This is an optimization exercise on Yosys and OpenROAD, whose aim is small area, not a production implementation. RTL that was checked went through simulation tests only; none was proved equivalent to the original. The series may have gaps, and a smaller design here may also do less where the tests do not look. The RTL of runs 1 to 3 was laid out without a check of its function.

run_1/logic_types.png
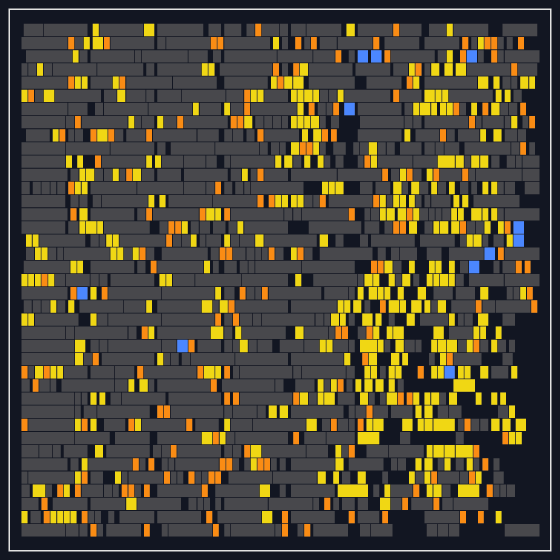
run_1/congestion.png
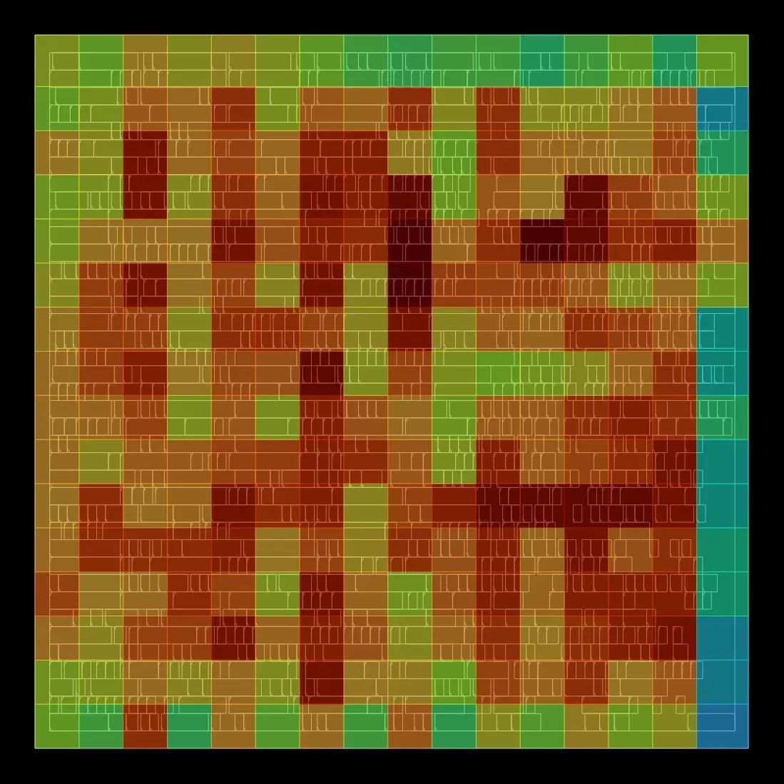
run_1/sizes.png
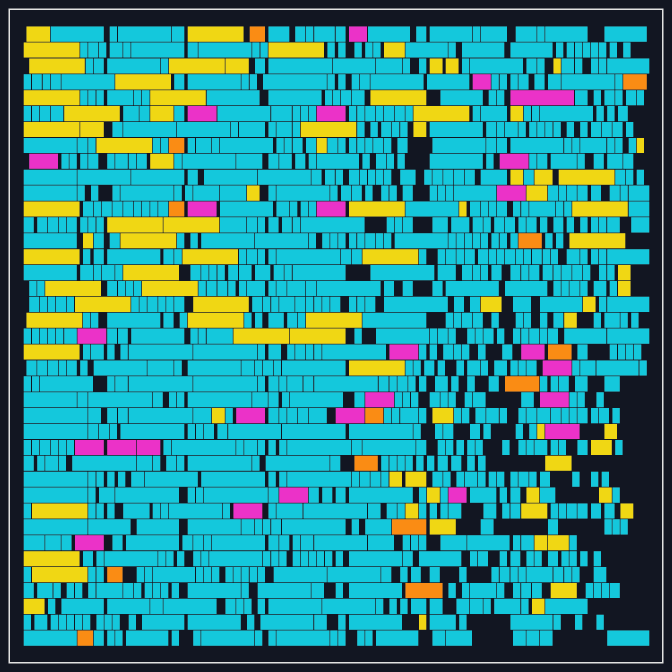
File: run.sh
#!/bin/bash
# synth_recipe.tcl (not shown) runs the flow's synth.tcl, then flattens the netlist and writes it again
# the make line also repeats each setting of config.mk as NAME=value (left out here)
make -C /OpenROAD-flow-scripts/flow DESIGN_CONFIG=/design/flow/config.mk WORK_HOME=/design/flow/orfs CLKGATE_MAP_FILE= SYNTH_SCRIPT=/design/flow/synth_recipe.tcl finish
File: design.v
module top_coldstorage(clk, rst_n, led_fan, led_hum, sda_lcd_in, sda_lcd_oe, scl_lcd, rx, tx);
  input clk;
  wire clk;
  input rst_n;
  wire rst_n;
  output led_fan;
  reg led_fan;
  output led_hum;
  reg led_hum;
  input sda_lcd_in;
  wire sda_lcd_in;
  output sda_lcd_oe;
  wire sda_lcd_oe;
  output scl_lcd;
  reg scl_lcd;
  input rx;
  wire rx;
  output tx;
  reg tx;
  wire [5:0] _0000_;
  wire _0001_;
  wire [4:0] _0002_;
  wire [18:0] _0003_;
  wire _0004_;
  wire _0005_;
  wire _0006_;
  wire _0007_;
  wire _0008_;
  wire _0009_;
  wire _0010_;
  wire _0011_;
  wire _0012_;
  wire _0013_;
  wire _0014_;
  wire _0015_;
  wire _0016_;
  wire _0017_;
  wire _0018_;
  wire _0019_;
  wire _0020_;
  wire _0021_;
  wire _0022_;
  wire _0023_;
  wire _0024_;
  wire _0025_;
  wire _0026_;
  wire _0027_;
  wire _0028_;
  wire _0029_;
  wire _0030_;
  wire _0031_;
  wire _0032_;
  wire _0033_;
  wire _0034_;
  wire _0035_;
  wire _0036_;
  wire _0037_;
  wire _0038_;
  wire _0039_;
  wire _0040_;
  wire _0041_;
  wire _0042_;
  wire _0043_;
  wire _0044_;
  wire _0045_;
  wire _0046_;
  wire _0047_;
  wire _0048_;
  wire _0049_;
  wire _0050_;
  wire _0051_;
  wire _0052_;
  wire _0053_;
  wire _0054_;
  wire _0055_;
  wire _0056_;
  wire _0057_;
  wire _0058_;
  wire _0059_;
  wire _0060_;
  wire _0061_;
  wire _0062_;
  wire _0063_;
  wire _0064_;
  wire _0065_;
  wire _0066_;
  wire _0067_;
  wire _0068_;
  wire _0069_;
  wire _0070_;
  wire _0071_;
  wire _0072_;
  wire _0073_;
  wire _0074_;
  wire _0075_;
  wire _0076_;
  wire _0077_;
  wire _0078_;
  wire _0079_;
  wire _0080_;
  wire _0081_;
  wire _0082_;
  wire _0083_;
  wire _0084_;
  wire _0085_;
  wire _0086_;
  wire _0087_;
  wire _0088_;
  wire _0089_;
  wire _0090_;
  wire _0091_;
  wire _0092_;
  wire _0093_;
  wire _0094_;
  wire _0095_;
  wire _0096_;
  wire _0097_;
  wire _0098_;
  wire _0099_;
  wire _0100_;
  wire _0101_;
  wire _0102_;
  wire _0103_;
  wire _0104_;
  wire _0105_;
  wire _0106_;
  wire _0107_;
  wire _0108_;
  wire _0109_;
  wire _0110_;
  wire _0111_;
  wire _0112_;
  wire _0113_;
  wire _0114_;
  wire _0115_;
  wire _0116_;
  wire _0117_;
  wire _0118_;
  wire _0119_;
  wire _0120_;
  wire _0121_;
  wire _0122_;
  wire _0123_;
  wire _0124_;
  wire _0125_;
  wire _0126_;
  wire _0127_;
  wire _0128_;
  wire _0129_;
  wire _0130_;
  wire _0131_;
  wire _0132_;
  wire _0133_;
  wire _0134_;
  wire _0135_;
  wire _0136_;
  wire _0137_;
  wire _0138_;
  wire _0139_;
  wire _0140_;
  wire _0141_;
  wire _0142_;
  wire _0143_;
  wire _0144_;
  wire _0145_;
  wire _0146_;
  wire _0147_;
  wire _0148_;
  wire _0149_;
  wire _0150_;
  wire _0151_;
  wire _0152_;
  wire _0153_;
  wire _0154_;
  wire _0155_;
  wire _0156_;
  wire _0157_;
  wire _0158_;
  wire _0159_;
  wire _0160_;
  wire _0161_;
  wire _0162_;
  wire _0163_;
  wire _0164_;
  wire _0165_;
  wire _0166_;
  wire _0167_;
  wire _0168_;
  wire _0169_;
  wire _0170_;
  wire _0171_;
  wire _0172_;
  wire _0173_;
  wire _0174_;
  wire _0175_;
  wire _0176_;
  wire _0177_;
  wire _0178_;
  wire _0179_;
  wire _0180_;
  wire _0181_;
  wire _0182_;
  wire _0183_;
  wire _0184_;
  wire _0185_;
  wire _0186_;
  wire _0187_;
  wire _0188_;
  wire _0189_;
  wire _0190_;
  wire _0191_;
  wire _0192_;
  wire _0193_;
  wire _0194_;
  wire _0195_;
  wire _0196_;
  wire _0197_;
  wire _0198_;
  wire _0199_;
  wire _0200_;
  wire _0201_;
  wire _0202_;
  wire _0203_;
  wire _0204_;
  wire _0205_;
  wire _0206_;
  wire _0207_;
  wire _0208_;
  wire _0209_;
  wire _0210_;
  wire _0211_;
  wire _0212_;
  wire _0213_;
  wire _0214_;
  wire _0215_;
  wire _0216_;
  wire _0217_;
  wire _0218_;
  wire _0219_;
  wire _0220_;
  wire _0221_;
  wire _0222_;
  wire _0223_;
  wire _0224_;
  wire _0225_;
  wire _0226_;
  wire _0227_;
  wire _0228_;
  wire _0229_;
  wire _0230_;
  wire _0231_;
  wire _0232_;
  wire _0233_;
  wire _0234_;
  wire _0235_;
  wire _0236_;
  wire _0237_;
  wire _0238_;
  wire _0239_;
  wire _0240_;
  wire _0241_;
  wire _0242_;
  wire _0243_;
  wire _0244_;
  wire _0245_;
  wire _0246_;
  wire _0247_;
  wire _0248_;
  wire _0249_;
  wire _0250_;
  wire _0251_;
  wire _0252_;
  wire _0253_;
  wire _0254_;
  wire _0255_;
  wire _0256_;
  wire _0257_;
  wire _0258_;
  wire _0259_;
  wire _0260_;
  wire _0261_;
  wire _0262_;
  wire _0263_;
  wire _0264_;
  wire _0265_;
  wire _0266_;
  wire _0267_;
  wire _0268_;
  wire _0269_;
  wire _0270_;
  wire _0271_;
  wire _0272_;
  wire _0273_;
  wire _0274_;
  wire _0275_;
  wire _0276_;
  wire _0277_;
  wire _0278_;
  wire _0279_;
  wire _0280_;
  wire _0281_;
  wire _0282_;
  wire _0283_;
  wire _0284_;
  wire _0285_;
  wire _0286_;
  wire _0287_;
  wire _0288_;
  wire _0289_;
  wire _0290_;
  wire _0291_;
  wire _0292_;
  wire _0293_;
  wire _0294_;
  wire _0295_;
  wire _0296_;
  wire _0297_;
  wire _0298_;
  wire _0299_;
  wire _0300_;
  wire _0301_;
  wire _0302_;
  wire _0303_;
  wire _0304_;
  wire _0305_;
  wire _0306_;
  wire _0307_;
  wire _0308_;
  wire _0309_;
  wire _0310_;
  wire _0311_;
  wire _0312_;
  wire _0313_;
  wire _0314_;
  wire _0315_;
  wire _0316_;
  wire _0317_;
  wire _0318_;
  wire _0319_;
  wire _0320_;
  wire _0321_;
  wire _0322_;
  wire _0323_;
  wire _0324_;
  wire _0325_;
  wire _0326_;
  wire _0327_;
  wire _0328_;
  wire _0329_;
  wire _0330_;
  wire _0331_;
  wire _0332_;
  wire _0333_;
  wire _0334_;
  wire _0335_;
  wire _0336_;
  wire _0337_;
  wire _0338_;
  wire _0339_;
  wire _0340_;
  wire _0341_;
  wire _0342_;
  wire _0343_;
  wire _0344_;
  wire _0345_;
  wire _0346_;
  wire _0347_;
  wire _0348_;
  wire _0349_;
  wire _0350_;
  wire _0351_;
  wire _0352_;
  wire _0353_;
  wire _0354_;
  wire _0355_;
  wire _0356_;
  wire _0357_;
  wire _0358_;
  wire _0359_;
  wire _0360_;
  wire _0361_;
  wire _0362_;
  wire _0363_;
  wire _0364_;
  wire _0365_;
  wire _0366_;
  wire _0367_;
  wire _0368_;
  wire _0369_;
  wire _0370_;
  wire _0371_;
  wire _0372_;
  wire _0373_;
  wire _0374_;
  wire _0375_;
  wire _0376_;
  wire _0377_;
  wire _0378_;
  wire _0379_;
  wire _0380_;
  wire _0381_;
  wire _0382_;
  wire _0383_;
  wire _0384_;
  wire _0385_;
  wire _0386_;
  wire _0387_;
  wire _0388_;
  wire _0389_;
  wire _0390_;
  wire _0391_;
  wire _0392_;
  wire _0393_;
  wire _0394_;
  wire _0395_;
  wire _0396_;
  wire _0397_;
  wire _0398_;
  wire _0399_;
  wire _0400_;
  wire _0401_;
  wire _0402_;
  wire _0403_;
  wire _0404_;
  wire _0405_;
  wire _0406_;
  wire _0407_;
  wire _0408_;
  wire _0409_;
  wire _0410_;
  wire _0411_;
  wire _0412_;
  wire _0413_;
  wire _0414_;
  wire _0415_;
  wire _0416_;
  wire _0417_;
  wire _0418_;
  wire _0419_;
  wire _0420_;
  wire _0421_;
  wire _0422_;
  wire _0423_;
  wire _0424_;
  wire _0425_;
  wire _0426_;
  wire _0427_;
  wire _0428_;
  wire _0429_;
  wire _0430_;
  wire _0431_;
  wire _0432_;
  wire _0433_;
  wire _0434_;
  wire _0435_;
  wire _0436_;
  wire _0437_;
  wire _0438_;
  wire _0439_;
  wire _0440_;
  wire _0441_;
  wire _0442_;
  wire _0443_;
  wire _0444_;
  wire _0445_;
  wire _0446_;
  wire _0447_;
  wire _0448_;
  wire _0449_;
  wire _0450_;
  wire _0451_;
  wire _0452_;
  wire _0453_;
  wire _0454_;
  wire _0455_;
  wire _0456_;
  wire _0457_;
  wire _0458_;
  wire _0459_;
  wire _0460_;
  wire _0461_;
  wire _0462_;
  wire _0463_;
  wire _0464_;
  wire _0465_;
  wire _0466_;
  wire _0467_;
  wire _0468_;
  wire _0469_;
  wire _0470_;
  wire _0471_;
  wire _0472_;
  wire _0473_;
  wire _0474_;
  wire _0475_;
  wire _0476_;
  wire _0477_;
  wire _0478_;
  wire _0479_;
  wire _0480_;
  wire _0481_;
  wire _0482_;
  wire _0483_;
  wire _0484_;
  wire _0485_;
  wire _0486_;
  wire _0487_;
  wire _0488_;
  wire _0489_;
  wire _0490_;
  wire _0491_;
  wire _0492_;
  wire _0493_;
  wire _0494_;
  wire _0495_;
  wire _0496_;
  wire _0497_;
  wire _0498_;
  wire _0499_;
  wire _0500_;
  wire _0501_;
  wire _0502_;
  wire _0503_;
  wire _0504_;
  wire _0505_;
  wire _0506_;
  wire _0507_;
  wire _0508_;
  wire _0509_;
  wire _0510_;
  wire _0511_;
  wire _0512_;
  wire _0513_;
  wire _0514_;
  wire _0515_;
  wire _0516_;
  wire _0517_;
  wire _0518_;
  wire _0519_;
  wire _0520_;
  wire _0521_;
  wire _0522_;
  wire _0523_;
  wire _0524_;
  wire _0525_;
  wire _0526_;
  wire _0527_;
  wire _0528_;
  wire _0529_;
  wire _0530_;
  wire _0531_;
  wire _0532_;
  wire _0533_;
  wire _0534_;
  wire _0535_;
  wire _0536_;
  wire _0537_;
  wire _0538_;
  wire _0539_;
  wire _0540_;
  wire _0541_;
  wire _0542_;
  wire _0543_;
  wire _0544_;
  wire _0545_;
  wire _0546_;
  wire _0547_;
  wire _0548_;
  wire _0549_;
  wire _0550_;
  wire _0551_;
  wire _0552_;
  wire _0553_;
  wire _0554_;
  wire _0555_;
  wire _0556_;
  wire _0557_;
  wire _0558_;
  wire _0559_;
  wire _0560_;
  wire _0561_;
  wire _0562_;
  wire _0563_;
  wire _0564_;
  wire _0565_;
  wire _0566_;
  wire _0567_;
  wire _0568_;
  wire _0569_;
  wire _0570_;
  wire _0571_;
  wire _0572_;
  wire _0573_;
  wire _0574_;
  wire _0575_;
  wire _0576_;
  wire _0577_;
  wire _0578_;
  wire _0579_;
  wire _0580_;
  wire _0581_;
  wire _0582_;
  wire _0583_;
  wire _0584_;
  wire _0585_;
  wire _0586_;
  wire _0587_;
  wire _0588_;
  wire _0589_;
  wire _0590_;
  wire _0591_;
  wire _0592_;
  wire _0593_;
  wire _0594_;
  wire _0595_;
  wire _0596_;
  wire _0597_;
  wire _0598_;
  wire _0599_;
  wire _0600_;
  wire _0601_;
  wire _0602_;
  wire _0603_;
  wire _0604_;
  wire _0605_;
  wire _0606_;
  wire _0607_;
  wire _0608_;
  wire _0609_;
  wire _0610_;
  wire _0611_;
  wire _0612_;
  wire _0613_;
  wire _0614_;
  wire _0615_;
  wire _0616_;
  wire _0617_;
  wire _0618_;
  wire _0619_;
  wire _0620_;
  wire _0621_;
  wire _0622_;
  wire _0623_;
  wire _0624_;
  wire _0625_;
  wire _0626_;
  wire _0627_;
  wire _0628_;
  wire _0629_;
  wire _0630_;
  wire _0631_;
  wire _0632_;
  wire _0633_;
  wire _0634_;
  wire _0635_;
  wire _0636_;
  wire _0637_;
  wire _0638_;
  wire _0639_;
  wire _0640_;
  wire _0641_;
  wire _0642_;
  wire _0643_;
  wire _0644_;
  wire _0645_;
  wire _0646_;
  wire _0647_;
  wire _0648_;
  wire _0649_;
  wire _0650_;
  wire _0651_;
  wire _0652_;
  wire _0653_;
  wire _0654_;
  wire _0655_;
  wire _0656_;
  wire _0657_;
  wire _0658_;
  wire _0659_;
  wire _0660_;
  wire _0661_;
  wire _0662_;
  wire _0663_;
  wire _0664_;
  wire _0665_;
  wire _0666_;
  wire _0667_;
  wire _0668_;
  wire _0669_;
  wire _0670_;
  wire _0671_;
  wire _0672_;
  wire _0673_;
  wire _0674_;
  wire _0675_;
  wire _0676_;
  wire _0677_;
  wire _0678_;
  wire _0679_;
  wire _0680_;
  wire _0681_;
  wire _0682_;
  wire _0683_;
  wire _0684_;
  wire _0685_;
  wire _0686_;
  wire _0687_;
  wire _0688_;
  wire _0689_;
  wire _0690_;
  wire _0691_;
  wire _0692_;
  wire _0693_;
  wire _0694_;
  wire _0695_;
  wire _0696_;
  wire _0697_;
  wire _0698_;
  wire _0699_;
  wire _0700_;
  wire _0701_;
  wire _0702_;
  wire _0703_;
  wire _0704_;
  wire _0705_;
  wire _0706_;
  wire _0707_;
  wire _0708_;
  wire _0709_;
  wire _0710_;
  wire _0711_;
  wire _0712_;
  wire _0713_;
  wire _0714_;
  wire _0715_;
  wire _0716_;
  wire _0717_;
  wire _0718_;
  wire _0719_;
  wire _0720_;
  wire _0721_;
  wire _0722_;
  wire _0723_;
  wire _0724_;
  wire _0725_;
  wire _0726_;
  wire _0727_;
  wire _0728_;
  wire _0729_;
  wire _0730_;
  wire _0731_;
  wire _0732_;
  wire _0733_;
  wire _0734_;
  wire _0735_;
  wire _0736_;
  wire _0737_;
  wire _0738_;
  wire _0739_;
  wire _0740_;
  wire _0741_;
  wire _0742_;
  wire _0743_;
  wire _0744_;
  wire _0745_;
  wire _0746_;
  wire _0747_;
  wire _0748_;
  wire _0749_;
  wire _0750_;
  wire _0751_;
  wire _0752_;
  wire _0753_;
  wire _0754_;
  wire _0755_;
  wire _0756_;
  wire _0757_;
  wire _0758_;
  wire _0759_;
  wire _0760_;
  wire _0761_;
  wire _0762_;
  wire _0763_;
  wire _0764_;
  wire _0765_;
  wire _0766_;
  wire _0767_;
  wire _0768_;
  wire _0769_;
  wire _0770_;
  wire _0771_;
  wire _0772_;
  wire _0773_;
  wire _0774_;
  wire _0775_;
  wire _0776_;
  wire _0777_;
  wire _0778_;
  wire _0779_;
  wire _0780_;
  wire _0781_;
  wire _0782_;
  wire _0783_;
  wire _0784_;
  wire _0785_;
  wire _0786_;
  wire _0787_;
  wire _0788_;
  wire _0789_;
  wire _0790_;
  wire _0791_;
  wire _0792_;
  wire _0793_;
  wire _0794_;
  wire _0795_;
  wire _0796_;
  wire _0797_;
  wire _0798_;
  wire _0799_;
  wire _0800_;
  wire _0801_;
  wire _0802_;
  wire _0803_;
  wire _0804_;
  wire _0805_;
  wire _0806_;
  wire _0807_;
  wire _0808_;
  wire _0809_;
  wire _0810_;
  wire _0811_;
  wire _0812_;
  wire _0813_;
  wire _0814_;
  wire _0815_;
  wire _0816_;
  wire _0817_;
  wire _0818_;
  wire _0819_;
  wire _0820_;
  wire _0821_;
  wire _0822_;
  wire _0823_;
  wire _0824_;
  wire _0825_;
  wire _0826_;
  wire _0827_;
  wire _0828_;
  wire _0829_;
  wire _0830_;
  wire _0831_;
  wire _0832_;
  wire _0833_;
  wire _0834_;
  wire _0835_;
  wire _0836_;
  wire _0837_;
  wire _0838_;
  wire _0839_;
  wire _0840_;
  wire _0841_;
  wire _0842_;
  wire _0843_;
  wire _0844_;
  wire _0845_;
  wire _0846_;
  wire _0847_;
  wire _0848_;
  wire _0849_;
  wire _0850_;
  wire _0851_;
  wire _0852_;
  wire _0853_;
  wire _0854_;
  wire _0855_;
  wire _0856_;
  wire _0857_;
  wire _0858_;
  wire _0859_;
  wire _0860_;
  wire _0861_;
  wire _0862_;
  wire _0863_;
  wire _0864_;
  wire _0865_;
  wire _0866_;
  wire _0867_;
  wire _0868_;
  wire _0869_;
  wire _0870_;
  wire _0871_;
  wire _0872_;
  wire _0873_;
  wire _0874_;
  wire _0875_;
  wire _0876_;
  wire _0877_;
  wire _0878_;
  wire _0879_;
  wire _0880_;
  wire _0881_;
  wire _0882_;
  wire _0883_;
  wire _0884_;
  wire _0885_;
  wire _0886_;
  wire _0887_;
  wire _0888_;
  wire _0889_;
  wire _0890_;
  wire _0891_;
  wire _0892_;
  wire _0893_;
  wire _0894_;
  wire _0895_;
  wire _0896_;
  wire _0897_;
  wire _0898_;
  wire _0899_;
  wire _0900_;
  wire _0901_;
  wire _0902_;
  wire _0903_;
  wire _0904_;
  wire _0905_;
  wire _0906_;
  wire _0907_;
  wire _0908_;
  wire _0909_;
  wire _0910_;
  wire _0911_;
  wire _0912_;
  wire _0913_;
  wire _0914_;
  wire _0915_;
  wire _0916_;
  wire _0917_;
  wire _0918_;
  wire _0919_;
  wire _0920_;
  wire _0921_;
  wire _0922_;
  wire _0923_;
  wire _0924_;
  wire _0925_;
  wire _0926_;
  wire _0927_;
  wire _0928_;
  wire _0929_;
  wire _0930_;
  wire _0931_;
  wire _0932_;
  wire _0933_;
  wire _0934_;
  wire _0935_;
  wire _0936_;
  wire _0937_;
  wire _0938_;
  wire _0939_;
  wire _0940_;
  wire _0941_;
  wire _0942_;
  wire _0943_;
  wire _0944_;
  wire _0945_;
  wire _0946_;
  wire _0947_;
  wire _0948_;
  wire _0949_;
  wire _0950_;
  wire _0951_;
  wire _0952_;
  wire _0953_;
  wire _0954_;
  wire _0955_;
  wire _0956_;
  wire _0957_;
  wire _0958_;
  wire _0959_;
  wire _0960_;
  wire _0961_;
  wire _0962_;
  wire _0963_;
  wire _0964_;
  wire _0965_;
  wire _0966_;
  wire _0967_;
  wire _0968_;
  wire _0969_;
  wire _0970_;
  wire _0971_;
  wire _0972_;
  wire _0973_;
  wire _0974_;
  wire _0975_;
  wire _0976_;
  wire _0977_;
  wire _0978_;
  wire _0979_;
  wire _0980_;
  wire _0981_;
  wire _0982_;
  wire _0983_;
  wire _0984_;
  wire _0985_;
  wire _0986_;
  wire _0987_;
  wire _0988_;
  wire _0989_;
  wire _0990_;
  wire _0991_;
  wire _0992_;
  wire _0993_;
  wire _0994_;
  wire _0995_;
  wire _0996_;
  wire _0997_;
  wire _0998_;
  wire _0999_;
  wire _1000_;
  wire _1001_;
  wire _1002_;
  wire _1003_;
  wire _1004_;
  wire _1005_;
  wire _1006_;
  wire _1007_;
  wire _1008_;
  wire _1009_;
  wire _1010_;
  wire _1011_;
  wire _1012_;
  wire _1013_;
  wire _1014_;
  wire _1015_;
  wire _1016_;
  wire _1017_;
  wire _1018_;
  wire _1019_;
  wire _1020_;
  reg [5:0] c;
  reg [2:0] cH;
  reg [2:0] cT;
  reg [2:0] c_cmd;
  reg [3:0] c_v0;
  reg [3:0] c_v1;
  wire [3:0] cmd_ch;
  reg cmd_pulse;
  reg [6:0] data;
  reg [21:0] dcnt;
  reg dht_en;
  reg [2:0] dk;
  reg en_tx;
  reg [2:0] f_bit;
  reg f_data;
  wire [4:0] fst;
  reg [18:0] ic;
  reg [2:0] k;
  reg lcd_en;
  reg mf;
  reg mh;
  reg [2:0] mk;
  reg [1:0] mode;
  reg [5:0] ptr;
  reg [3:0] rbi;
  reg [6:0] rcc;
  reg [2:0] rk;
  reg [2:0] rs;
  reg [7:0] rsr;
  reg [3:0] s_v0;
  reg [3:0] s_v1;
  reg sda_en;
  reg sda_out;
  reg [4:0] seq;
  reg [3:0] tbi;
  reg [6:0] tcc;
  reg tick;
  reg [3:0] tix;
  reg tmd;
  reg [19:0] tmr;
  reg [1:0] ts;
  assign _0003_[0] = _0496_ & ~(_0498_);
  assign _0499_ = fst[3] | f_data;
  assign _0500_ = _0499_ | f_bit[0];
  assign _0501_ = f_bit[2] ^ f_bit[1];
  assign _0502_ = _0501_ | _0500_;
  assign _0503_ = f_bit[0] | f_bit[1];
  assign _0504_ = ~fst[3];
  assign _0505_ = f_data | ~(f_bit[2]);
  assign _0506_ = _0505_ | _0504_;
  assign _0507_ = ~(_0506_ | _0503_);
  assign _0508_ = _0502_ & ~(_0507_);
  assign _0509_ = c[5] & ~(c[4]);
  assign _0510_ = ~(c[1] & c[0]);
  assign _0511_ = ~(c[3] & c[2]);
  assign _0512_ = _0511_ | _0510_;
  assign _0513_ = _0509_ & ~(_0512_);
  assign _0514_ = ~(_0513_ & _0508_);
  assign _0515_ = seq[4] | ~(seq[3]);
  assign _0516_ = ~_0515_;
  assign _0517_ = seq[0] | ~(seq[1]);
  assign _0518_ = seq[0] & ~(seq[1]);
  assign _0519_ = ~_0518_;
  assign _0520_ = seq[2] ? _0517_ : _0519_;
  assign _0521_ = _0516_ & ~(_0520_);
  assign _0522_ = ~seq[4];
  assign _0523_ = _0522_ & ~(_0517_);
  assign _0524_ = seq[2] | seq[3];
  assign _0525_ = _0523_ & ~(_0524_);
  assign _0526_ = _0525_ | _0508_;
  assign _0527_ = ~(_0526_ | _0521_);
  assign _0528_ = _0527_ | ~(_0514_);
  assign _0000_[4] = c[3] & ~(_0528_);
  assign _0000_[3] = c[2] & ~(_0528_);
  assign _0000_[2] = c[1] & ~(_0528_);
  assign _0000_[1] = c[0] & ~(_0528_);
  assign _0529_ = c[5] | ~(c[4]);
  assign _0530_ = _0509_ | ~(_0529_);
  assign _0000_[0] = ~(_0530_ | _0527_);
  assign _0003_[13] = ic[12] & ~(cmd_pulse);
  assign _0003_[12] = ic[11] & ~(_0493_);
  assign _0003_[14] = ic[13] & ~(_0493_);
  assign _0531_ = f_data & ~(_0513_);
  assign _0532_ = _0531_ | _0504_;
  assign _0533_ = ~(f_bit[0] & f_bit[1]);
  assign _0534_ = f_bit[2] & ~(_0533_);
  assign _0535_ = _0532_ | ~(_0534_);
  assign _0536_ = ~f_data;
  assign _0537_ = _0533_ & _0503_;
  assign _0538_ = _0513_ & ~(_0537_);
  assign _0539_ = ~(_0538_ & _0501_);
  assign _0540_ = _0532_ & ~(_0539_);
  assign _0541_ = _0536_ & ~(_0540_);
  assign _0002_[4] = _0535_ & ~(_0541_);
  assign _0000_[5] = _0527_ | c[4];
  assign _0542_ = ~cmd_pulse;
  assign _0543_ = _0492_ & tick;
  assign _0544_ = _0542_ & ~(_0543_);
  assign _0545_ = _0524_ | _0522_;
  assign _0546_ = _0518_ & ~(_0545_);
  assign _0547_ = _0546_ | ~(lcd_en);
  assign _0004_ = ~(_0547_ & _0544_);
  assign sda_lcd_oe = sda_en & ~(sda_out);
  assign _0003_[18] = ic[17] & ~(cmd_pulse);
  assign _0548_ = ~rbi[0];
  assign _0549_ = rbi[3] & rbi[1];
  assign _0550_ = ~(_0549_ & _0548_);
  assign _0551_ = _0550_ | rs[2];
  assign _0552_ = ~(rsr[2] & rsr[0]);
  assign _0553_ = rsr[5] & ~(_0552_);
  assign _0554_ = ~(rsr[2] | rsr[0]);
  assign _0555_ = _0554_ | _0553_;
  assign _0556_ = rsr[7] | rsr[4];
  assign _0557_ = _0556_ | rsr[6];
  assign _0558_ = ~(rsr[3] & rsr[1]);
  assign _0559_ = _0558_ | _0550_;
  assign _0560_ = _0559_ | _0557_;
  assign _0561_ = _0555_ & ~(_0560_);
  assign _0562_ = _0551_ & ~(_0561_);
  assign _0563_ = ~rsr[3];
  assign _0564_ = rsr[1] | rs[1];
  assign _0565_ = _0564_ | _0563_;
  assign _0566_ = ~(_0565_ | _0557_);
  assign _0567_ = ~(_0566_ & _0553_);
  assign _0568_ = ~(rsr[2] | rsr[1]);
  assign _0569_ = _0568_ | _0563_;
  assign _0570_ = ~(rsr[4] & rsr[5]);
  assign _0571_ = rsr[6] | rsr[7];
  assign _0572_ = _0571_ | _0570_;
  assign _0573_ = _0569_ & ~(_0572_);
  assign _0574_ = _0573_ | ~(rs[0]);
  assign _0575_ = _0567_ & ~(_0574_);
  assign _0576_ = _0575_ | _0562_;
  assign _0577_ = _0558_ | ~(_0554_);
  assign _0578_ = ~(_0577_ | _0572_);
  assign _0579_ = rs[1] & ~(_0578_);
  assign _0580_ = ~(_0579_ | _0576_);
  assign _0001_ = _0580_ & rs[2];
  assign _0003_[17] = ic[16] & ~(_0493_);
  assign _0003_[16] = ic[15] & ~(cmd_pulse);
  assign _0581_ = ~tix[3];
  assign _0582_ = tix[2] | tix[1];
  assign _0583_ = _0581_ & ~(_0582_);
  assign _0584_ = en_tx & ts[0];
  assign _0585_ = ~(ts[1] | tix[0]);
  assign _0586_ = _0585_ & _0584_;
  assign _0587_ = ~(_0586_ & _0583_);
  assign _0005_ = _0587_ ? mk[0] : k[0];
  assign _0588_ = ~tbi[2];
  assign _0589_ = ~tbi[1];
  assign _0590_ = ~(tcc[3] & tcc[2]);
  assign _0591_ = _0590_ | tcc[4];
  assign _0592_ = tcc[6] | ~(tcc[5]);
  assign _0593_ = tbi[3] & tbi[1];
  assign _0594_ = tcc[0] | tcc[1];
  assign _0595_ = _0594_ | _0593_;
  assign _0596_ = _0595_ | _0592_;
  assign _0597_ = _0596_ | _0591_;
  assign _0598_ = tbi[0] & ~(_0597_);
  assign _0599_ = _0598_ & ~(_0589_);
  assign _0600_ = _0599_ & ~(_0588_);
  assign _0601_ = ts[0] | ~(ts[1]);
  assign _0602_ = _0593_ & ~(_0601_);
  assign _0603_ = _0588_ & ~(_0599_);
  assign _0604_ = ~(_0603_ | _0602_);
  assign _0006_ = _0604_ & ~(_0600_);
  assign _0605_ = tbi[1] & ~(_0602_);
  assign _0007_ = _0598_ ? _0589_ : _0605_;
  assign _0606_ = ~tbi[0];
  assign _0607_ = tbi[0] & ~(_0602_);
  assign _0008_ = _0597_ ? _0607_ : _0606_;
  assign _0608_ = ~(_0543_ | mode[0]);
  assign _0009_ = _0542_ & ~(_0608_);
  assign _0010_ = cmd_pulse ? c_cmd[1] : cmd_ch[1];
  assign _0011_ = cmd_pulse ? c_cmd[0] : cmd_ch[0];
  assign _0609_ = ~(rcc[3] & rcc[2]);
  assign _0610_ = _0609_ | rcc[4];
  assign _0611_ = rcc[6] | ~(rcc[5]);
  assign _0612_ = rcc[0] | rcc[1];
  assign _0613_ = _0612_ | _0611_;
  assign _0614_ = _0613_ | _0610_;
  assign _0615_ = ~(rbi[3] | rbi[1]);
  assign _0616_ = _0615_ | rbi[0];
  assign _0617_ = rbi[0] & ~(rbi[3]);
  assign _0618_ = _0617_ | rbi[2];
  assign _0619_ = _0616_ & ~(_0618_);
  assign _0620_ = _0619_ | _0549_;
  assign _0621_ = ~(_0620_ | _0614_);
  assign _0012_ = _0621_ ? rsr[7] : rsr[6];
  assign _0013_ = _0621_ ? rsr[6] : rsr[5];
  assign _0014_ = _0621_ ? rsr[5] : rsr[4];
  assign _0015_ = _0621_ ? rsr[4] : rsr[3];
  assign _0016_ = _0621_ ? rsr[3] : rsr[2];
  assign _0017_ = _0621_ ? rsr[2] : rsr[1];
  assign _0018_ = _0621_ ? rsr[1] : rsr[0];
  assign _0019_ = _0544_ ? rk[1] : dk[1];
  assign _0020_ = _0544_ ? rk[0] : dk[0];
  assign _0021_ = tcc[4] & ~(_0593_);
  assign _0622_ = f_data & ~(fst[3]);
  assign _0623_ = _0503_ | f_bit[2];
  assign _0624_ = ~(c[3] | c[2]);
  assign _0625_ = c[1] | c[0];
  assign _0626_ = c[5] | c[4];
  assign _0627_ = _0626_ | _0625_;
  assign _0628_ = _0624_ & ~(_0627_);
  assign _0629_ = _0628_ & _0623_;
  assign _0630_ = _0629_ | ~(_0622_);
  assign _0631_ = ~f_bit[2];
  assign _0632_ = _0517_ & ~(seq[2]);
  assign _0633_ = _0518_ | _0515_;
  assign _0634_ = _0632_ & ~(_0633_);
  assign _0635_ = _0515_ | ~(seq[2]);
  assign _0636_ = _0518_ & ~(_0635_);
  assign _0637_ = _0636_ | _0634_;
  assign _0638_ = seq[1] | seq[0];
  assign _0639_ = ~(_0638_ | _0545_);
  assign _0640_ = seq[2] & ~(_0517_);
  assign _0641_ = seq[4] | seq[3];
  assign _0642_ = _0640_ & ~(_0641_);
  assign _0643_ = _0642_ | _0639_;
  assign _0644_ = ~(_0643_ | _0637_);
  assign _0645_ = ~(_0644_ & _0631_);
  assign _0646_ = sda_lcd_in & f_bit[2];
  assign _0647_ = _0646_ | _0508_;
  assign _0648_ = _0645_ & ~(_0647_);
  assign _0649_ = _0514_ & ~(_0648_);
  assign _0650_ = _0630_ & ~(_0649_);
  assign _0651_ = ~f_bit[0];
  assign _0652_ = _0504_ & ~(_0642_);
  assign _0653_ = _0651_ & ~(_0652_);
  assign _0654_ = _0650_ & ~(_0653_);
  assign _0655_ = f_data | ~(fst[3]);
  assign _0656_ = _0655_ | f_bit[2];
  assign _0657_ = _0504_ & ~(_0513_);
  assign _0658_ = _0536_ & ~(_0534_);
  assign _0659_ = _0658_ | _0657_;
  assign _0660_ = _0532_ & ~(_0659_);
  assign _0126_ = _0660_ | ~(_0656_);
  assign _0661_ = _0126_ & ~(_0639_);
  assign _0662_ = _0537_ & ~(_0661_);
  assign _0663_ = _0654_ & ~(_0662_);
  assign _0664_ = ~f_bit[1];
  assign _0665_ = _0664_ & ~(_0654_);
  assign _0666_ = _0538_ | fst[3];
  assign _0667_ = _0666_ & ~(_0505_);
  assign _0668_ = ~(_0667_ | _0665_);
  assign _0022_ = _0668_ & ~(_0663_);
  assign _0669_ = f_bit[2] | ~(f_bit[0]);
  assign _0670_ = ~(_0669_ & f_bit[1]);
  assign _0671_ = ~(_0670_ & _0654_);
  assign _0672_ = _0651_ & ~(_0650_);
  assign _0673_ = _0672_ | _0667_;
  assign _0023_ = _0671_ & ~(_0673_);
  assign _0024_ = _0593_ | tcc[3];
  assign _0025_ = _0593_ | tcc[2];
  assign _0026_ = tcc[1] & ~(_0593_);
  assign _0027_ = tcc[0] & ~(_0593_);
  assign _0028_ = _0543_ ? k[1] : dk[1];
  assign _0029_ = _0543_ ? k[0] : dk[0];
  assign _0674_ = _0614_ | _0548_;
  assign _0675_ = rbi[1] & ~(_0674_);
  assign _0676_ = _0675_ | rbi[2];
  assign _0677_ = _0675_ & rbi[2];
  assign _0678_ = _0677_ | _0549_;
  assign _0030_ = _0676_ & ~(_0678_);
  assign _0679_ = ~rx;
  assign _0680_ = _0549_ & ~(_0679_);
  assign _0681_ = rbi[1] | ~(_0674_);
  assign _0682_ = _0675_ | _0549_;
  assign _0683_ = _0681_ & ~(_0682_);
  assign _0031_ = _0683_ | _0680_;
  assign _0684_ = _0679_ & ~(_0621_);
  assign _0685_ = _0684_ | _0674_;
  assign _0686_ = _0614_ & ~(rbi[0]);
  assign _0687_ = _0686_ | _0549_;
  assign _0688_ = _0685_ & ~(_0687_);
  assign _0032_ = _0688_ | _0680_;
  assign _0070_ = dht_en ? dcnt[19] : dcnt[20];
  assign _0689_ = dcnt[17] & dcnt[16];
  assign _0690_ = ~(_0689_ & dcnt[18]);
  assign _0691_ = dcnt[12] | dcnt[13];
  assign _0692_ = dcnt[14] | ~(dcnt[15]);
  assign _0693_ = _0692_ | _0691_;
  assign _0694_ = _0693_ | _0690_;
  assign _0695_ = _0070_ & ~(_0694_);
  assign _0696_ = dcnt[21] & ~(dcnt[20]);
  assign _0697_ = ~(dcnt[1] & dcnt[0]);
  assign _0698_ = dcnt[3] | ~(dcnt[2]);
  assign _0699_ = ~(_0698_ | _0697_);
  assign _0700_ = ~(_0699_ & _0696_);
  assign _0701_ = dcnt[8] | dcnt[9];
  assign _0702_ = dcnt[10] | ~(dcnt[11]);
  assign _0703_ = _0702_ | _0701_;
  assign _0704_ = dcnt[5] | ~(dcnt[4]);
  assign _0705_ = dcnt[7] | ~(dcnt[6]);
  assign _0706_ = _0705_ | _0704_;
  assign _0707_ = _0706_ | _0703_;
  assign _0708_ = _0707_ | _0700_;
  assign _0709_ = _0695_ & ~(_0708_);
  assign _0710_ = ~(_0709_ & k[0]);
  assign _0711_ = ~(k[1] | k[2]);
  assign _0033_ = _0710_ ? k[1] : _0711_;
  assign _0034_ = _0709_ ^ k[0];
  assign _0712_ = ~(tcc[6] ^ tcc[5]);
  assign _0713_ = _0712_ | _0593_;
  assign _0035_ = _0713_ | ~(_0597_);
  assign _0714_ = seq[4] | seq[1];
  assign _0715_ = ~(_0714_ | _0524_);
  assign _0716_ = ~(_0715_ & seq[0]);
  assign _0717_ = ptr[3] & ~(_0716_);
  assign _0718_ = ptr[4] & ~(_0715_);
  assign _0036_ = _0718_ | _0717_;
  assign _0719_ = ptr[3] & ~(_0715_);
  assign _0720_ = ptr[2] & ~(_0716_);
  assign _0037_ = _0720_ | _0719_;
  assign _0721_ = ptr[2] & ~(_0715_);
  assign _0722_ = ptr[1] & ~(_0716_);
  assign _0038_ = _0722_ | _0721_;
  assign _0723_ = ptr[1] & ~(_0715_);
  assign _0724_ = ptr[0] & ~(_0716_);
  assign _0039_ = _0724_ | _0723_;
  assign _0725_ = ptr[0] & ~(_0715_);
  assign _0726_ = ptr[5] | ~(ptr[4]);
  assign _0727_ = ptr[5] & ~(ptr[4]);
  assign _0728_ = _0726_ & ~(_0727_);
  assign _0729_ = _0728_ & ~(_0716_);
  assign _0040_ = _0729_ | _0725_;
  assign _0730_ = data[5] | ~(_0716_);
  assign _0731_ = ~(ptr[1] & ptr[0]);
  assign _0732_ = _0727_ & ~(_0731_);
  assign _0733_ = ~ptr[0];
  assign _0734_ = ~(ptr[3] & ptr[2]);
  assign _0735_ = _0734_ | ptr[1];
  assign _0736_ = _0735_ | _0726_;
  assign _0737_ = ~(ptr[4] & ptr[5]);
  assign _0738_ = _0737_ | _0735_;
  assign _0739_ = _0733_ ? _0736_ : _0738_;
  assign _0740_ = ~_0731_;
  assign _0741_ = _0734_ | ~(_0727_);
  assign _0742_ = _0740_ & ~(_0741_);
  assign _0743_ = _0739_ & ~(_0742_);
  assign _0744_ = mode[1] & ~(_0743_);
  assign _0745_ = mode[1] | ~(mode[0]);
  assign _0746_ = ptr[2] & ~(_0745_);
  assign _0747_ = ptr[1] & ptr[5];
  assign _0748_ = ptr[3] | ~(ptr[0]);
  assign _0749_ = _0748_ | ~(_0747_);
  assign _0750_ = _0746_ & ~(_0749_);
  assign _0751_ = _0750_ | _0744_;
  assign _0752_ = _0751_ | ~(_0732_);
  assign _0753_ = ptr[4] | ptr[5];
  assign _0754_ = ptr[3] | ~(ptr[2]);
  assign _0755_ = _0754_ & _0735_;
  assign _0756_ = _0755_ | _0753_;
  assign _0757_ = ptr[1] | ptr[0];
  assign _0758_ = ~(_0757_ & _0731_);
  assign _0759_ = _0734_ | ptr[5];
  assign _0760_ = _0759_ | _0758_;
  assign _0761_ = _0756_ & ~(_0760_);
  assign _0762_ = _0752_ & ~(_0761_);
  assign _0763_ = ~mode[1];
  assign _0764_ = ~(rk[2] & rk[1]);
  assign _0765_ = _0764_ | _0763_;
  assign _0766_ = mode[1] | mode[0];
  assign _0767_ = ~ptr[5];
  assign _0768_ = ptr[2] | ~(ptr[3]);
  assign _0769_ = _0768_ | ~(ptr[4]);
  assign _0770_ = _0769_ | _0757_;
  assign _0771_ = _0767_ & ~(_0770_);
  assign _0772_ = ptr[0] | ~(ptr[1]);
  assign _0773_ = _0772_ | _0734_;
  assign _0774_ = ~(_0773_ | _0737_);
  assign _0775_ = ~(_0774_ | _0771_);
  assign _0776_ = _0775_ | _0766_;
  assign _0777_ = _0768_ | _0731_;
  assign _0778_ = _0766_ & ~(_0777_);
  assign _0779_ = ~(_0758_ | _0756_);
  assign _0780_ = _0779_ | _0778_;
  assign _0781_ = _0776_ & ~(_0780_);
  assign _0782_ = _0765_ & ~(_0781_);
  assign _0783_ = ~(_0764_ | _0745_);
  assign _0784_ = _0731_ | _0726_;
  assign _0785_ = _0784_ | _0754_;
  assign _0786_ = _0785_ | mode[1];
  assign _0787_ = ~(_0772_ | _0741_);
  assign _0788_ = _0786_ & ~(_0787_);
  assign _0789_ = _0769_ | _0767_;
  assign _0790_ = _0766_ & ~(_0789_);
  assign _0791_ = _0738_ | ptr[0];
  assign _0792_ = _0790_ | ~(_0791_);
  assign _0793_ = _0788_ & ~(_0792_);
  assign _0794_ = _0793_ | _0783_;
  assign _0795_ = _0739_ | mode[1];
  assign _0796_ = ptr[4] & ~(_0754_);
  assign _0797_ = _0796_ & ~(_0772_);
  assign _0798_ = ~(_0777_ | _0726_);
  assign _0799_ = _0798_ | _0716_;
  assign _0800_ = _0799_ | _0797_;
  assign _0801_ = ~ptr[2];
  assign _0802_ = _0801_ & ~(_0757_);
  assign _0803_ = _0748_ & ~(_0802_);
  assign _0804_ = _0803_ | _0737_;
  assign _0805_ = ptr[3] | ptr[2];
  assign _0806_ = _0805_ | ptr[4];
  assign _0807_ = _0806_ | _0747_;
  assign _0808_ = ~(_0807_ | _0758_);
  assign _0809_ = _0733_ & ~(_0789_);
  assign _0810_ = ~(_0809_ | _0808_);
  assign _0811_ = ~(_0810_ & _0804_);
  assign _0812_ = ~(_0811_ | _0800_);
  assign _0813_ = ~(_0812_ & _0795_);
  assign _0814_ = _0813_ | ~(_0794_);
  assign _0815_ = _0814_ | _0782_;
  assign _0816_ = _0762_ & ~(_0815_);
  assign _0041_ = _0730_ & ~(_0816_);
  assign _0817_ = ~c_v0[3];
  assign _0818_ = c_v1[3] ^ c_v1[0];
  assign _0819_ = ~(c_v1[2] | c_v1[1]);
  assign _0820_ = ~(c_v0[2] & c_v0[0]);
  assign _0821_ = _0819_ & ~(_0820_);
  assign _0822_ = _0821_ & ~(_0818_);
  assign _0823_ = _0822_ | _0817_;
  assign _0824_ = ~(c_cmd[0] & cmd_pulse);
  assign _0825_ = _0824_ | c_cmd[2];
  assign _0826_ = c_cmd[1] & ~(_0825_);
  assign _0827_ = c_v0[2] & c_v0[1];
  assign _0828_ = _0826_ & ~(_0827_);
  assign _0829_ = ~(_0828_ & _0823_);
  assign _0830_ = c_v1[3] | c_v1[1];
  assign _0831_ = _0830_ | c_v0[0];
  assign _0832_ = c_v0[2] & ~(c_v0[3]);
  assign _0833_ = _0832_ & _0831_;
  assign _0834_ = _0833_ | _0829_;
  assign _0835_ = ~(_0826_ | cH[1]);
  assign _0042_ = _0834_ & ~(_0835_);
  assign _0836_ = ~(rs[1] & rs[0]);
  assign _0837_ = _0836_ | _0551_;
  assign _0838_ = _0837_ | ~(_0573_);
  assign _0043_ = _0838_ ? c_v1[3] : rsr[3];
  assign _0839_ = cH[0] & ~(_0826_);
  assign _0840_ = ~(c_v1[3] | c_v1[2]);
  assign _0841_ = _0840_ & ~(c_v0[0]);
  assign _0842_ = _0831_ & ~(_0841_);
  assign _0843_ = ~(_0832_ & c_v1[0]);
  assign _0844_ = _0843_ | _0842_;
  assign _0845_ = _0828_ & ~(_0844_);
  assign _0044_ = _0845_ | _0839_;
  assign _0846_ = data[4] | ~(_0716_);
  assign _0847_ = _0761_ & ~(_0766_);
  assign _0848_ = _0847_ | _0751_;
  assign _0849_ = _0772_ | _0763_;
  assign _0850_ = _0849_ | _0805_;
  assign _0851_ = _0850_ & ~(_0848_);
  assign _0852_ = _0851_ | _0753_;
  assign _0853_ = _0773_ | _0726_;
  assign _0854_ = _0853_ | _0763_;
  assign _0855_ = s_v0[1] & ~(_0854_);
  assign _0856_ = _0855_ | _0746_;
  assign _0857_ = ~(_0789_ | _0731_);
  assign _0858_ = _0857_ | _0745_;
  assign _0859_ = ptr[1] | ~(ptr[0]);
  assign _0860_ = _0753_ | ptr[3];
  assign _0861_ = ~(_0860_ | _0859_);
  assign _0862_ = _0861_ | _0742_;
  assign _0863_ = _0862_ | _0771_;
  assign _0864_ = _0863_ | _0858_;
  assign _0865_ = _0864_ & _0856_;
  assign _0866_ = _0865_ | _0716_;
  assign _0867_ = _0866_ | ~(_0852_);
  assign _0868_ = _0732_ & ~(_0805_);
  assign _0869_ = _0868_ | _0857_;
  assign _0870_ = _0779_ & _0764_;
  assign _0871_ = ~(_0770_ & _0738_);
  assign _0872_ = _0871_ | _0870_;
  assign _0873_ = ~(_0872_ | _0869_);
  assign _0874_ = _0873_ | _0763_;
  assign _0875_ = _0746_ & ~(_0794_);
  assign _0876_ = _0874_ & ~(_0875_);
  assign _0877_ = ~(_0789_ & _0736_);
  assign _0878_ = ~(_0777_ | _0753_);
  assign _0879_ = _0878_ | _0868_;
  assign _0880_ = _0879_ | _0877_;
  assign _0881_ = _0859_ | _0767_;
  assign _0882_ = _0881_ | mode[1];
  assign _0883_ = ptr[5] | ~(ptr[1]);
  assign _0884_ = _0745_ & ~(_0883_);
  assign _0885_ = _0882_ & ~(_0884_);
  assign _0886_ = _0880_ & ~(_0885_);
  assign _0887_ = _0766_ & ~(_0764_);
  assign _0888_ = _0886_ & ~(_0887_);
  assign _0889_ = ptr[2] & ~(mode[0]);
  assign _0890_ = ptr[2] | ~(mode[0]);
  assign _0891_ = _0890_ & ~(_0731_);
  assign _0892_ = _0891_ & ~(_0889_);
  assign _0893_ = _0802_ & mode[0];
  assign _0894_ = _0893_ | _0892_;
  assign _0895_ = mode[1] | ptr[3];
  assign _0896_ = _0895_ | _0737_;
  assign _0897_ = _0894_ & ~(_0896_);
  assign _0898_ = _0774_ & _0766_;
  assign _0899_ = ~(s_v0[3] & s_v0[2]);
  assign _0900_ = _0899_ | ~(s_v0[0]);
  assign _0901_ = _0900_ & ~(_0854_);
  assign _0902_ = _0901_ | _0898_;
  assign _0903_ = _0902_ | _0897_;
  assign _0904_ = ~(_0903_ | _0888_);
  assign _0905_ = _0904_ & _0876_;
  assign _0906_ = _0905_ & ~(_0867_);
  assign _0045_ = _0846_ & ~(_0906_);
  assign _0046_ = _0838_ ? c_v1[2] : rsr[2];
  assign _0907_ = _0832_ & ~(_0841_);
  assign _0908_ = _0907_ | _0829_;
  assign _0909_ = ~(_0826_ | cH[2]);
  assign _0047_ = _0908_ & ~(_0909_);
  assign _0910_ = ~scl_lcd;
  assign _0911_ = f_bit[2] | f_bit[0];
  assign _0912_ = _0911_ & ~(_0910_);
  assign _0913_ = _0911_ | _0664_;
  assign _0914_ = _0655_ | ~(_0913_);
  assign _0915_ = _0914_ | _0912_;
  assign _0916_ = _0910_ & ~(_0500_);
  assign _0917_ = fst[3] | ~(f_bit[0]);
  assign _0918_ = _0501_ & ~(_0917_);
  assign _0919_ = _0918_ | _0622_;
  assign _0920_ = _0919_ | _0916_;
  assign _0048_ = _0915_ & ~(_0920_);
  assign _0921_ = _0584_ & ts[1];
  assign _0922_ = _0584_ | ts[1];
  assign _0923_ = en_tx & ~(_0922_);
  assign _0924_ = tmd & ~(_0923_);
  assign _0049_ = _0924_ | _0921_;
  assign _0050_ = _0838_ ? c_v1[1] : rsr[1];
  assign _0051_ = _0838_ ? c_v1[0] : rsr[0];
  assign _0925_ = data[3] | ~(_0716_);
  assign _0926_ = s_v1[3] & ~(_0738_);
  assign _0927_ = ~(_0881_ | _0805_);
  assign _0928_ = _0927_ | _0926_;
  assign _0929_ = _0739_ & ~(_0928_);
  assign _0930_ = _0741_ | _0731_;
  assign _0931_ = cmd_ch[3] & ~(_0930_);
  assign _0932_ = _0931_ | _0763_;
  assign _0933_ = _0932_ | _0869_;
  assign _0934_ = _0929_ & ~(_0933_);
  assign _0935_ = _0934_ | ~(_0864_);
  assign _0936_ = _0935_ & ~(_0808_);
  assign _0937_ = ptr[3] & ~(mode[1]);
  assign _0938_ = _0733_ & ~(_0937_);
  assign _0939_ = ~(_0938_ | ptr[1]);
  assign _0940_ = _0939_ | _0766_;
  assign _0941_ = _0801_ & ~(_0940_);
  assign _0942_ = ptr[1] & ~(_0741_);
  assign _0943_ = ~_0766_;
  assign _0944_ = ~(_0943_ & _0749_);
  assign _0945_ = _0944_ | _0942_;
  assign _0946_ = ~(_0945_ | _0809_);
  assign _0947_ = _0946_ | _0941_;
  assign _0948_ = _0947_ | _0936_;
  assign _0949_ = ptr[0] & ~(_0805_);
  assign _0950_ = _0766_ & ~(_0938_);
  assign _0951_ = _0950_ | _0804_;
  assign _0952_ = _0940_ & ~(_0951_);
  assign _0953_ = _0753_ & ~(_0952_);
  assign _0954_ = _0949_ & ~(_0953_);
  assign _0955_ = s_v0[3] & ~(_0854_);
  assign _0956_ = _0955_ | _0716_;
  assign _0957_ = _0956_ | _0954_;
  assign _0958_ = _0948_ & ~(_0957_);
  assign _0052_ = _0925_ & ~(_0958_);
  assign _0959_ = data[2] | ~(_0716_);
  assign _0960_ = _0864_ | _0808_;
  assign _0961_ = _0763_ & ~(_0880_);
  assign _0962_ = ~(_0961_ & _0864_);
  assign _0963_ = mode[1] & ~(_0927_);
  assign _0964_ = _0962_ & ~(_0963_);
  assign _0965_ = _0785_ & ~(_0964_);
  assign _0966_ = _0960_ & ~(_0965_);
  assign _0967_ = ptr[5] & ~(_0966_);
  assign _0968_ = ptr[5] & ~(_0946_);
  assign _0969_ = _0794_ & ~(_0968_);
  assign _0970_ = _0969_ | _0967_;
  assign _0971_ = ~(rk[0] ^ rk[1]);
  assign _0972_ = ~(_0971_ | rk[2]);
  assign _0973_ = _0972_ & _0886_;
  assign _0974_ = ~(_0734_ | s_v1[2]);
  assign _0975_ = _0974_ | ptr[0];
  assign _0976_ = _0872_ & ~(_0975_);
  assign _0977_ = cmd_ch[1] | cmd_ch[0];
  assign _0978_ = _0742_ & ~(_0977_);
  assign _0979_ = _0978_ | _0932_;
  assign _0980_ = _0979_ | _0976_;
  assign _0981_ = _0774_ | _0745_;
  assign _0982_ = _0739_ & ~(_0981_);
  assign _0983_ = _0980_ & ~(_0982_);
  assign _0984_ = _0983_ | _0973_;
  assign _0985_ = _0878_ | ~(_0853_);
  assign _0986_ = _0946_ & ~(_0985_);
  assign _0987_ = _0984_ & ~(_0986_);
  assign _0988_ = _0787_ & ~(_0858_);
  assign _0989_ = mode[1] & ptr[3];
  assign _0990_ = _0989_ & _0779_;
  assign _0991_ = _0990_ | _0988_;
  assign _0992_ = rk[1] | ~(rk[2]);
  assign _0993_ = _0991_ & ~(_0992_);
  assign _0994_ = _0952_ | _0716_;
  assign _0995_ = s_v0[2] & ~(_0854_);
  assign _0996_ = _0740_ & ~(_0860_);
  assign _0997_ = _0798_ & ~(_0763_);
  assign _0998_ = _0997_ | _0996_;
  assign _0999_ = _0998_ | _0995_;
  assign _1000_ = _0999_ | _0994_;
  assign _1001_ = _1000_ | _0993_;
  assign _1002_ = _1001_ | _0987_;
  assign _1003_ = _0970_ & ~(_1002_);
  assign _0053_ = _0959_ & ~(_1003_);
  assign _1004_ = data[1] | ~(_0716_);
  assign _1005_ = _0989_ | ptr[1];
  assign _1006_ = _1005_ | _0876_;
  assign _1007_ = ptr[4] & ~(_0889_);
  assign _1008_ = _1007_ | _0749_;
  assign _1009_ = _0961_ & ~(_1008_);
  assign _1010_ = _1006_ & ~(_1009_);
  assign _1011_ = _0766_ | ~(_0880_);
  assign _1012_ = rk[2] & ~(rk[0]);
  assign _1013_ = _1012_ | rk[1];
  assign _1014_ = _1013_ | _0972_;
  assign _1015_ = _0886_ & ~(_1014_);
  assign _1016_ = _1011_ & ~(_1015_);
  assign _1017_ = _0762_ & ~(_1016_);
  assign _1018_ = rk[2] | ~(rk[1]);
  assign _1019_ = _0991_ & ~(_1018_);
  assign _1020_ = _0860_ | _0803_;
  assign _0162_ = _1020_ | _0779_;
  assign _0163_ = ~(_0162_ | _0949_);
  assign _0164_ = _0791_ | ~(s_v1[1]);
  assign _0165_ = cmd_ch[1] & ~(_0930_);
  assign _0166_ = _0774_ | ~(_0785_);
  assign _0167_ = _0166_ | _0165_;
  assign _0168_ = _0167_ | _0869_;
  assign _0169_ = _0164_ & ~(_0168_);
  assign _0170_ = mode[1] & ~(_0169_);
  assign _0171_ = _0170_ | _0163_;
  assign _0172_ = _0171_ | _1019_;
  assign _0173_ = _0172_ | _1017_;
  assign _0174_ = _0173_ | _0867_;
  assign _0175_ = _1010_ & ~(_0174_);
  assign _0054_ = _1004_ & ~(_0175_);
  assign _0176_ = data[0] | ~(_0716_);
  assign _0177_ = ~(_0994_ | _0966_);
  assign _0178_ = ~rk[0];
  assign _0179_ = _0991_ | _0178_;
  assign _0180_ = _0178_ & ~(_0886_);
  assign _0181_ = _0180_ | ~(_0764_);
  assign _0182_ = _0179_ & ~(_0181_);
  assign _0183_ = _0791_ | ~(s_v1[0]);
  assign _0184_ = cmd_ch[0] & ~(_0930_);
  assign _0185_ = s_v0[0] & ~(_0853_);
  assign _0186_ = _0185_ | _0798_;
  assign _0187_ = _0186_ | _0184_;
  assign _0188_ = _0183_ & ~(_0187_);
  assign _0189_ = mode[1] & ~(_0188_);
  assign _0190_ = mode[0] & ~(_0795_);
  assign _0191_ = ~(_0759_ | _0731_);
  assign _0192_ = _0191_ & ~(ptr[4]);
  assign _0193_ = _0192_ | _0190_;
  assign _0194_ = _0193_ | _0189_;
  assign _0195_ = ~(_0194_ | _0182_);
  assign _0196_ = ~(_0195_ & _0177_);
  assign _0197_ = _1010_ & ~(_0196_);
  assign _0055_ = _0176_ & ~(_0197_);
  assign _0198_ = ~_0641_;
  assign _0199_ = ~(seq[1] & seq[0]);
  assign _0200_ = seq[2] & ~(_0199_);
  assign _0056_ = _0200_ ? _0198_ : _0516_;
  assign _0201_ = _0199_ | ~(seq[3]);
  assign _0202_ = _0507_ & ~(_0201_);
  assign _0203_ = _0518_ & ~(seq[3]);
  assign _0204_ = _0203_ | seq[2];
  assign _0205_ = _0204_ | _0202_;
  assign _0206_ = _0200_ | seq[4];
  assign _0057_ = _0205_ & ~(_0206_);
  assign _0207_ = c_cmd[2] & cmd_pulse;
  assign _0208_ = c_cmd[1] | c_cmd[0];
  assign _0209_ = _0207_ & ~(_0208_);
  assign _0210_ = ~(_0209_ | _0544_);
  assign _0211_ = k[1] & ~(cH[1]);
  assign _0212_ = k[0] | ~(cH[0]);
  assign _0213_ = _0212_ | _0211_;
  assign _0214_ = cH[2] & ~(k[2]);
  assign _0215_ = cH[1] & ~(k[1]);
  assign _0216_ = _0215_ | _0214_;
  assign _0217_ = _0213_ & ~(_0216_);
  assign _0218_ = k[2] & ~(cH[2]);
  assign _0219_ = _0218_ | _0217_;
  assign _0220_ = _0210_ & ~(_0219_);
  assign _0221_ = _0544_ & led_hum;
  assign _0222_ = c_v1[0] & c_v1[1];
  assign _0223_ = _0840_ & ~(_0222_);
  assign _0224_ = ~(_0209_ & c_v1[0]);
  assign _0225_ = _0223_ & ~(_0224_);
  assign _0226_ = _0225_ | _0221_;
  assign _0058_ = _0226_ | _0220_;
  assign _0227_ = ~(_0644_ | _0507_);
  assign _0228_ = ~(_0859_ | _0741_);
  assign _0229_ = _0525_ & ~(_0228_);
  assign _0230_ = _0229_ | _0521_;
  assign _0231_ = _0529_ | _0510_;
  assign _0232_ = _0624_ & ~(_0231_);
  assign _0233_ = _0230_ & ~(_0232_);
  assign _0234_ = ~(_0233_ | _0227_);
  assign _0235_ = seq[1] & ~(_0234_);
  assign _0236_ = ~(_0524_ & _0522_);
  assign _0237_ = _0236_ | _0519_;
  assign _0238_ = _0234_ & ~(_0237_);
  assign _0239_ = _0523_ & ~(_0229_);
  assign _0240_ = _0239_ | _0546_;
  assign _0241_ = _0240_ | _0238_;
  assign _0059_ = _0241_ | _0235_;
  assign _0242_ = seq[4] & ~(_0639_);
  assign _0243_ = ~(_0242_ | seq[0]);
  assign _0244_ = _0234_ & ~(_0243_);
  assign _0245_ = _0715_ & ~(lcd_en);
  assign _0246_ = _0243_ & ~(_0234_);
  assign _0247_ = ~(_0246_ | _0245_);
  assign _0060_ = _0247_ & ~(_0244_);
  assign _0061_ = _0492_ ^ tick;
  assign _0248_ = rsr[1] | rsr[0];
  assign _0249_ = ~(rsr[3] | rsr[2]);
  assign _0250_ = _0248_ & ~(_0249_);
  assign _0251_ = ~(_0248_ | rsr[2]);
  assign _0252_ = rsr[5] | ~(rsr[6]);
  assign _0253_ = _0252_ | _0556_;
  assign _0254_ = _0253_ | _0251_;
  assign _0255_ = ~(_0254_ | _0250_);
  assign _0256_ = _0255_ & _0580_;
  assign _0062_ = _0256_ ? rsr[3] : c_cmd[2];
  assign _0257_ = ~tix[1];
  assign _0258_ = tbi[0] | ~(en_tx);
  assign _0259_ = _0258_ | ~(_0602_);
  assign _0260_ = tix[0] & ~(_0259_);
  assign _0261_ = _0260_ & ~(_0257_);
  assign _0063_ = _0261_ ^ tix[2];
  assign _0064_ = _0260_ ^ tix[1];
  assign _0262_ = _0582_ | tix[0];
  assign _0263_ = tix[3] & ~(_0262_);
  assign _0264_ = ~(_0263_ | _0259_);
  assign _0065_ = tix[0] ? _0259_ : _0264_;
  assign _0265_ = _0200_ & ~(_0515_);
  assign _0066_ = _0265_ | _0639_;
  assign _0266_ = data[6] | ~(_0716_);
  assign _0267_ = ptr[0] & ~(_0738_);
  assign _0268_ = _0943_ | _0267_;
  assign _0269_ = _0775_ & ~(_0268_);
  assign _0270_ = ~(_0269_ | _0946_);
  assign _0271_ = ~(_0757_ | _0741_);
  assign _0272_ = _0271_ | _0270_;
  assign _0273_ = _0272_ | _0848_;
  assign _0274_ = _0177_ & ~(_0273_);
  assign _0067_ = _0266_ & ~(_0274_);
  assign _0275_ = ptr[4] & ~(_0716_);
  assign _0276_ = ptr[5] & ~(_0715_);
  assign _0068_ = _0276_ | _0275_;
  assign _0069_ = _0593_ | tcc[5];
  assign _0071_ = dht_en ? dcnt[18] : dcnt[19];
  assign _0072_ = _0544_ ? rk[2] : dk[2];
  assign _0073_ = _0621_ ? rx : rsr[7];
  assign _0277_ = _0601_ & ~(_0262_);
  assign _0278_ = tix[3] ? _0262_ : _0277_;
  assign _0279_ = _0583_ | _0589_;
  assign _0280_ = _0279_ & ~(_0278_);
  assign _0281_ = ~tix[2];
  assign _0282_ = tix[0] | ~(tix[1]);
  assign _0283_ = _0281_ & ~(_0282_);
  assign _0284_ = _0606_ & ~(_0283_);
  assign _0285_ = _0280_ & ~(_0284_);
  assign _0286_ = _0606_ & ~(_0280_);
  assign _0287_ = tbi[3] | ~(tbi[2]);
  assign _0288_ = _0287_ | _0286_;
  assign _0289_ = _0288_ | _0285_;
  assign _0290_ = mk[0] & tix[2];
  assign _0291_ = _0290_ | _0282_;
  assign _0292_ = mk[1] & mk[2];
  assign _0293_ = mk[0] | tix[0];
  assign _0294_ = _0293_ | _0292_;
  assign _0295_ = mf & tix[1];
  assign _0296_ = ~(_0282_ & tix[2]);
  assign _0297_ = _0296_ | _0295_;
  assign _0298_ = _0294_ & ~(_0297_);
  assign _0299_ = _0291_ & ~(_0298_);
  assign _0300_ = _0299_ | tix[3];
  assign _0301_ = _0263_ & ~(mh);
  assign _0302_ = _0301_ | tbi[1];
  assign _0303_ = _0302_ | ~(_0300_);
  assign _0304_ = _0303_ & ~(tbi[3]);
  assign _0305_ = _0304_ | _0606_;
  assign _0306_ = mk[2] & ~(mk[0]);
  assign _0307_ = _0257_ & ~(_0306_);
  assign _0308_ = _0307_ | mk[1];
  assign _0309_ = mk[0] | mk[1];
  assign _0310_ = mk[2] | tix[1];
  assign _0311_ = _0309_ & ~(_0310_);
  assign _0312_ = _0311_ | tix[0];
  assign _0313_ = _0308_ & ~(_0312_);
  assign _0314_ = tix[2] & ~(_0313_);
  assign _0315_ = tix[3] | tbi[0];
  assign _0316_ = _0315_ | _0314_;
  assign _0317_ = mk[0] & mk[1];
  assign _0318_ = _0311_ & ~(_0317_);
  assign _0319_ = mk[2] & ~(_0282_);
  assign _0320_ = tix[0] & ~(tix[1]);
  assign _0321_ = _0320_ | _0319_;
  assign _0322_ = _0321_ | _0318_;
  assign _0323_ = ~(tix[2] & tbi[0]);
  assign _0324_ = _0322_ & ~(_0323_);
  assign _0325_ = _0324_ | _0278_;
  assign _0326_ = _0316_ & ~(_0325_);
  assign _0327_ = tbi[1] & ~(_0326_);
  assign _0328_ = _0327_ | tbi[2];
  assign _0329_ = _0305_ & ~(_0328_);
  assign _0330_ = _0289_ & ~(_0329_);
  assign _0074_ = _0597_ ? tx : _0330_;
  assign _0075_ = cmd_pulse ? c_cmd[2] : cmd_ch[3];
  assign _0331_ = c_v0[2] | c_v0[3];
  assign _0332_ = c_v1[3] | c_v1[0];
  assign _0333_ = _0332_ | _0817_;
  assign _0334_ = _0821_ & ~(_0333_);
  assign _0335_ = _0331_ & ~(_0334_);
  assign _0336_ = _0825_ | c_cmd[1];
  assign _0337_ = _0336_ | c_v0[1];
  assign _0338_ = ~(_0337_ | _0335_);
  assign _0339_ = ~(_0336_ | _0331_);
  assign _0340_ = c_v0[0] & ~(_0223_);
  assign _0341_ = _0339_ & ~(_0340_);
  assign _0342_ = _0336_ & ~(cT[2]);
  assign _0343_ = ~(_0342_ | _0341_);
  assign _0076_ = _0343_ & ~(_0338_);
  assign _0344_ = _0922_ & ~(_0921_);
  assign _0077_ = _0344_ & ~(_0264_);
  assign _0078_ = dht_en ? dcnt[17] : dcnt[18];
  assign _0079_ = dht_en ? dcnt[16] : dcnt[17];
  assign _0080_ = dht_en ? dcnt[15] : dcnt[16];
  assign _0081_ = dht_en ? dcnt[14] : dcnt[15];
  assign _0082_ = dht_en ? dcnt[13] : dcnt[14];
  assign _0083_ = dht_en ? dcnt[12] : dcnt[13];
  assign _0084_ = dht_en ? dcnt[11] : dcnt[12];
  assign _0345_ = _0911_ & _0533_;
  assign _0346_ = _0631_ & ~(_0628_);
  assign _0347_ = _0191_ | ~(_0775_);
  assign _0348_ = _0162_ & ~(_0347_);
  assign _0349_ = _0348_ | _0346_;
  assign _0350_ = _0349_ & ~(_0642_);
  assign _0351_ = _0350_ | _0345_;
  assign _0352_ = f_bit[1] | seq[1];
  assign _0353_ = _0637_ & ~(_0352_);
  assign _0354_ = _0537_ & ~(_0353_);
  assign _0355_ = _0354_ | _0346_;
  assign _0356_ = data[3] & ~(_0503_);
  assign _0357_ = data[0] & ~(_0533_);
  assign _0358_ = _0357_ | _0356_;
  assign _0359_ = _0358_ | _0642_;
  assign _0360_ = data[1] & ~(_0913_);
  assign _0361_ = _0669_ | f_bit[1];
  assign _0362_ = data[2] & ~(_0361_);
  assign _0363_ = _0362_ | _0634_;
  assign _0364_ = _0363_ | _0360_;
  assign _0365_ = _0364_ | _0359_;
  assign _0366_ = _0775_ | _0503_;
  assign _0367_ = _0533_ | ~(data[4]);
  assign _0368_ = ~(_0367_ & _0634_);
  assign _0369_ = data[5] & ~(_0913_);
  assign _0370_ = data[6] & ~(_0361_);
  assign _0371_ = _0370_ | _0369_;
  assign _0372_ = _0371_ | _0368_;
  assign _0373_ = _0366_ & ~(_0372_);
  assign _0374_ = _0365_ & ~(_0373_);
  assign _0375_ = _0355_ & ~(_0374_);
  assign _0376_ = _0351_ & ~(_0375_);
  assign _0377_ = _0376_ | _0630_;
  assign _0378_ = f_bit[1] & ~(f_bit[2]);
  assign _0379_ = _0378_ & ~(_0500_);
  assign _0380_ = ~(_0361_ | _0499_);
  assign _0381_ = ~(_0656_ | _0533_);
  assign _0382_ = _0381_ | sda_out;
  assign _0383_ = _0382_ | _0380_;
  assign _0384_ = _0630_ & ~(_0383_);
  assign _0385_ = _0384_ | _0379_;
  assign _0085_ = _0377_ & ~(_0385_);
  assign _0386_ = k[1] & ~(k[2]);
  assign _0086_ = _0710_ ? k[2] : _0386_;
  assign _0387_ = ~(_0549_ & _0679_);
  assign _0388_ = ~(_0677_ | rbi[3]);
  assign _0087_ = _0387_ & ~(_0388_);
  assign _0088_ = dht_en ? dcnt[10] : dcnt[11];
  assign _0089_ = dht_en ? dcnt[9] : dcnt[10];
  assign _0090_ = dht_en ? dcnt[8] : dcnt[9];
  assign _0091_ = dht_en ? dcnt[7] : dcnt[8];
  assign _0092_ = dht_en ? dcnt[6] : dcnt[7];
  assign _0093_ = dht_en ? dcnt[5] : dcnt[6];
  assign _0094_ = dht_en ? dcnt[4] : dcnt[5];
  assign _0095_ = cmd_pulse ? c_v1[3] : s_v1[3];
  assign _0096_ = dht_en ? dcnt[3] : dcnt[4];
  assign _0097_ = dht_en ? dcnt[2] : dcnt[3];
  assign _0098_ = dht_en ? dcnt[1] : dcnt[2];
  assign _0389_ = rs[0] & ~(_0576_);
  assign _0099_ = _0389_ ^ rs[1];
  assign _0390_ = ~rs[1];
  assign _0391_ = _0390_ & ~(_0255_);
  assign _0392_ = _0580_ & ~(_0391_);
  assign _0100_ = rs[0] ? _0576_ : _0392_;
  assign _0101_ = dht_en ? dcnt[0] : dcnt[1];
  assign _0393_ = dht_en & ~(_0709_);
  assign _0394_ = dcnt[0] & ~(_0393_);
  assign _0395_ = dcnt[21] | ~(dcnt[20]);
  assign _0396_ = _0696_ | ~(dht_en);
  assign _0397_ = _0395_ & ~(_0396_);
  assign _0102_ = _0397_ | _0394_;
  assign _0398_ = ~(_0389_ & _0390_);
  assign _0103_ = _0398_ ? c_v0[2] : rsr[2];
  assign _0104_ = _0398_ ? c_v0[1] : rsr[1];
  assign _0105_ = _0398_ ? c_v0[0] : rsr[0];
  assign _0106_ = cmd_pulse ? c_v1[2] : s_v1[2];
  assign _0107_ = cmd_pulse ? c_v1[1] : s_v1[1];
  assign _0399_ = mode[1] & ~(_0543_);
  assign _0108_ = _0399_ | cmd_pulse;
  assign _0400_ = tbi[3] & ~(_0602_);
  assign _0109_ = _0400_ | _0600_;
  assign _0110_ = cmd_pulse ? c_v1[0] : s_v1[0];
  assign _0111_ = _0587_ ? mk[2] : k[2];
  assign _0401_ = _0923_ & _0593_;
  assign _0137_ = _0401_ ? tmr[0] : tmr[1];
  assign _0402_ = tmr[5] | ~(tmr[2]);
  assign _0403_ = ~(tmr[6] & tmr[4]);
  assign _0404_ = _0403_ | _0402_;
  assign _0405_ = tmr[19] | ~(tmr[16]);
  assign _0406_ = tmr[3] | ~(tmr[1]);
  assign _0407_ = _0406_ | _0405_;
  assign _0408_ = _0407_ | _0404_;
  assign _0409_ = tmr[17] | ~(tmr[15]);
  assign _0410_ = _0409_ | tmr[18];
  assign _0411_ = tmr[13] | ~(tmr[10]);
  assign _0412_ = tmr[12] | ~(tmr[14]);
  assign _0413_ = _0412_ | _0411_;
  assign _0414_ = tmr[9] | ~(tmr[7]);
  assign _0415_ = tmr[11] | tmr[8];
  assign _0416_ = _0415_ | _0414_;
  assign _0417_ = _0416_ | _0413_;
  assign _0418_ = _0417_ | _0410_;
  assign _0419_ = ~(_0418_ | _0408_);
  assign _0420_ = _0419_ & ~(_0137_);
  assign _0421_ = ts[0] & ~(en_tx);
  assign _0422_ = _0421_ | ~(_0259_);
  assign _0112_ = _0422_ | _0420_;
  assign _0113_ = _0587_ ? mf : led_fan;
  assign _0114_ = _0587_ ? mh : led_hum;
  assign _0115_ = cmd_pulse ? c_v0[3] : s_v0[3];
  assign _0116_ = _0398_ ? c_v0[3] : rsr[3];
  assign _0117_ = _0401_ ? tmr[17] : tmr[18];
  assign _0118_ = _0401_ ? tmr[16] : tmr[17];
  assign _0119_ = _0492_ ? tick : dht_en;
  assign _0120_ = _0401_ ? tmr[15] : tmr[16];
  assign _0121_ = rcc[5] & ~(_0549_);
  assign _0122_ = _0401_ ? tmr[14] : tmr[15];
  assign _0123_ = _0401_ ? tmr[13] : tmr[14];
  assign _0124_ = _0401_ ? tmr[12] : tmr[13];
  assign _0125_ = _0401_ ? tmr[11] : tmr[12];
  assign _0127_ = _0401_ ? tmr[10] : tmr[11];
  assign _0128_ = _0401_ ? tmr[9] : tmr[10];
  assign _0129_ = _0401_ ? tmr[8] : tmr[9];
  assign _0130_ = _0401_ ? tmr[7] : tmr[8];
  assign _0131_ = _0401_ ? tmr[6] : tmr[7];
  assign _0132_ = _0401_ ? tmr[5] : tmr[6];
  assign _0133_ = _0401_ ? tmr[4] : tmr[5];
  assign _0134_ = _0401_ ? tmr[3] : tmr[4];
  assign _0135_ = _0401_ ? tmr[2] : tmr[3];
  assign _0136_ = _0401_ ? tmr[1] : tmr[2];
  assign _0423_ = _0505_ | ~(_0918_);
  assign _0424_ = _0623_ | _0499_;
  assign _0425_ = _0381_ | sda_en;
  assign _0426_ = _0424_ & ~(_0425_);
  assign _0138_ = _0423_ & ~(_0426_);
  assign _0139_ = _0543_ ? k[2] : dk[2];
  assign _0427_ = _0663_ | f_bit[2];
  assign _0428_ = _0504_ & ~(_0669_);
  assign _0429_ = _0428_ | _0667_;
  assign _0140_ = _0427_ & ~(_0429_);
  assign _0141_ = _0401_ ? tmr[18] : tmr[19];
  assign _0430_ = rs[2] & ~(_0580_);
  assign _0142_ = _0430_ | ~(_0838_);
  assign _0143_ = dht_en ? dcnt[20] : dcnt[21];
  assign _0431_ = ~(tmr[19] ^ tmr[16]);
  assign _0432_ = _0401_ ? _0431_ : tmr[0];
  assign _0144_ = _0432_ | _0420_;
  assign _0433_ = ~tmd;
  assign _0145_ = en_tx ? _0433_ : _0543_;
  assign _0434_ = _0261_ & ~(_0281_);
  assign _0435_ = ~(_0434_ & tix[3]);
  assign _0436_ = _0581_ & ~(_0434_);
  assign _0437_ = ~(_0262_ | _0259_);
  assign _0438_ = _0437_ | _0436_;
  assign _0146_ = _0435_ & ~(_0438_);
  assign _0439_ = ~(_0332_ | c_v1[1]);
  assign _0440_ = ~(_0222_ & _0840_);
  assign _0441_ = ~(_0440_ & c_v0[0]);
  assign _0442_ = _0441_ | _0439_;
  assign _0443_ = ~(_0442_ & _0339_);
  assign _0444_ = _0336_ & ~(cT[1]);
  assign _0445_ = _0444_ | _0338_;
  assign _0147_ = _0443_ & ~(_0445_);
  assign _0446_ = _0336_ & cT[0];
  assign _0447_ = ~(_0332_ | c_v1[2]);
  assign _0448_ = _0447_ | _0439_;
  assign _0449_ = c_v0[0] & ~(_0331_);
  assign _0450_ = ~(_0449_ & c_v0[1]);
  assign _0451_ = _0450_ | _0336_;
  assign _0452_ = _0448_ & ~(_0451_);
  assign _0148_ = _0452_ | _0446_;
  assign _0149_ = _0256_ ? rsr[1] : c_cmd[1];
  assign _0150_ = _0256_ ? rsr[0] : c_cmd[0];
  assign _0151_ = rcc[4] & ~(_0549_);
  assign _0152_ = rcc[3] & ~(_0549_);
  assign _0153_ = rcc[2] & ~(_0549_);
  assign _0154_ = rcc[1] & ~(_0549_);
  assign _0155_ = rcc[0] & ~(_0549_);
  assign _0453_ = ~(rcc[6] ^ rcc[5]);
  assign _0454_ = _0614_ & ~(_0453_);
  assign _0156_ = ~(_0454_ | _0549_);
  assign _0157_ = cmd_pulse ? c_v0[2] : s_v0[2];
  assign _0158_ = cmd_pulse ? c_v0[1] : s_v0[1];
  assign _0159_ = cmd_pulse ? c_v0[0] : s_v0[0];
  assign _0160_ = _0587_ ? mk[1] : k[1];
  assign _0455_ = cT[0] | cT[1];
  assign _0456_ = _0455_ & ~(k[2]);
  assign _0457_ = _0456_ | cT[2];
  assign _0458_ = _0711_ | ~(k[0]);
  assign _0459_ = _0457_ & ~(_0458_);
  assign _0460_ = k[0] & ~(cT[0]);
  assign _0461_ = _0460_ | _0386_;
  assign _0462_ = _0461_ & ~(cT[1]);
  assign _0463_ = cT[2] & ~(_0462_);
  assign _0464_ = ~(k[0] | k[1]);
  assign _0465_ = _0464_ | cT[0];
  assign _0466_ = ~(cT[1] & k[2]);
  assign _0467_ = _0465_ & ~(_0466_);
  assign _0468_ = _0467_ | _0463_;
  assign _0469_ = _0468_ | _0459_;
  assign _0470_ = _0210_ & ~(_0469_);
  assign _0471_ = _0544_ & led_fan;
  assign _0472_ = c_v0[1] | ~(_0209_);
  assign _0473_ = _0449_ & ~(_0472_);
  assign _0474_ = _0473_ | _0471_;
  assign _0161_ = _0474_ | _0470_;
  assign _0003_[11] = ic[10] & ~(cmd_pulse);
  assign _0003_[10] = ic[9] & ~(cmd_pulse);
  assign _0003_[9] = ic[8] & ~(cmd_pulse);
  assign _0475_ = ic[2] & ~(ic[3]);
  assign _0476_ = ic[5] | ~(ic[4]);
  assign _0477_ = _0475_ & ~(_0476_);
  assign _0478_ = ic[17] | ~(ic[18]);
  assign _0479_ = ~(ic[1] & ic[0]);
  assign _0480_ = _0479_ | _0478_;
  assign _0481_ = _0477_ & ~(_0480_);
  assign _0482_ = ic[14] & ~(ic[15]);
  assign _0483_ = ~(_0482_ & ic[16]);
  assign _0484_ = ic[10] | ~(ic[11]);
  assign _0485_ = ic[12] | ~(ic[13]);
  assign _0486_ = _0485_ | _0484_;
  assign _0487_ = ic[6] | ~(ic[7]);
  assign _0488_ = ic[9] | ic[8];
  assign _0489_ = _0488_ | _0487_;
  assign _0490_ = _0489_ | _0486_;
  assign _0491_ = _0490_ | _0483_;
  assign _0492_ = _0481_ & ~(_0491_);
  assign _0493_ = _0492_ | cmd_pulse;
  assign _0003_[8] = ic[7] & ~(_0493_);
  assign _0003_[7] = ic[6] & ~(cmd_pulse);
  assign _0003_[15] = ic[14] & ~(_0493_);
  assign _0003_[6] = ic[5] & ~(cmd_pulse);
  assign _0003_[5] = ic[4] & ~(_0493_);
  assign _0003_[4] = ic[3] & ~(cmd_pulse);
  assign _0003_[3] = ic[2] & ~(_0493_);
  assign _0003_[2] = ic[1] & ~(_0493_);
  assign _0003_[1] = ic[0] & ~(_0493_);
  assign _0494_ = ~(ic[18] ^ ic[17]);
  assign _0495_ = ic[16] ^ ic[13];
  assign _0496_ = _0495_ | _0494_;
  assign _0497_ = _0495_ & _0494_;
  assign _0498_ = _0497_ | cmd_pulse;
  reg \fst_reg[3] ;
  always @(posedge clk, negedge rst_n)
    if (!rst_n) \fst_reg[3]  <= 1'h0;
    else \fst_reg[3]  <= _0126_;
  assign fst[3] = \fst_reg[3] ;
  always @(posedge clk, negedge rst_n)
    if (!rst_n) f_bit[0] <= 1'h0;
    else f_bit[0] <= _0023_;
  always @(posedge clk, negedge rst_n)
    if (!rst_n) f_bit[1] <= 1'h0;
    else f_bit[1] <= _0022_;
  always @(posedge clk, negedge rst_n)
    if (!rst_n) f_bit[2] <= 1'h0;
    else f_bit[2] <= _0140_;
  always @(posedge clk)
    c_v1[0] <= _0051_;
  always @(posedge clk)
    c_v1[1] <= _0050_;
  always @(posedge clk)
    c_v1[2] <= _0046_;
  always @(posedge clk)
    c_v1[3] <= _0043_;
  always @(posedge clk, negedge rst_n)
    if (!rst_n) cH[0] <= 1'h0;
    else cH[0] <= _0044_;
  always @(posedge clk, negedge rst_n)
    if (!rst_n) cH[1] <= 1'h1;
    else cH[1] <= _0042_;
  always @(posedge clk, negedge rst_n)
    if (!rst_n) cH[2] <= 1'h1;
    else cH[2] <= _0047_;
  always @(posedge clk, negedge rst_n)
    if (!rst_n) scl_lcd <= 1'h1;
    else scl_lcd <= _0048_;
  always @(posedge clk, negedge rst_n)
    if (!rst_n) tmd <= 1'h0;
    else tmd <= _0049_;
  always @(posedge clk, negedge rst_n)
    if (!rst_n) sda_out <= 1'h1;
    else sda_out <= _0085_;
  always @(posedge clk, negedge rst_n)
    if (!rst_n) k[0] <= 1'h0;
    else k[0] <= _0034_;
  always @(posedge clk, negedge rst_n)
    if (!rst_n) k[1] <= 1'h0;
    else k[1] <= _0033_;
  always @(posedge clk, negedge rst_n)
    if (!rst_n) k[2] <= 1'h0;
    else k[2] <= _0086_;
  always @(posedge clk, negedge rst_n)
    if (!rst_n) rbi[0] <= 1'h1;
    else rbi[0] <= _0032_;
  always @(posedge clk, negedge rst_n)
    if (!rst_n) rbi[1] <= 1'h1;
    else rbi[1] <= _0031_;
  always @(posedge clk, negedge rst_n)
    if (!rst_n) rbi[2] <= 1'h0;
    else rbi[2] <= _0030_;
  always @(posedge clk, negedge rst_n)
    if (!rst_n) rbi[3] <= 1'h1;
    else rbi[3] <= _0087_;
  always @(posedge clk, negedge rst_n)
    if (!rst_n) sda_en <= 1'h1;
    else sda_en <= _0138_;
  always @(posedge clk, negedge rst_n)
    if (!rst_n) dk[0] <= 1'h1;
    else dk[0] <= _0029_;
  always @(posedge clk, negedge rst_n)
    if (!rst_n) dk[1] <= 1'h1;
    else dk[1] <= _0028_;
  always @(posedge clk, negedge rst_n)
    if (!rst_n) dk[2] <= 1'h1;
    else dk[2] <= _0139_;
  always @(posedge clk, negedge rst_n)
    if (!rst_n) f_data <= 1'h0;
    else f_data <= _0002_[4];
  always @(posedge clk, negedge rst_n)
    if (!rst_n) tmr[0] <= 1'h1;
    else tmr[0] <= _0144_;
  always @(posedge clk, negedge rst_n)
    if (!rst_n) tmr[1] <= 1'h0;
    else tmr[1] <= _0137_;
  always @(posedge clk, negedge rst_n)
    if (!rst_n) tmr[2] <= 1'h1;
    else tmr[2] <= _0136_;
  always @(posedge clk, negedge rst_n)
    if (!rst_n) tmr[3] <= 1'h1;
    else tmr[3] <= _0135_;
  always @(posedge clk, negedge rst_n)
    if (!rst_n) tmr[4] <= 1'h0;
    else tmr[4] <= _0134_;
  always @(posedge clk, negedge rst_n)
    if (!rst_n) tmr[5] <= 1'h1;
    else tmr[5] <= _0133_;
  always @(posedge clk, negedge rst_n)
    if (!rst_n) tmr[6] <= 1'h0;
    else tmr[6] <= _0132_;
  always @(posedge clk, negedge rst_n)
    if (!rst_n) tmr[7] <= 1'h1;
    else tmr[7] <= _0131_;
  always @(posedge clk, negedge rst_n)
    if (!rst_n) tmr[8] <= 1'h1;
    else tmr[8] <= _0130_;
  always @(posedge clk, negedge rst_n)
    if (!rst_n) tmr[9] <= 1'h0;
    else tmr[9] <= _0129_;
  always @(posedge clk, negedge rst_n)
    if (!rst_n) tmr[10] <= 1'h0;
    else tmr[10] <= _0128_;
  always @(posedge clk, negedge rst_n)
    if (!rst_n) tmr[11] <= 1'h1;
    else tmr[11] <= _0127_;
  always @(posedge clk, negedge rst_n)
    if (!rst_n) tmr[12] <= 1'h0;
    else tmr[12] <= _0125_;
  always @(posedge clk, negedge rst_n)
    if (!rst_n) tmr[13] <= 1'h0;
    else tmr[13] <= _0124_;
  always @(posedge clk, negedge rst_n)
    if (!rst_n) tmr[14] <= 1'h0;
    else tmr[14] <= _0123_;
  always @(posedge clk, negedge rst_n)
    if (!rst_n) tmr[15] <= 1'h1;
    else tmr[15] <= _0122_;
  always @(posedge clk, negedge rst_n)
    if (!rst_n) tmr[16] <= 1'h1;
    else tmr[16] <= _0120_;
  always @(posedge clk, negedge rst_n)
    if (!rst_n) tmr[17] <= 1'h1;
    else tmr[17] <= _0118_;
  always @(posedge clk, negedge rst_n)
    if (!rst_n) tmr[18] <= 1'h0;
    else tmr[18] <= _0117_;
  always @(posedge clk, negedge rst_n)
    if (!rst_n) tmr[19] <= 1'h0;
    else tmr[19] <= _0141_;
  always @(posedge clk, negedge rst_n)
    if (!rst_n) rs[0] <= 1'h0;
    else rs[0] <= _0100_;
  always @(posedge clk, negedge rst_n)
    if (!rst_n) rs[1] <= 1'h0;
    else rs[1] <= _0099_;
  always @(posedge clk, negedge rst_n)
    if (!rst_n) rs[2] <= 1'h0;
    else rs[2] <= _0142_;
  always @(posedge clk, negedge rst_n)
    if (!rst_n) seq[0] <= 1'h0;
    else seq[0] <= _0060_;
  always @(posedge clk, negedge rst_n)
    if (!rst_n) seq[1] <= 1'h0;
    else seq[1] <= _0059_;
  always @(posedge clk, negedge rst_n)
    if (!rst_n) seq[2] <= 1'h0;
    else seq[2] <= _0057_;
  always @(posedge clk, negedge rst_n)
    if (!rst_n) seq[3] <= 1'h0;
    else seq[3] <= _0056_;
  always @(posedge clk, negedge rst_n)
    if (!rst_n) seq[4] <= 1'h0;
    else seq[4] <= _0066_;
  always @(posedge clk)
    data[0] <= _0055_;
  always @(posedge clk)
    data[1] <= _0054_;
  always @(posedge clk)
    data[2] <= _0053_;
  always @(posedge clk)
    data[3] <= _0052_;
  always @(posedge clk)
    data[4] <= _0045_;
  always @(posedge clk)
    data[5] <= _0041_;
  always @(posedge clk)
    data[6] <= _0067_;
  always @(posedge clk)
    ptr[0] <= _0040_;
  always @(posedge clk)
    ptr[1] <= _0039_;
  always @(posedge clk)
    ptr[2] <= _0038_;
  always @(posedge clk)
    ptr[3] <= _0037_;
  always @(posedge clk)
    ptr[4] <= _0036_;
  always @(posedge clk)
    ptr[5] <= _0068_;
  always @(posedge clk)
    tcc[0] <= _0035_;
  always @(posedge clk)
    tcc[1] <= _0027_;
  always @(posedge clk)
    tcc[2] <= _0026_;
  always @(posedge clk)
    tcc[3] <= _0025_;
  always @(posedge clk)
    tcc[4] <= _0024_;
  always @(posedge clk)
    tcc[5] <= _0021_;
  always @(posedge clk)
    tcc[6] <= _0069_;
  always @(posedge clk)
    rk[0] <= _0020_;
  always @(posedge clk)
    rk[1] <= _0019_;
  always @(posedge clk)
    rk[2] <= _0072_;
  always @(posedge clk)
    rsr[0] <= _0018_;
  always @(posedge clk)
    rsr[1] <= _0017_;
  always @(posedge clk)
    rsr[2] <= _0016_;
  always @(posedge clk)
    rsr[3] <= _0015_;
  always @(posedge clk)
    rsr[4] <= _0014_;
  always @(posedge clk)
    rsr[5] <= _0013_;
  always @(posedge clk)
    rsr[6] <= _0012_;
  always @(posedge clk)
    rsr[7] <= _0073_;
  always @(posedge clk, negedge rst_n)
    if (!rst_n) tx <= 1'h1;
    else tx <= _0074_;
  reg \cmd_ch_reg[0] ;
  always @(posedge clk)
    \cmd_ch_reg[0]  <= _0011_;
  assign cmd_ch[0] = \cmd_ch_reg[0] ;
  reg \cmd_ch_reg[1] ;
  always @(posedge clk)
    \cmd_ch_reg[1]  <= _0010_;
  assign cmd_ch[1] = \cmd_ch_reg[1] ;
  reg \cmd_ch_reg[3] ;
  always @(posedge clk)
    \cmd_ch_reg[3]  <= _0075_;
  assign cmd_ch[3] = \cmd_ch_reg[3] ;
  always @(posedge clk, negedge rst_n)
    if (!rst_n) mode[0] <= 1'h0;
    else mode[0] <= _0009_;
  always @(posedge clk, negedge rst_n)
    if (!rst_n) mode[1] <= 1'h0;
    else mode[1] <= _0108_;
  always @(posedge clk, negedge rst_n)
    if (!rst_n) tbi[0] <= 1'h1;
    else tbi[0] <= _0008_;
  always @(posedge clk, negedge rst_n)
    if (!rst_n) tbi[1] <= 1'h1;
    else tbi[1] <= _0007_;
  always @(posedge clk, negedge rst_n)
    if (!rst_n) tbi[2] <= 1'h0;
    else tbi[2] <= _0006_;
  always @(posedge clk, negedge rst_n)
    if (!rst_n) tbi[3] <= 1'h1;
    else tbi[3] <= _0109_;
  always @(posedge clk)
    mk[0] <= _0005_;
  always @(posedge clk)
    mk[1] <= _0160_;
  always @(posedge clk)
    mk[2] <= _0111_;
  always @(posedge clk)
    mf <= _0113_;
  always @(posedge clk)
    mh <= _0114_;
  always @(posedge clk)
    s_v0[0] <= _0159_;
  always @(posedge clk)
    s_v0[1] <= _0158_;
  always @(posedge clk)
    s_v0[2] <= _0157_;
  always @(posedge clk)
    s_v0[3] <= _0115_;
  always @(posedge clk, negedge rst_n)
    if (!rst_n) dht_en <= 1'h0;
    else dht_en <= _0119_;
  always @(posedge clk)
    rcc[0] <= _0156_;
  always @(posedge clk)
    rcc[1] <= _0155_;
  always @(posedge clk)
    rcc[2] <= _0154_;
  always @(posedge clk)
    rcc[3] <= _0153_;
  always @(posedge clk)
    rcc[4] <= _0152_;
  always @(posedge clk)
    rcc[5] <= _0151_;
  always @(posedge clk)
    rcc[6] <= _0121_;
  always @(posedge clk, negedge rst_n)
    if (!rst_n) led_hum <= 1'h0;
    else led_hum <= _0058_;
  always @(posedge clk, negedge rst_n)
    if (!rst_n) tick <= 1'h0;
    else tick <= _0061_;
  always @(posedge clk)
    c_cmd[0] <= _0150_;
  always @(posedge clk)
    c_cmd[1] <= _0149_;
  always @(posedge clk)
    c_cmd[2] <= _0062_;
  always @(posedge clk, negedge rst_n)
    if (!rst_n) cT[0] <= 1'h1;
    else cT[0] <= _0148_;
  always @(posedge clk, negedge rst_n)
    if (!rst_n) cT[1] <= 1'h0;
    else cT[1] <= _0147_;
  always @(posedge clk, negedge rst_n)
    if (!rst_n) cT[2] <= 1'h1;
    else cT[2] <= _0076_;
  always @(posedge clk, negedge rst_n)
    if (!rst_n) ts[0] <= 1'h0;
    else ts[0] <= _0112_;
  always @(posedge clk, negedge rst_n)
    if (!rst_n) ts[1] <= 1'h0;
    else ts[1] <= _0077_;
  always @(posedge clk)
    s_v1[0] <= _0110_;
  always @(posedge clk)
    s_v1[1] <= _0107_;
  always @(posedge clk)
    s_v1[2] <= _0106_;
  always @(posedge clk)
    s_v1[3] <= _0095_;
  always @(posedge clk)
    c_v0[0] <= _0105_;
  always @(posedge clk)
    c_v0[1] <= _0104_;
  always @(posedge clk)
    c_v0[2] <= _0103_;
  always @(posedge clk)
    c_v0[3] <= _0116_;
  always @(posedge clk, negedge rst_n)
    if (!rst_n) dcnt[0] <= 1'h1;
    else dcnt[0] <= _0102_;
  always @(posedge clk, negedge rst_n)
    if (!rst_n) dcnt[1] <= 1'h1;
    else dcnt[1] <= _0101_;
  always @(posedge clk, negedge rst_n)
    if (!rst_n) dcnt[2] <= 1'h1;
    else dcnt[2] <= _0098_;
  always @(posedge clk, negedge rst_n)
    if (!rst_n) dcnt[3] <= 1'h1;
    else dcnt[3] <= _0097_;
  always @(posedge clk, negedge rst_n)
    if (!rst_n) dcnt[4] <= 1'h0;
    else dcnt[4] <= _0096_;
  always @(posedge clk, negedge rst_n)
    if (!rst_n) dcnt[5] <= 1'h1;
    else dcnt[5] <= _0094_;
  always @(posedge clk, negedge rst_n)
    if (!rst_n) dcnt[6] <= 1'h0;
    else dcnt[6] <= _0093_;
  always @(posedge clk, negedge rst_n)
    if (!rst_n) dcnt[7] <= 1'h1;
    else dcnt[7] <= _0092_;
  always @(posedge clk, negedge rst_n)
    if (!rst_n) dcnt[8] <= 1'h0;
    else dcnt[8] <= _0091_;
  always @(posedge clk, negedge rst_n)
    if (!rst_n) dcnt[9] <= 1'h0;
    else dcnt[9] <= _0090_;
  always @(posedge clk, negedge rst_n)
    if (!rst_n) dcnt[10] <= 1'h0;
    else dcnt[10] <= _0089_;
  always @(posedge clk, negedge rst_n)
    if (!rst_n) dcnt[11] <= 1'h0;
    else dcnt[11] <= _0088_;
  always @(posedge clk, negedge rst_n)
    if (!rst_n) dcnt[12] <= 1'h1;
    else dcnt[12] <= _0084_;
  always @(posedge clk, negedge rst_n)
    if (!rst_n) dcnt[13] <= 1'h0;
    else dcnt[13] <= _0083_;
  always @(posedge clk, negedge rst_n)
    if (!rst_n) dcnt[14] <= 1'h0;
    else dcnt[14] <= _0082_;
  always @(posedge clk, negedge rst_n)
    if (!rst_n) dcnt[15] <= 1'h0;
    else dcnt[15] <= _0081_;
  always @(posedge clk, negedge rst_n)
    if (!rst_n) dcnt[16] <= 1'h1;
    else dcnt[16] <= _0080_;
  always @(posedge clk, negedge rst_n)
    if (!rst_n) dcnt[17] <= 1'h1;
    else dcnt[17] <= _0079_;
  always @(posedge clk, negedge rst_n)
    if (!rst_n) dcnt[18] <= 1'h1;
    else dcnt[18] <= _0078_;
  always @(posedge clk, negedge rst_n)
    if (!rst_n) dcnt[19] <= 1'h1;
    else dcnt[19] <= _0071_;
  always @(posedge clk, negedge rst_n)
    if (!rst_n) dcnt[20] <= 1'h1;
    else dcnt[20] <= _0070_;
  always @(posedge clk, negedge rst_n)
    if (!rst_n) dcnt[21] <= 1'h0;
    else dcnt[21] <= _0143_;
  always @(posedge clk, negedge rst_n)
    if (!rst_n) en_tx <= 1'h0;
    else en_tx <= _0145_;
  always @(posedge clk, negedge rst_n)
    if (!rst_n) tix[0] <= 1'h0;
    else tix[0] <= _0065_;
  always @(posedge clk, negedge rst_n)
    if (!rst_n) tix[1] <= 1'h0;
    else tix[1] <= _0064_;
  always @(posedge clk, negedge rst_n)
    if (!rst_n) tix[2] <= 1'h0;
    else tix[2] <= _0063_;
  always @(posedge clk, negedge rst_n)
    if (!rst_n) tix[3] <= 1'h0;
    else tix[3] <= _0146_;
  always @(posedge clk, negedge rst_n)
    if (!rst_n) led_fan <= 1'h0;
    else led_fan <= _0161_;
  always @(posedge clk)
    c[0] <= _0000_[0];
  always @(posedge clk)
    c[1] <= _0000_[1];
  always @(posedge clk)
    c[2] <= _0000_[2];
  always @(posedge clk)
    c[3] <= _0000_[3];
  always @(posedge clk)
    c[4] <= _0000_[4];
  always @(posedge clk)
    c[5] <= _0000_[5];
  always @(posedge clk, negedge rst_n)
    if (!rst_n) ic[0] <= 1'h0;
    else ic[0] <= _0003_[0];
  always @(posedge clk, negedge rst_n)
    if (!rst_n) ic[1] <= 1'h0;
    else ic[1] <= _0003_[1];
  always @(posedge clk, negedge rst_n)
    if (!rst_n) ic[2] <= 1'h0;
    else ic[2] <= _0003_[2];
  always @(posedge clk, negedge rst_n)
    if (!rst_n) ic[3] <= 1'h0;
    else ic[3] <= _0003_[3];
  always @(posedge clk, negedge rst_n)
    if (!rst_n) ic[4] <= 1'h0;
    else ic[4] <= _0003_[4];
  always @(posedge clk, negedge rst_n)
    if (!rst_n) ic[5] <= 1'h0;
    else ic[5] <= _0003_[5];
  always @(posedge clk, negedge rst_n)
    if (!rst_n) ic[6] <= 1'h0;
    else ic[6] <= _0003_[6];
  always @(posedge clk, negedge rst_n)
    if (!rst_n) ic[7] <= 1'h0;
    else ic[7] <= _0003_[7];
  always @(posedge clk, negedge rst_n)
    if (!rst_n) ic[8] <= 1'h0;
    else ic[8] <= _0003_[8];
  always @(posedge clk, negedge rst_n)
    if (!rst_n) ic[9] <= 1'h0;
    else ic[9] <= _0003_[9];
  always @(posedge clk, negedge rst_n)
    if (!rst_n) ic[10] <= 1'h0;
    else ic[10] <= _0003_[10];
  always @(posedge clk, negedge rst_n)
    if (!rst_n) ic[11] <= 1'h0;
    else ic[11] <= _0003_[11];
  always @(posedge clk, negedge rst_n)
    if (!rst_n) ic[12] <= 1'h0;
    else ic[12] <= _0003_[12];
  always @(posedge clk, negedge rst_n)
    if (!rst_n) ic[13] <= 1'h0;
    else ic[13] <= _0003_[13];
  always @(posedge clk, negedge rst_n)
    if (!rst_n) ic[14] <= 1'h0;
    else ic[14] <= _0003_[14];
  always @(posedge clk, negedge rst_n)
    if (!rst_n) ic[15] <= 1'h0;
    else ic[15] <= _0003_[15];
  always @(posedge clk, negedge rst_n)
    if (!rst_n) ic[16] <= 1'h0;
    else ic[16] <= _0003_[16];
  always @(posedge clk, negedge rst_n)
    if (!rst_n) ic[17] <= 1'h0;
    else ic[17] <= _0003_[17];
  always @(posedge clk, negedge rst_n)
    if (!rst_n) ic[18] <= 1'h0;
    else ic[18] <= _0003_[18];
  always @(posedge clk, negedge rst_n)
    if (!rst_n) lcd_en <= 1'h1;
    else lcd_en <= _0004_;
  always @(posedge clk, negedge rst_n)
    if (!rst_n) cmd_pulse <= 1'h0;
    else cmd_pulse <= _0001_;
  assign { fst[4], fst[2:0] } = { f_data, f_bit };
endmodule
File: constraint.sdc
create_clock -name core_clock -period 10.0 [get_ports {clk}]
set_input_delay 2.0000 -clock core_clock [delete_from_list [all_inputs] [get_ports {clk}]]
set_output_delay 2.0000 -clock core_clock [all_outputs]
set_load 0.01 [all_outputs]
File: config.mk
export PLATFORM = sky130hd
export DESIGN_NAME = top_coldstorage
export DESIGN_NICKNAME = top_coldstorage
export VERILOG_FILES = /design/flow/design.v
export SDC_FILE = /design/flow/constraint.sdc
export NUM_CORES = 4
export LEC_CHECK = 0
export ABC_AREA = 1
export CAP_MARGIN = 20
export CORE_MARGIN = 2
export CORE_UTILIZATION = 80
export CTS_BUF_LIST = sky130_fd_sc_hd__clkbuf_4 sky130_fd_sc_hd__clkbuf_8
export PLACE_DENSITY = 0.85
export SLEW_MARGIN = 20
==> results.cfg, run 1 <==
[finish]
design.final.nets = 1163
seqAreaFraction = 0.478
final-clk-cell-share = 0.0397
drive_gt1_frac = 0.108
antennaDiodeCount = 0
mostFrequentLayoutCells = sky130_fd_sc_hd__nand2_1 (223), sky130_fd_sc_hd__inv_1 (173), sky130_fd_sc_hd__nor2_1 (134)
largest_class = sequential cells
n_fill_cell = 560
multi_input_comb_cells = 738

[sta]
fin_skew_ps = 23.0
hold_viol_final = 0
final.setup.tns_ps = 0
tightest_slew_ps = 1060
finalHoldWorstSlack_ps = 445
layout_worst_path_cycle_share = 0.365
slew_violations = 0
rsz_0062_raised_after_global_routing = no
final-setup-viol-count = 0

[setup_path]
timing.setup.critical_path_class = flip-flop to primary output
worstSetupStartpoint = sda_en$_DFF_PN1_
reg2reg_to = cH[2]$_DFF_PN1_
r2r_setup_slack_ps = 7390
cp_data_required_time_ps = 8000
crit-reg2reg-launch = cmd_pulse$_DFF_PN0_
crit_path_start_kind = flip-flop
worst-path-max-fanout = 2

[synth]
yosysTopAreaCell = sky130_fd_sc_hd__dfrtp_1
largest_family_of_logic_cells_by_synthesized_area = simple AND/OR/NAND/NOR gates
post_synth_inst_count = 1119
yosysTopAreaCellShare = 0.200
synth_async_sr_flop_share = 0.616
synth_compound_area_frac = 0.106
synth-main-ff-cell = sky130_fd_sc_hd__dfrtp_1
area_share_of_and_or_nand_nor_cells_after_synthesis = 0.259
synthAdderAreaFrac = 0.0365
synth_area_leaders = sky130_fd_sc_hd__dfrtp_1 (20%), sky130_fd_sc_hd__edfxtp_1 (12%), sky130_fd_sc_hd__dfstp_2 (11%), sky130_fd_sc_hd__nand2_1 (9.0%), sky130_fd_sc_hd__dfxtp_1 (7.1%)
synth_edf_count = 38

[die]
num_io_pins = 9
floorplan.die_area_um2 = 12400
initial_core_util = 0.814
placeableCoreArea_um2 = 11400

[global_routing]
grt_usage = 0.408
grt_pass1_vias = 8126
wire_length_of_the_first_global_routing_pass_um = 40100
grt_start_max_net_pins = 88
grt_antenna_before_repair = 0

[place]
dpl_worst_slack_ps = 6630
placed_area_um2 = 9440
place.detailed.hpwl_um = 15600
dp.cells = 1256
place.gp.congestion = 1.05

[run_status]
outcome = finished clean

[route]
drt-vias-per-instance = 6.40
ant_nets = 0
num_vias = 8237
detail_route.wirelength_um = 23900
drt-initial-drc-count = 1263

[cts]
tritoncts = yes
cts_hold_buffers = 0
post_cts.repair.setup_buffers = 0

[run]
maxCapViolCount = 0

[min_path]
worst_hold_startpoint = rcc[4]$_DFF_P_
holdPathStages = 2
## Picture notes: logic_types.png
legend:
  yellow:
    family: NAND gates
    cells: 342
    where: spread over the die
  blue:
    family: AND and OR gates
    cells: 11
  orange:
    family: inverters
    cells: 180
    where: spread over the die
count of non-filler cells in the finished layout: 1288
multi-input gate share of the layout cell area: 0.385
most frequent standard cell in the layout excluding fill and tap cells: sky130_fd_sc_hd__nand2_1

## Picture notes: congestion.png
met1 demand-to-capacity share in global routing: 0.508
met2 capacity usage during global routing: 0.677
most heavily used metal layer in global routing: met2
global routing usage on met3: 0.0800

## Picture notes: sizes.png
legend:
  yellow:
    size: _2 cells
    cells: 85
    share: 7.4%
  magenta:
    size: _6 and larger
    cells: 26
    share: 2.3%
  cyan:
    size: _0 and _1 cells
    cells: 1021
    share: 89%
  orange:
    size: _3 and _4 cells
    cells: 13
    share: 1.1%
post-route standard cell area excluding fillers: 9840 um2
Layout Area Growth over Synthesis: 6.27%
smallest setup slack after layout: 6350 ps
non-clock buffer count: 10

## run 1: layer usage
metal  vias to the layer above  part of all wire  global-route usage  routed length [um]
li1                       3704                 -                   -                   -
met1                      3831              0.37               0.508                8780
met2                       568              0.49               0.677               11800
met3                       134             0.079              0.0800                1900
met4                         0             0.058               0.230                1390
met5                         -                 0                   0                   0
## run 1: critical path, cell delays in order (launching register included)
cell and delay [ps]:
sky130_fd_sc_hd__dfstp_2 540, sky130_fd_sc_hd__inv_1 40, sky130_fd_sc_hd__nor2_1 70, sky130_fd_sc_hd__clkdlybuf4s50_1 530
--- run 2 (diff from run 1) ---
--- a/config.mk
+++ b/config.mk
@@ -11,3 +11,3 @@
 export CORE_UTILIZATION = 80
-export CTS_BUF_LIST = sky130_fd_sc_hd__clkbuf_4 sky130_fd_sc_hd__clkbuf_8
+export CTS_BUF_LIST = sky130_fd_sc_hd__clkbuf_8
 export PLACE_DENSITY = 0.85
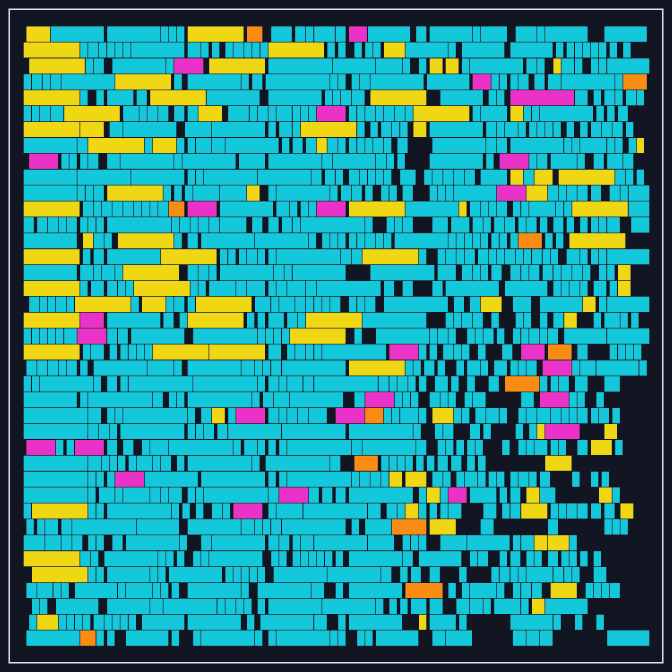
run_2/sizes.png
legend:
  magenta:
    size: _6 and larger
    cells: 26
    share: 2.3%
  yellow:
    size: _2 cells
    cells: 85
    share: 7.4%
  orange:
    size: _3 and _4 cells
    cells: 11
    share: 0.96%
  cyan:
    size: _0 and _1 cells
    cells: 1023
    share: 89%
smallest setup slack after layout: 6350 ps
Layout Area Growth over Synthesis: 6.19%
post-route standard cell area excluding fillers: 9830 um2

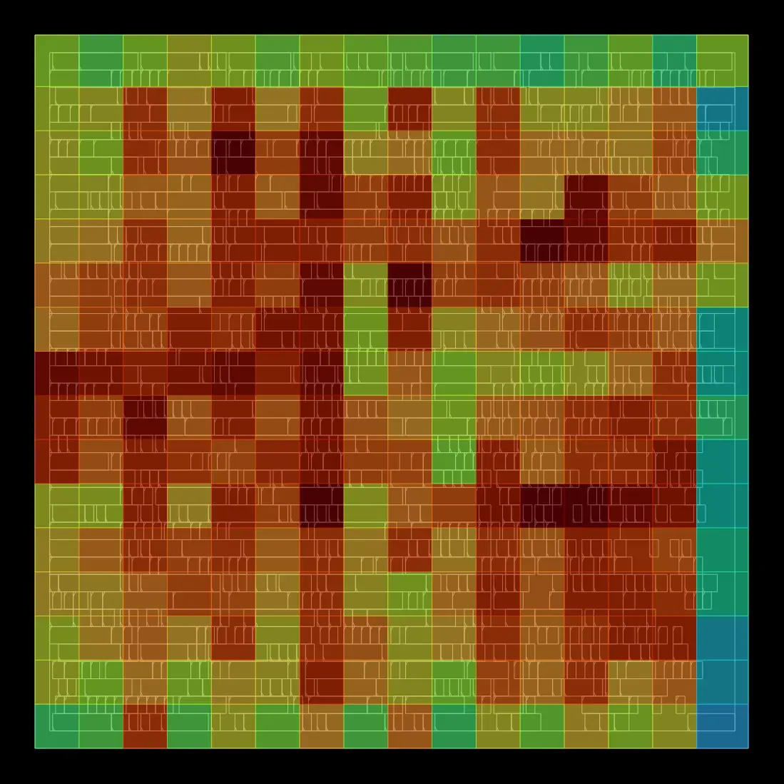
run_2/congestion.png
total global routing track utilization: 0.416
met2 capacity usage during global routing: 0.667
utilization after layout: 0.865

==> run 2 against run 1 <==
Against the previous run: fmax is essentially flat; worst hold slack lost 5.0 ps; global-route usage increased by 0.76 points; non-clock buffer count is the same; core utilization decreased by 0.066 points; cell count did not move; highest routed layer unchanged.
==> results.cfg, run 2 <==
[route]
routed_wl_per_cell_um = 19.0
detail_route.wirelength_um = 24500
drt-vias-per-instance = 6.47
drt-initial-drc-count = 1276
ant_nets = 0
num_vias = 8328

[setup_path]
timing.critical_path.slowest_cell_delay_ps = 540
crit-reg2reg-launch = rbi[3]$_DFF_PN1_
timing.critical_path.buf_inv = 2
crit_chain = inv_1 -> nor2_1 -> clkdlybuf4s50_1
cp_data_required_time_ps = 8000
crit_path_start_kind = flip-flop
r2r_setup_slack_ps = 7350
worst-path-stages = 3
worst-path-max-fanout = 2
critPathSlowestCell = sky130_fd_sc_hd__dfstp_2
reg2reg_to = c_v0[2]$_DFFE_PP_
critical_path.top_delay_family = buffers and inverters
worstSetupStartpoint = sda_en$_DFF_PN1_
timing.setup.critical_path_class = flip-flop to primary output
reg2regPathDepth = 9

[sta]
layout_worst_path_cycle_share = 0.365
tightest_slew_ps = 1060
fmax_ghz = 0.274
rsz_0062_raised_after_global_routing = no
slew_violations = 0
fin_skew_ps = 21.2
hold_viol_final = 0
final-setup-viol-count = 0

[synth]
synth.most_common_cell = sky130_fd_sc_hd__nand2_1
synth_area_um2 = 9260
synth.area.mux_share = 0.00608
synth_edf_count = 38
mean_instance_size_in_the_synthesized_netlist_um2 = 8.27
yosysTopAreaCellShare = 0.200
synth_async_sr_flop_share = 0.616
synth_warnings = 1
synth_compound_area_frac = 0.106
area_share_of_and_or_nand_nor_cells_after_synthesis = 0.259
yosysTopAreaCell = sky130_fd_sc_hd__dfrtp_1
largest_family_of_logic_cells_by_synthesized_area = simple AND/OR/NAND/NOR gates
synth-main-ff-cell = sky130_fd_sc_hd__dfrtp_1
post_synth_inst_count = 1119
synth_area_leaders = sky130_fd_sc_hd__dfrtp_1 (20%), sky130_fd_sc_hd__edfxtp_1 (12%), sky130_fd_sc_hd__dfstp_2 (11%), sky130_fd_sc_hd__nand2_1 (9.0%), sky130_fd_sc_hd__dfxtp_1 (7.1%)
synthAdderAreaFrac = 0.0365

[min_path]
holdPathStages = 2
worst_hold_startpoint = rcc[2]$_DFF_P_
min_delay_worst_endpoint = rcc[3]$_DFF_P_
worstHoldPathType = flip-flop to flip-flop

[run]
maxCapViolCount = 0

[global_routing]
wire_length_of_the_first_global_routing_pass_um = 40700
grt_start_max_net_pins = 88
grt_antenna_before_repair = 0
grt_pass1_vias = 8193

[cts]
post_cts.repair.setup_buffers = 0
cts.root.buffer_cell = sky130_fd_sc_hd__clkbuf_8
tritoncts = yes
cts_hold_buffers = 0
cts_buffer_depth = 2
htree_num_levels = 4

[finish]
n_fill_cell = 573
largest_register_ffs = 22
ff_latch_area_um2 = 4700
multi_input_area_um2 = 3790
design.final.nets = 1163
top_regs = dcnt (22), tmr (20), ic (19)
drive_gt1_frac = 0.107
antennaDiodeCount = 0
mostFrequentLayoutCells = sky130_fd_sc_hd__nand2_1 (223), sky130_fd_sc_hd__inv_1 (175), sky130_fd_sc_hd__nor2_1 (134)
layout.cells.most_common = sky130_fd_sc_hd__nand2_1

[die]
placeableCoreArea_um2 = 11400
initial_core_util = 0.814
num_io_pins = 9
die_h_um = 112
floorplan.die_area_um2 = 12400

[run_status]
outcome = finished clean

[place]
place.port_buffers = 8
place.detailed.hpwl_um = 15600
dpl_worst_slack_ps = 6630
place.gp.congestion = 1.05
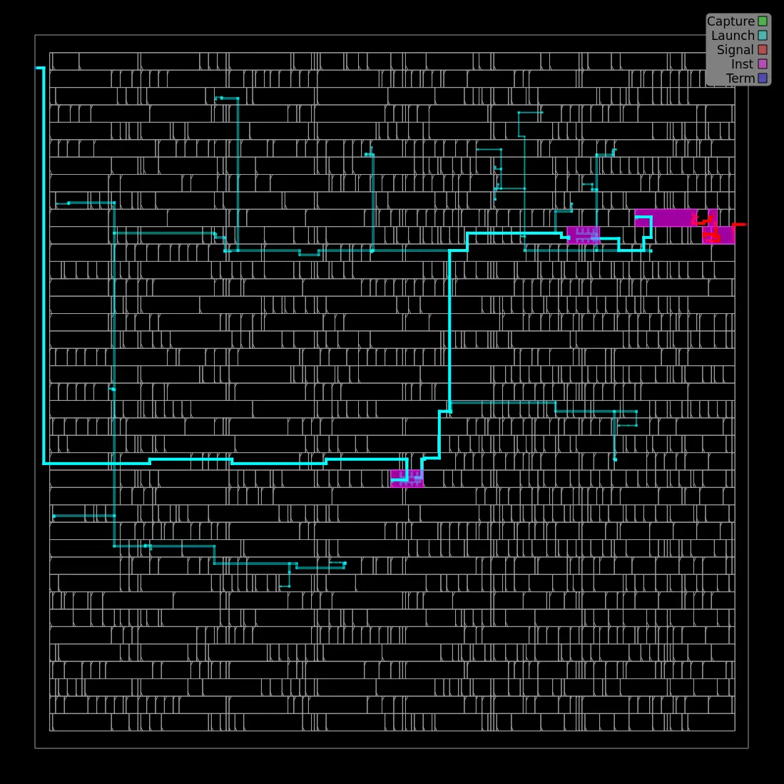
run_2/worst_path.png
Fin Setup TNS: 0 ps
final critical-path required period: 3650 ps

==> run 2: cell type report <==
| class | count | share of cell area |
|---|---|---|
| well taps | 143 | 0.0182 |
| inverters | 180 | 0.0687 |
| repair buffers | 10 | 0.00980 |
| flip-flops and latches | 185 | 0.479 |
| clock inverters | 13 | 0.0123 |
| multi-input cells | 738 | 0.386 |
| clock buffers | 19 | 0.0266 |
==> run 2: stage by stage <==
step	cells	hold WS, ps	cell area [um2]	utilization
after floorplan	1119	408	9260	-
after global placement	1256	413	9440	0.831
after detailed placement	1256	423	9440	0.831
after CTS	1288	438	9830	0.864
after global routing	1288	461	9830	0.865
final	1288	440	9830	0.865
==> run 2: cell families after synthesis <==
kind of cell / after synthesis
adder cells (fa/ha/maj): 27
flip-flops: 185
multiplexers: 5
buffers and inverters: 196
AO/OA/AOI/OAI: 173
AND/OR/NAND/NOR: 531
XOR/XNOR: 2
==> run 2: routing by layer <==
metal  share of wire  track usage
met1            0.36        0.518
met2            0.48        0.667
met3           0.088       0.0882
met4           0.067        0.266
met5               0            0
--- run 3 (diff from run 2) ---
==> flow/run.sh (new file) <==
#!/bin/bash
# Own layout flow: the standard flow (standard synthesis, floorplan, power
# grid, placement, routing, finish) with clock-tree synthesis run without
# dummy loads, so the clock tree holds only the buffers that drive the flops.
set -euo pipefail
bash standard.sh \
  "CTS_ARGS=-sink_clustering_enable -repair_clock_nets -dont_use_dummy_load -buf_list sky130_fd_sc_hd__clkbuf_8" \
  finish > flow_standard.log 2>&1
==> standard.sh (new file) <==
#!/bin/bash
# synth_recipe.tcl (not shown) runs the flow's synth.tcl, then flattens the netlist and writes it again
# the make line also repeats each setting of config.mk as NAME=value (left out here)
make -C /OpenROAD-flow-scripts/flow DESIGN_CONFIG=/design/flow/config.mk WORK_HOME=/design/flow/orfs CLKGATE_MAP_FILE= SYNTH_SCRIPT=/design/flow/synth_recipe.tcl "${@:-finish}"
removed: run.sh
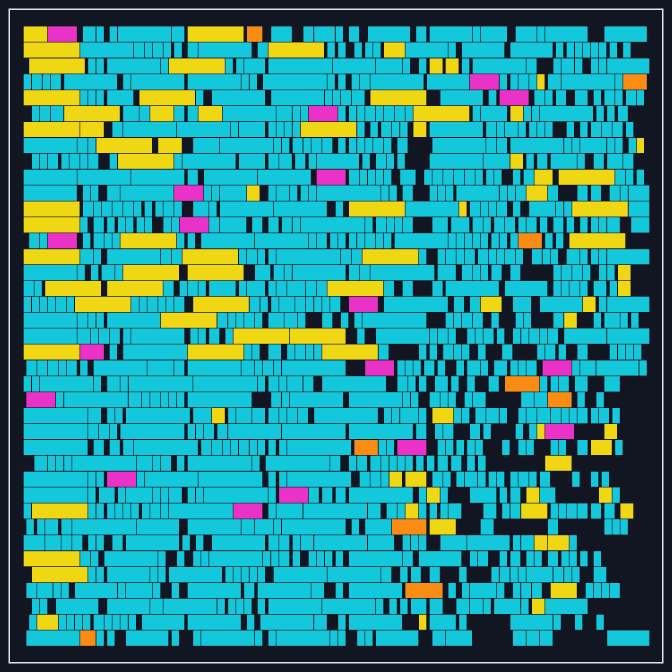
run_3/sizes.png
legend:
  orange:
    size: _3 and _4 cells
    cells: 9
    share: 0.80%
  cyan:
    size: _0 and _1 cells
    cells: 1020
    share: 90%
  magenta:
    size: _6 and larger
    cells: 18
    share: 1.6%
  yellow:
    size: _2 cells
    cells: 83
    share: 7.3%
smallest setup slack after layout: 6380 ps
Layout Area Growth over Synthesis: 4.58%

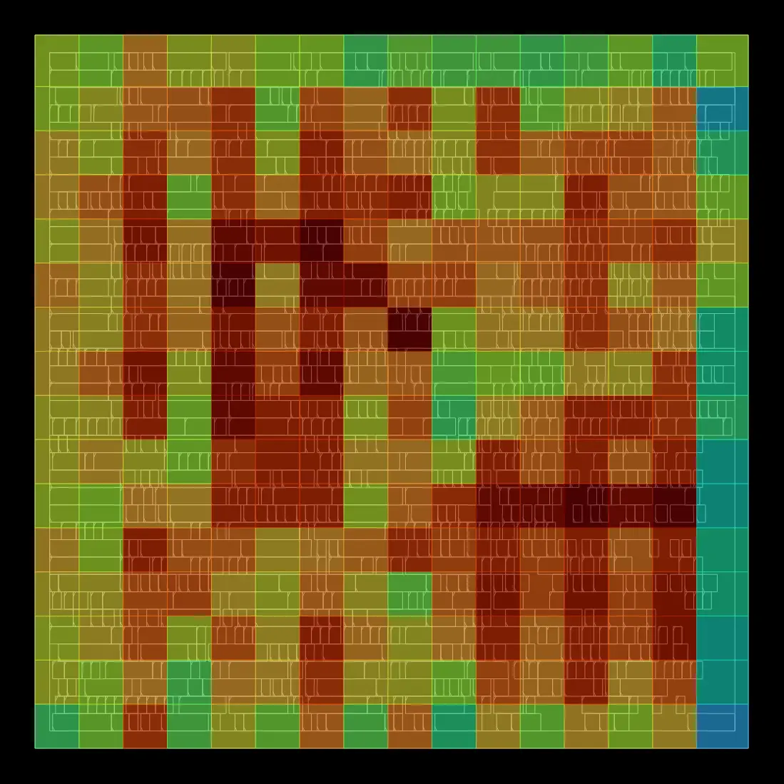
run_3/congestion.png
met2 capacity usage during global routing: 0.645
utilization after layout: 0.852
global routing usage on met3: 0.0768
met1 demand-to-capacity share in global routing: 0.486
Routed WL per cell: 17.7 um

==> run 3 against run 2 <==
Against the previous run: synthesized area is the same; worst hold slack lost 3.3 ps; clock-buffer cell count shrank 2; still clean; design area shrank 1.5%; critical path type unchanged; synthesized cell count is the same; core utilization shrank 1.3 points; critical path depth is the same; clock skew grew 8.9 ps.
==> results.cfg, run 3 <==
[run_status]
outcome = finished clean

[finish]
drive_gt1_frac = 0.0973
n_all_inverters = 180
antennaDiodeCount = 0
ff_latch_area_um2 = 4700
final-clk-cell-share = 0.0242
top_regs = dcnt (22), tmr (20), ic (19)
layout.cells.most_common = sky130_fd_sc_hd__nand2_1
multi_input_area_um2 = 3790
layoutNonFillerInstCount = 1273
largest_class = sequential cells
seq_cells = 185
design.final.nets = 1163
n_fill_cell = 609
mostFrequentLayoutCells = sky130_fd_sc_hd__nand2_1 (223), sky130_fd_sc_hd__inv_1 (173), sky130_fd_sc_hd__nor2_1 (134)
multi_input_gate_share_of_the_layout_cell_area = 0.392
layout.clock_buffers = 17
nonClockBufferCount = 10
layout.cell_area.non_filler_um2 = 9680
bufAreaShareNonClock = 0.00995

[place]
placed_area_um2 = 9440
place.port_buffers = 8
place.detailed.hpwl_um = 15600
dp.cells = 1256
dpl_worst_slack_ps = 6630
place.gp.congestion = 1.05

[sta]
final.setup.tns_ps = 0
rsz_0062_raised_after_global_routing = no
fin_crit_ps = 3620
finalHoldWorstSlack_ps = 437
fin_skew_ps = 30.1
hold_viol_final = 0
slew_violations = 0
final-setup-viol-count = 0

[synth]
synth_area_leaders = sky130_fd_sc_hd__dfrtp_1 (20%), sky130_fd_sc_hd__edfxtp_1 (12%), sky130_fd_sc_hd__dfstp_2 (11%), sky130_fd_sc_hd__nand2_1 (9.0%), sky130_fd_sc_hd__dfxtp_1 (7.1%)
synth_warnings = 1
yosysTopAreaCellShare = 0.200
synth_async_sr_flop_share = 0.616
mean_instance_size_in_the_synthesized_netlist_um2 = 8.27
post_synth_inst_count = 1119
synth-main-ff-cell = sky130_fd_sc_hd__dfrtp_1
synth_edf_count = 38
yosysTopAreaCell = sky130_fd_sc_hd__dfrtp_1
synth.most_common_cell = sky130_fd_sc_hd__nand2_1

[min_path]
holdPathStages = 2
worst_hold_startpoint = rcc[1]$_DFF_P_
worstHoldPathType = flip-flop to flip-flop

[die]
well_tap_count = 143
floorplan.die_area_um2 = 12400
initial_core_util = 0.814
die_h_um = 112
placeableCoreArea_um2 = 11400

[cts]
cts.root.buffer_cell = sky130_fd_sc_hd__clkbuf_8
post_cts.repair.setup_buffers = 0
cts_hold_buffers = 0
cts_buffer_depth = 2

[route]
drt-initial-drc-count = 1095
detail_route.wirelength.met1_um = 8630
route.met2.wl_um = 11100
ant_nets = 0
drt-vias-per-instance = 6.32
met3_wirelength_um = 1680

[setup_path]
critical_path.top_delay_family = buffers and inverters
timing.critical_path.buf_inv = 2
worstPathArrival_ps = 1620
worst-path-stages = 3
reg2reg_to = cH[1]$_DFF_PN1_
critPathSlowestCell = sky130_fd_sc_hd__dfstp_2
worst-path-max-fanout = 2
timing.setup.critical_path_class = flip-flop to primary output
worstSetupStartpoint = sda_en$_DFF_PN1_
reg2regPathDepth = 9
cp_data_required_time_ps = 8000
nature_of_the_critical_path_endpoint = primary output
crit_chain = inv_1 -> nor2_1 -> clkdlybuf4s50_1
crit_path_start_kind = flip-flop
timing.critical_path.slowest_cell_delay_ps = 530
r2r_setup_slack_ps = 7430

[global_routing]
wire_length_of_the_first_global_routing_pass_um = 38300
grt_antenna_before_repair = 0
grt_start_max_net_pins = 88
gr-max-usage-layer = met2
grt_usage = 0.387
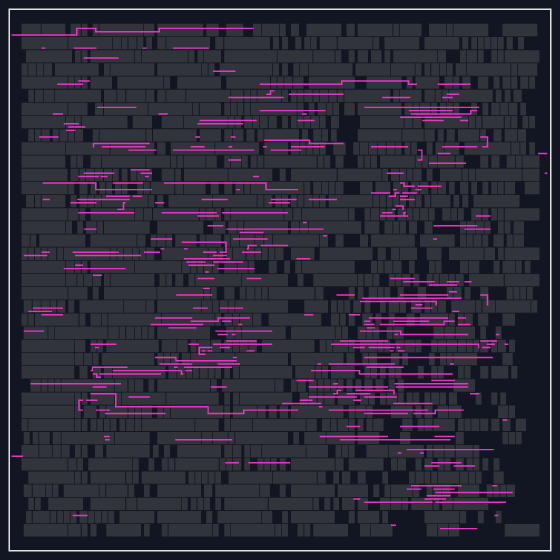
run_3/layer_met3.png
wire length on this layer: 1680 um
longest straight run: 30.4 um
share of all routed wire: 7.5%
total detailed-routing wirelength: 22500 um
routed vias: 8040

## run 3: cell counts after synthesis
Identical to the previous run, type by type.
## run 3: logic make-up (layout without fill, tap and decap cells)
family / count (synthesis) / count (layout) / share of synthesized area
multiplexers: 5 / 5 / 0.00608
adder cells (fa/ha/maj): 27 / 27 / 0.0365
buffers and inverters: 196 / 207 / 0.0824
AND/OR/NAND/NOR: 531 / 531 / 0.259
AO/OA/AOI/OAI: 173 / 173 / 0.106
XOR/XNOR: 2 / 2 / 0.00189
flip-flops: 185 / 185 / 0.508
## run 3: tightest hold or removal path, delay by kind of cell, from the launching register on
kind                   cells  cell delay (ps)
buffers and inverters      1               50
AND/OR/NAND/NOR            1               30
flip-flops                 1              320
## run 3: metrics by stage
step	util
5_1_grt	0.852
6_report	0.852
4_1_cts	0.851
3_3_place_gp	0.831
3_5_place_dp	0.831
2_1_floorplan	-
## Run 4: large edit since run 3, in outline
design.v: 2620 -> 2601 lines; modules unchanged: 0
  top_coldstorage: edited, 2620 -> 2601 lines
==> run.sh (new file) <==
#!/bin/bash
# synth_recipe.tcl (not shown) runs the flow's synth.tcl, then flattens the netlist and writes it again
# the make line also repeats each setting of config.mk as NAME=value (left out here)
make -C /OpenROAD-flow-scripts/flow DESIGN_CONFIG=/design/flow/config.mk WORK_HOME=/design/flow/orfs CLKGATE_MAP_FILE= SYNTH_SCRIPT=/design/flow/synth_recipe.tcl finish
removed: flow/run.sh
removed: standard.sh
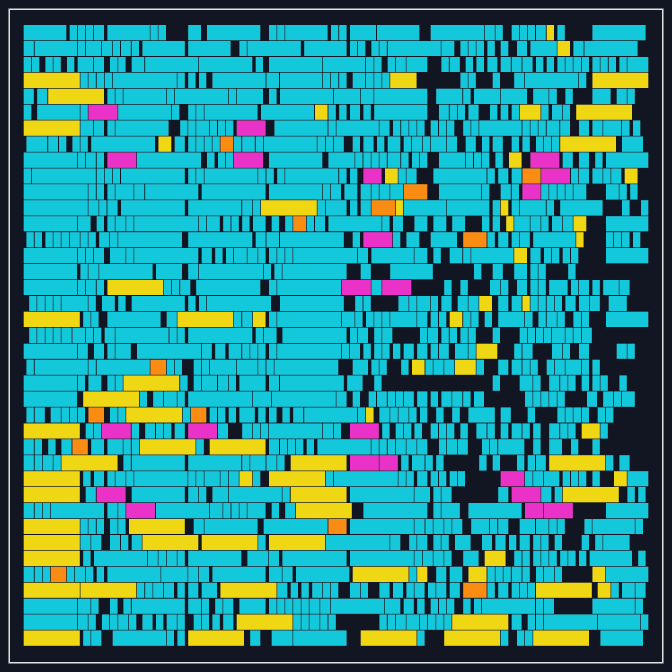
run_4/sizes.png
legend:
  yellow:
    size: _2 cells
    cells: 75
    share: 6.3%
  cyan:
    size: _0 and _1 cells
    cells: 1074
    share: 91%
  magenta:
    size: _6 and larger
    cells: 22
    share: 1.9%
  orange:
    size: _3 and _4 cells
    cells: 13
    share: 1.1%
post-route standard cell area excluding fillers: 9740 um2
Layout Area Growth over Synthesis: 5.71%
non-clock buffer count: 11
smallest setup slack after layout: 6370 ps

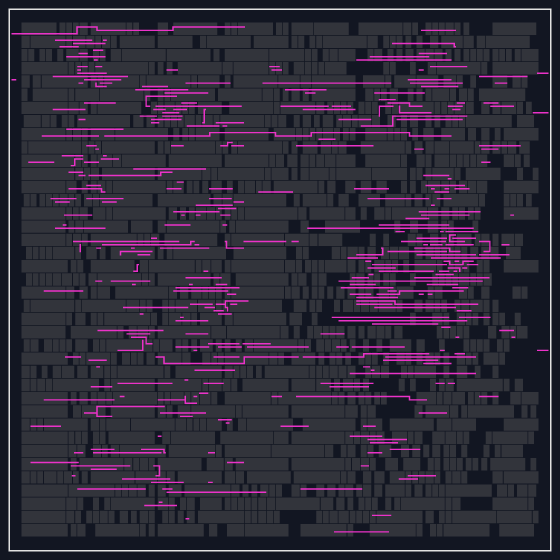
run_4/layer_met3.png
share of all routed wire: 9.0%
longest straight run: 34.0 um
global routing usage on met3: 0.0815
total detailed-routing wirelength: 22900 um
routed vias: 8233

==> run 4 against run 3 <==
Against the previous run: still clean on timing, DRC and antenna; synthesized cell count increased by 3.7%; worst setup slack got worse by 15 ps; flip-flop and latch count down 2; register-to-register slack got worse by 260 ps; critical path type unchanged; design area is 0.56% higher; worst hold slack improved by 0.60 ps.
==> results.cfg, run 4 <==
[finish]
mostFrequentLayoutCells = sky130_fd_sc_hd__nand2_1 (268), sky130_fd_sc_hd__inv_1 (197), sky130_fd_sc_hd__nor2_1 (128)
registers.top_by_ff_count = dcnt
layout.cells.most_common = sky130_fd_sc_hd__nand2_1
final_core_util = 0.860
layoutNonFillerInstCount = 1327
top_regs = dcnt (22), tmr (20), ic (19)
largest_register_ffs = 22
antennaDiodeCount = 0
design.final.nets = 1197
drive_gt1_frac = 0.0929

[setup_path]
worstPathArrival_ps = 1630
worst-path-stages = 3
cp_data_required_time_ps = 8000
timing.critical_path.slowest_cell_delay_ps = 530
timing.setup.critical_path_class = flip-flop to primary output
critical_path.top_delay_family = buffers and inverters
worst-path-max-fanout = 2
crit_chain = inv_1 -> nor2_1 -> clkdlybuf4s50_1
nature_of_the_critical_path_endpoint = primary output
crit_path_start_kind = flip-flop
reg2regPathDepth = 9
timing.critical_path.buf_inv = 2
critPathSlowestCell = sky130_fd_sc_hd__dfstp_2

[synth]
synth_area_um2 = 9210
sequential_element_share_of_the_synthesized_area = 0.506
synth_async_sr_flop_share = 0.612
yosysTopAreaCell = sky130_fd_sc_hd__dfrtp_1
netlist_top_cells_count = sky130_fd_sc_hd__nand2_1 (268), sky130_fd_sc_hd__inv_1 (193), sky130_fd_sc_hd__nor2_1 (128)
synth_warnings = 1
synth_area_leaders = sky130_fd_sc_hd__dfrtp_1 (18%), sky130_fd_sc_hd__dfstp_2 (13%), sky130_fd_sc_hd__edfxtp_1 (12%), sky130_fd_sc_hd__nand2_1 (11%), sky130_fd_sc_hd__inv_1 (7.9%)
mean_instance_size_in_the_synthesized_netlist_um2 = 7.94
synth_edf_count = 38
postSynthRegisterBits = 183
yosysTopAreaCellShare = 0.185
syn-num-nets = 1186
post_synth_inst_count = 1160
synth.most_common_cell = sky130_fd_sc_hd__nand2_1
synth-main-ff-cell = sky130_fd_sc_hd__dfrtp_1
netlist-cell-type-count = 49

[route]
detail_route.wirelength.met1_um = 8910
ant_nets = 0
detailed_routing_iterations_pass_1 = 6
met3_wirelength_um = 2050
remaining_drc_errors = 0
drt-initial-drc-count = 1061
drt-vias-per-instance = 6.20
highest-signal-layer = met4
route.met2.wl_um = 10900
routed_wl_per_cell_um = 17.2

[min_path]
holdPathStages = 2
worstHoldPathType = flip-flop to flip-flop

[global_routing]
grt_pass1_vias = 7928
grt_usage = 0.384
gr-max-usage-layer = met2
grt_util_met1 = 0.513
use_met2 = 0.623
grt_start_max_net_pins = 62
grt_antenna_before_repair = 0
wire_length_of_the_first_global_routing_pass_um = 38100
grt-ovfl-total = 0

[die]
die_h_um = 111
initial_core_util = 0.814
die_w_um = 111
num_io_pins = 9
floorplan.die_area_um2 = 12400

[sta]
fin_crit_ps = 3630
finalHoldWorstSlack_ps = 438
layout_worst_path_cycle_share = 0.363
tightest_slew_ps = 955
relSlewSlack = 0.363
fmax_ghz = 0.275
final.setup.tns_ps = 0
final-setup-viol-count = 0
rsz_0062_raised_after_global_routing = no
hold_viol_final = 0
fin_skew_ps = 17.3
slew_violations = 0

[cts]
clk_pin_slew_ps = 100
numCtsBuffers = 17
cts.root.buffer_cell = sky130_fd_sc_hd__clkbuf_8
post_cts_resize_count = 0
clkLatencyLatePin_ps = 460
cts_sinks = 183
tritoncts = yes
htree_num_levels = 4
cts_hold_buffers = 0
cts_buffer_depth = 2
post_cts.repair.setup_buffers = 0

[place]
placed_area_um2 = 9390
place.detailed.hpwl_um = 15500
place.port_buffers = 8
dp.cells = 1294
place.gp.congestion = 1.10
dpl_worst_slack_ps = 6720

[run]
maxCapViolCount = 0

[run_status]
outcome = finished clean
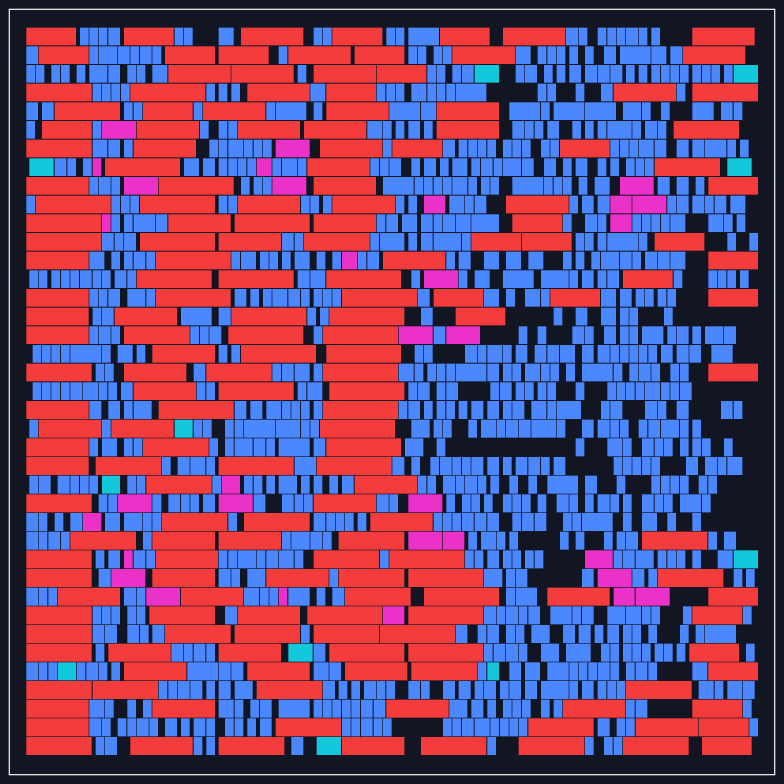
run_4/placement_by_type.png
legend:
  red:
    class: flops
    cells: 183
    share_of_their_area: 49%
  blue:
    class: combinational and other logic
    cells: 958
    share_of_their_area: 47%
  cyan:
    class: other buffers and delay cells
    cells: 11
    share_of_their_area: 1.0%
  magenta:
    class: clock drivers and dummy loads
    cells: 32
    share_of_their_area: 3.6%
area of the core: 11300 um2
Seq/total area: 0.479
Std-Cell Rows: 39

[run 4: final timing paths]
path / start / to / slack (ps)
max: sda_en$_DFF_PN1_ / sda_lcd_oe / 6370
min: tcc[0]$_DFF_P_ / tcc[1]$_DFF_P_ / 440
max reg2reg: dht_en$_DFFE_PN0P_ / k[1]$_DFF_PN0_ / 7170
min reg2reg: tcc[0]$_DFF_P_ / tcc[1]$_DFF_P_ / 440
max in group asynchronous: rst_n / seq[0]$_DFF_PN0_ / 7250
min in group asynchronous: rst_n / tmr[6]$_DFFE_PN0P_ / 1600
[run 4: area by class of cell]
type / count / area [um2]
sequential: 183 / 4660
multi-input combinational: 756 / 3700
fill: 615 / 1590
inverter: 202 / 758
clock buffer: 17 / 234
tap: 143 / 179
clock inverter: 15 / 106
timing repair buffer: 11 / 97.6
[run 4: logic make-up after synthesis]
kind of cell	synth area share
compound gates	0.111
simple gates	0.260
mux	0.00109
buf+inv	0.0922
fa+ha+maj	0.0299
flops	0.506
--- run 5 (diff from run 4) ---
==> flow/run.sh (new file) <==
#!/bin/bash
# Own layout flow: the standard flow (standard.sh: the standard synthesis,
# floorplan, power grid, placement, CTS, routing and finish) with two changes:
#  * the synthesis maps the combinational logic with an area-only ABC script
#    (abc_area.script beside this file, used through a copy of ORFS's scripts
#    folder; flip-flops are mapped by Yosys before ABC runs, so the registers,
#    their names and cell types are those of the standard synthesis);
#  * clock-tree synthesis runs without dummy loads.
# Each tool's output goes to flow_standard.log in the work folder.
set -euo pipefail
cd "$(dirname "$0")/.."
rm -rf scripts_area
cp -r "$FLOW_HOME/scripts" scripts_area
cp flow/abc_area.script scripts_area/abc_area.script
bash standard.sh \
  "SCRIPTS_DIR=$PWD/scripts_area" \
  "CTS_ARGS=-sink_clustering_enable -repair_clock_nets -dont_use_dummy_load -buf_list sky130_fd_sc_hd__clkbuf_8 -sink_clustering_size 30 -sink_clustering_max_diameter 80" \
  finish > flow_standard.log 2>&1
==> flow/abc_area.script (new file) <==
strash
dch -f
amap
topo
==> standard.sh (new file) <==
#!/bin/bash
# synth_recipe.tcl (not shown) runs the flow's synth.tcl, then flattens the netlist and writes it again
# the make line also repeats each setting of config.mk as NAME=value (left out here)
make -C /OpenROAD-flow-scripts/flow DESIGN_CONFIG=/design/flow/config.mk WORK_HOME=/design/flow/orfs CLKGATE_MAP_FILE= SYNTH_SCRIPT=/design/flow/synth_recipe.tcl "${@:-finish}"
removed: run.sh
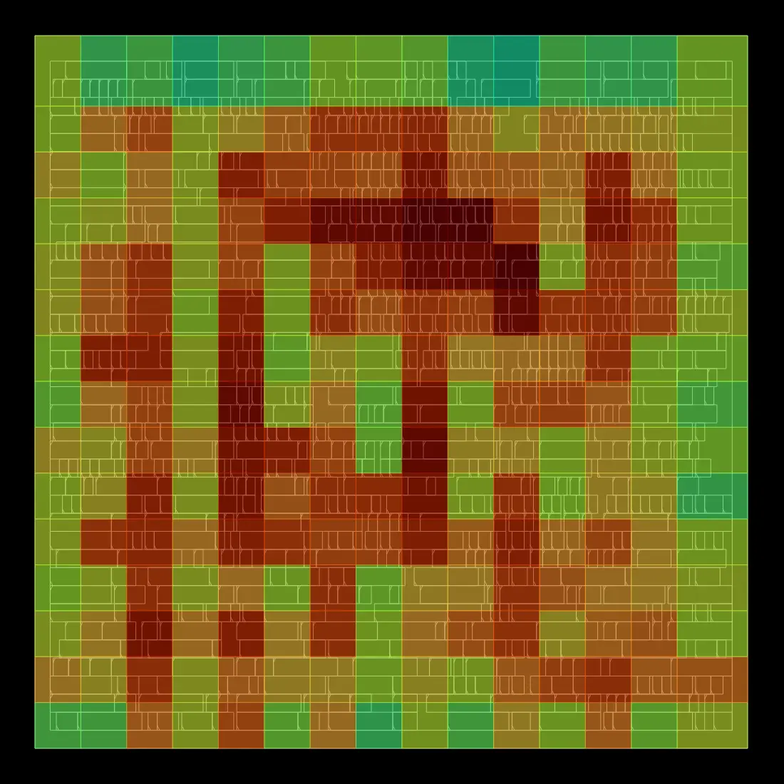
run_5/congestion.png
total global routing track utilization: 0.370
utilization after layout: 0.873

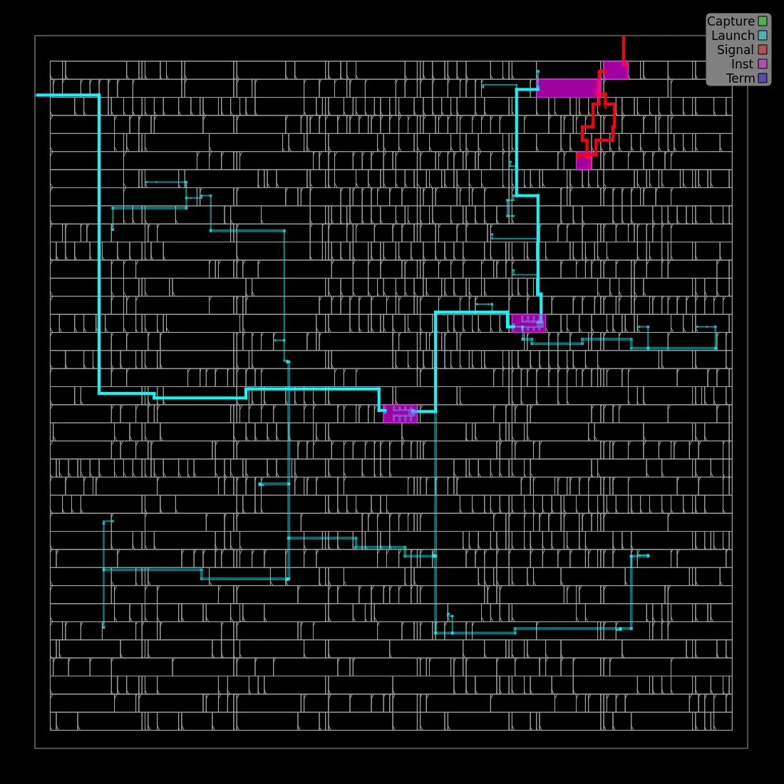
run_5/worst_path.png
count of non-filler cells in the finished layout: 1065
final critical-path required period: 3680 ps
smallest setup slack after layout: 6320 ps

==> run 5 against run 4 <==
Against the previous run: still clean on timing, DRC and antenna; design area decreased by 7.4%; synthesized area decreased by 7.5%; first-iteration DRC count decreased by 1.8%; cell count decreased by 20%; worst hold slack got worse by 9.1 ps; flip-flop and latch count unchanged; wire length decreased by 12%; fmax decreased by 1.2%; global-route usage decreased by 1.4 points; critical endpoint unchanged; largest cell class unchanged; highest routed layer unchanged.
==> results.cfg, run 5 <==
[route]
remaining_drc_errors = 0
drt-vias-per-instance = 6.82
detailed_routing_iterations_pass_1 = 12
detail_route.wirelength_um = 20100
routed_wl_per_cell_um = 18.9

[setup_path]
nature_of_the_critical_path_endpoint = primary output
cp_data_required_time_ps = 8000
r2r_setup_slack_ps = 6490
worstPathArrival_ps = 1680
crit-reg2reg-launch = tix[0]$_DFF_PN1_
timing.setup.critical_path_class = flip-flop to primary output
crit_path_start_kind = flip-flop
reg2regPathDepth = 11

[place]
dp.cells = 1048
dpl_worst_slack_ps = 6670
placed_area_um2 = 8780
place.detailed.hpwl_um = 14100
place.gp.congestion = 1.26
place.port_buffers = 8

[sta]
slew_violations = 0
final.setup.tns_ps = 0
relSlewSlack = 0.387
fmax_ghz = 0.272
finalHoldWorstSlack_ps = 429
layout_worst_path_cycle_share = 0.368

[global_routing]
grt_start_max_net_pins = 86
grt-ovfl-total = 0
grt_antenna_before_repair = 0

[synth]
synth_warnings = 1
synthXorXnorAreaFrac = 0
synth-main-ff-cell = sky130_fd_sc_hd__dfrtp_1
syn-num-nets = 929
netlist_top_cells_count = sky130_fd_sc_hd__nor2_1 (152), sky130_fd_sc_hd__clkinv_1 (125), sky130_fd_sc_hd__dfrtp_1 (68)
yosysTopAreaCellShare = 0.200
yosysTopAreaCell = sky130_fd_sc_hd__dfrtp_1
synth.area.mux_share = 0
synthAdderAreaFrac = 0.0323
synth_compound_area_frac = 0.175
largest_family_of_logic_cells_by_synthesized_area = simple AND/OR/NAND/NOR gates
area_share_of_and_or_nand_nor_cells_after_synthesis = 0.190
synth_edf_count = 38
postSynthRegisterBits = 183
synth_area_um2 = 8520
synth.most_common_cell = sky130_fd_sc_hd__nor2_1
sequential_element_share_of_the_synthesized_area = 0.547

[finish]
n_all_inverters = 125
registers.top_by_ff_count = dcnt
bufAreaShareNonClock = 0.00986
seq_cells = 183
mostFrequentLayoutCells = sky130_fd_sc_hd__nor2_1 (152), sky130_fd_sc_hd__clkinv_1 (125), sky130_fd_sc_hd__dfrtp_1 (68)
top_regs = dcnt (22), tmr (20), ic (19)
largest_class = sequential cells
antennaDiodeCount = 0
largest_register_ffs = 22
nonClockBufferCount = 9
layout.cell_area.non_filler_um2 = 9010
multi_input_comb_cells = 595
drive_gt1_frac = 0.0678
final-clk-cell-share = 0.0260

[min_path]
worstHoldPathType = flip-flop to flip-flop
holdPathStages = 2

[die]
die_w_um = 107
initial_core_util = 0.825
well_tap_count = 136
placeableCoreArea_um2 = 10300
floorplan.die_area_um2 = 11500

[run]
maxCapViolCount = 0

[cts]
tritoncts = yes
post_cts_resize_count = 0
cts_hold_buffers = 0
numCtsBuffers = 17
cts.root.buffer_cell = sky130_fd_sc_hd__clkbuf_8
clk_pin_slew_ps = 90

[run_status]
outcome = finished clean
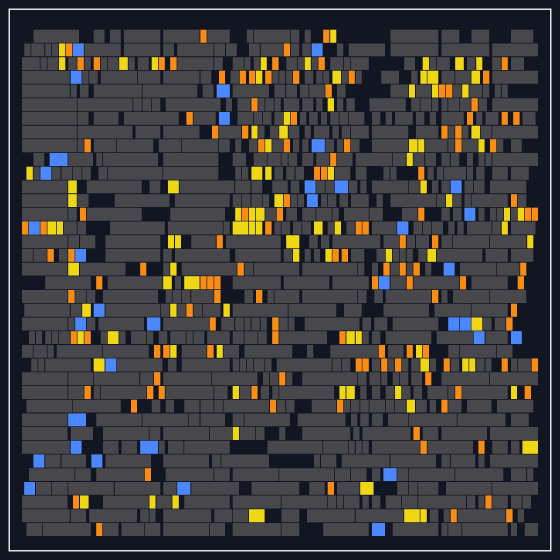
run_5/logic_types.png
legend:
  yellow:
    family: NAND gates
    cells: 93
    where: spread over the die
  orange:
    family: inverters
    cells: 125
    where: spread over the die
  blue:
    family: AND and OR gates
    cells: 35
    where: spread over the die
most frequent standard cell in the layout excluding fill and tap cells: sky130_fd_sc_hd__nor2_1
multi-input gate share of the layout cell area: 0.376

## run 5: routing by layer
| layer | share of wire | GRT usage | vias to the layer above |
|---|---|---|---|
| met5 | 0 | 0 | - |
| met4 | 0.050 | 0.197 | 0 |
| met3 | 0.084 | 0.0900 | 140 |
| met2 | 0.49 | 0.597 | 493 |
| met1 | 0.38 | 0.465 | 3375 |
| li1 | - | - | 3255 |
## run 5: worst max path at each step
| stage | cells past startpoint | endpoint | startpoint | slack [ps] |
|---|---|---|---|---|
| after CTS | 2 | sda_lcd_oe | sda_en$_DFF_PN1_ | 6320 |
| after floorplan | 1 | sda_lcd_oe | sda_en$_DFF_PN1_ | 7290 |
| after global placement | 2 | rbi[2]$_DFF_PN0_ | rst_n | 6730 |
| after global routing | 10 | tix[3]$_DFF_PN1_ | tix[2]$_DFF_PN1_ | 6190 |
| final | 2 | sda_lcd_oe | sda_en$_DFF_PN1_ | 6320 |
| after detailed placement | 2 | rbi[2]$_DFF_PN0_ | rst_n | 6670 |
## run 5: worst max-delay path, cell delays in order (launching register included)
cell and delay [ps]:
sky130_fd_sc_hd__dfstp_2 530, sky130_fd_sc_hd__nor2b_1 160, sky130_fd_sc_hd__clkdlybuf4s50_1 550
--- run 6 (diff from run 5) ---
--- a/flow/run.sh
+++ b/flow/run.sh
@@ -16,3 +16,3 @@
   "SCRIPTS_DIR=$PWD/scripts_area" \
-  "CTS_ARGS=-sink_clustering_enable -repair_clock_nets -dont_use_dummy_load -buf_list sky130_fd_sc_hd__clkbuf_8 -sink_clustering_size 30 -sink_clustering_max_diameter 80" \
+  "CTS_ARGS=-sink_clustering_enable -repair_clock_nets -dont_use_dummy_load -buf_list sky130_fd_sc_hd__clkbuf_8" \
   finish > flow_standard.log 2>&1
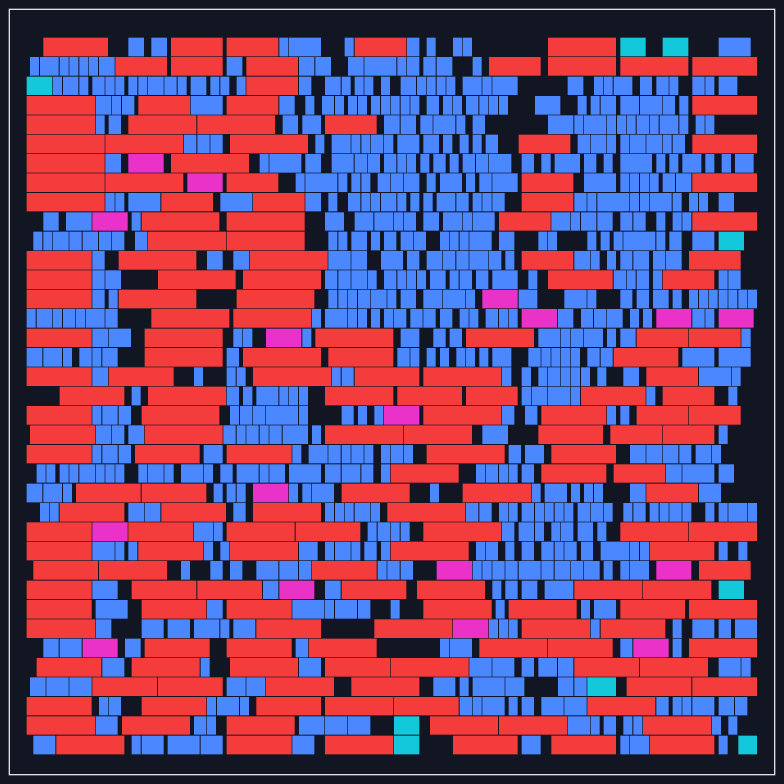
run_6/placement_by_type.png
legend:
  magenta:
    class: clock drivers
    cells: 17
    share_of_their_area: 2.6%
  red:
    class: flops
    cells: 183
    share_of_their_area: 53%
  blue:
    class: combinational and other logic
    cells: 720
    share_of_their_area: 44%
  cyan:
    class: other buffers and delay cells
    cells: 9
    share_of_their_area: 1.0%
area of the core: 10300 um2
Seq/total area: 0.517
Std-Cell Rows: 37
post-route standard cell area excluding fillers: 9010 um2

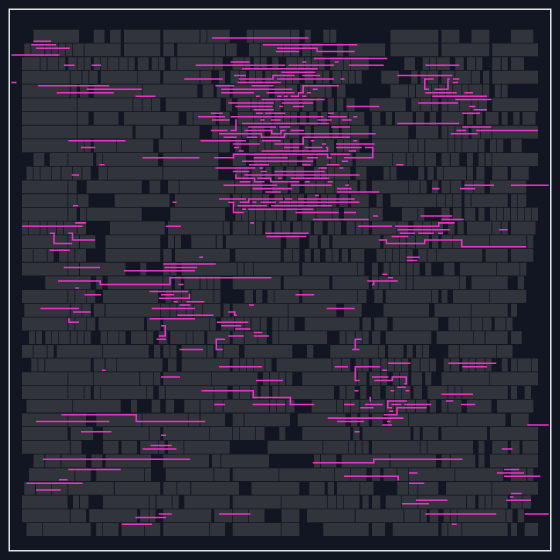
run_6/layer_met3.png
share of all routed wire: 8.4%
nets with wire on the layer: 197
wire length on this layer: 1680 um
longest straight run: 29.0 um
main direction: horizontal
routed vias: 7263
total detailed-routing wirelength: 20100 um

==> run 6 against run 5 <==
Against the previous run: first-iteration DRC count unchanged; fmax unchanged; clock skew unchanged; cell count unchanged; synthesized area unchanged.
==> results.cfg, run 6 <==
[global_routing]
gr-usage-met3 = 0.0900
grt_pass1_vias = 7024
grt_antenna_before_repair = 0
grt_util_met1 = 0.465
grt_start_max_net_pins = 86
grt_usage = 0.370
use_met2 = 0.597
wire_length_of_the_first_global_routing_pass_um = 33100
grt-ovfl-total = 0

[die]
num_io_pins = 9
floorplan.die_area_um2 = 11500
die_h_um = 107
initial_core_util = 0.825

[route]
remaining_drc_errors = 0
route.met2.wl_um = 9810
met3_wirelength_um = 1680
routed_wl_per_cell_um = 18.9
detailed_routing_iterations_pass_1 = 12
ant_nets = 0
drt-vias-per-instance = 6.82
detail_route.wirelength.met1_um = 7640

[synth]
yosysTopAreaCellShare = 0.200
synth_area_leaders = sky130_fd_sc_hd__dfrtp_1 (20%), sky130_fd_sc_hd__dfstp_2 (14%), sky130_fd_sc_hd__edfxtp_1 (13%), sky130_fd_sc_hd__dfxtp_1 (7.8%), sky130_fd_sc_hd__nor2_1 (6.7%)
synth_warnings = 1
postSynthRegisterBits = 183
sequential_element_share_of_the_synthesized_area = 0.547
synth_edf_count = 38
netlist_top_cells_count = sky130_fd_sc_hd__nor2_1 (152), sky130_fd_sc_hd__clkinv_1 (125), sky130_fd_sc_hd__dfrtp_1 (68)
post_synth_inst_count = 903
syn-num-nets = 929
synth.most_common_cell = sky130_fd_sc_hd__nor2_1
synth_async_sr_flop_share = 0.612
yosysTopAreaCell = sky130_fd_sc_hd__dfrtp_1
synth-main-ff-cell = sky130_fd_sc_hd__dfrtp_1
netlist-cell-type-count = 52
mean_instance_size_in_the_synthesized_netlist_um2 = 9.44

[setup_path]
reg2regPathDepth = 11
cp_data_required_time_ps = 8000
timing.critical_path.buf_inv = 1
timing.setup.critical_path_class = flip-flop to primary output
worstPathArrival_ps = 1680
r2r_setup_slack_ps = 6490
crit_chain = nor2b_1 -> clkdlybuf4s50_1
worstSetupStartpoint = sda_en$_DFF_PN1_
setup.worst_path.end = sda_lcd_oe
nature_of_the_critical_path_endpoint = primary output
crit_path_start_kind = flip-flop
worst-path-stages = 2
critPathSlowestCell = sky130_fd_sc_hd__clkdlybuf4s50_1
worst-path-max-fanout = 2
crit-reg2reg-launch = tix[0]$_DFF_PN1_
critical_path.top_delay_family = buffers and inverters

[finish]
antennaDiodeCount = 0
registers.top_by_ff_count = dcnt
multi_input_area_um2 = 3390
design.final.nets = 957
mostFrequentLayoutCells = sky130_fd_sc_hd__nor2_1 (152), sky130_fd_sc_hd__clkinv_1 (125), sky130_fd_sc_hd__dfrtp_1 (68)
layout.cells.most_common = sky130_fd_sc_hd__nor2_1
top_regs = dcnt (22), tmr (20), ic (19)
n_fill_cell = 521
drive_gt1_frac = 0.0678
ff_latch_area_um2 = 4660

[sta]
tightest_slew_ps = 911
slew_violations = 0
finalHoldWorstSlack_ps = 429
final-setup-viol-count = 0
hold_viol_final = 0
relSlewSlack = 0.387
fmax_ghz = 0.272
fin_crit_ps = 3680
fin_skew_ps = 20.0
fin_ws_ps = 6320
layout_worst_path_cycle_share = 0.368
rsz_0062_raised_after_global_routing = no
final.setup.tns_ps = 0

[place]
place.detailed.hpwl_um = 14100
dpl_worst_slack_ps = 6670
place.gp.congestion = 1.26
place.port_buffers = 8

[cts]
post_cts.repair.setup_buffers = 0
tritoncts = yes
cts_buffer_depth = 2
cts_sinks = 183
post_cts_resize_count = 0
clkLatencyLatePin_ps = 450
cts.root.buffer_cell = sky130_fd_sc_hd__clkbuf_8
cts_hold_buffers = 0
clk_pin_slew_ps = 90
numCtsBuffers = 17

[run_status]
outcome = finished clean

[min_path]
worstHoldPathType = flip-flop to flip-flop
worst_hold_startpoint = rcc[2]$_DFF_P_
min_delay_worst_endpoint = rcc[3]$_DFF_P_
holdPathStages = 2

[run]
maxCapViolCount = 0
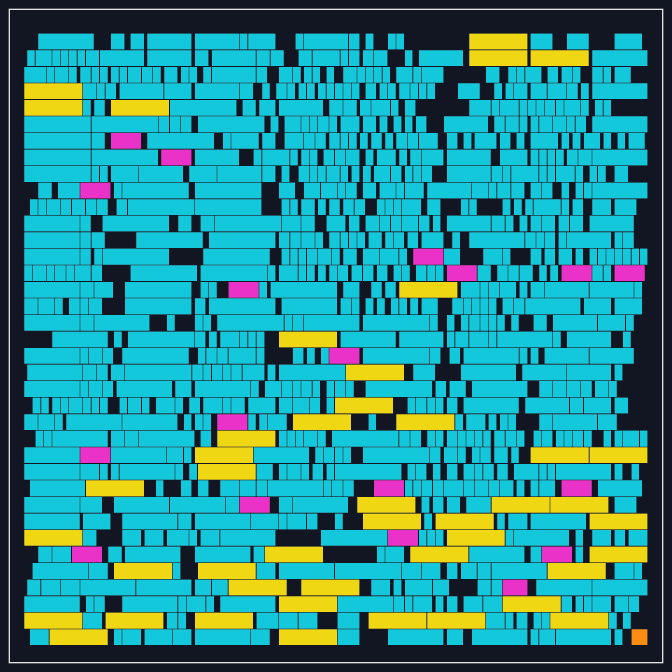
run_6/sizes.png
legend:
  cyan:
    size: _0 and _1 cells
    cells: 866
    share: 93%
  magenta:
    size: _6 and larger
    cells: 18
    share: 1.9%
  orange:
    size: _3 and _4 cells
    cells: 1
    share: 0.11%
  yellow:
    size: _2 cells
    cells: 44
    share: 4.7%
Layout Area Growth over Synthesis: 5.79%
non-clock buffer count: 9

-- run 6: cell counts after synthesis --
No cell type changed its count.
-- run 6: through the flow --
step                      instance area [um2]  std cells  utilization
after floorplan                          8520        903            -
after global placement                   8780       1048        0.850
after detailed placement                 8780       1048        0.850
after CTS                                9010       1065        0.873
after global routing                     9010       1065        0.873
final                                    9010       1065        0.873
-- run 6: worst min-delay path, cell delays in order (launching register included) --
cell and delay (ps):
sky130_fd_sc_hd__dfxtp_1 310, sky130_fd_sc_hd__clkinv_1 50, sky130_fd_sc_hd__nor2_1 40
-- run 6: kinds of logic after synthesis --
logic type | after synthesis | share of synthesized area
adders and majority gates | 22 | 0.0323
AOI/OAI and AO/OA | 224 | 0.175
buffers and inverters | 125 | 0.0551
and+or+nand+nor | 349 | 0.190
DFF | 183 | 0.547
-- run 6: layout make-up --
type | instances | area share
repair buffers | 9 | 0.00986
well taps | 136 | 0.0189
inverters | 125 | 0.0521
clock buffers | 17 | 0.0260
multi-input cells | 595 | 0.376
flip-flops and latches | 183 | 0.517
--- run 7: outline of the changes from run 6 ---
design.v: 2601 -> 2593 lines; modules unchanged: 0
  top_coldstorage: edited, 2601 -> 2593 lines
==> flow/run.sh (replaced) <==
#!/bin/bash
# Own layout flow: the standard flow (standard.sh: the standard synthesis,
# floorplan, power grid, placement, CTS, routing and finish) with three changes:
#  * the synthesis maps the combinational logic with an area-only ABC script
#    (abc_area.script beside this file, used through a copy of ORFS's scripts
#    folder; flip-flops are mapped by Yosys before ABC runs, so the registers,
#    their names and cell types are those of the standard synthesis);
#  * clock-tree synthesis runs without dummy loads;
#  * the port buffers (one per input and output, as in the standard flow)
#    use the smallest buffer cell.
# Each tool's output goes to flow_standard.log in the work folder.
set -euo pipefail
cd "$(dirname "$0")/.."
rm -rf scripts_area
cp -r "$FLOW_HOME/scripts" scripts_area
cp flow/abc_area.script scripts_area/abc_area.script
bash standard.sh \
  "SCRIPTS_DIR=$PWD/scripts_area" \
  "BUFFER_PORTS_ARGS=-buffer_cell sky130_fd_sc_hd__buf_1" \
  "CTS_ARGS=-sink_clustering_enable -repair_clock_nets -dont_use_dummy_load -buf_list sky130_fd_sc_hd__clkbuf_8" \
  finish > flow_standard.log 2>&1
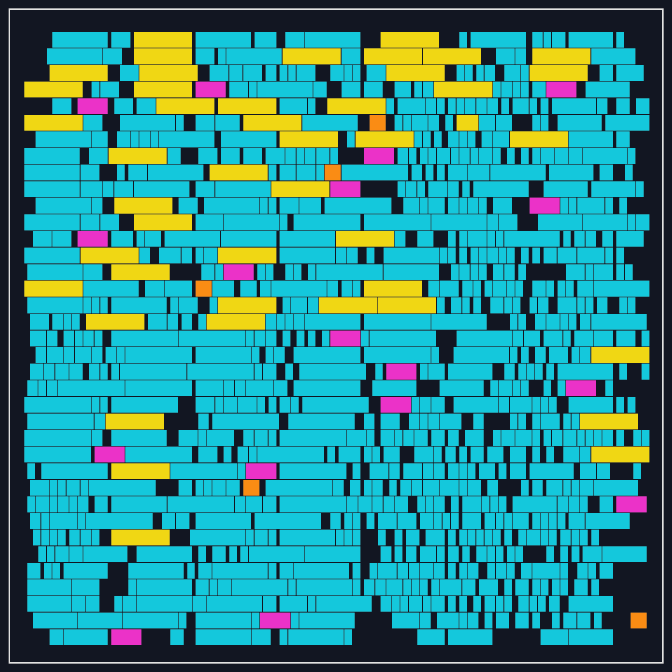
run_7/sizes.png
legend:
  magenta:
    size: _6 and larger
    cells: 17
    share: 1.8%
  yellow:
    size: _2 cells
    cells: 45
    share: 4.9%
  orange:
    size: _3 and _4 cells
    cells: 5
    share: 0.54%
  cyan:
    size: _0 and _1 cells
    cells: 852
    share: 93%
smallest setup slack after layout: 6530 ps
non-clock buffer count: 12
Layout Area Growth over Synthesis: 5.59%
post-route standard cell area excluding fillers: 8940 um2

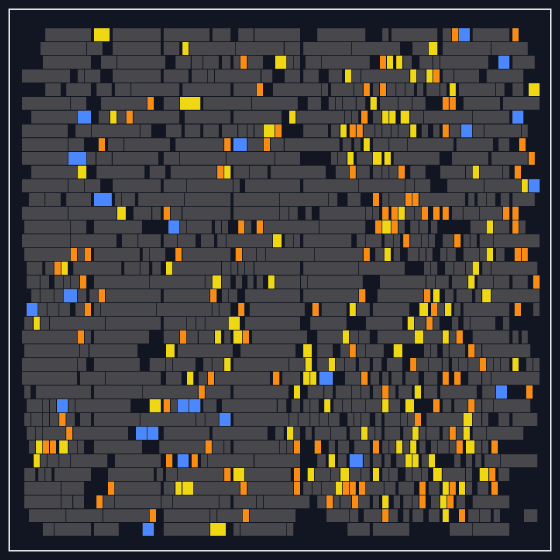
run_7/logic_types.png
legend:
  orange:
    family: inverters
    cells: 118
    where: spread over the die
  yellow:
    family: NAND gates
    cells: 101
  blue:
    family: AND and OR gates
    cells: 23
    where: spread over the die
count of non-filler cells in the finished layout: 1055
multi-input gate share of the layout cell area: 0.377

==> run 7 against run 6 <==
Against the previous run: highest routed layer unchanged; worst hold slack improved by 12 ps; fmax rose by 6.0%; still clean.
==> results.cfg, run 7 <==
[route]
met3_wirelength_um = 2010
detail_route.wirelength.met1_um = 7730
ant_nets = 0
remaining_drc_errors = 0
routed_wl_per_cell_um = 19.7
highest-signal-layer = met4
detail_route.wirelength_um = 20800
drt-vias-per-instance = 7.02
route.met2.wl_um = 9820
detailed_routing_iterations_pass_1 = 9

[run_status]
outcome = finished clean

[global_routing]
use_met2 = 0.625
grt_start_max_net_pins = 68
grt_antenna_before_repair = 0
grt_util_met1 = 0.489
gr-usage-met3 = 0.108
grt_pass1_vias = 7234
wire_length_of_the_first_global_routing_pass_um = 34500
grt-ovfl-total = 0
gr-max-usage-layer = met2
grt_usage = 0.391

[setup_path]
worstSetupStartpoint = seq[2]$_DFF_PN0_
timing.critical_path.slowest_cell_delay_ps = 510
crit_path_frequent_cell = sky130_fd_sc_hd__nor2_1
critPathSlowestCell = sky130_fd_sc_hd__nor2_1
crit-reg2reg-launch = seq[2]$_DFF_PN0_
nature_of_the_critical_path_endpoint = flip-flop
timing.critical_path.buf_inv = 3
crit_path_start_kind = flip-flop
cp_data_required_time_ps = 10350
crit_chain = nor2_1 -> clkinv_1 -> nor2_1 -> clkinv_1 -> nor2_1 -> nand2_1 -> clkinv_1 -> o31ai_1 -> nor2_1 -> o21ai_0 -> a2111oi_0 -> o21ai_0 -> o22a_1
worstPathArrival_ps = 3820
critical_path.top_delay_family = simple AND/OR/NAND/NOR gates
timing.setup.critical_path_class = flip-flop to flip-flop
worst-path-max-fanout = 10

[finish]
n_fill_cell = 522
drive_gt1_frac = 0.0729
top_regs = dcnt (22), tmr (20), ic (19)
design.final.nets = 943
registers.top_by_ff_count = dcnt
antennaDiodeCount = 0
layout.cells.most_common = sky130_fd_sc_hd__nor2_1
ff_latch_area_um2 = 4660
largest_register_ffs = 22
multi_input_area_um2 = 3370

[synth]
netlist-cell-type-count = 52
synth.area.mux_share = 0
synth-main-ff-cell = sky130_fd_sc_hd__dfrtp_1
syn-num-nets = 912
synth_area_um2 = 8470
area_share_of_and_or_nand_nor_cells_after_synthesis = 0.180
synth_edf_count = 38
synth.most_common_cell = sky130_fd_sc_hd__nor2_1
post_synth_inst_count = 890
largest_family_of_logic_cells_by_synthesized_area = compound AO/OA/AOI/OAI gates
yosysTopAreaCellShare = 0.201
synth_async_sr_flop_share = 0.612
synth_area_leaders = sky130_fd_sc_hd__dfrtp_1 (20%), sky130_fd_sc_hd__dfstp_2 (14%), sky130_fd_sc_hd__edfxtp_1 (13%), sky130_fd_sc_hd__dfxtp_1 (7.8%), sky130_fd_sc_hd__nor2_1 (6.6%)
yosysTopAreaCell = sky130_fd_sc_hd__dfrtp_1
synth_warnings = 1
synthXorXnorAreaFrac = 0
sequential_element_share_of_the_synthesized_area = 0.550
synth_compound_area_frac = 0.191
postSynthRegisterBits = 183

[sta]
slew_violations = 0
finalHoldWorstSlack_ps = 441
relSlewSlack = 0.296
layout_worst_path_cycle_share = 0.347
fmax_ghz = 0.288
final.setup.tns_ps = 0
final-setup-viol-count = 0
fin_skew_ps = 28.0
rsz_0062_raised_after_global_routing = no

[die]
die_w_um = 107
floorplan.die_area_um2 = 11400
num_io_pins = 9
placeableCoreArea_um2 = 10300
std_cell_rows = 37
die_h_um = 107

[cts]
post_cts.repair.setup_buffers = 0
tritoncts = yes
numCtsBuffers = 17
htree_num_levels = 4
cts_buffer_depth = 2
cts_sinks = 183
clkLatencyLatePin_ps = 480
cts_hold_buffers = 0
clk_pin_slew_ps = 90

[place]
place.gp.congestion = 1.28
place.port_buffers = 8
dpl_worst_slack_ps = 6630
placed_area_um2 = 8710
dp.cells = 1038
place.detailed.hpwl_um = 14200

[min_path]
worstHoldPathType = flip-flop to flip-flop
worst_hold_startpoint = tcc[1]$_DFF_P_

[run]
maxCapViolCount = 0
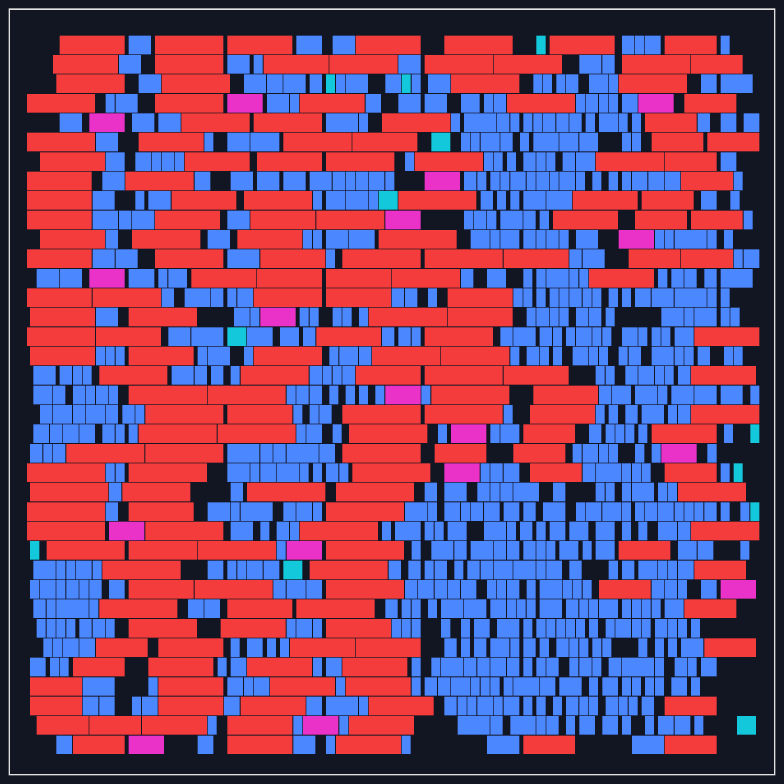
run_7/placement_by_type.png
legend:
  red:
    class: flops
    cells: 183
    share_of_their_area: 53%
  magenta:
    class: clock drivers
    cells: 17
    share_of_their_area: 2.7%
  blue:
    class: combinational and other logic
    cells: 707
    share_of_their_area: 43%
  cyan:
    class: other buffers and delay cells
    cells: 12
    share_of_their_area: 0.73%
Seq/total area: 0.521
utilization after layout: 0.866

run 7: cell types whose count changed in the layout (fill, tap and decap cells not counted), moves of 7 or more:
cell,change
sky130_fd_sc_hd__clkdlybuf4s50_1,-7
sky130_fd_sc_hd__nand2_1,+11
sky130_fd_sc_hd__nor3_1,-8
sky130_fd_sc_hd__clkinv_1,-7
sky130_fd_sc_hd__buf_1,+7
sky130_fd_sc_hd__o32ai_1,+7
run 7: worst paths after layout:
| kind | endpoint | slack (ps) | depth (start not counted) |
|---|---|---|---|
| min in group asynchronous | ic[18]$_DFF_PN0_ | 1570 | 1 |
| setup / recovery | data[2]$_DFF_P_ | 6530 | 13 |
| hold / removal | tcc[2]$_DFF_P_ | 440 | 2 |
| max in group asynchronous | tmr[4]$_DFFE_PN0P_ | 7200 | 2 |
| setup reg to reg | data[2]$_DFF_P_ | 6530 | 13 |
| hold reg to reg | tcc[2]$_DFF_P_ | 440 | 2 |
run 7: area by class of cell:
| cell class | count | share of cell area |
|---|---|---|
| multi-input cells | 589 | 0.377 |
| flip-flops and latches | 183 | 0.521 |
| well taps | 136 | 0.0190 |
| clock buffers | 17 | 0.0262 |
| inverters | 118 | 0.0495 |
| repair buffers | 12 | 0.00714 |

## what the ideal ports hide
Ports are ideal in the flow. The routed layouts listed here were re-timed in OpenROAD.
Step 1 sets driving cells, clkbuf_16 on the clock port and buf_2 on the other inputs (assumed; they add their load-dependent delay and slew).
Step 2 moves the port delays by t, midway between the first and last clock arrival at a register: inputs arrive t later, outputs are due t later. That takes back most of the time a late clock gives input paths.
Three values: no drivers, after step 1, after step 2; two values: the first two.
run | shift t [ns] | setup WS [ns] | hold slack, ns | worst setup path at the end
run 1 | 0.514 | 6.348 / 6.307 / 6.822 | 0.445 / 0.445 / 0.445 | register to output
run 2 | 0.510 | 6.347 / 6.306 / 6.816 | 0.440 / 0.440 / 0.440 | register to output
run 3 | 0.496 | 6.382 / 6.345 / 6.842 | 0.437 / 0.437 / 0.437 | register to output
run 4 | 0.487 | 6.367 / 6.330 / 6.771 | 0.438 / 0.438 / 0.438 | input, reset recovery
run 5 | 0.483 | 6.324 / 6.286 / 6.491 | 0.429 / 0.429 / 0.429 | register to register
run 6 | 0.483 | 6.324 / 6.286 / 6.491 | 0.429 / 0.429 / 0.429 | register to register
run 7 | 0.504 | 6.531 / 6.531 / 6.531 | 0.441 / 0.441 / 0.441 | register to register
After both steps setup and hold are still met in every run listed. The worst setup slack also covers recovery checks on asynchronous resets.
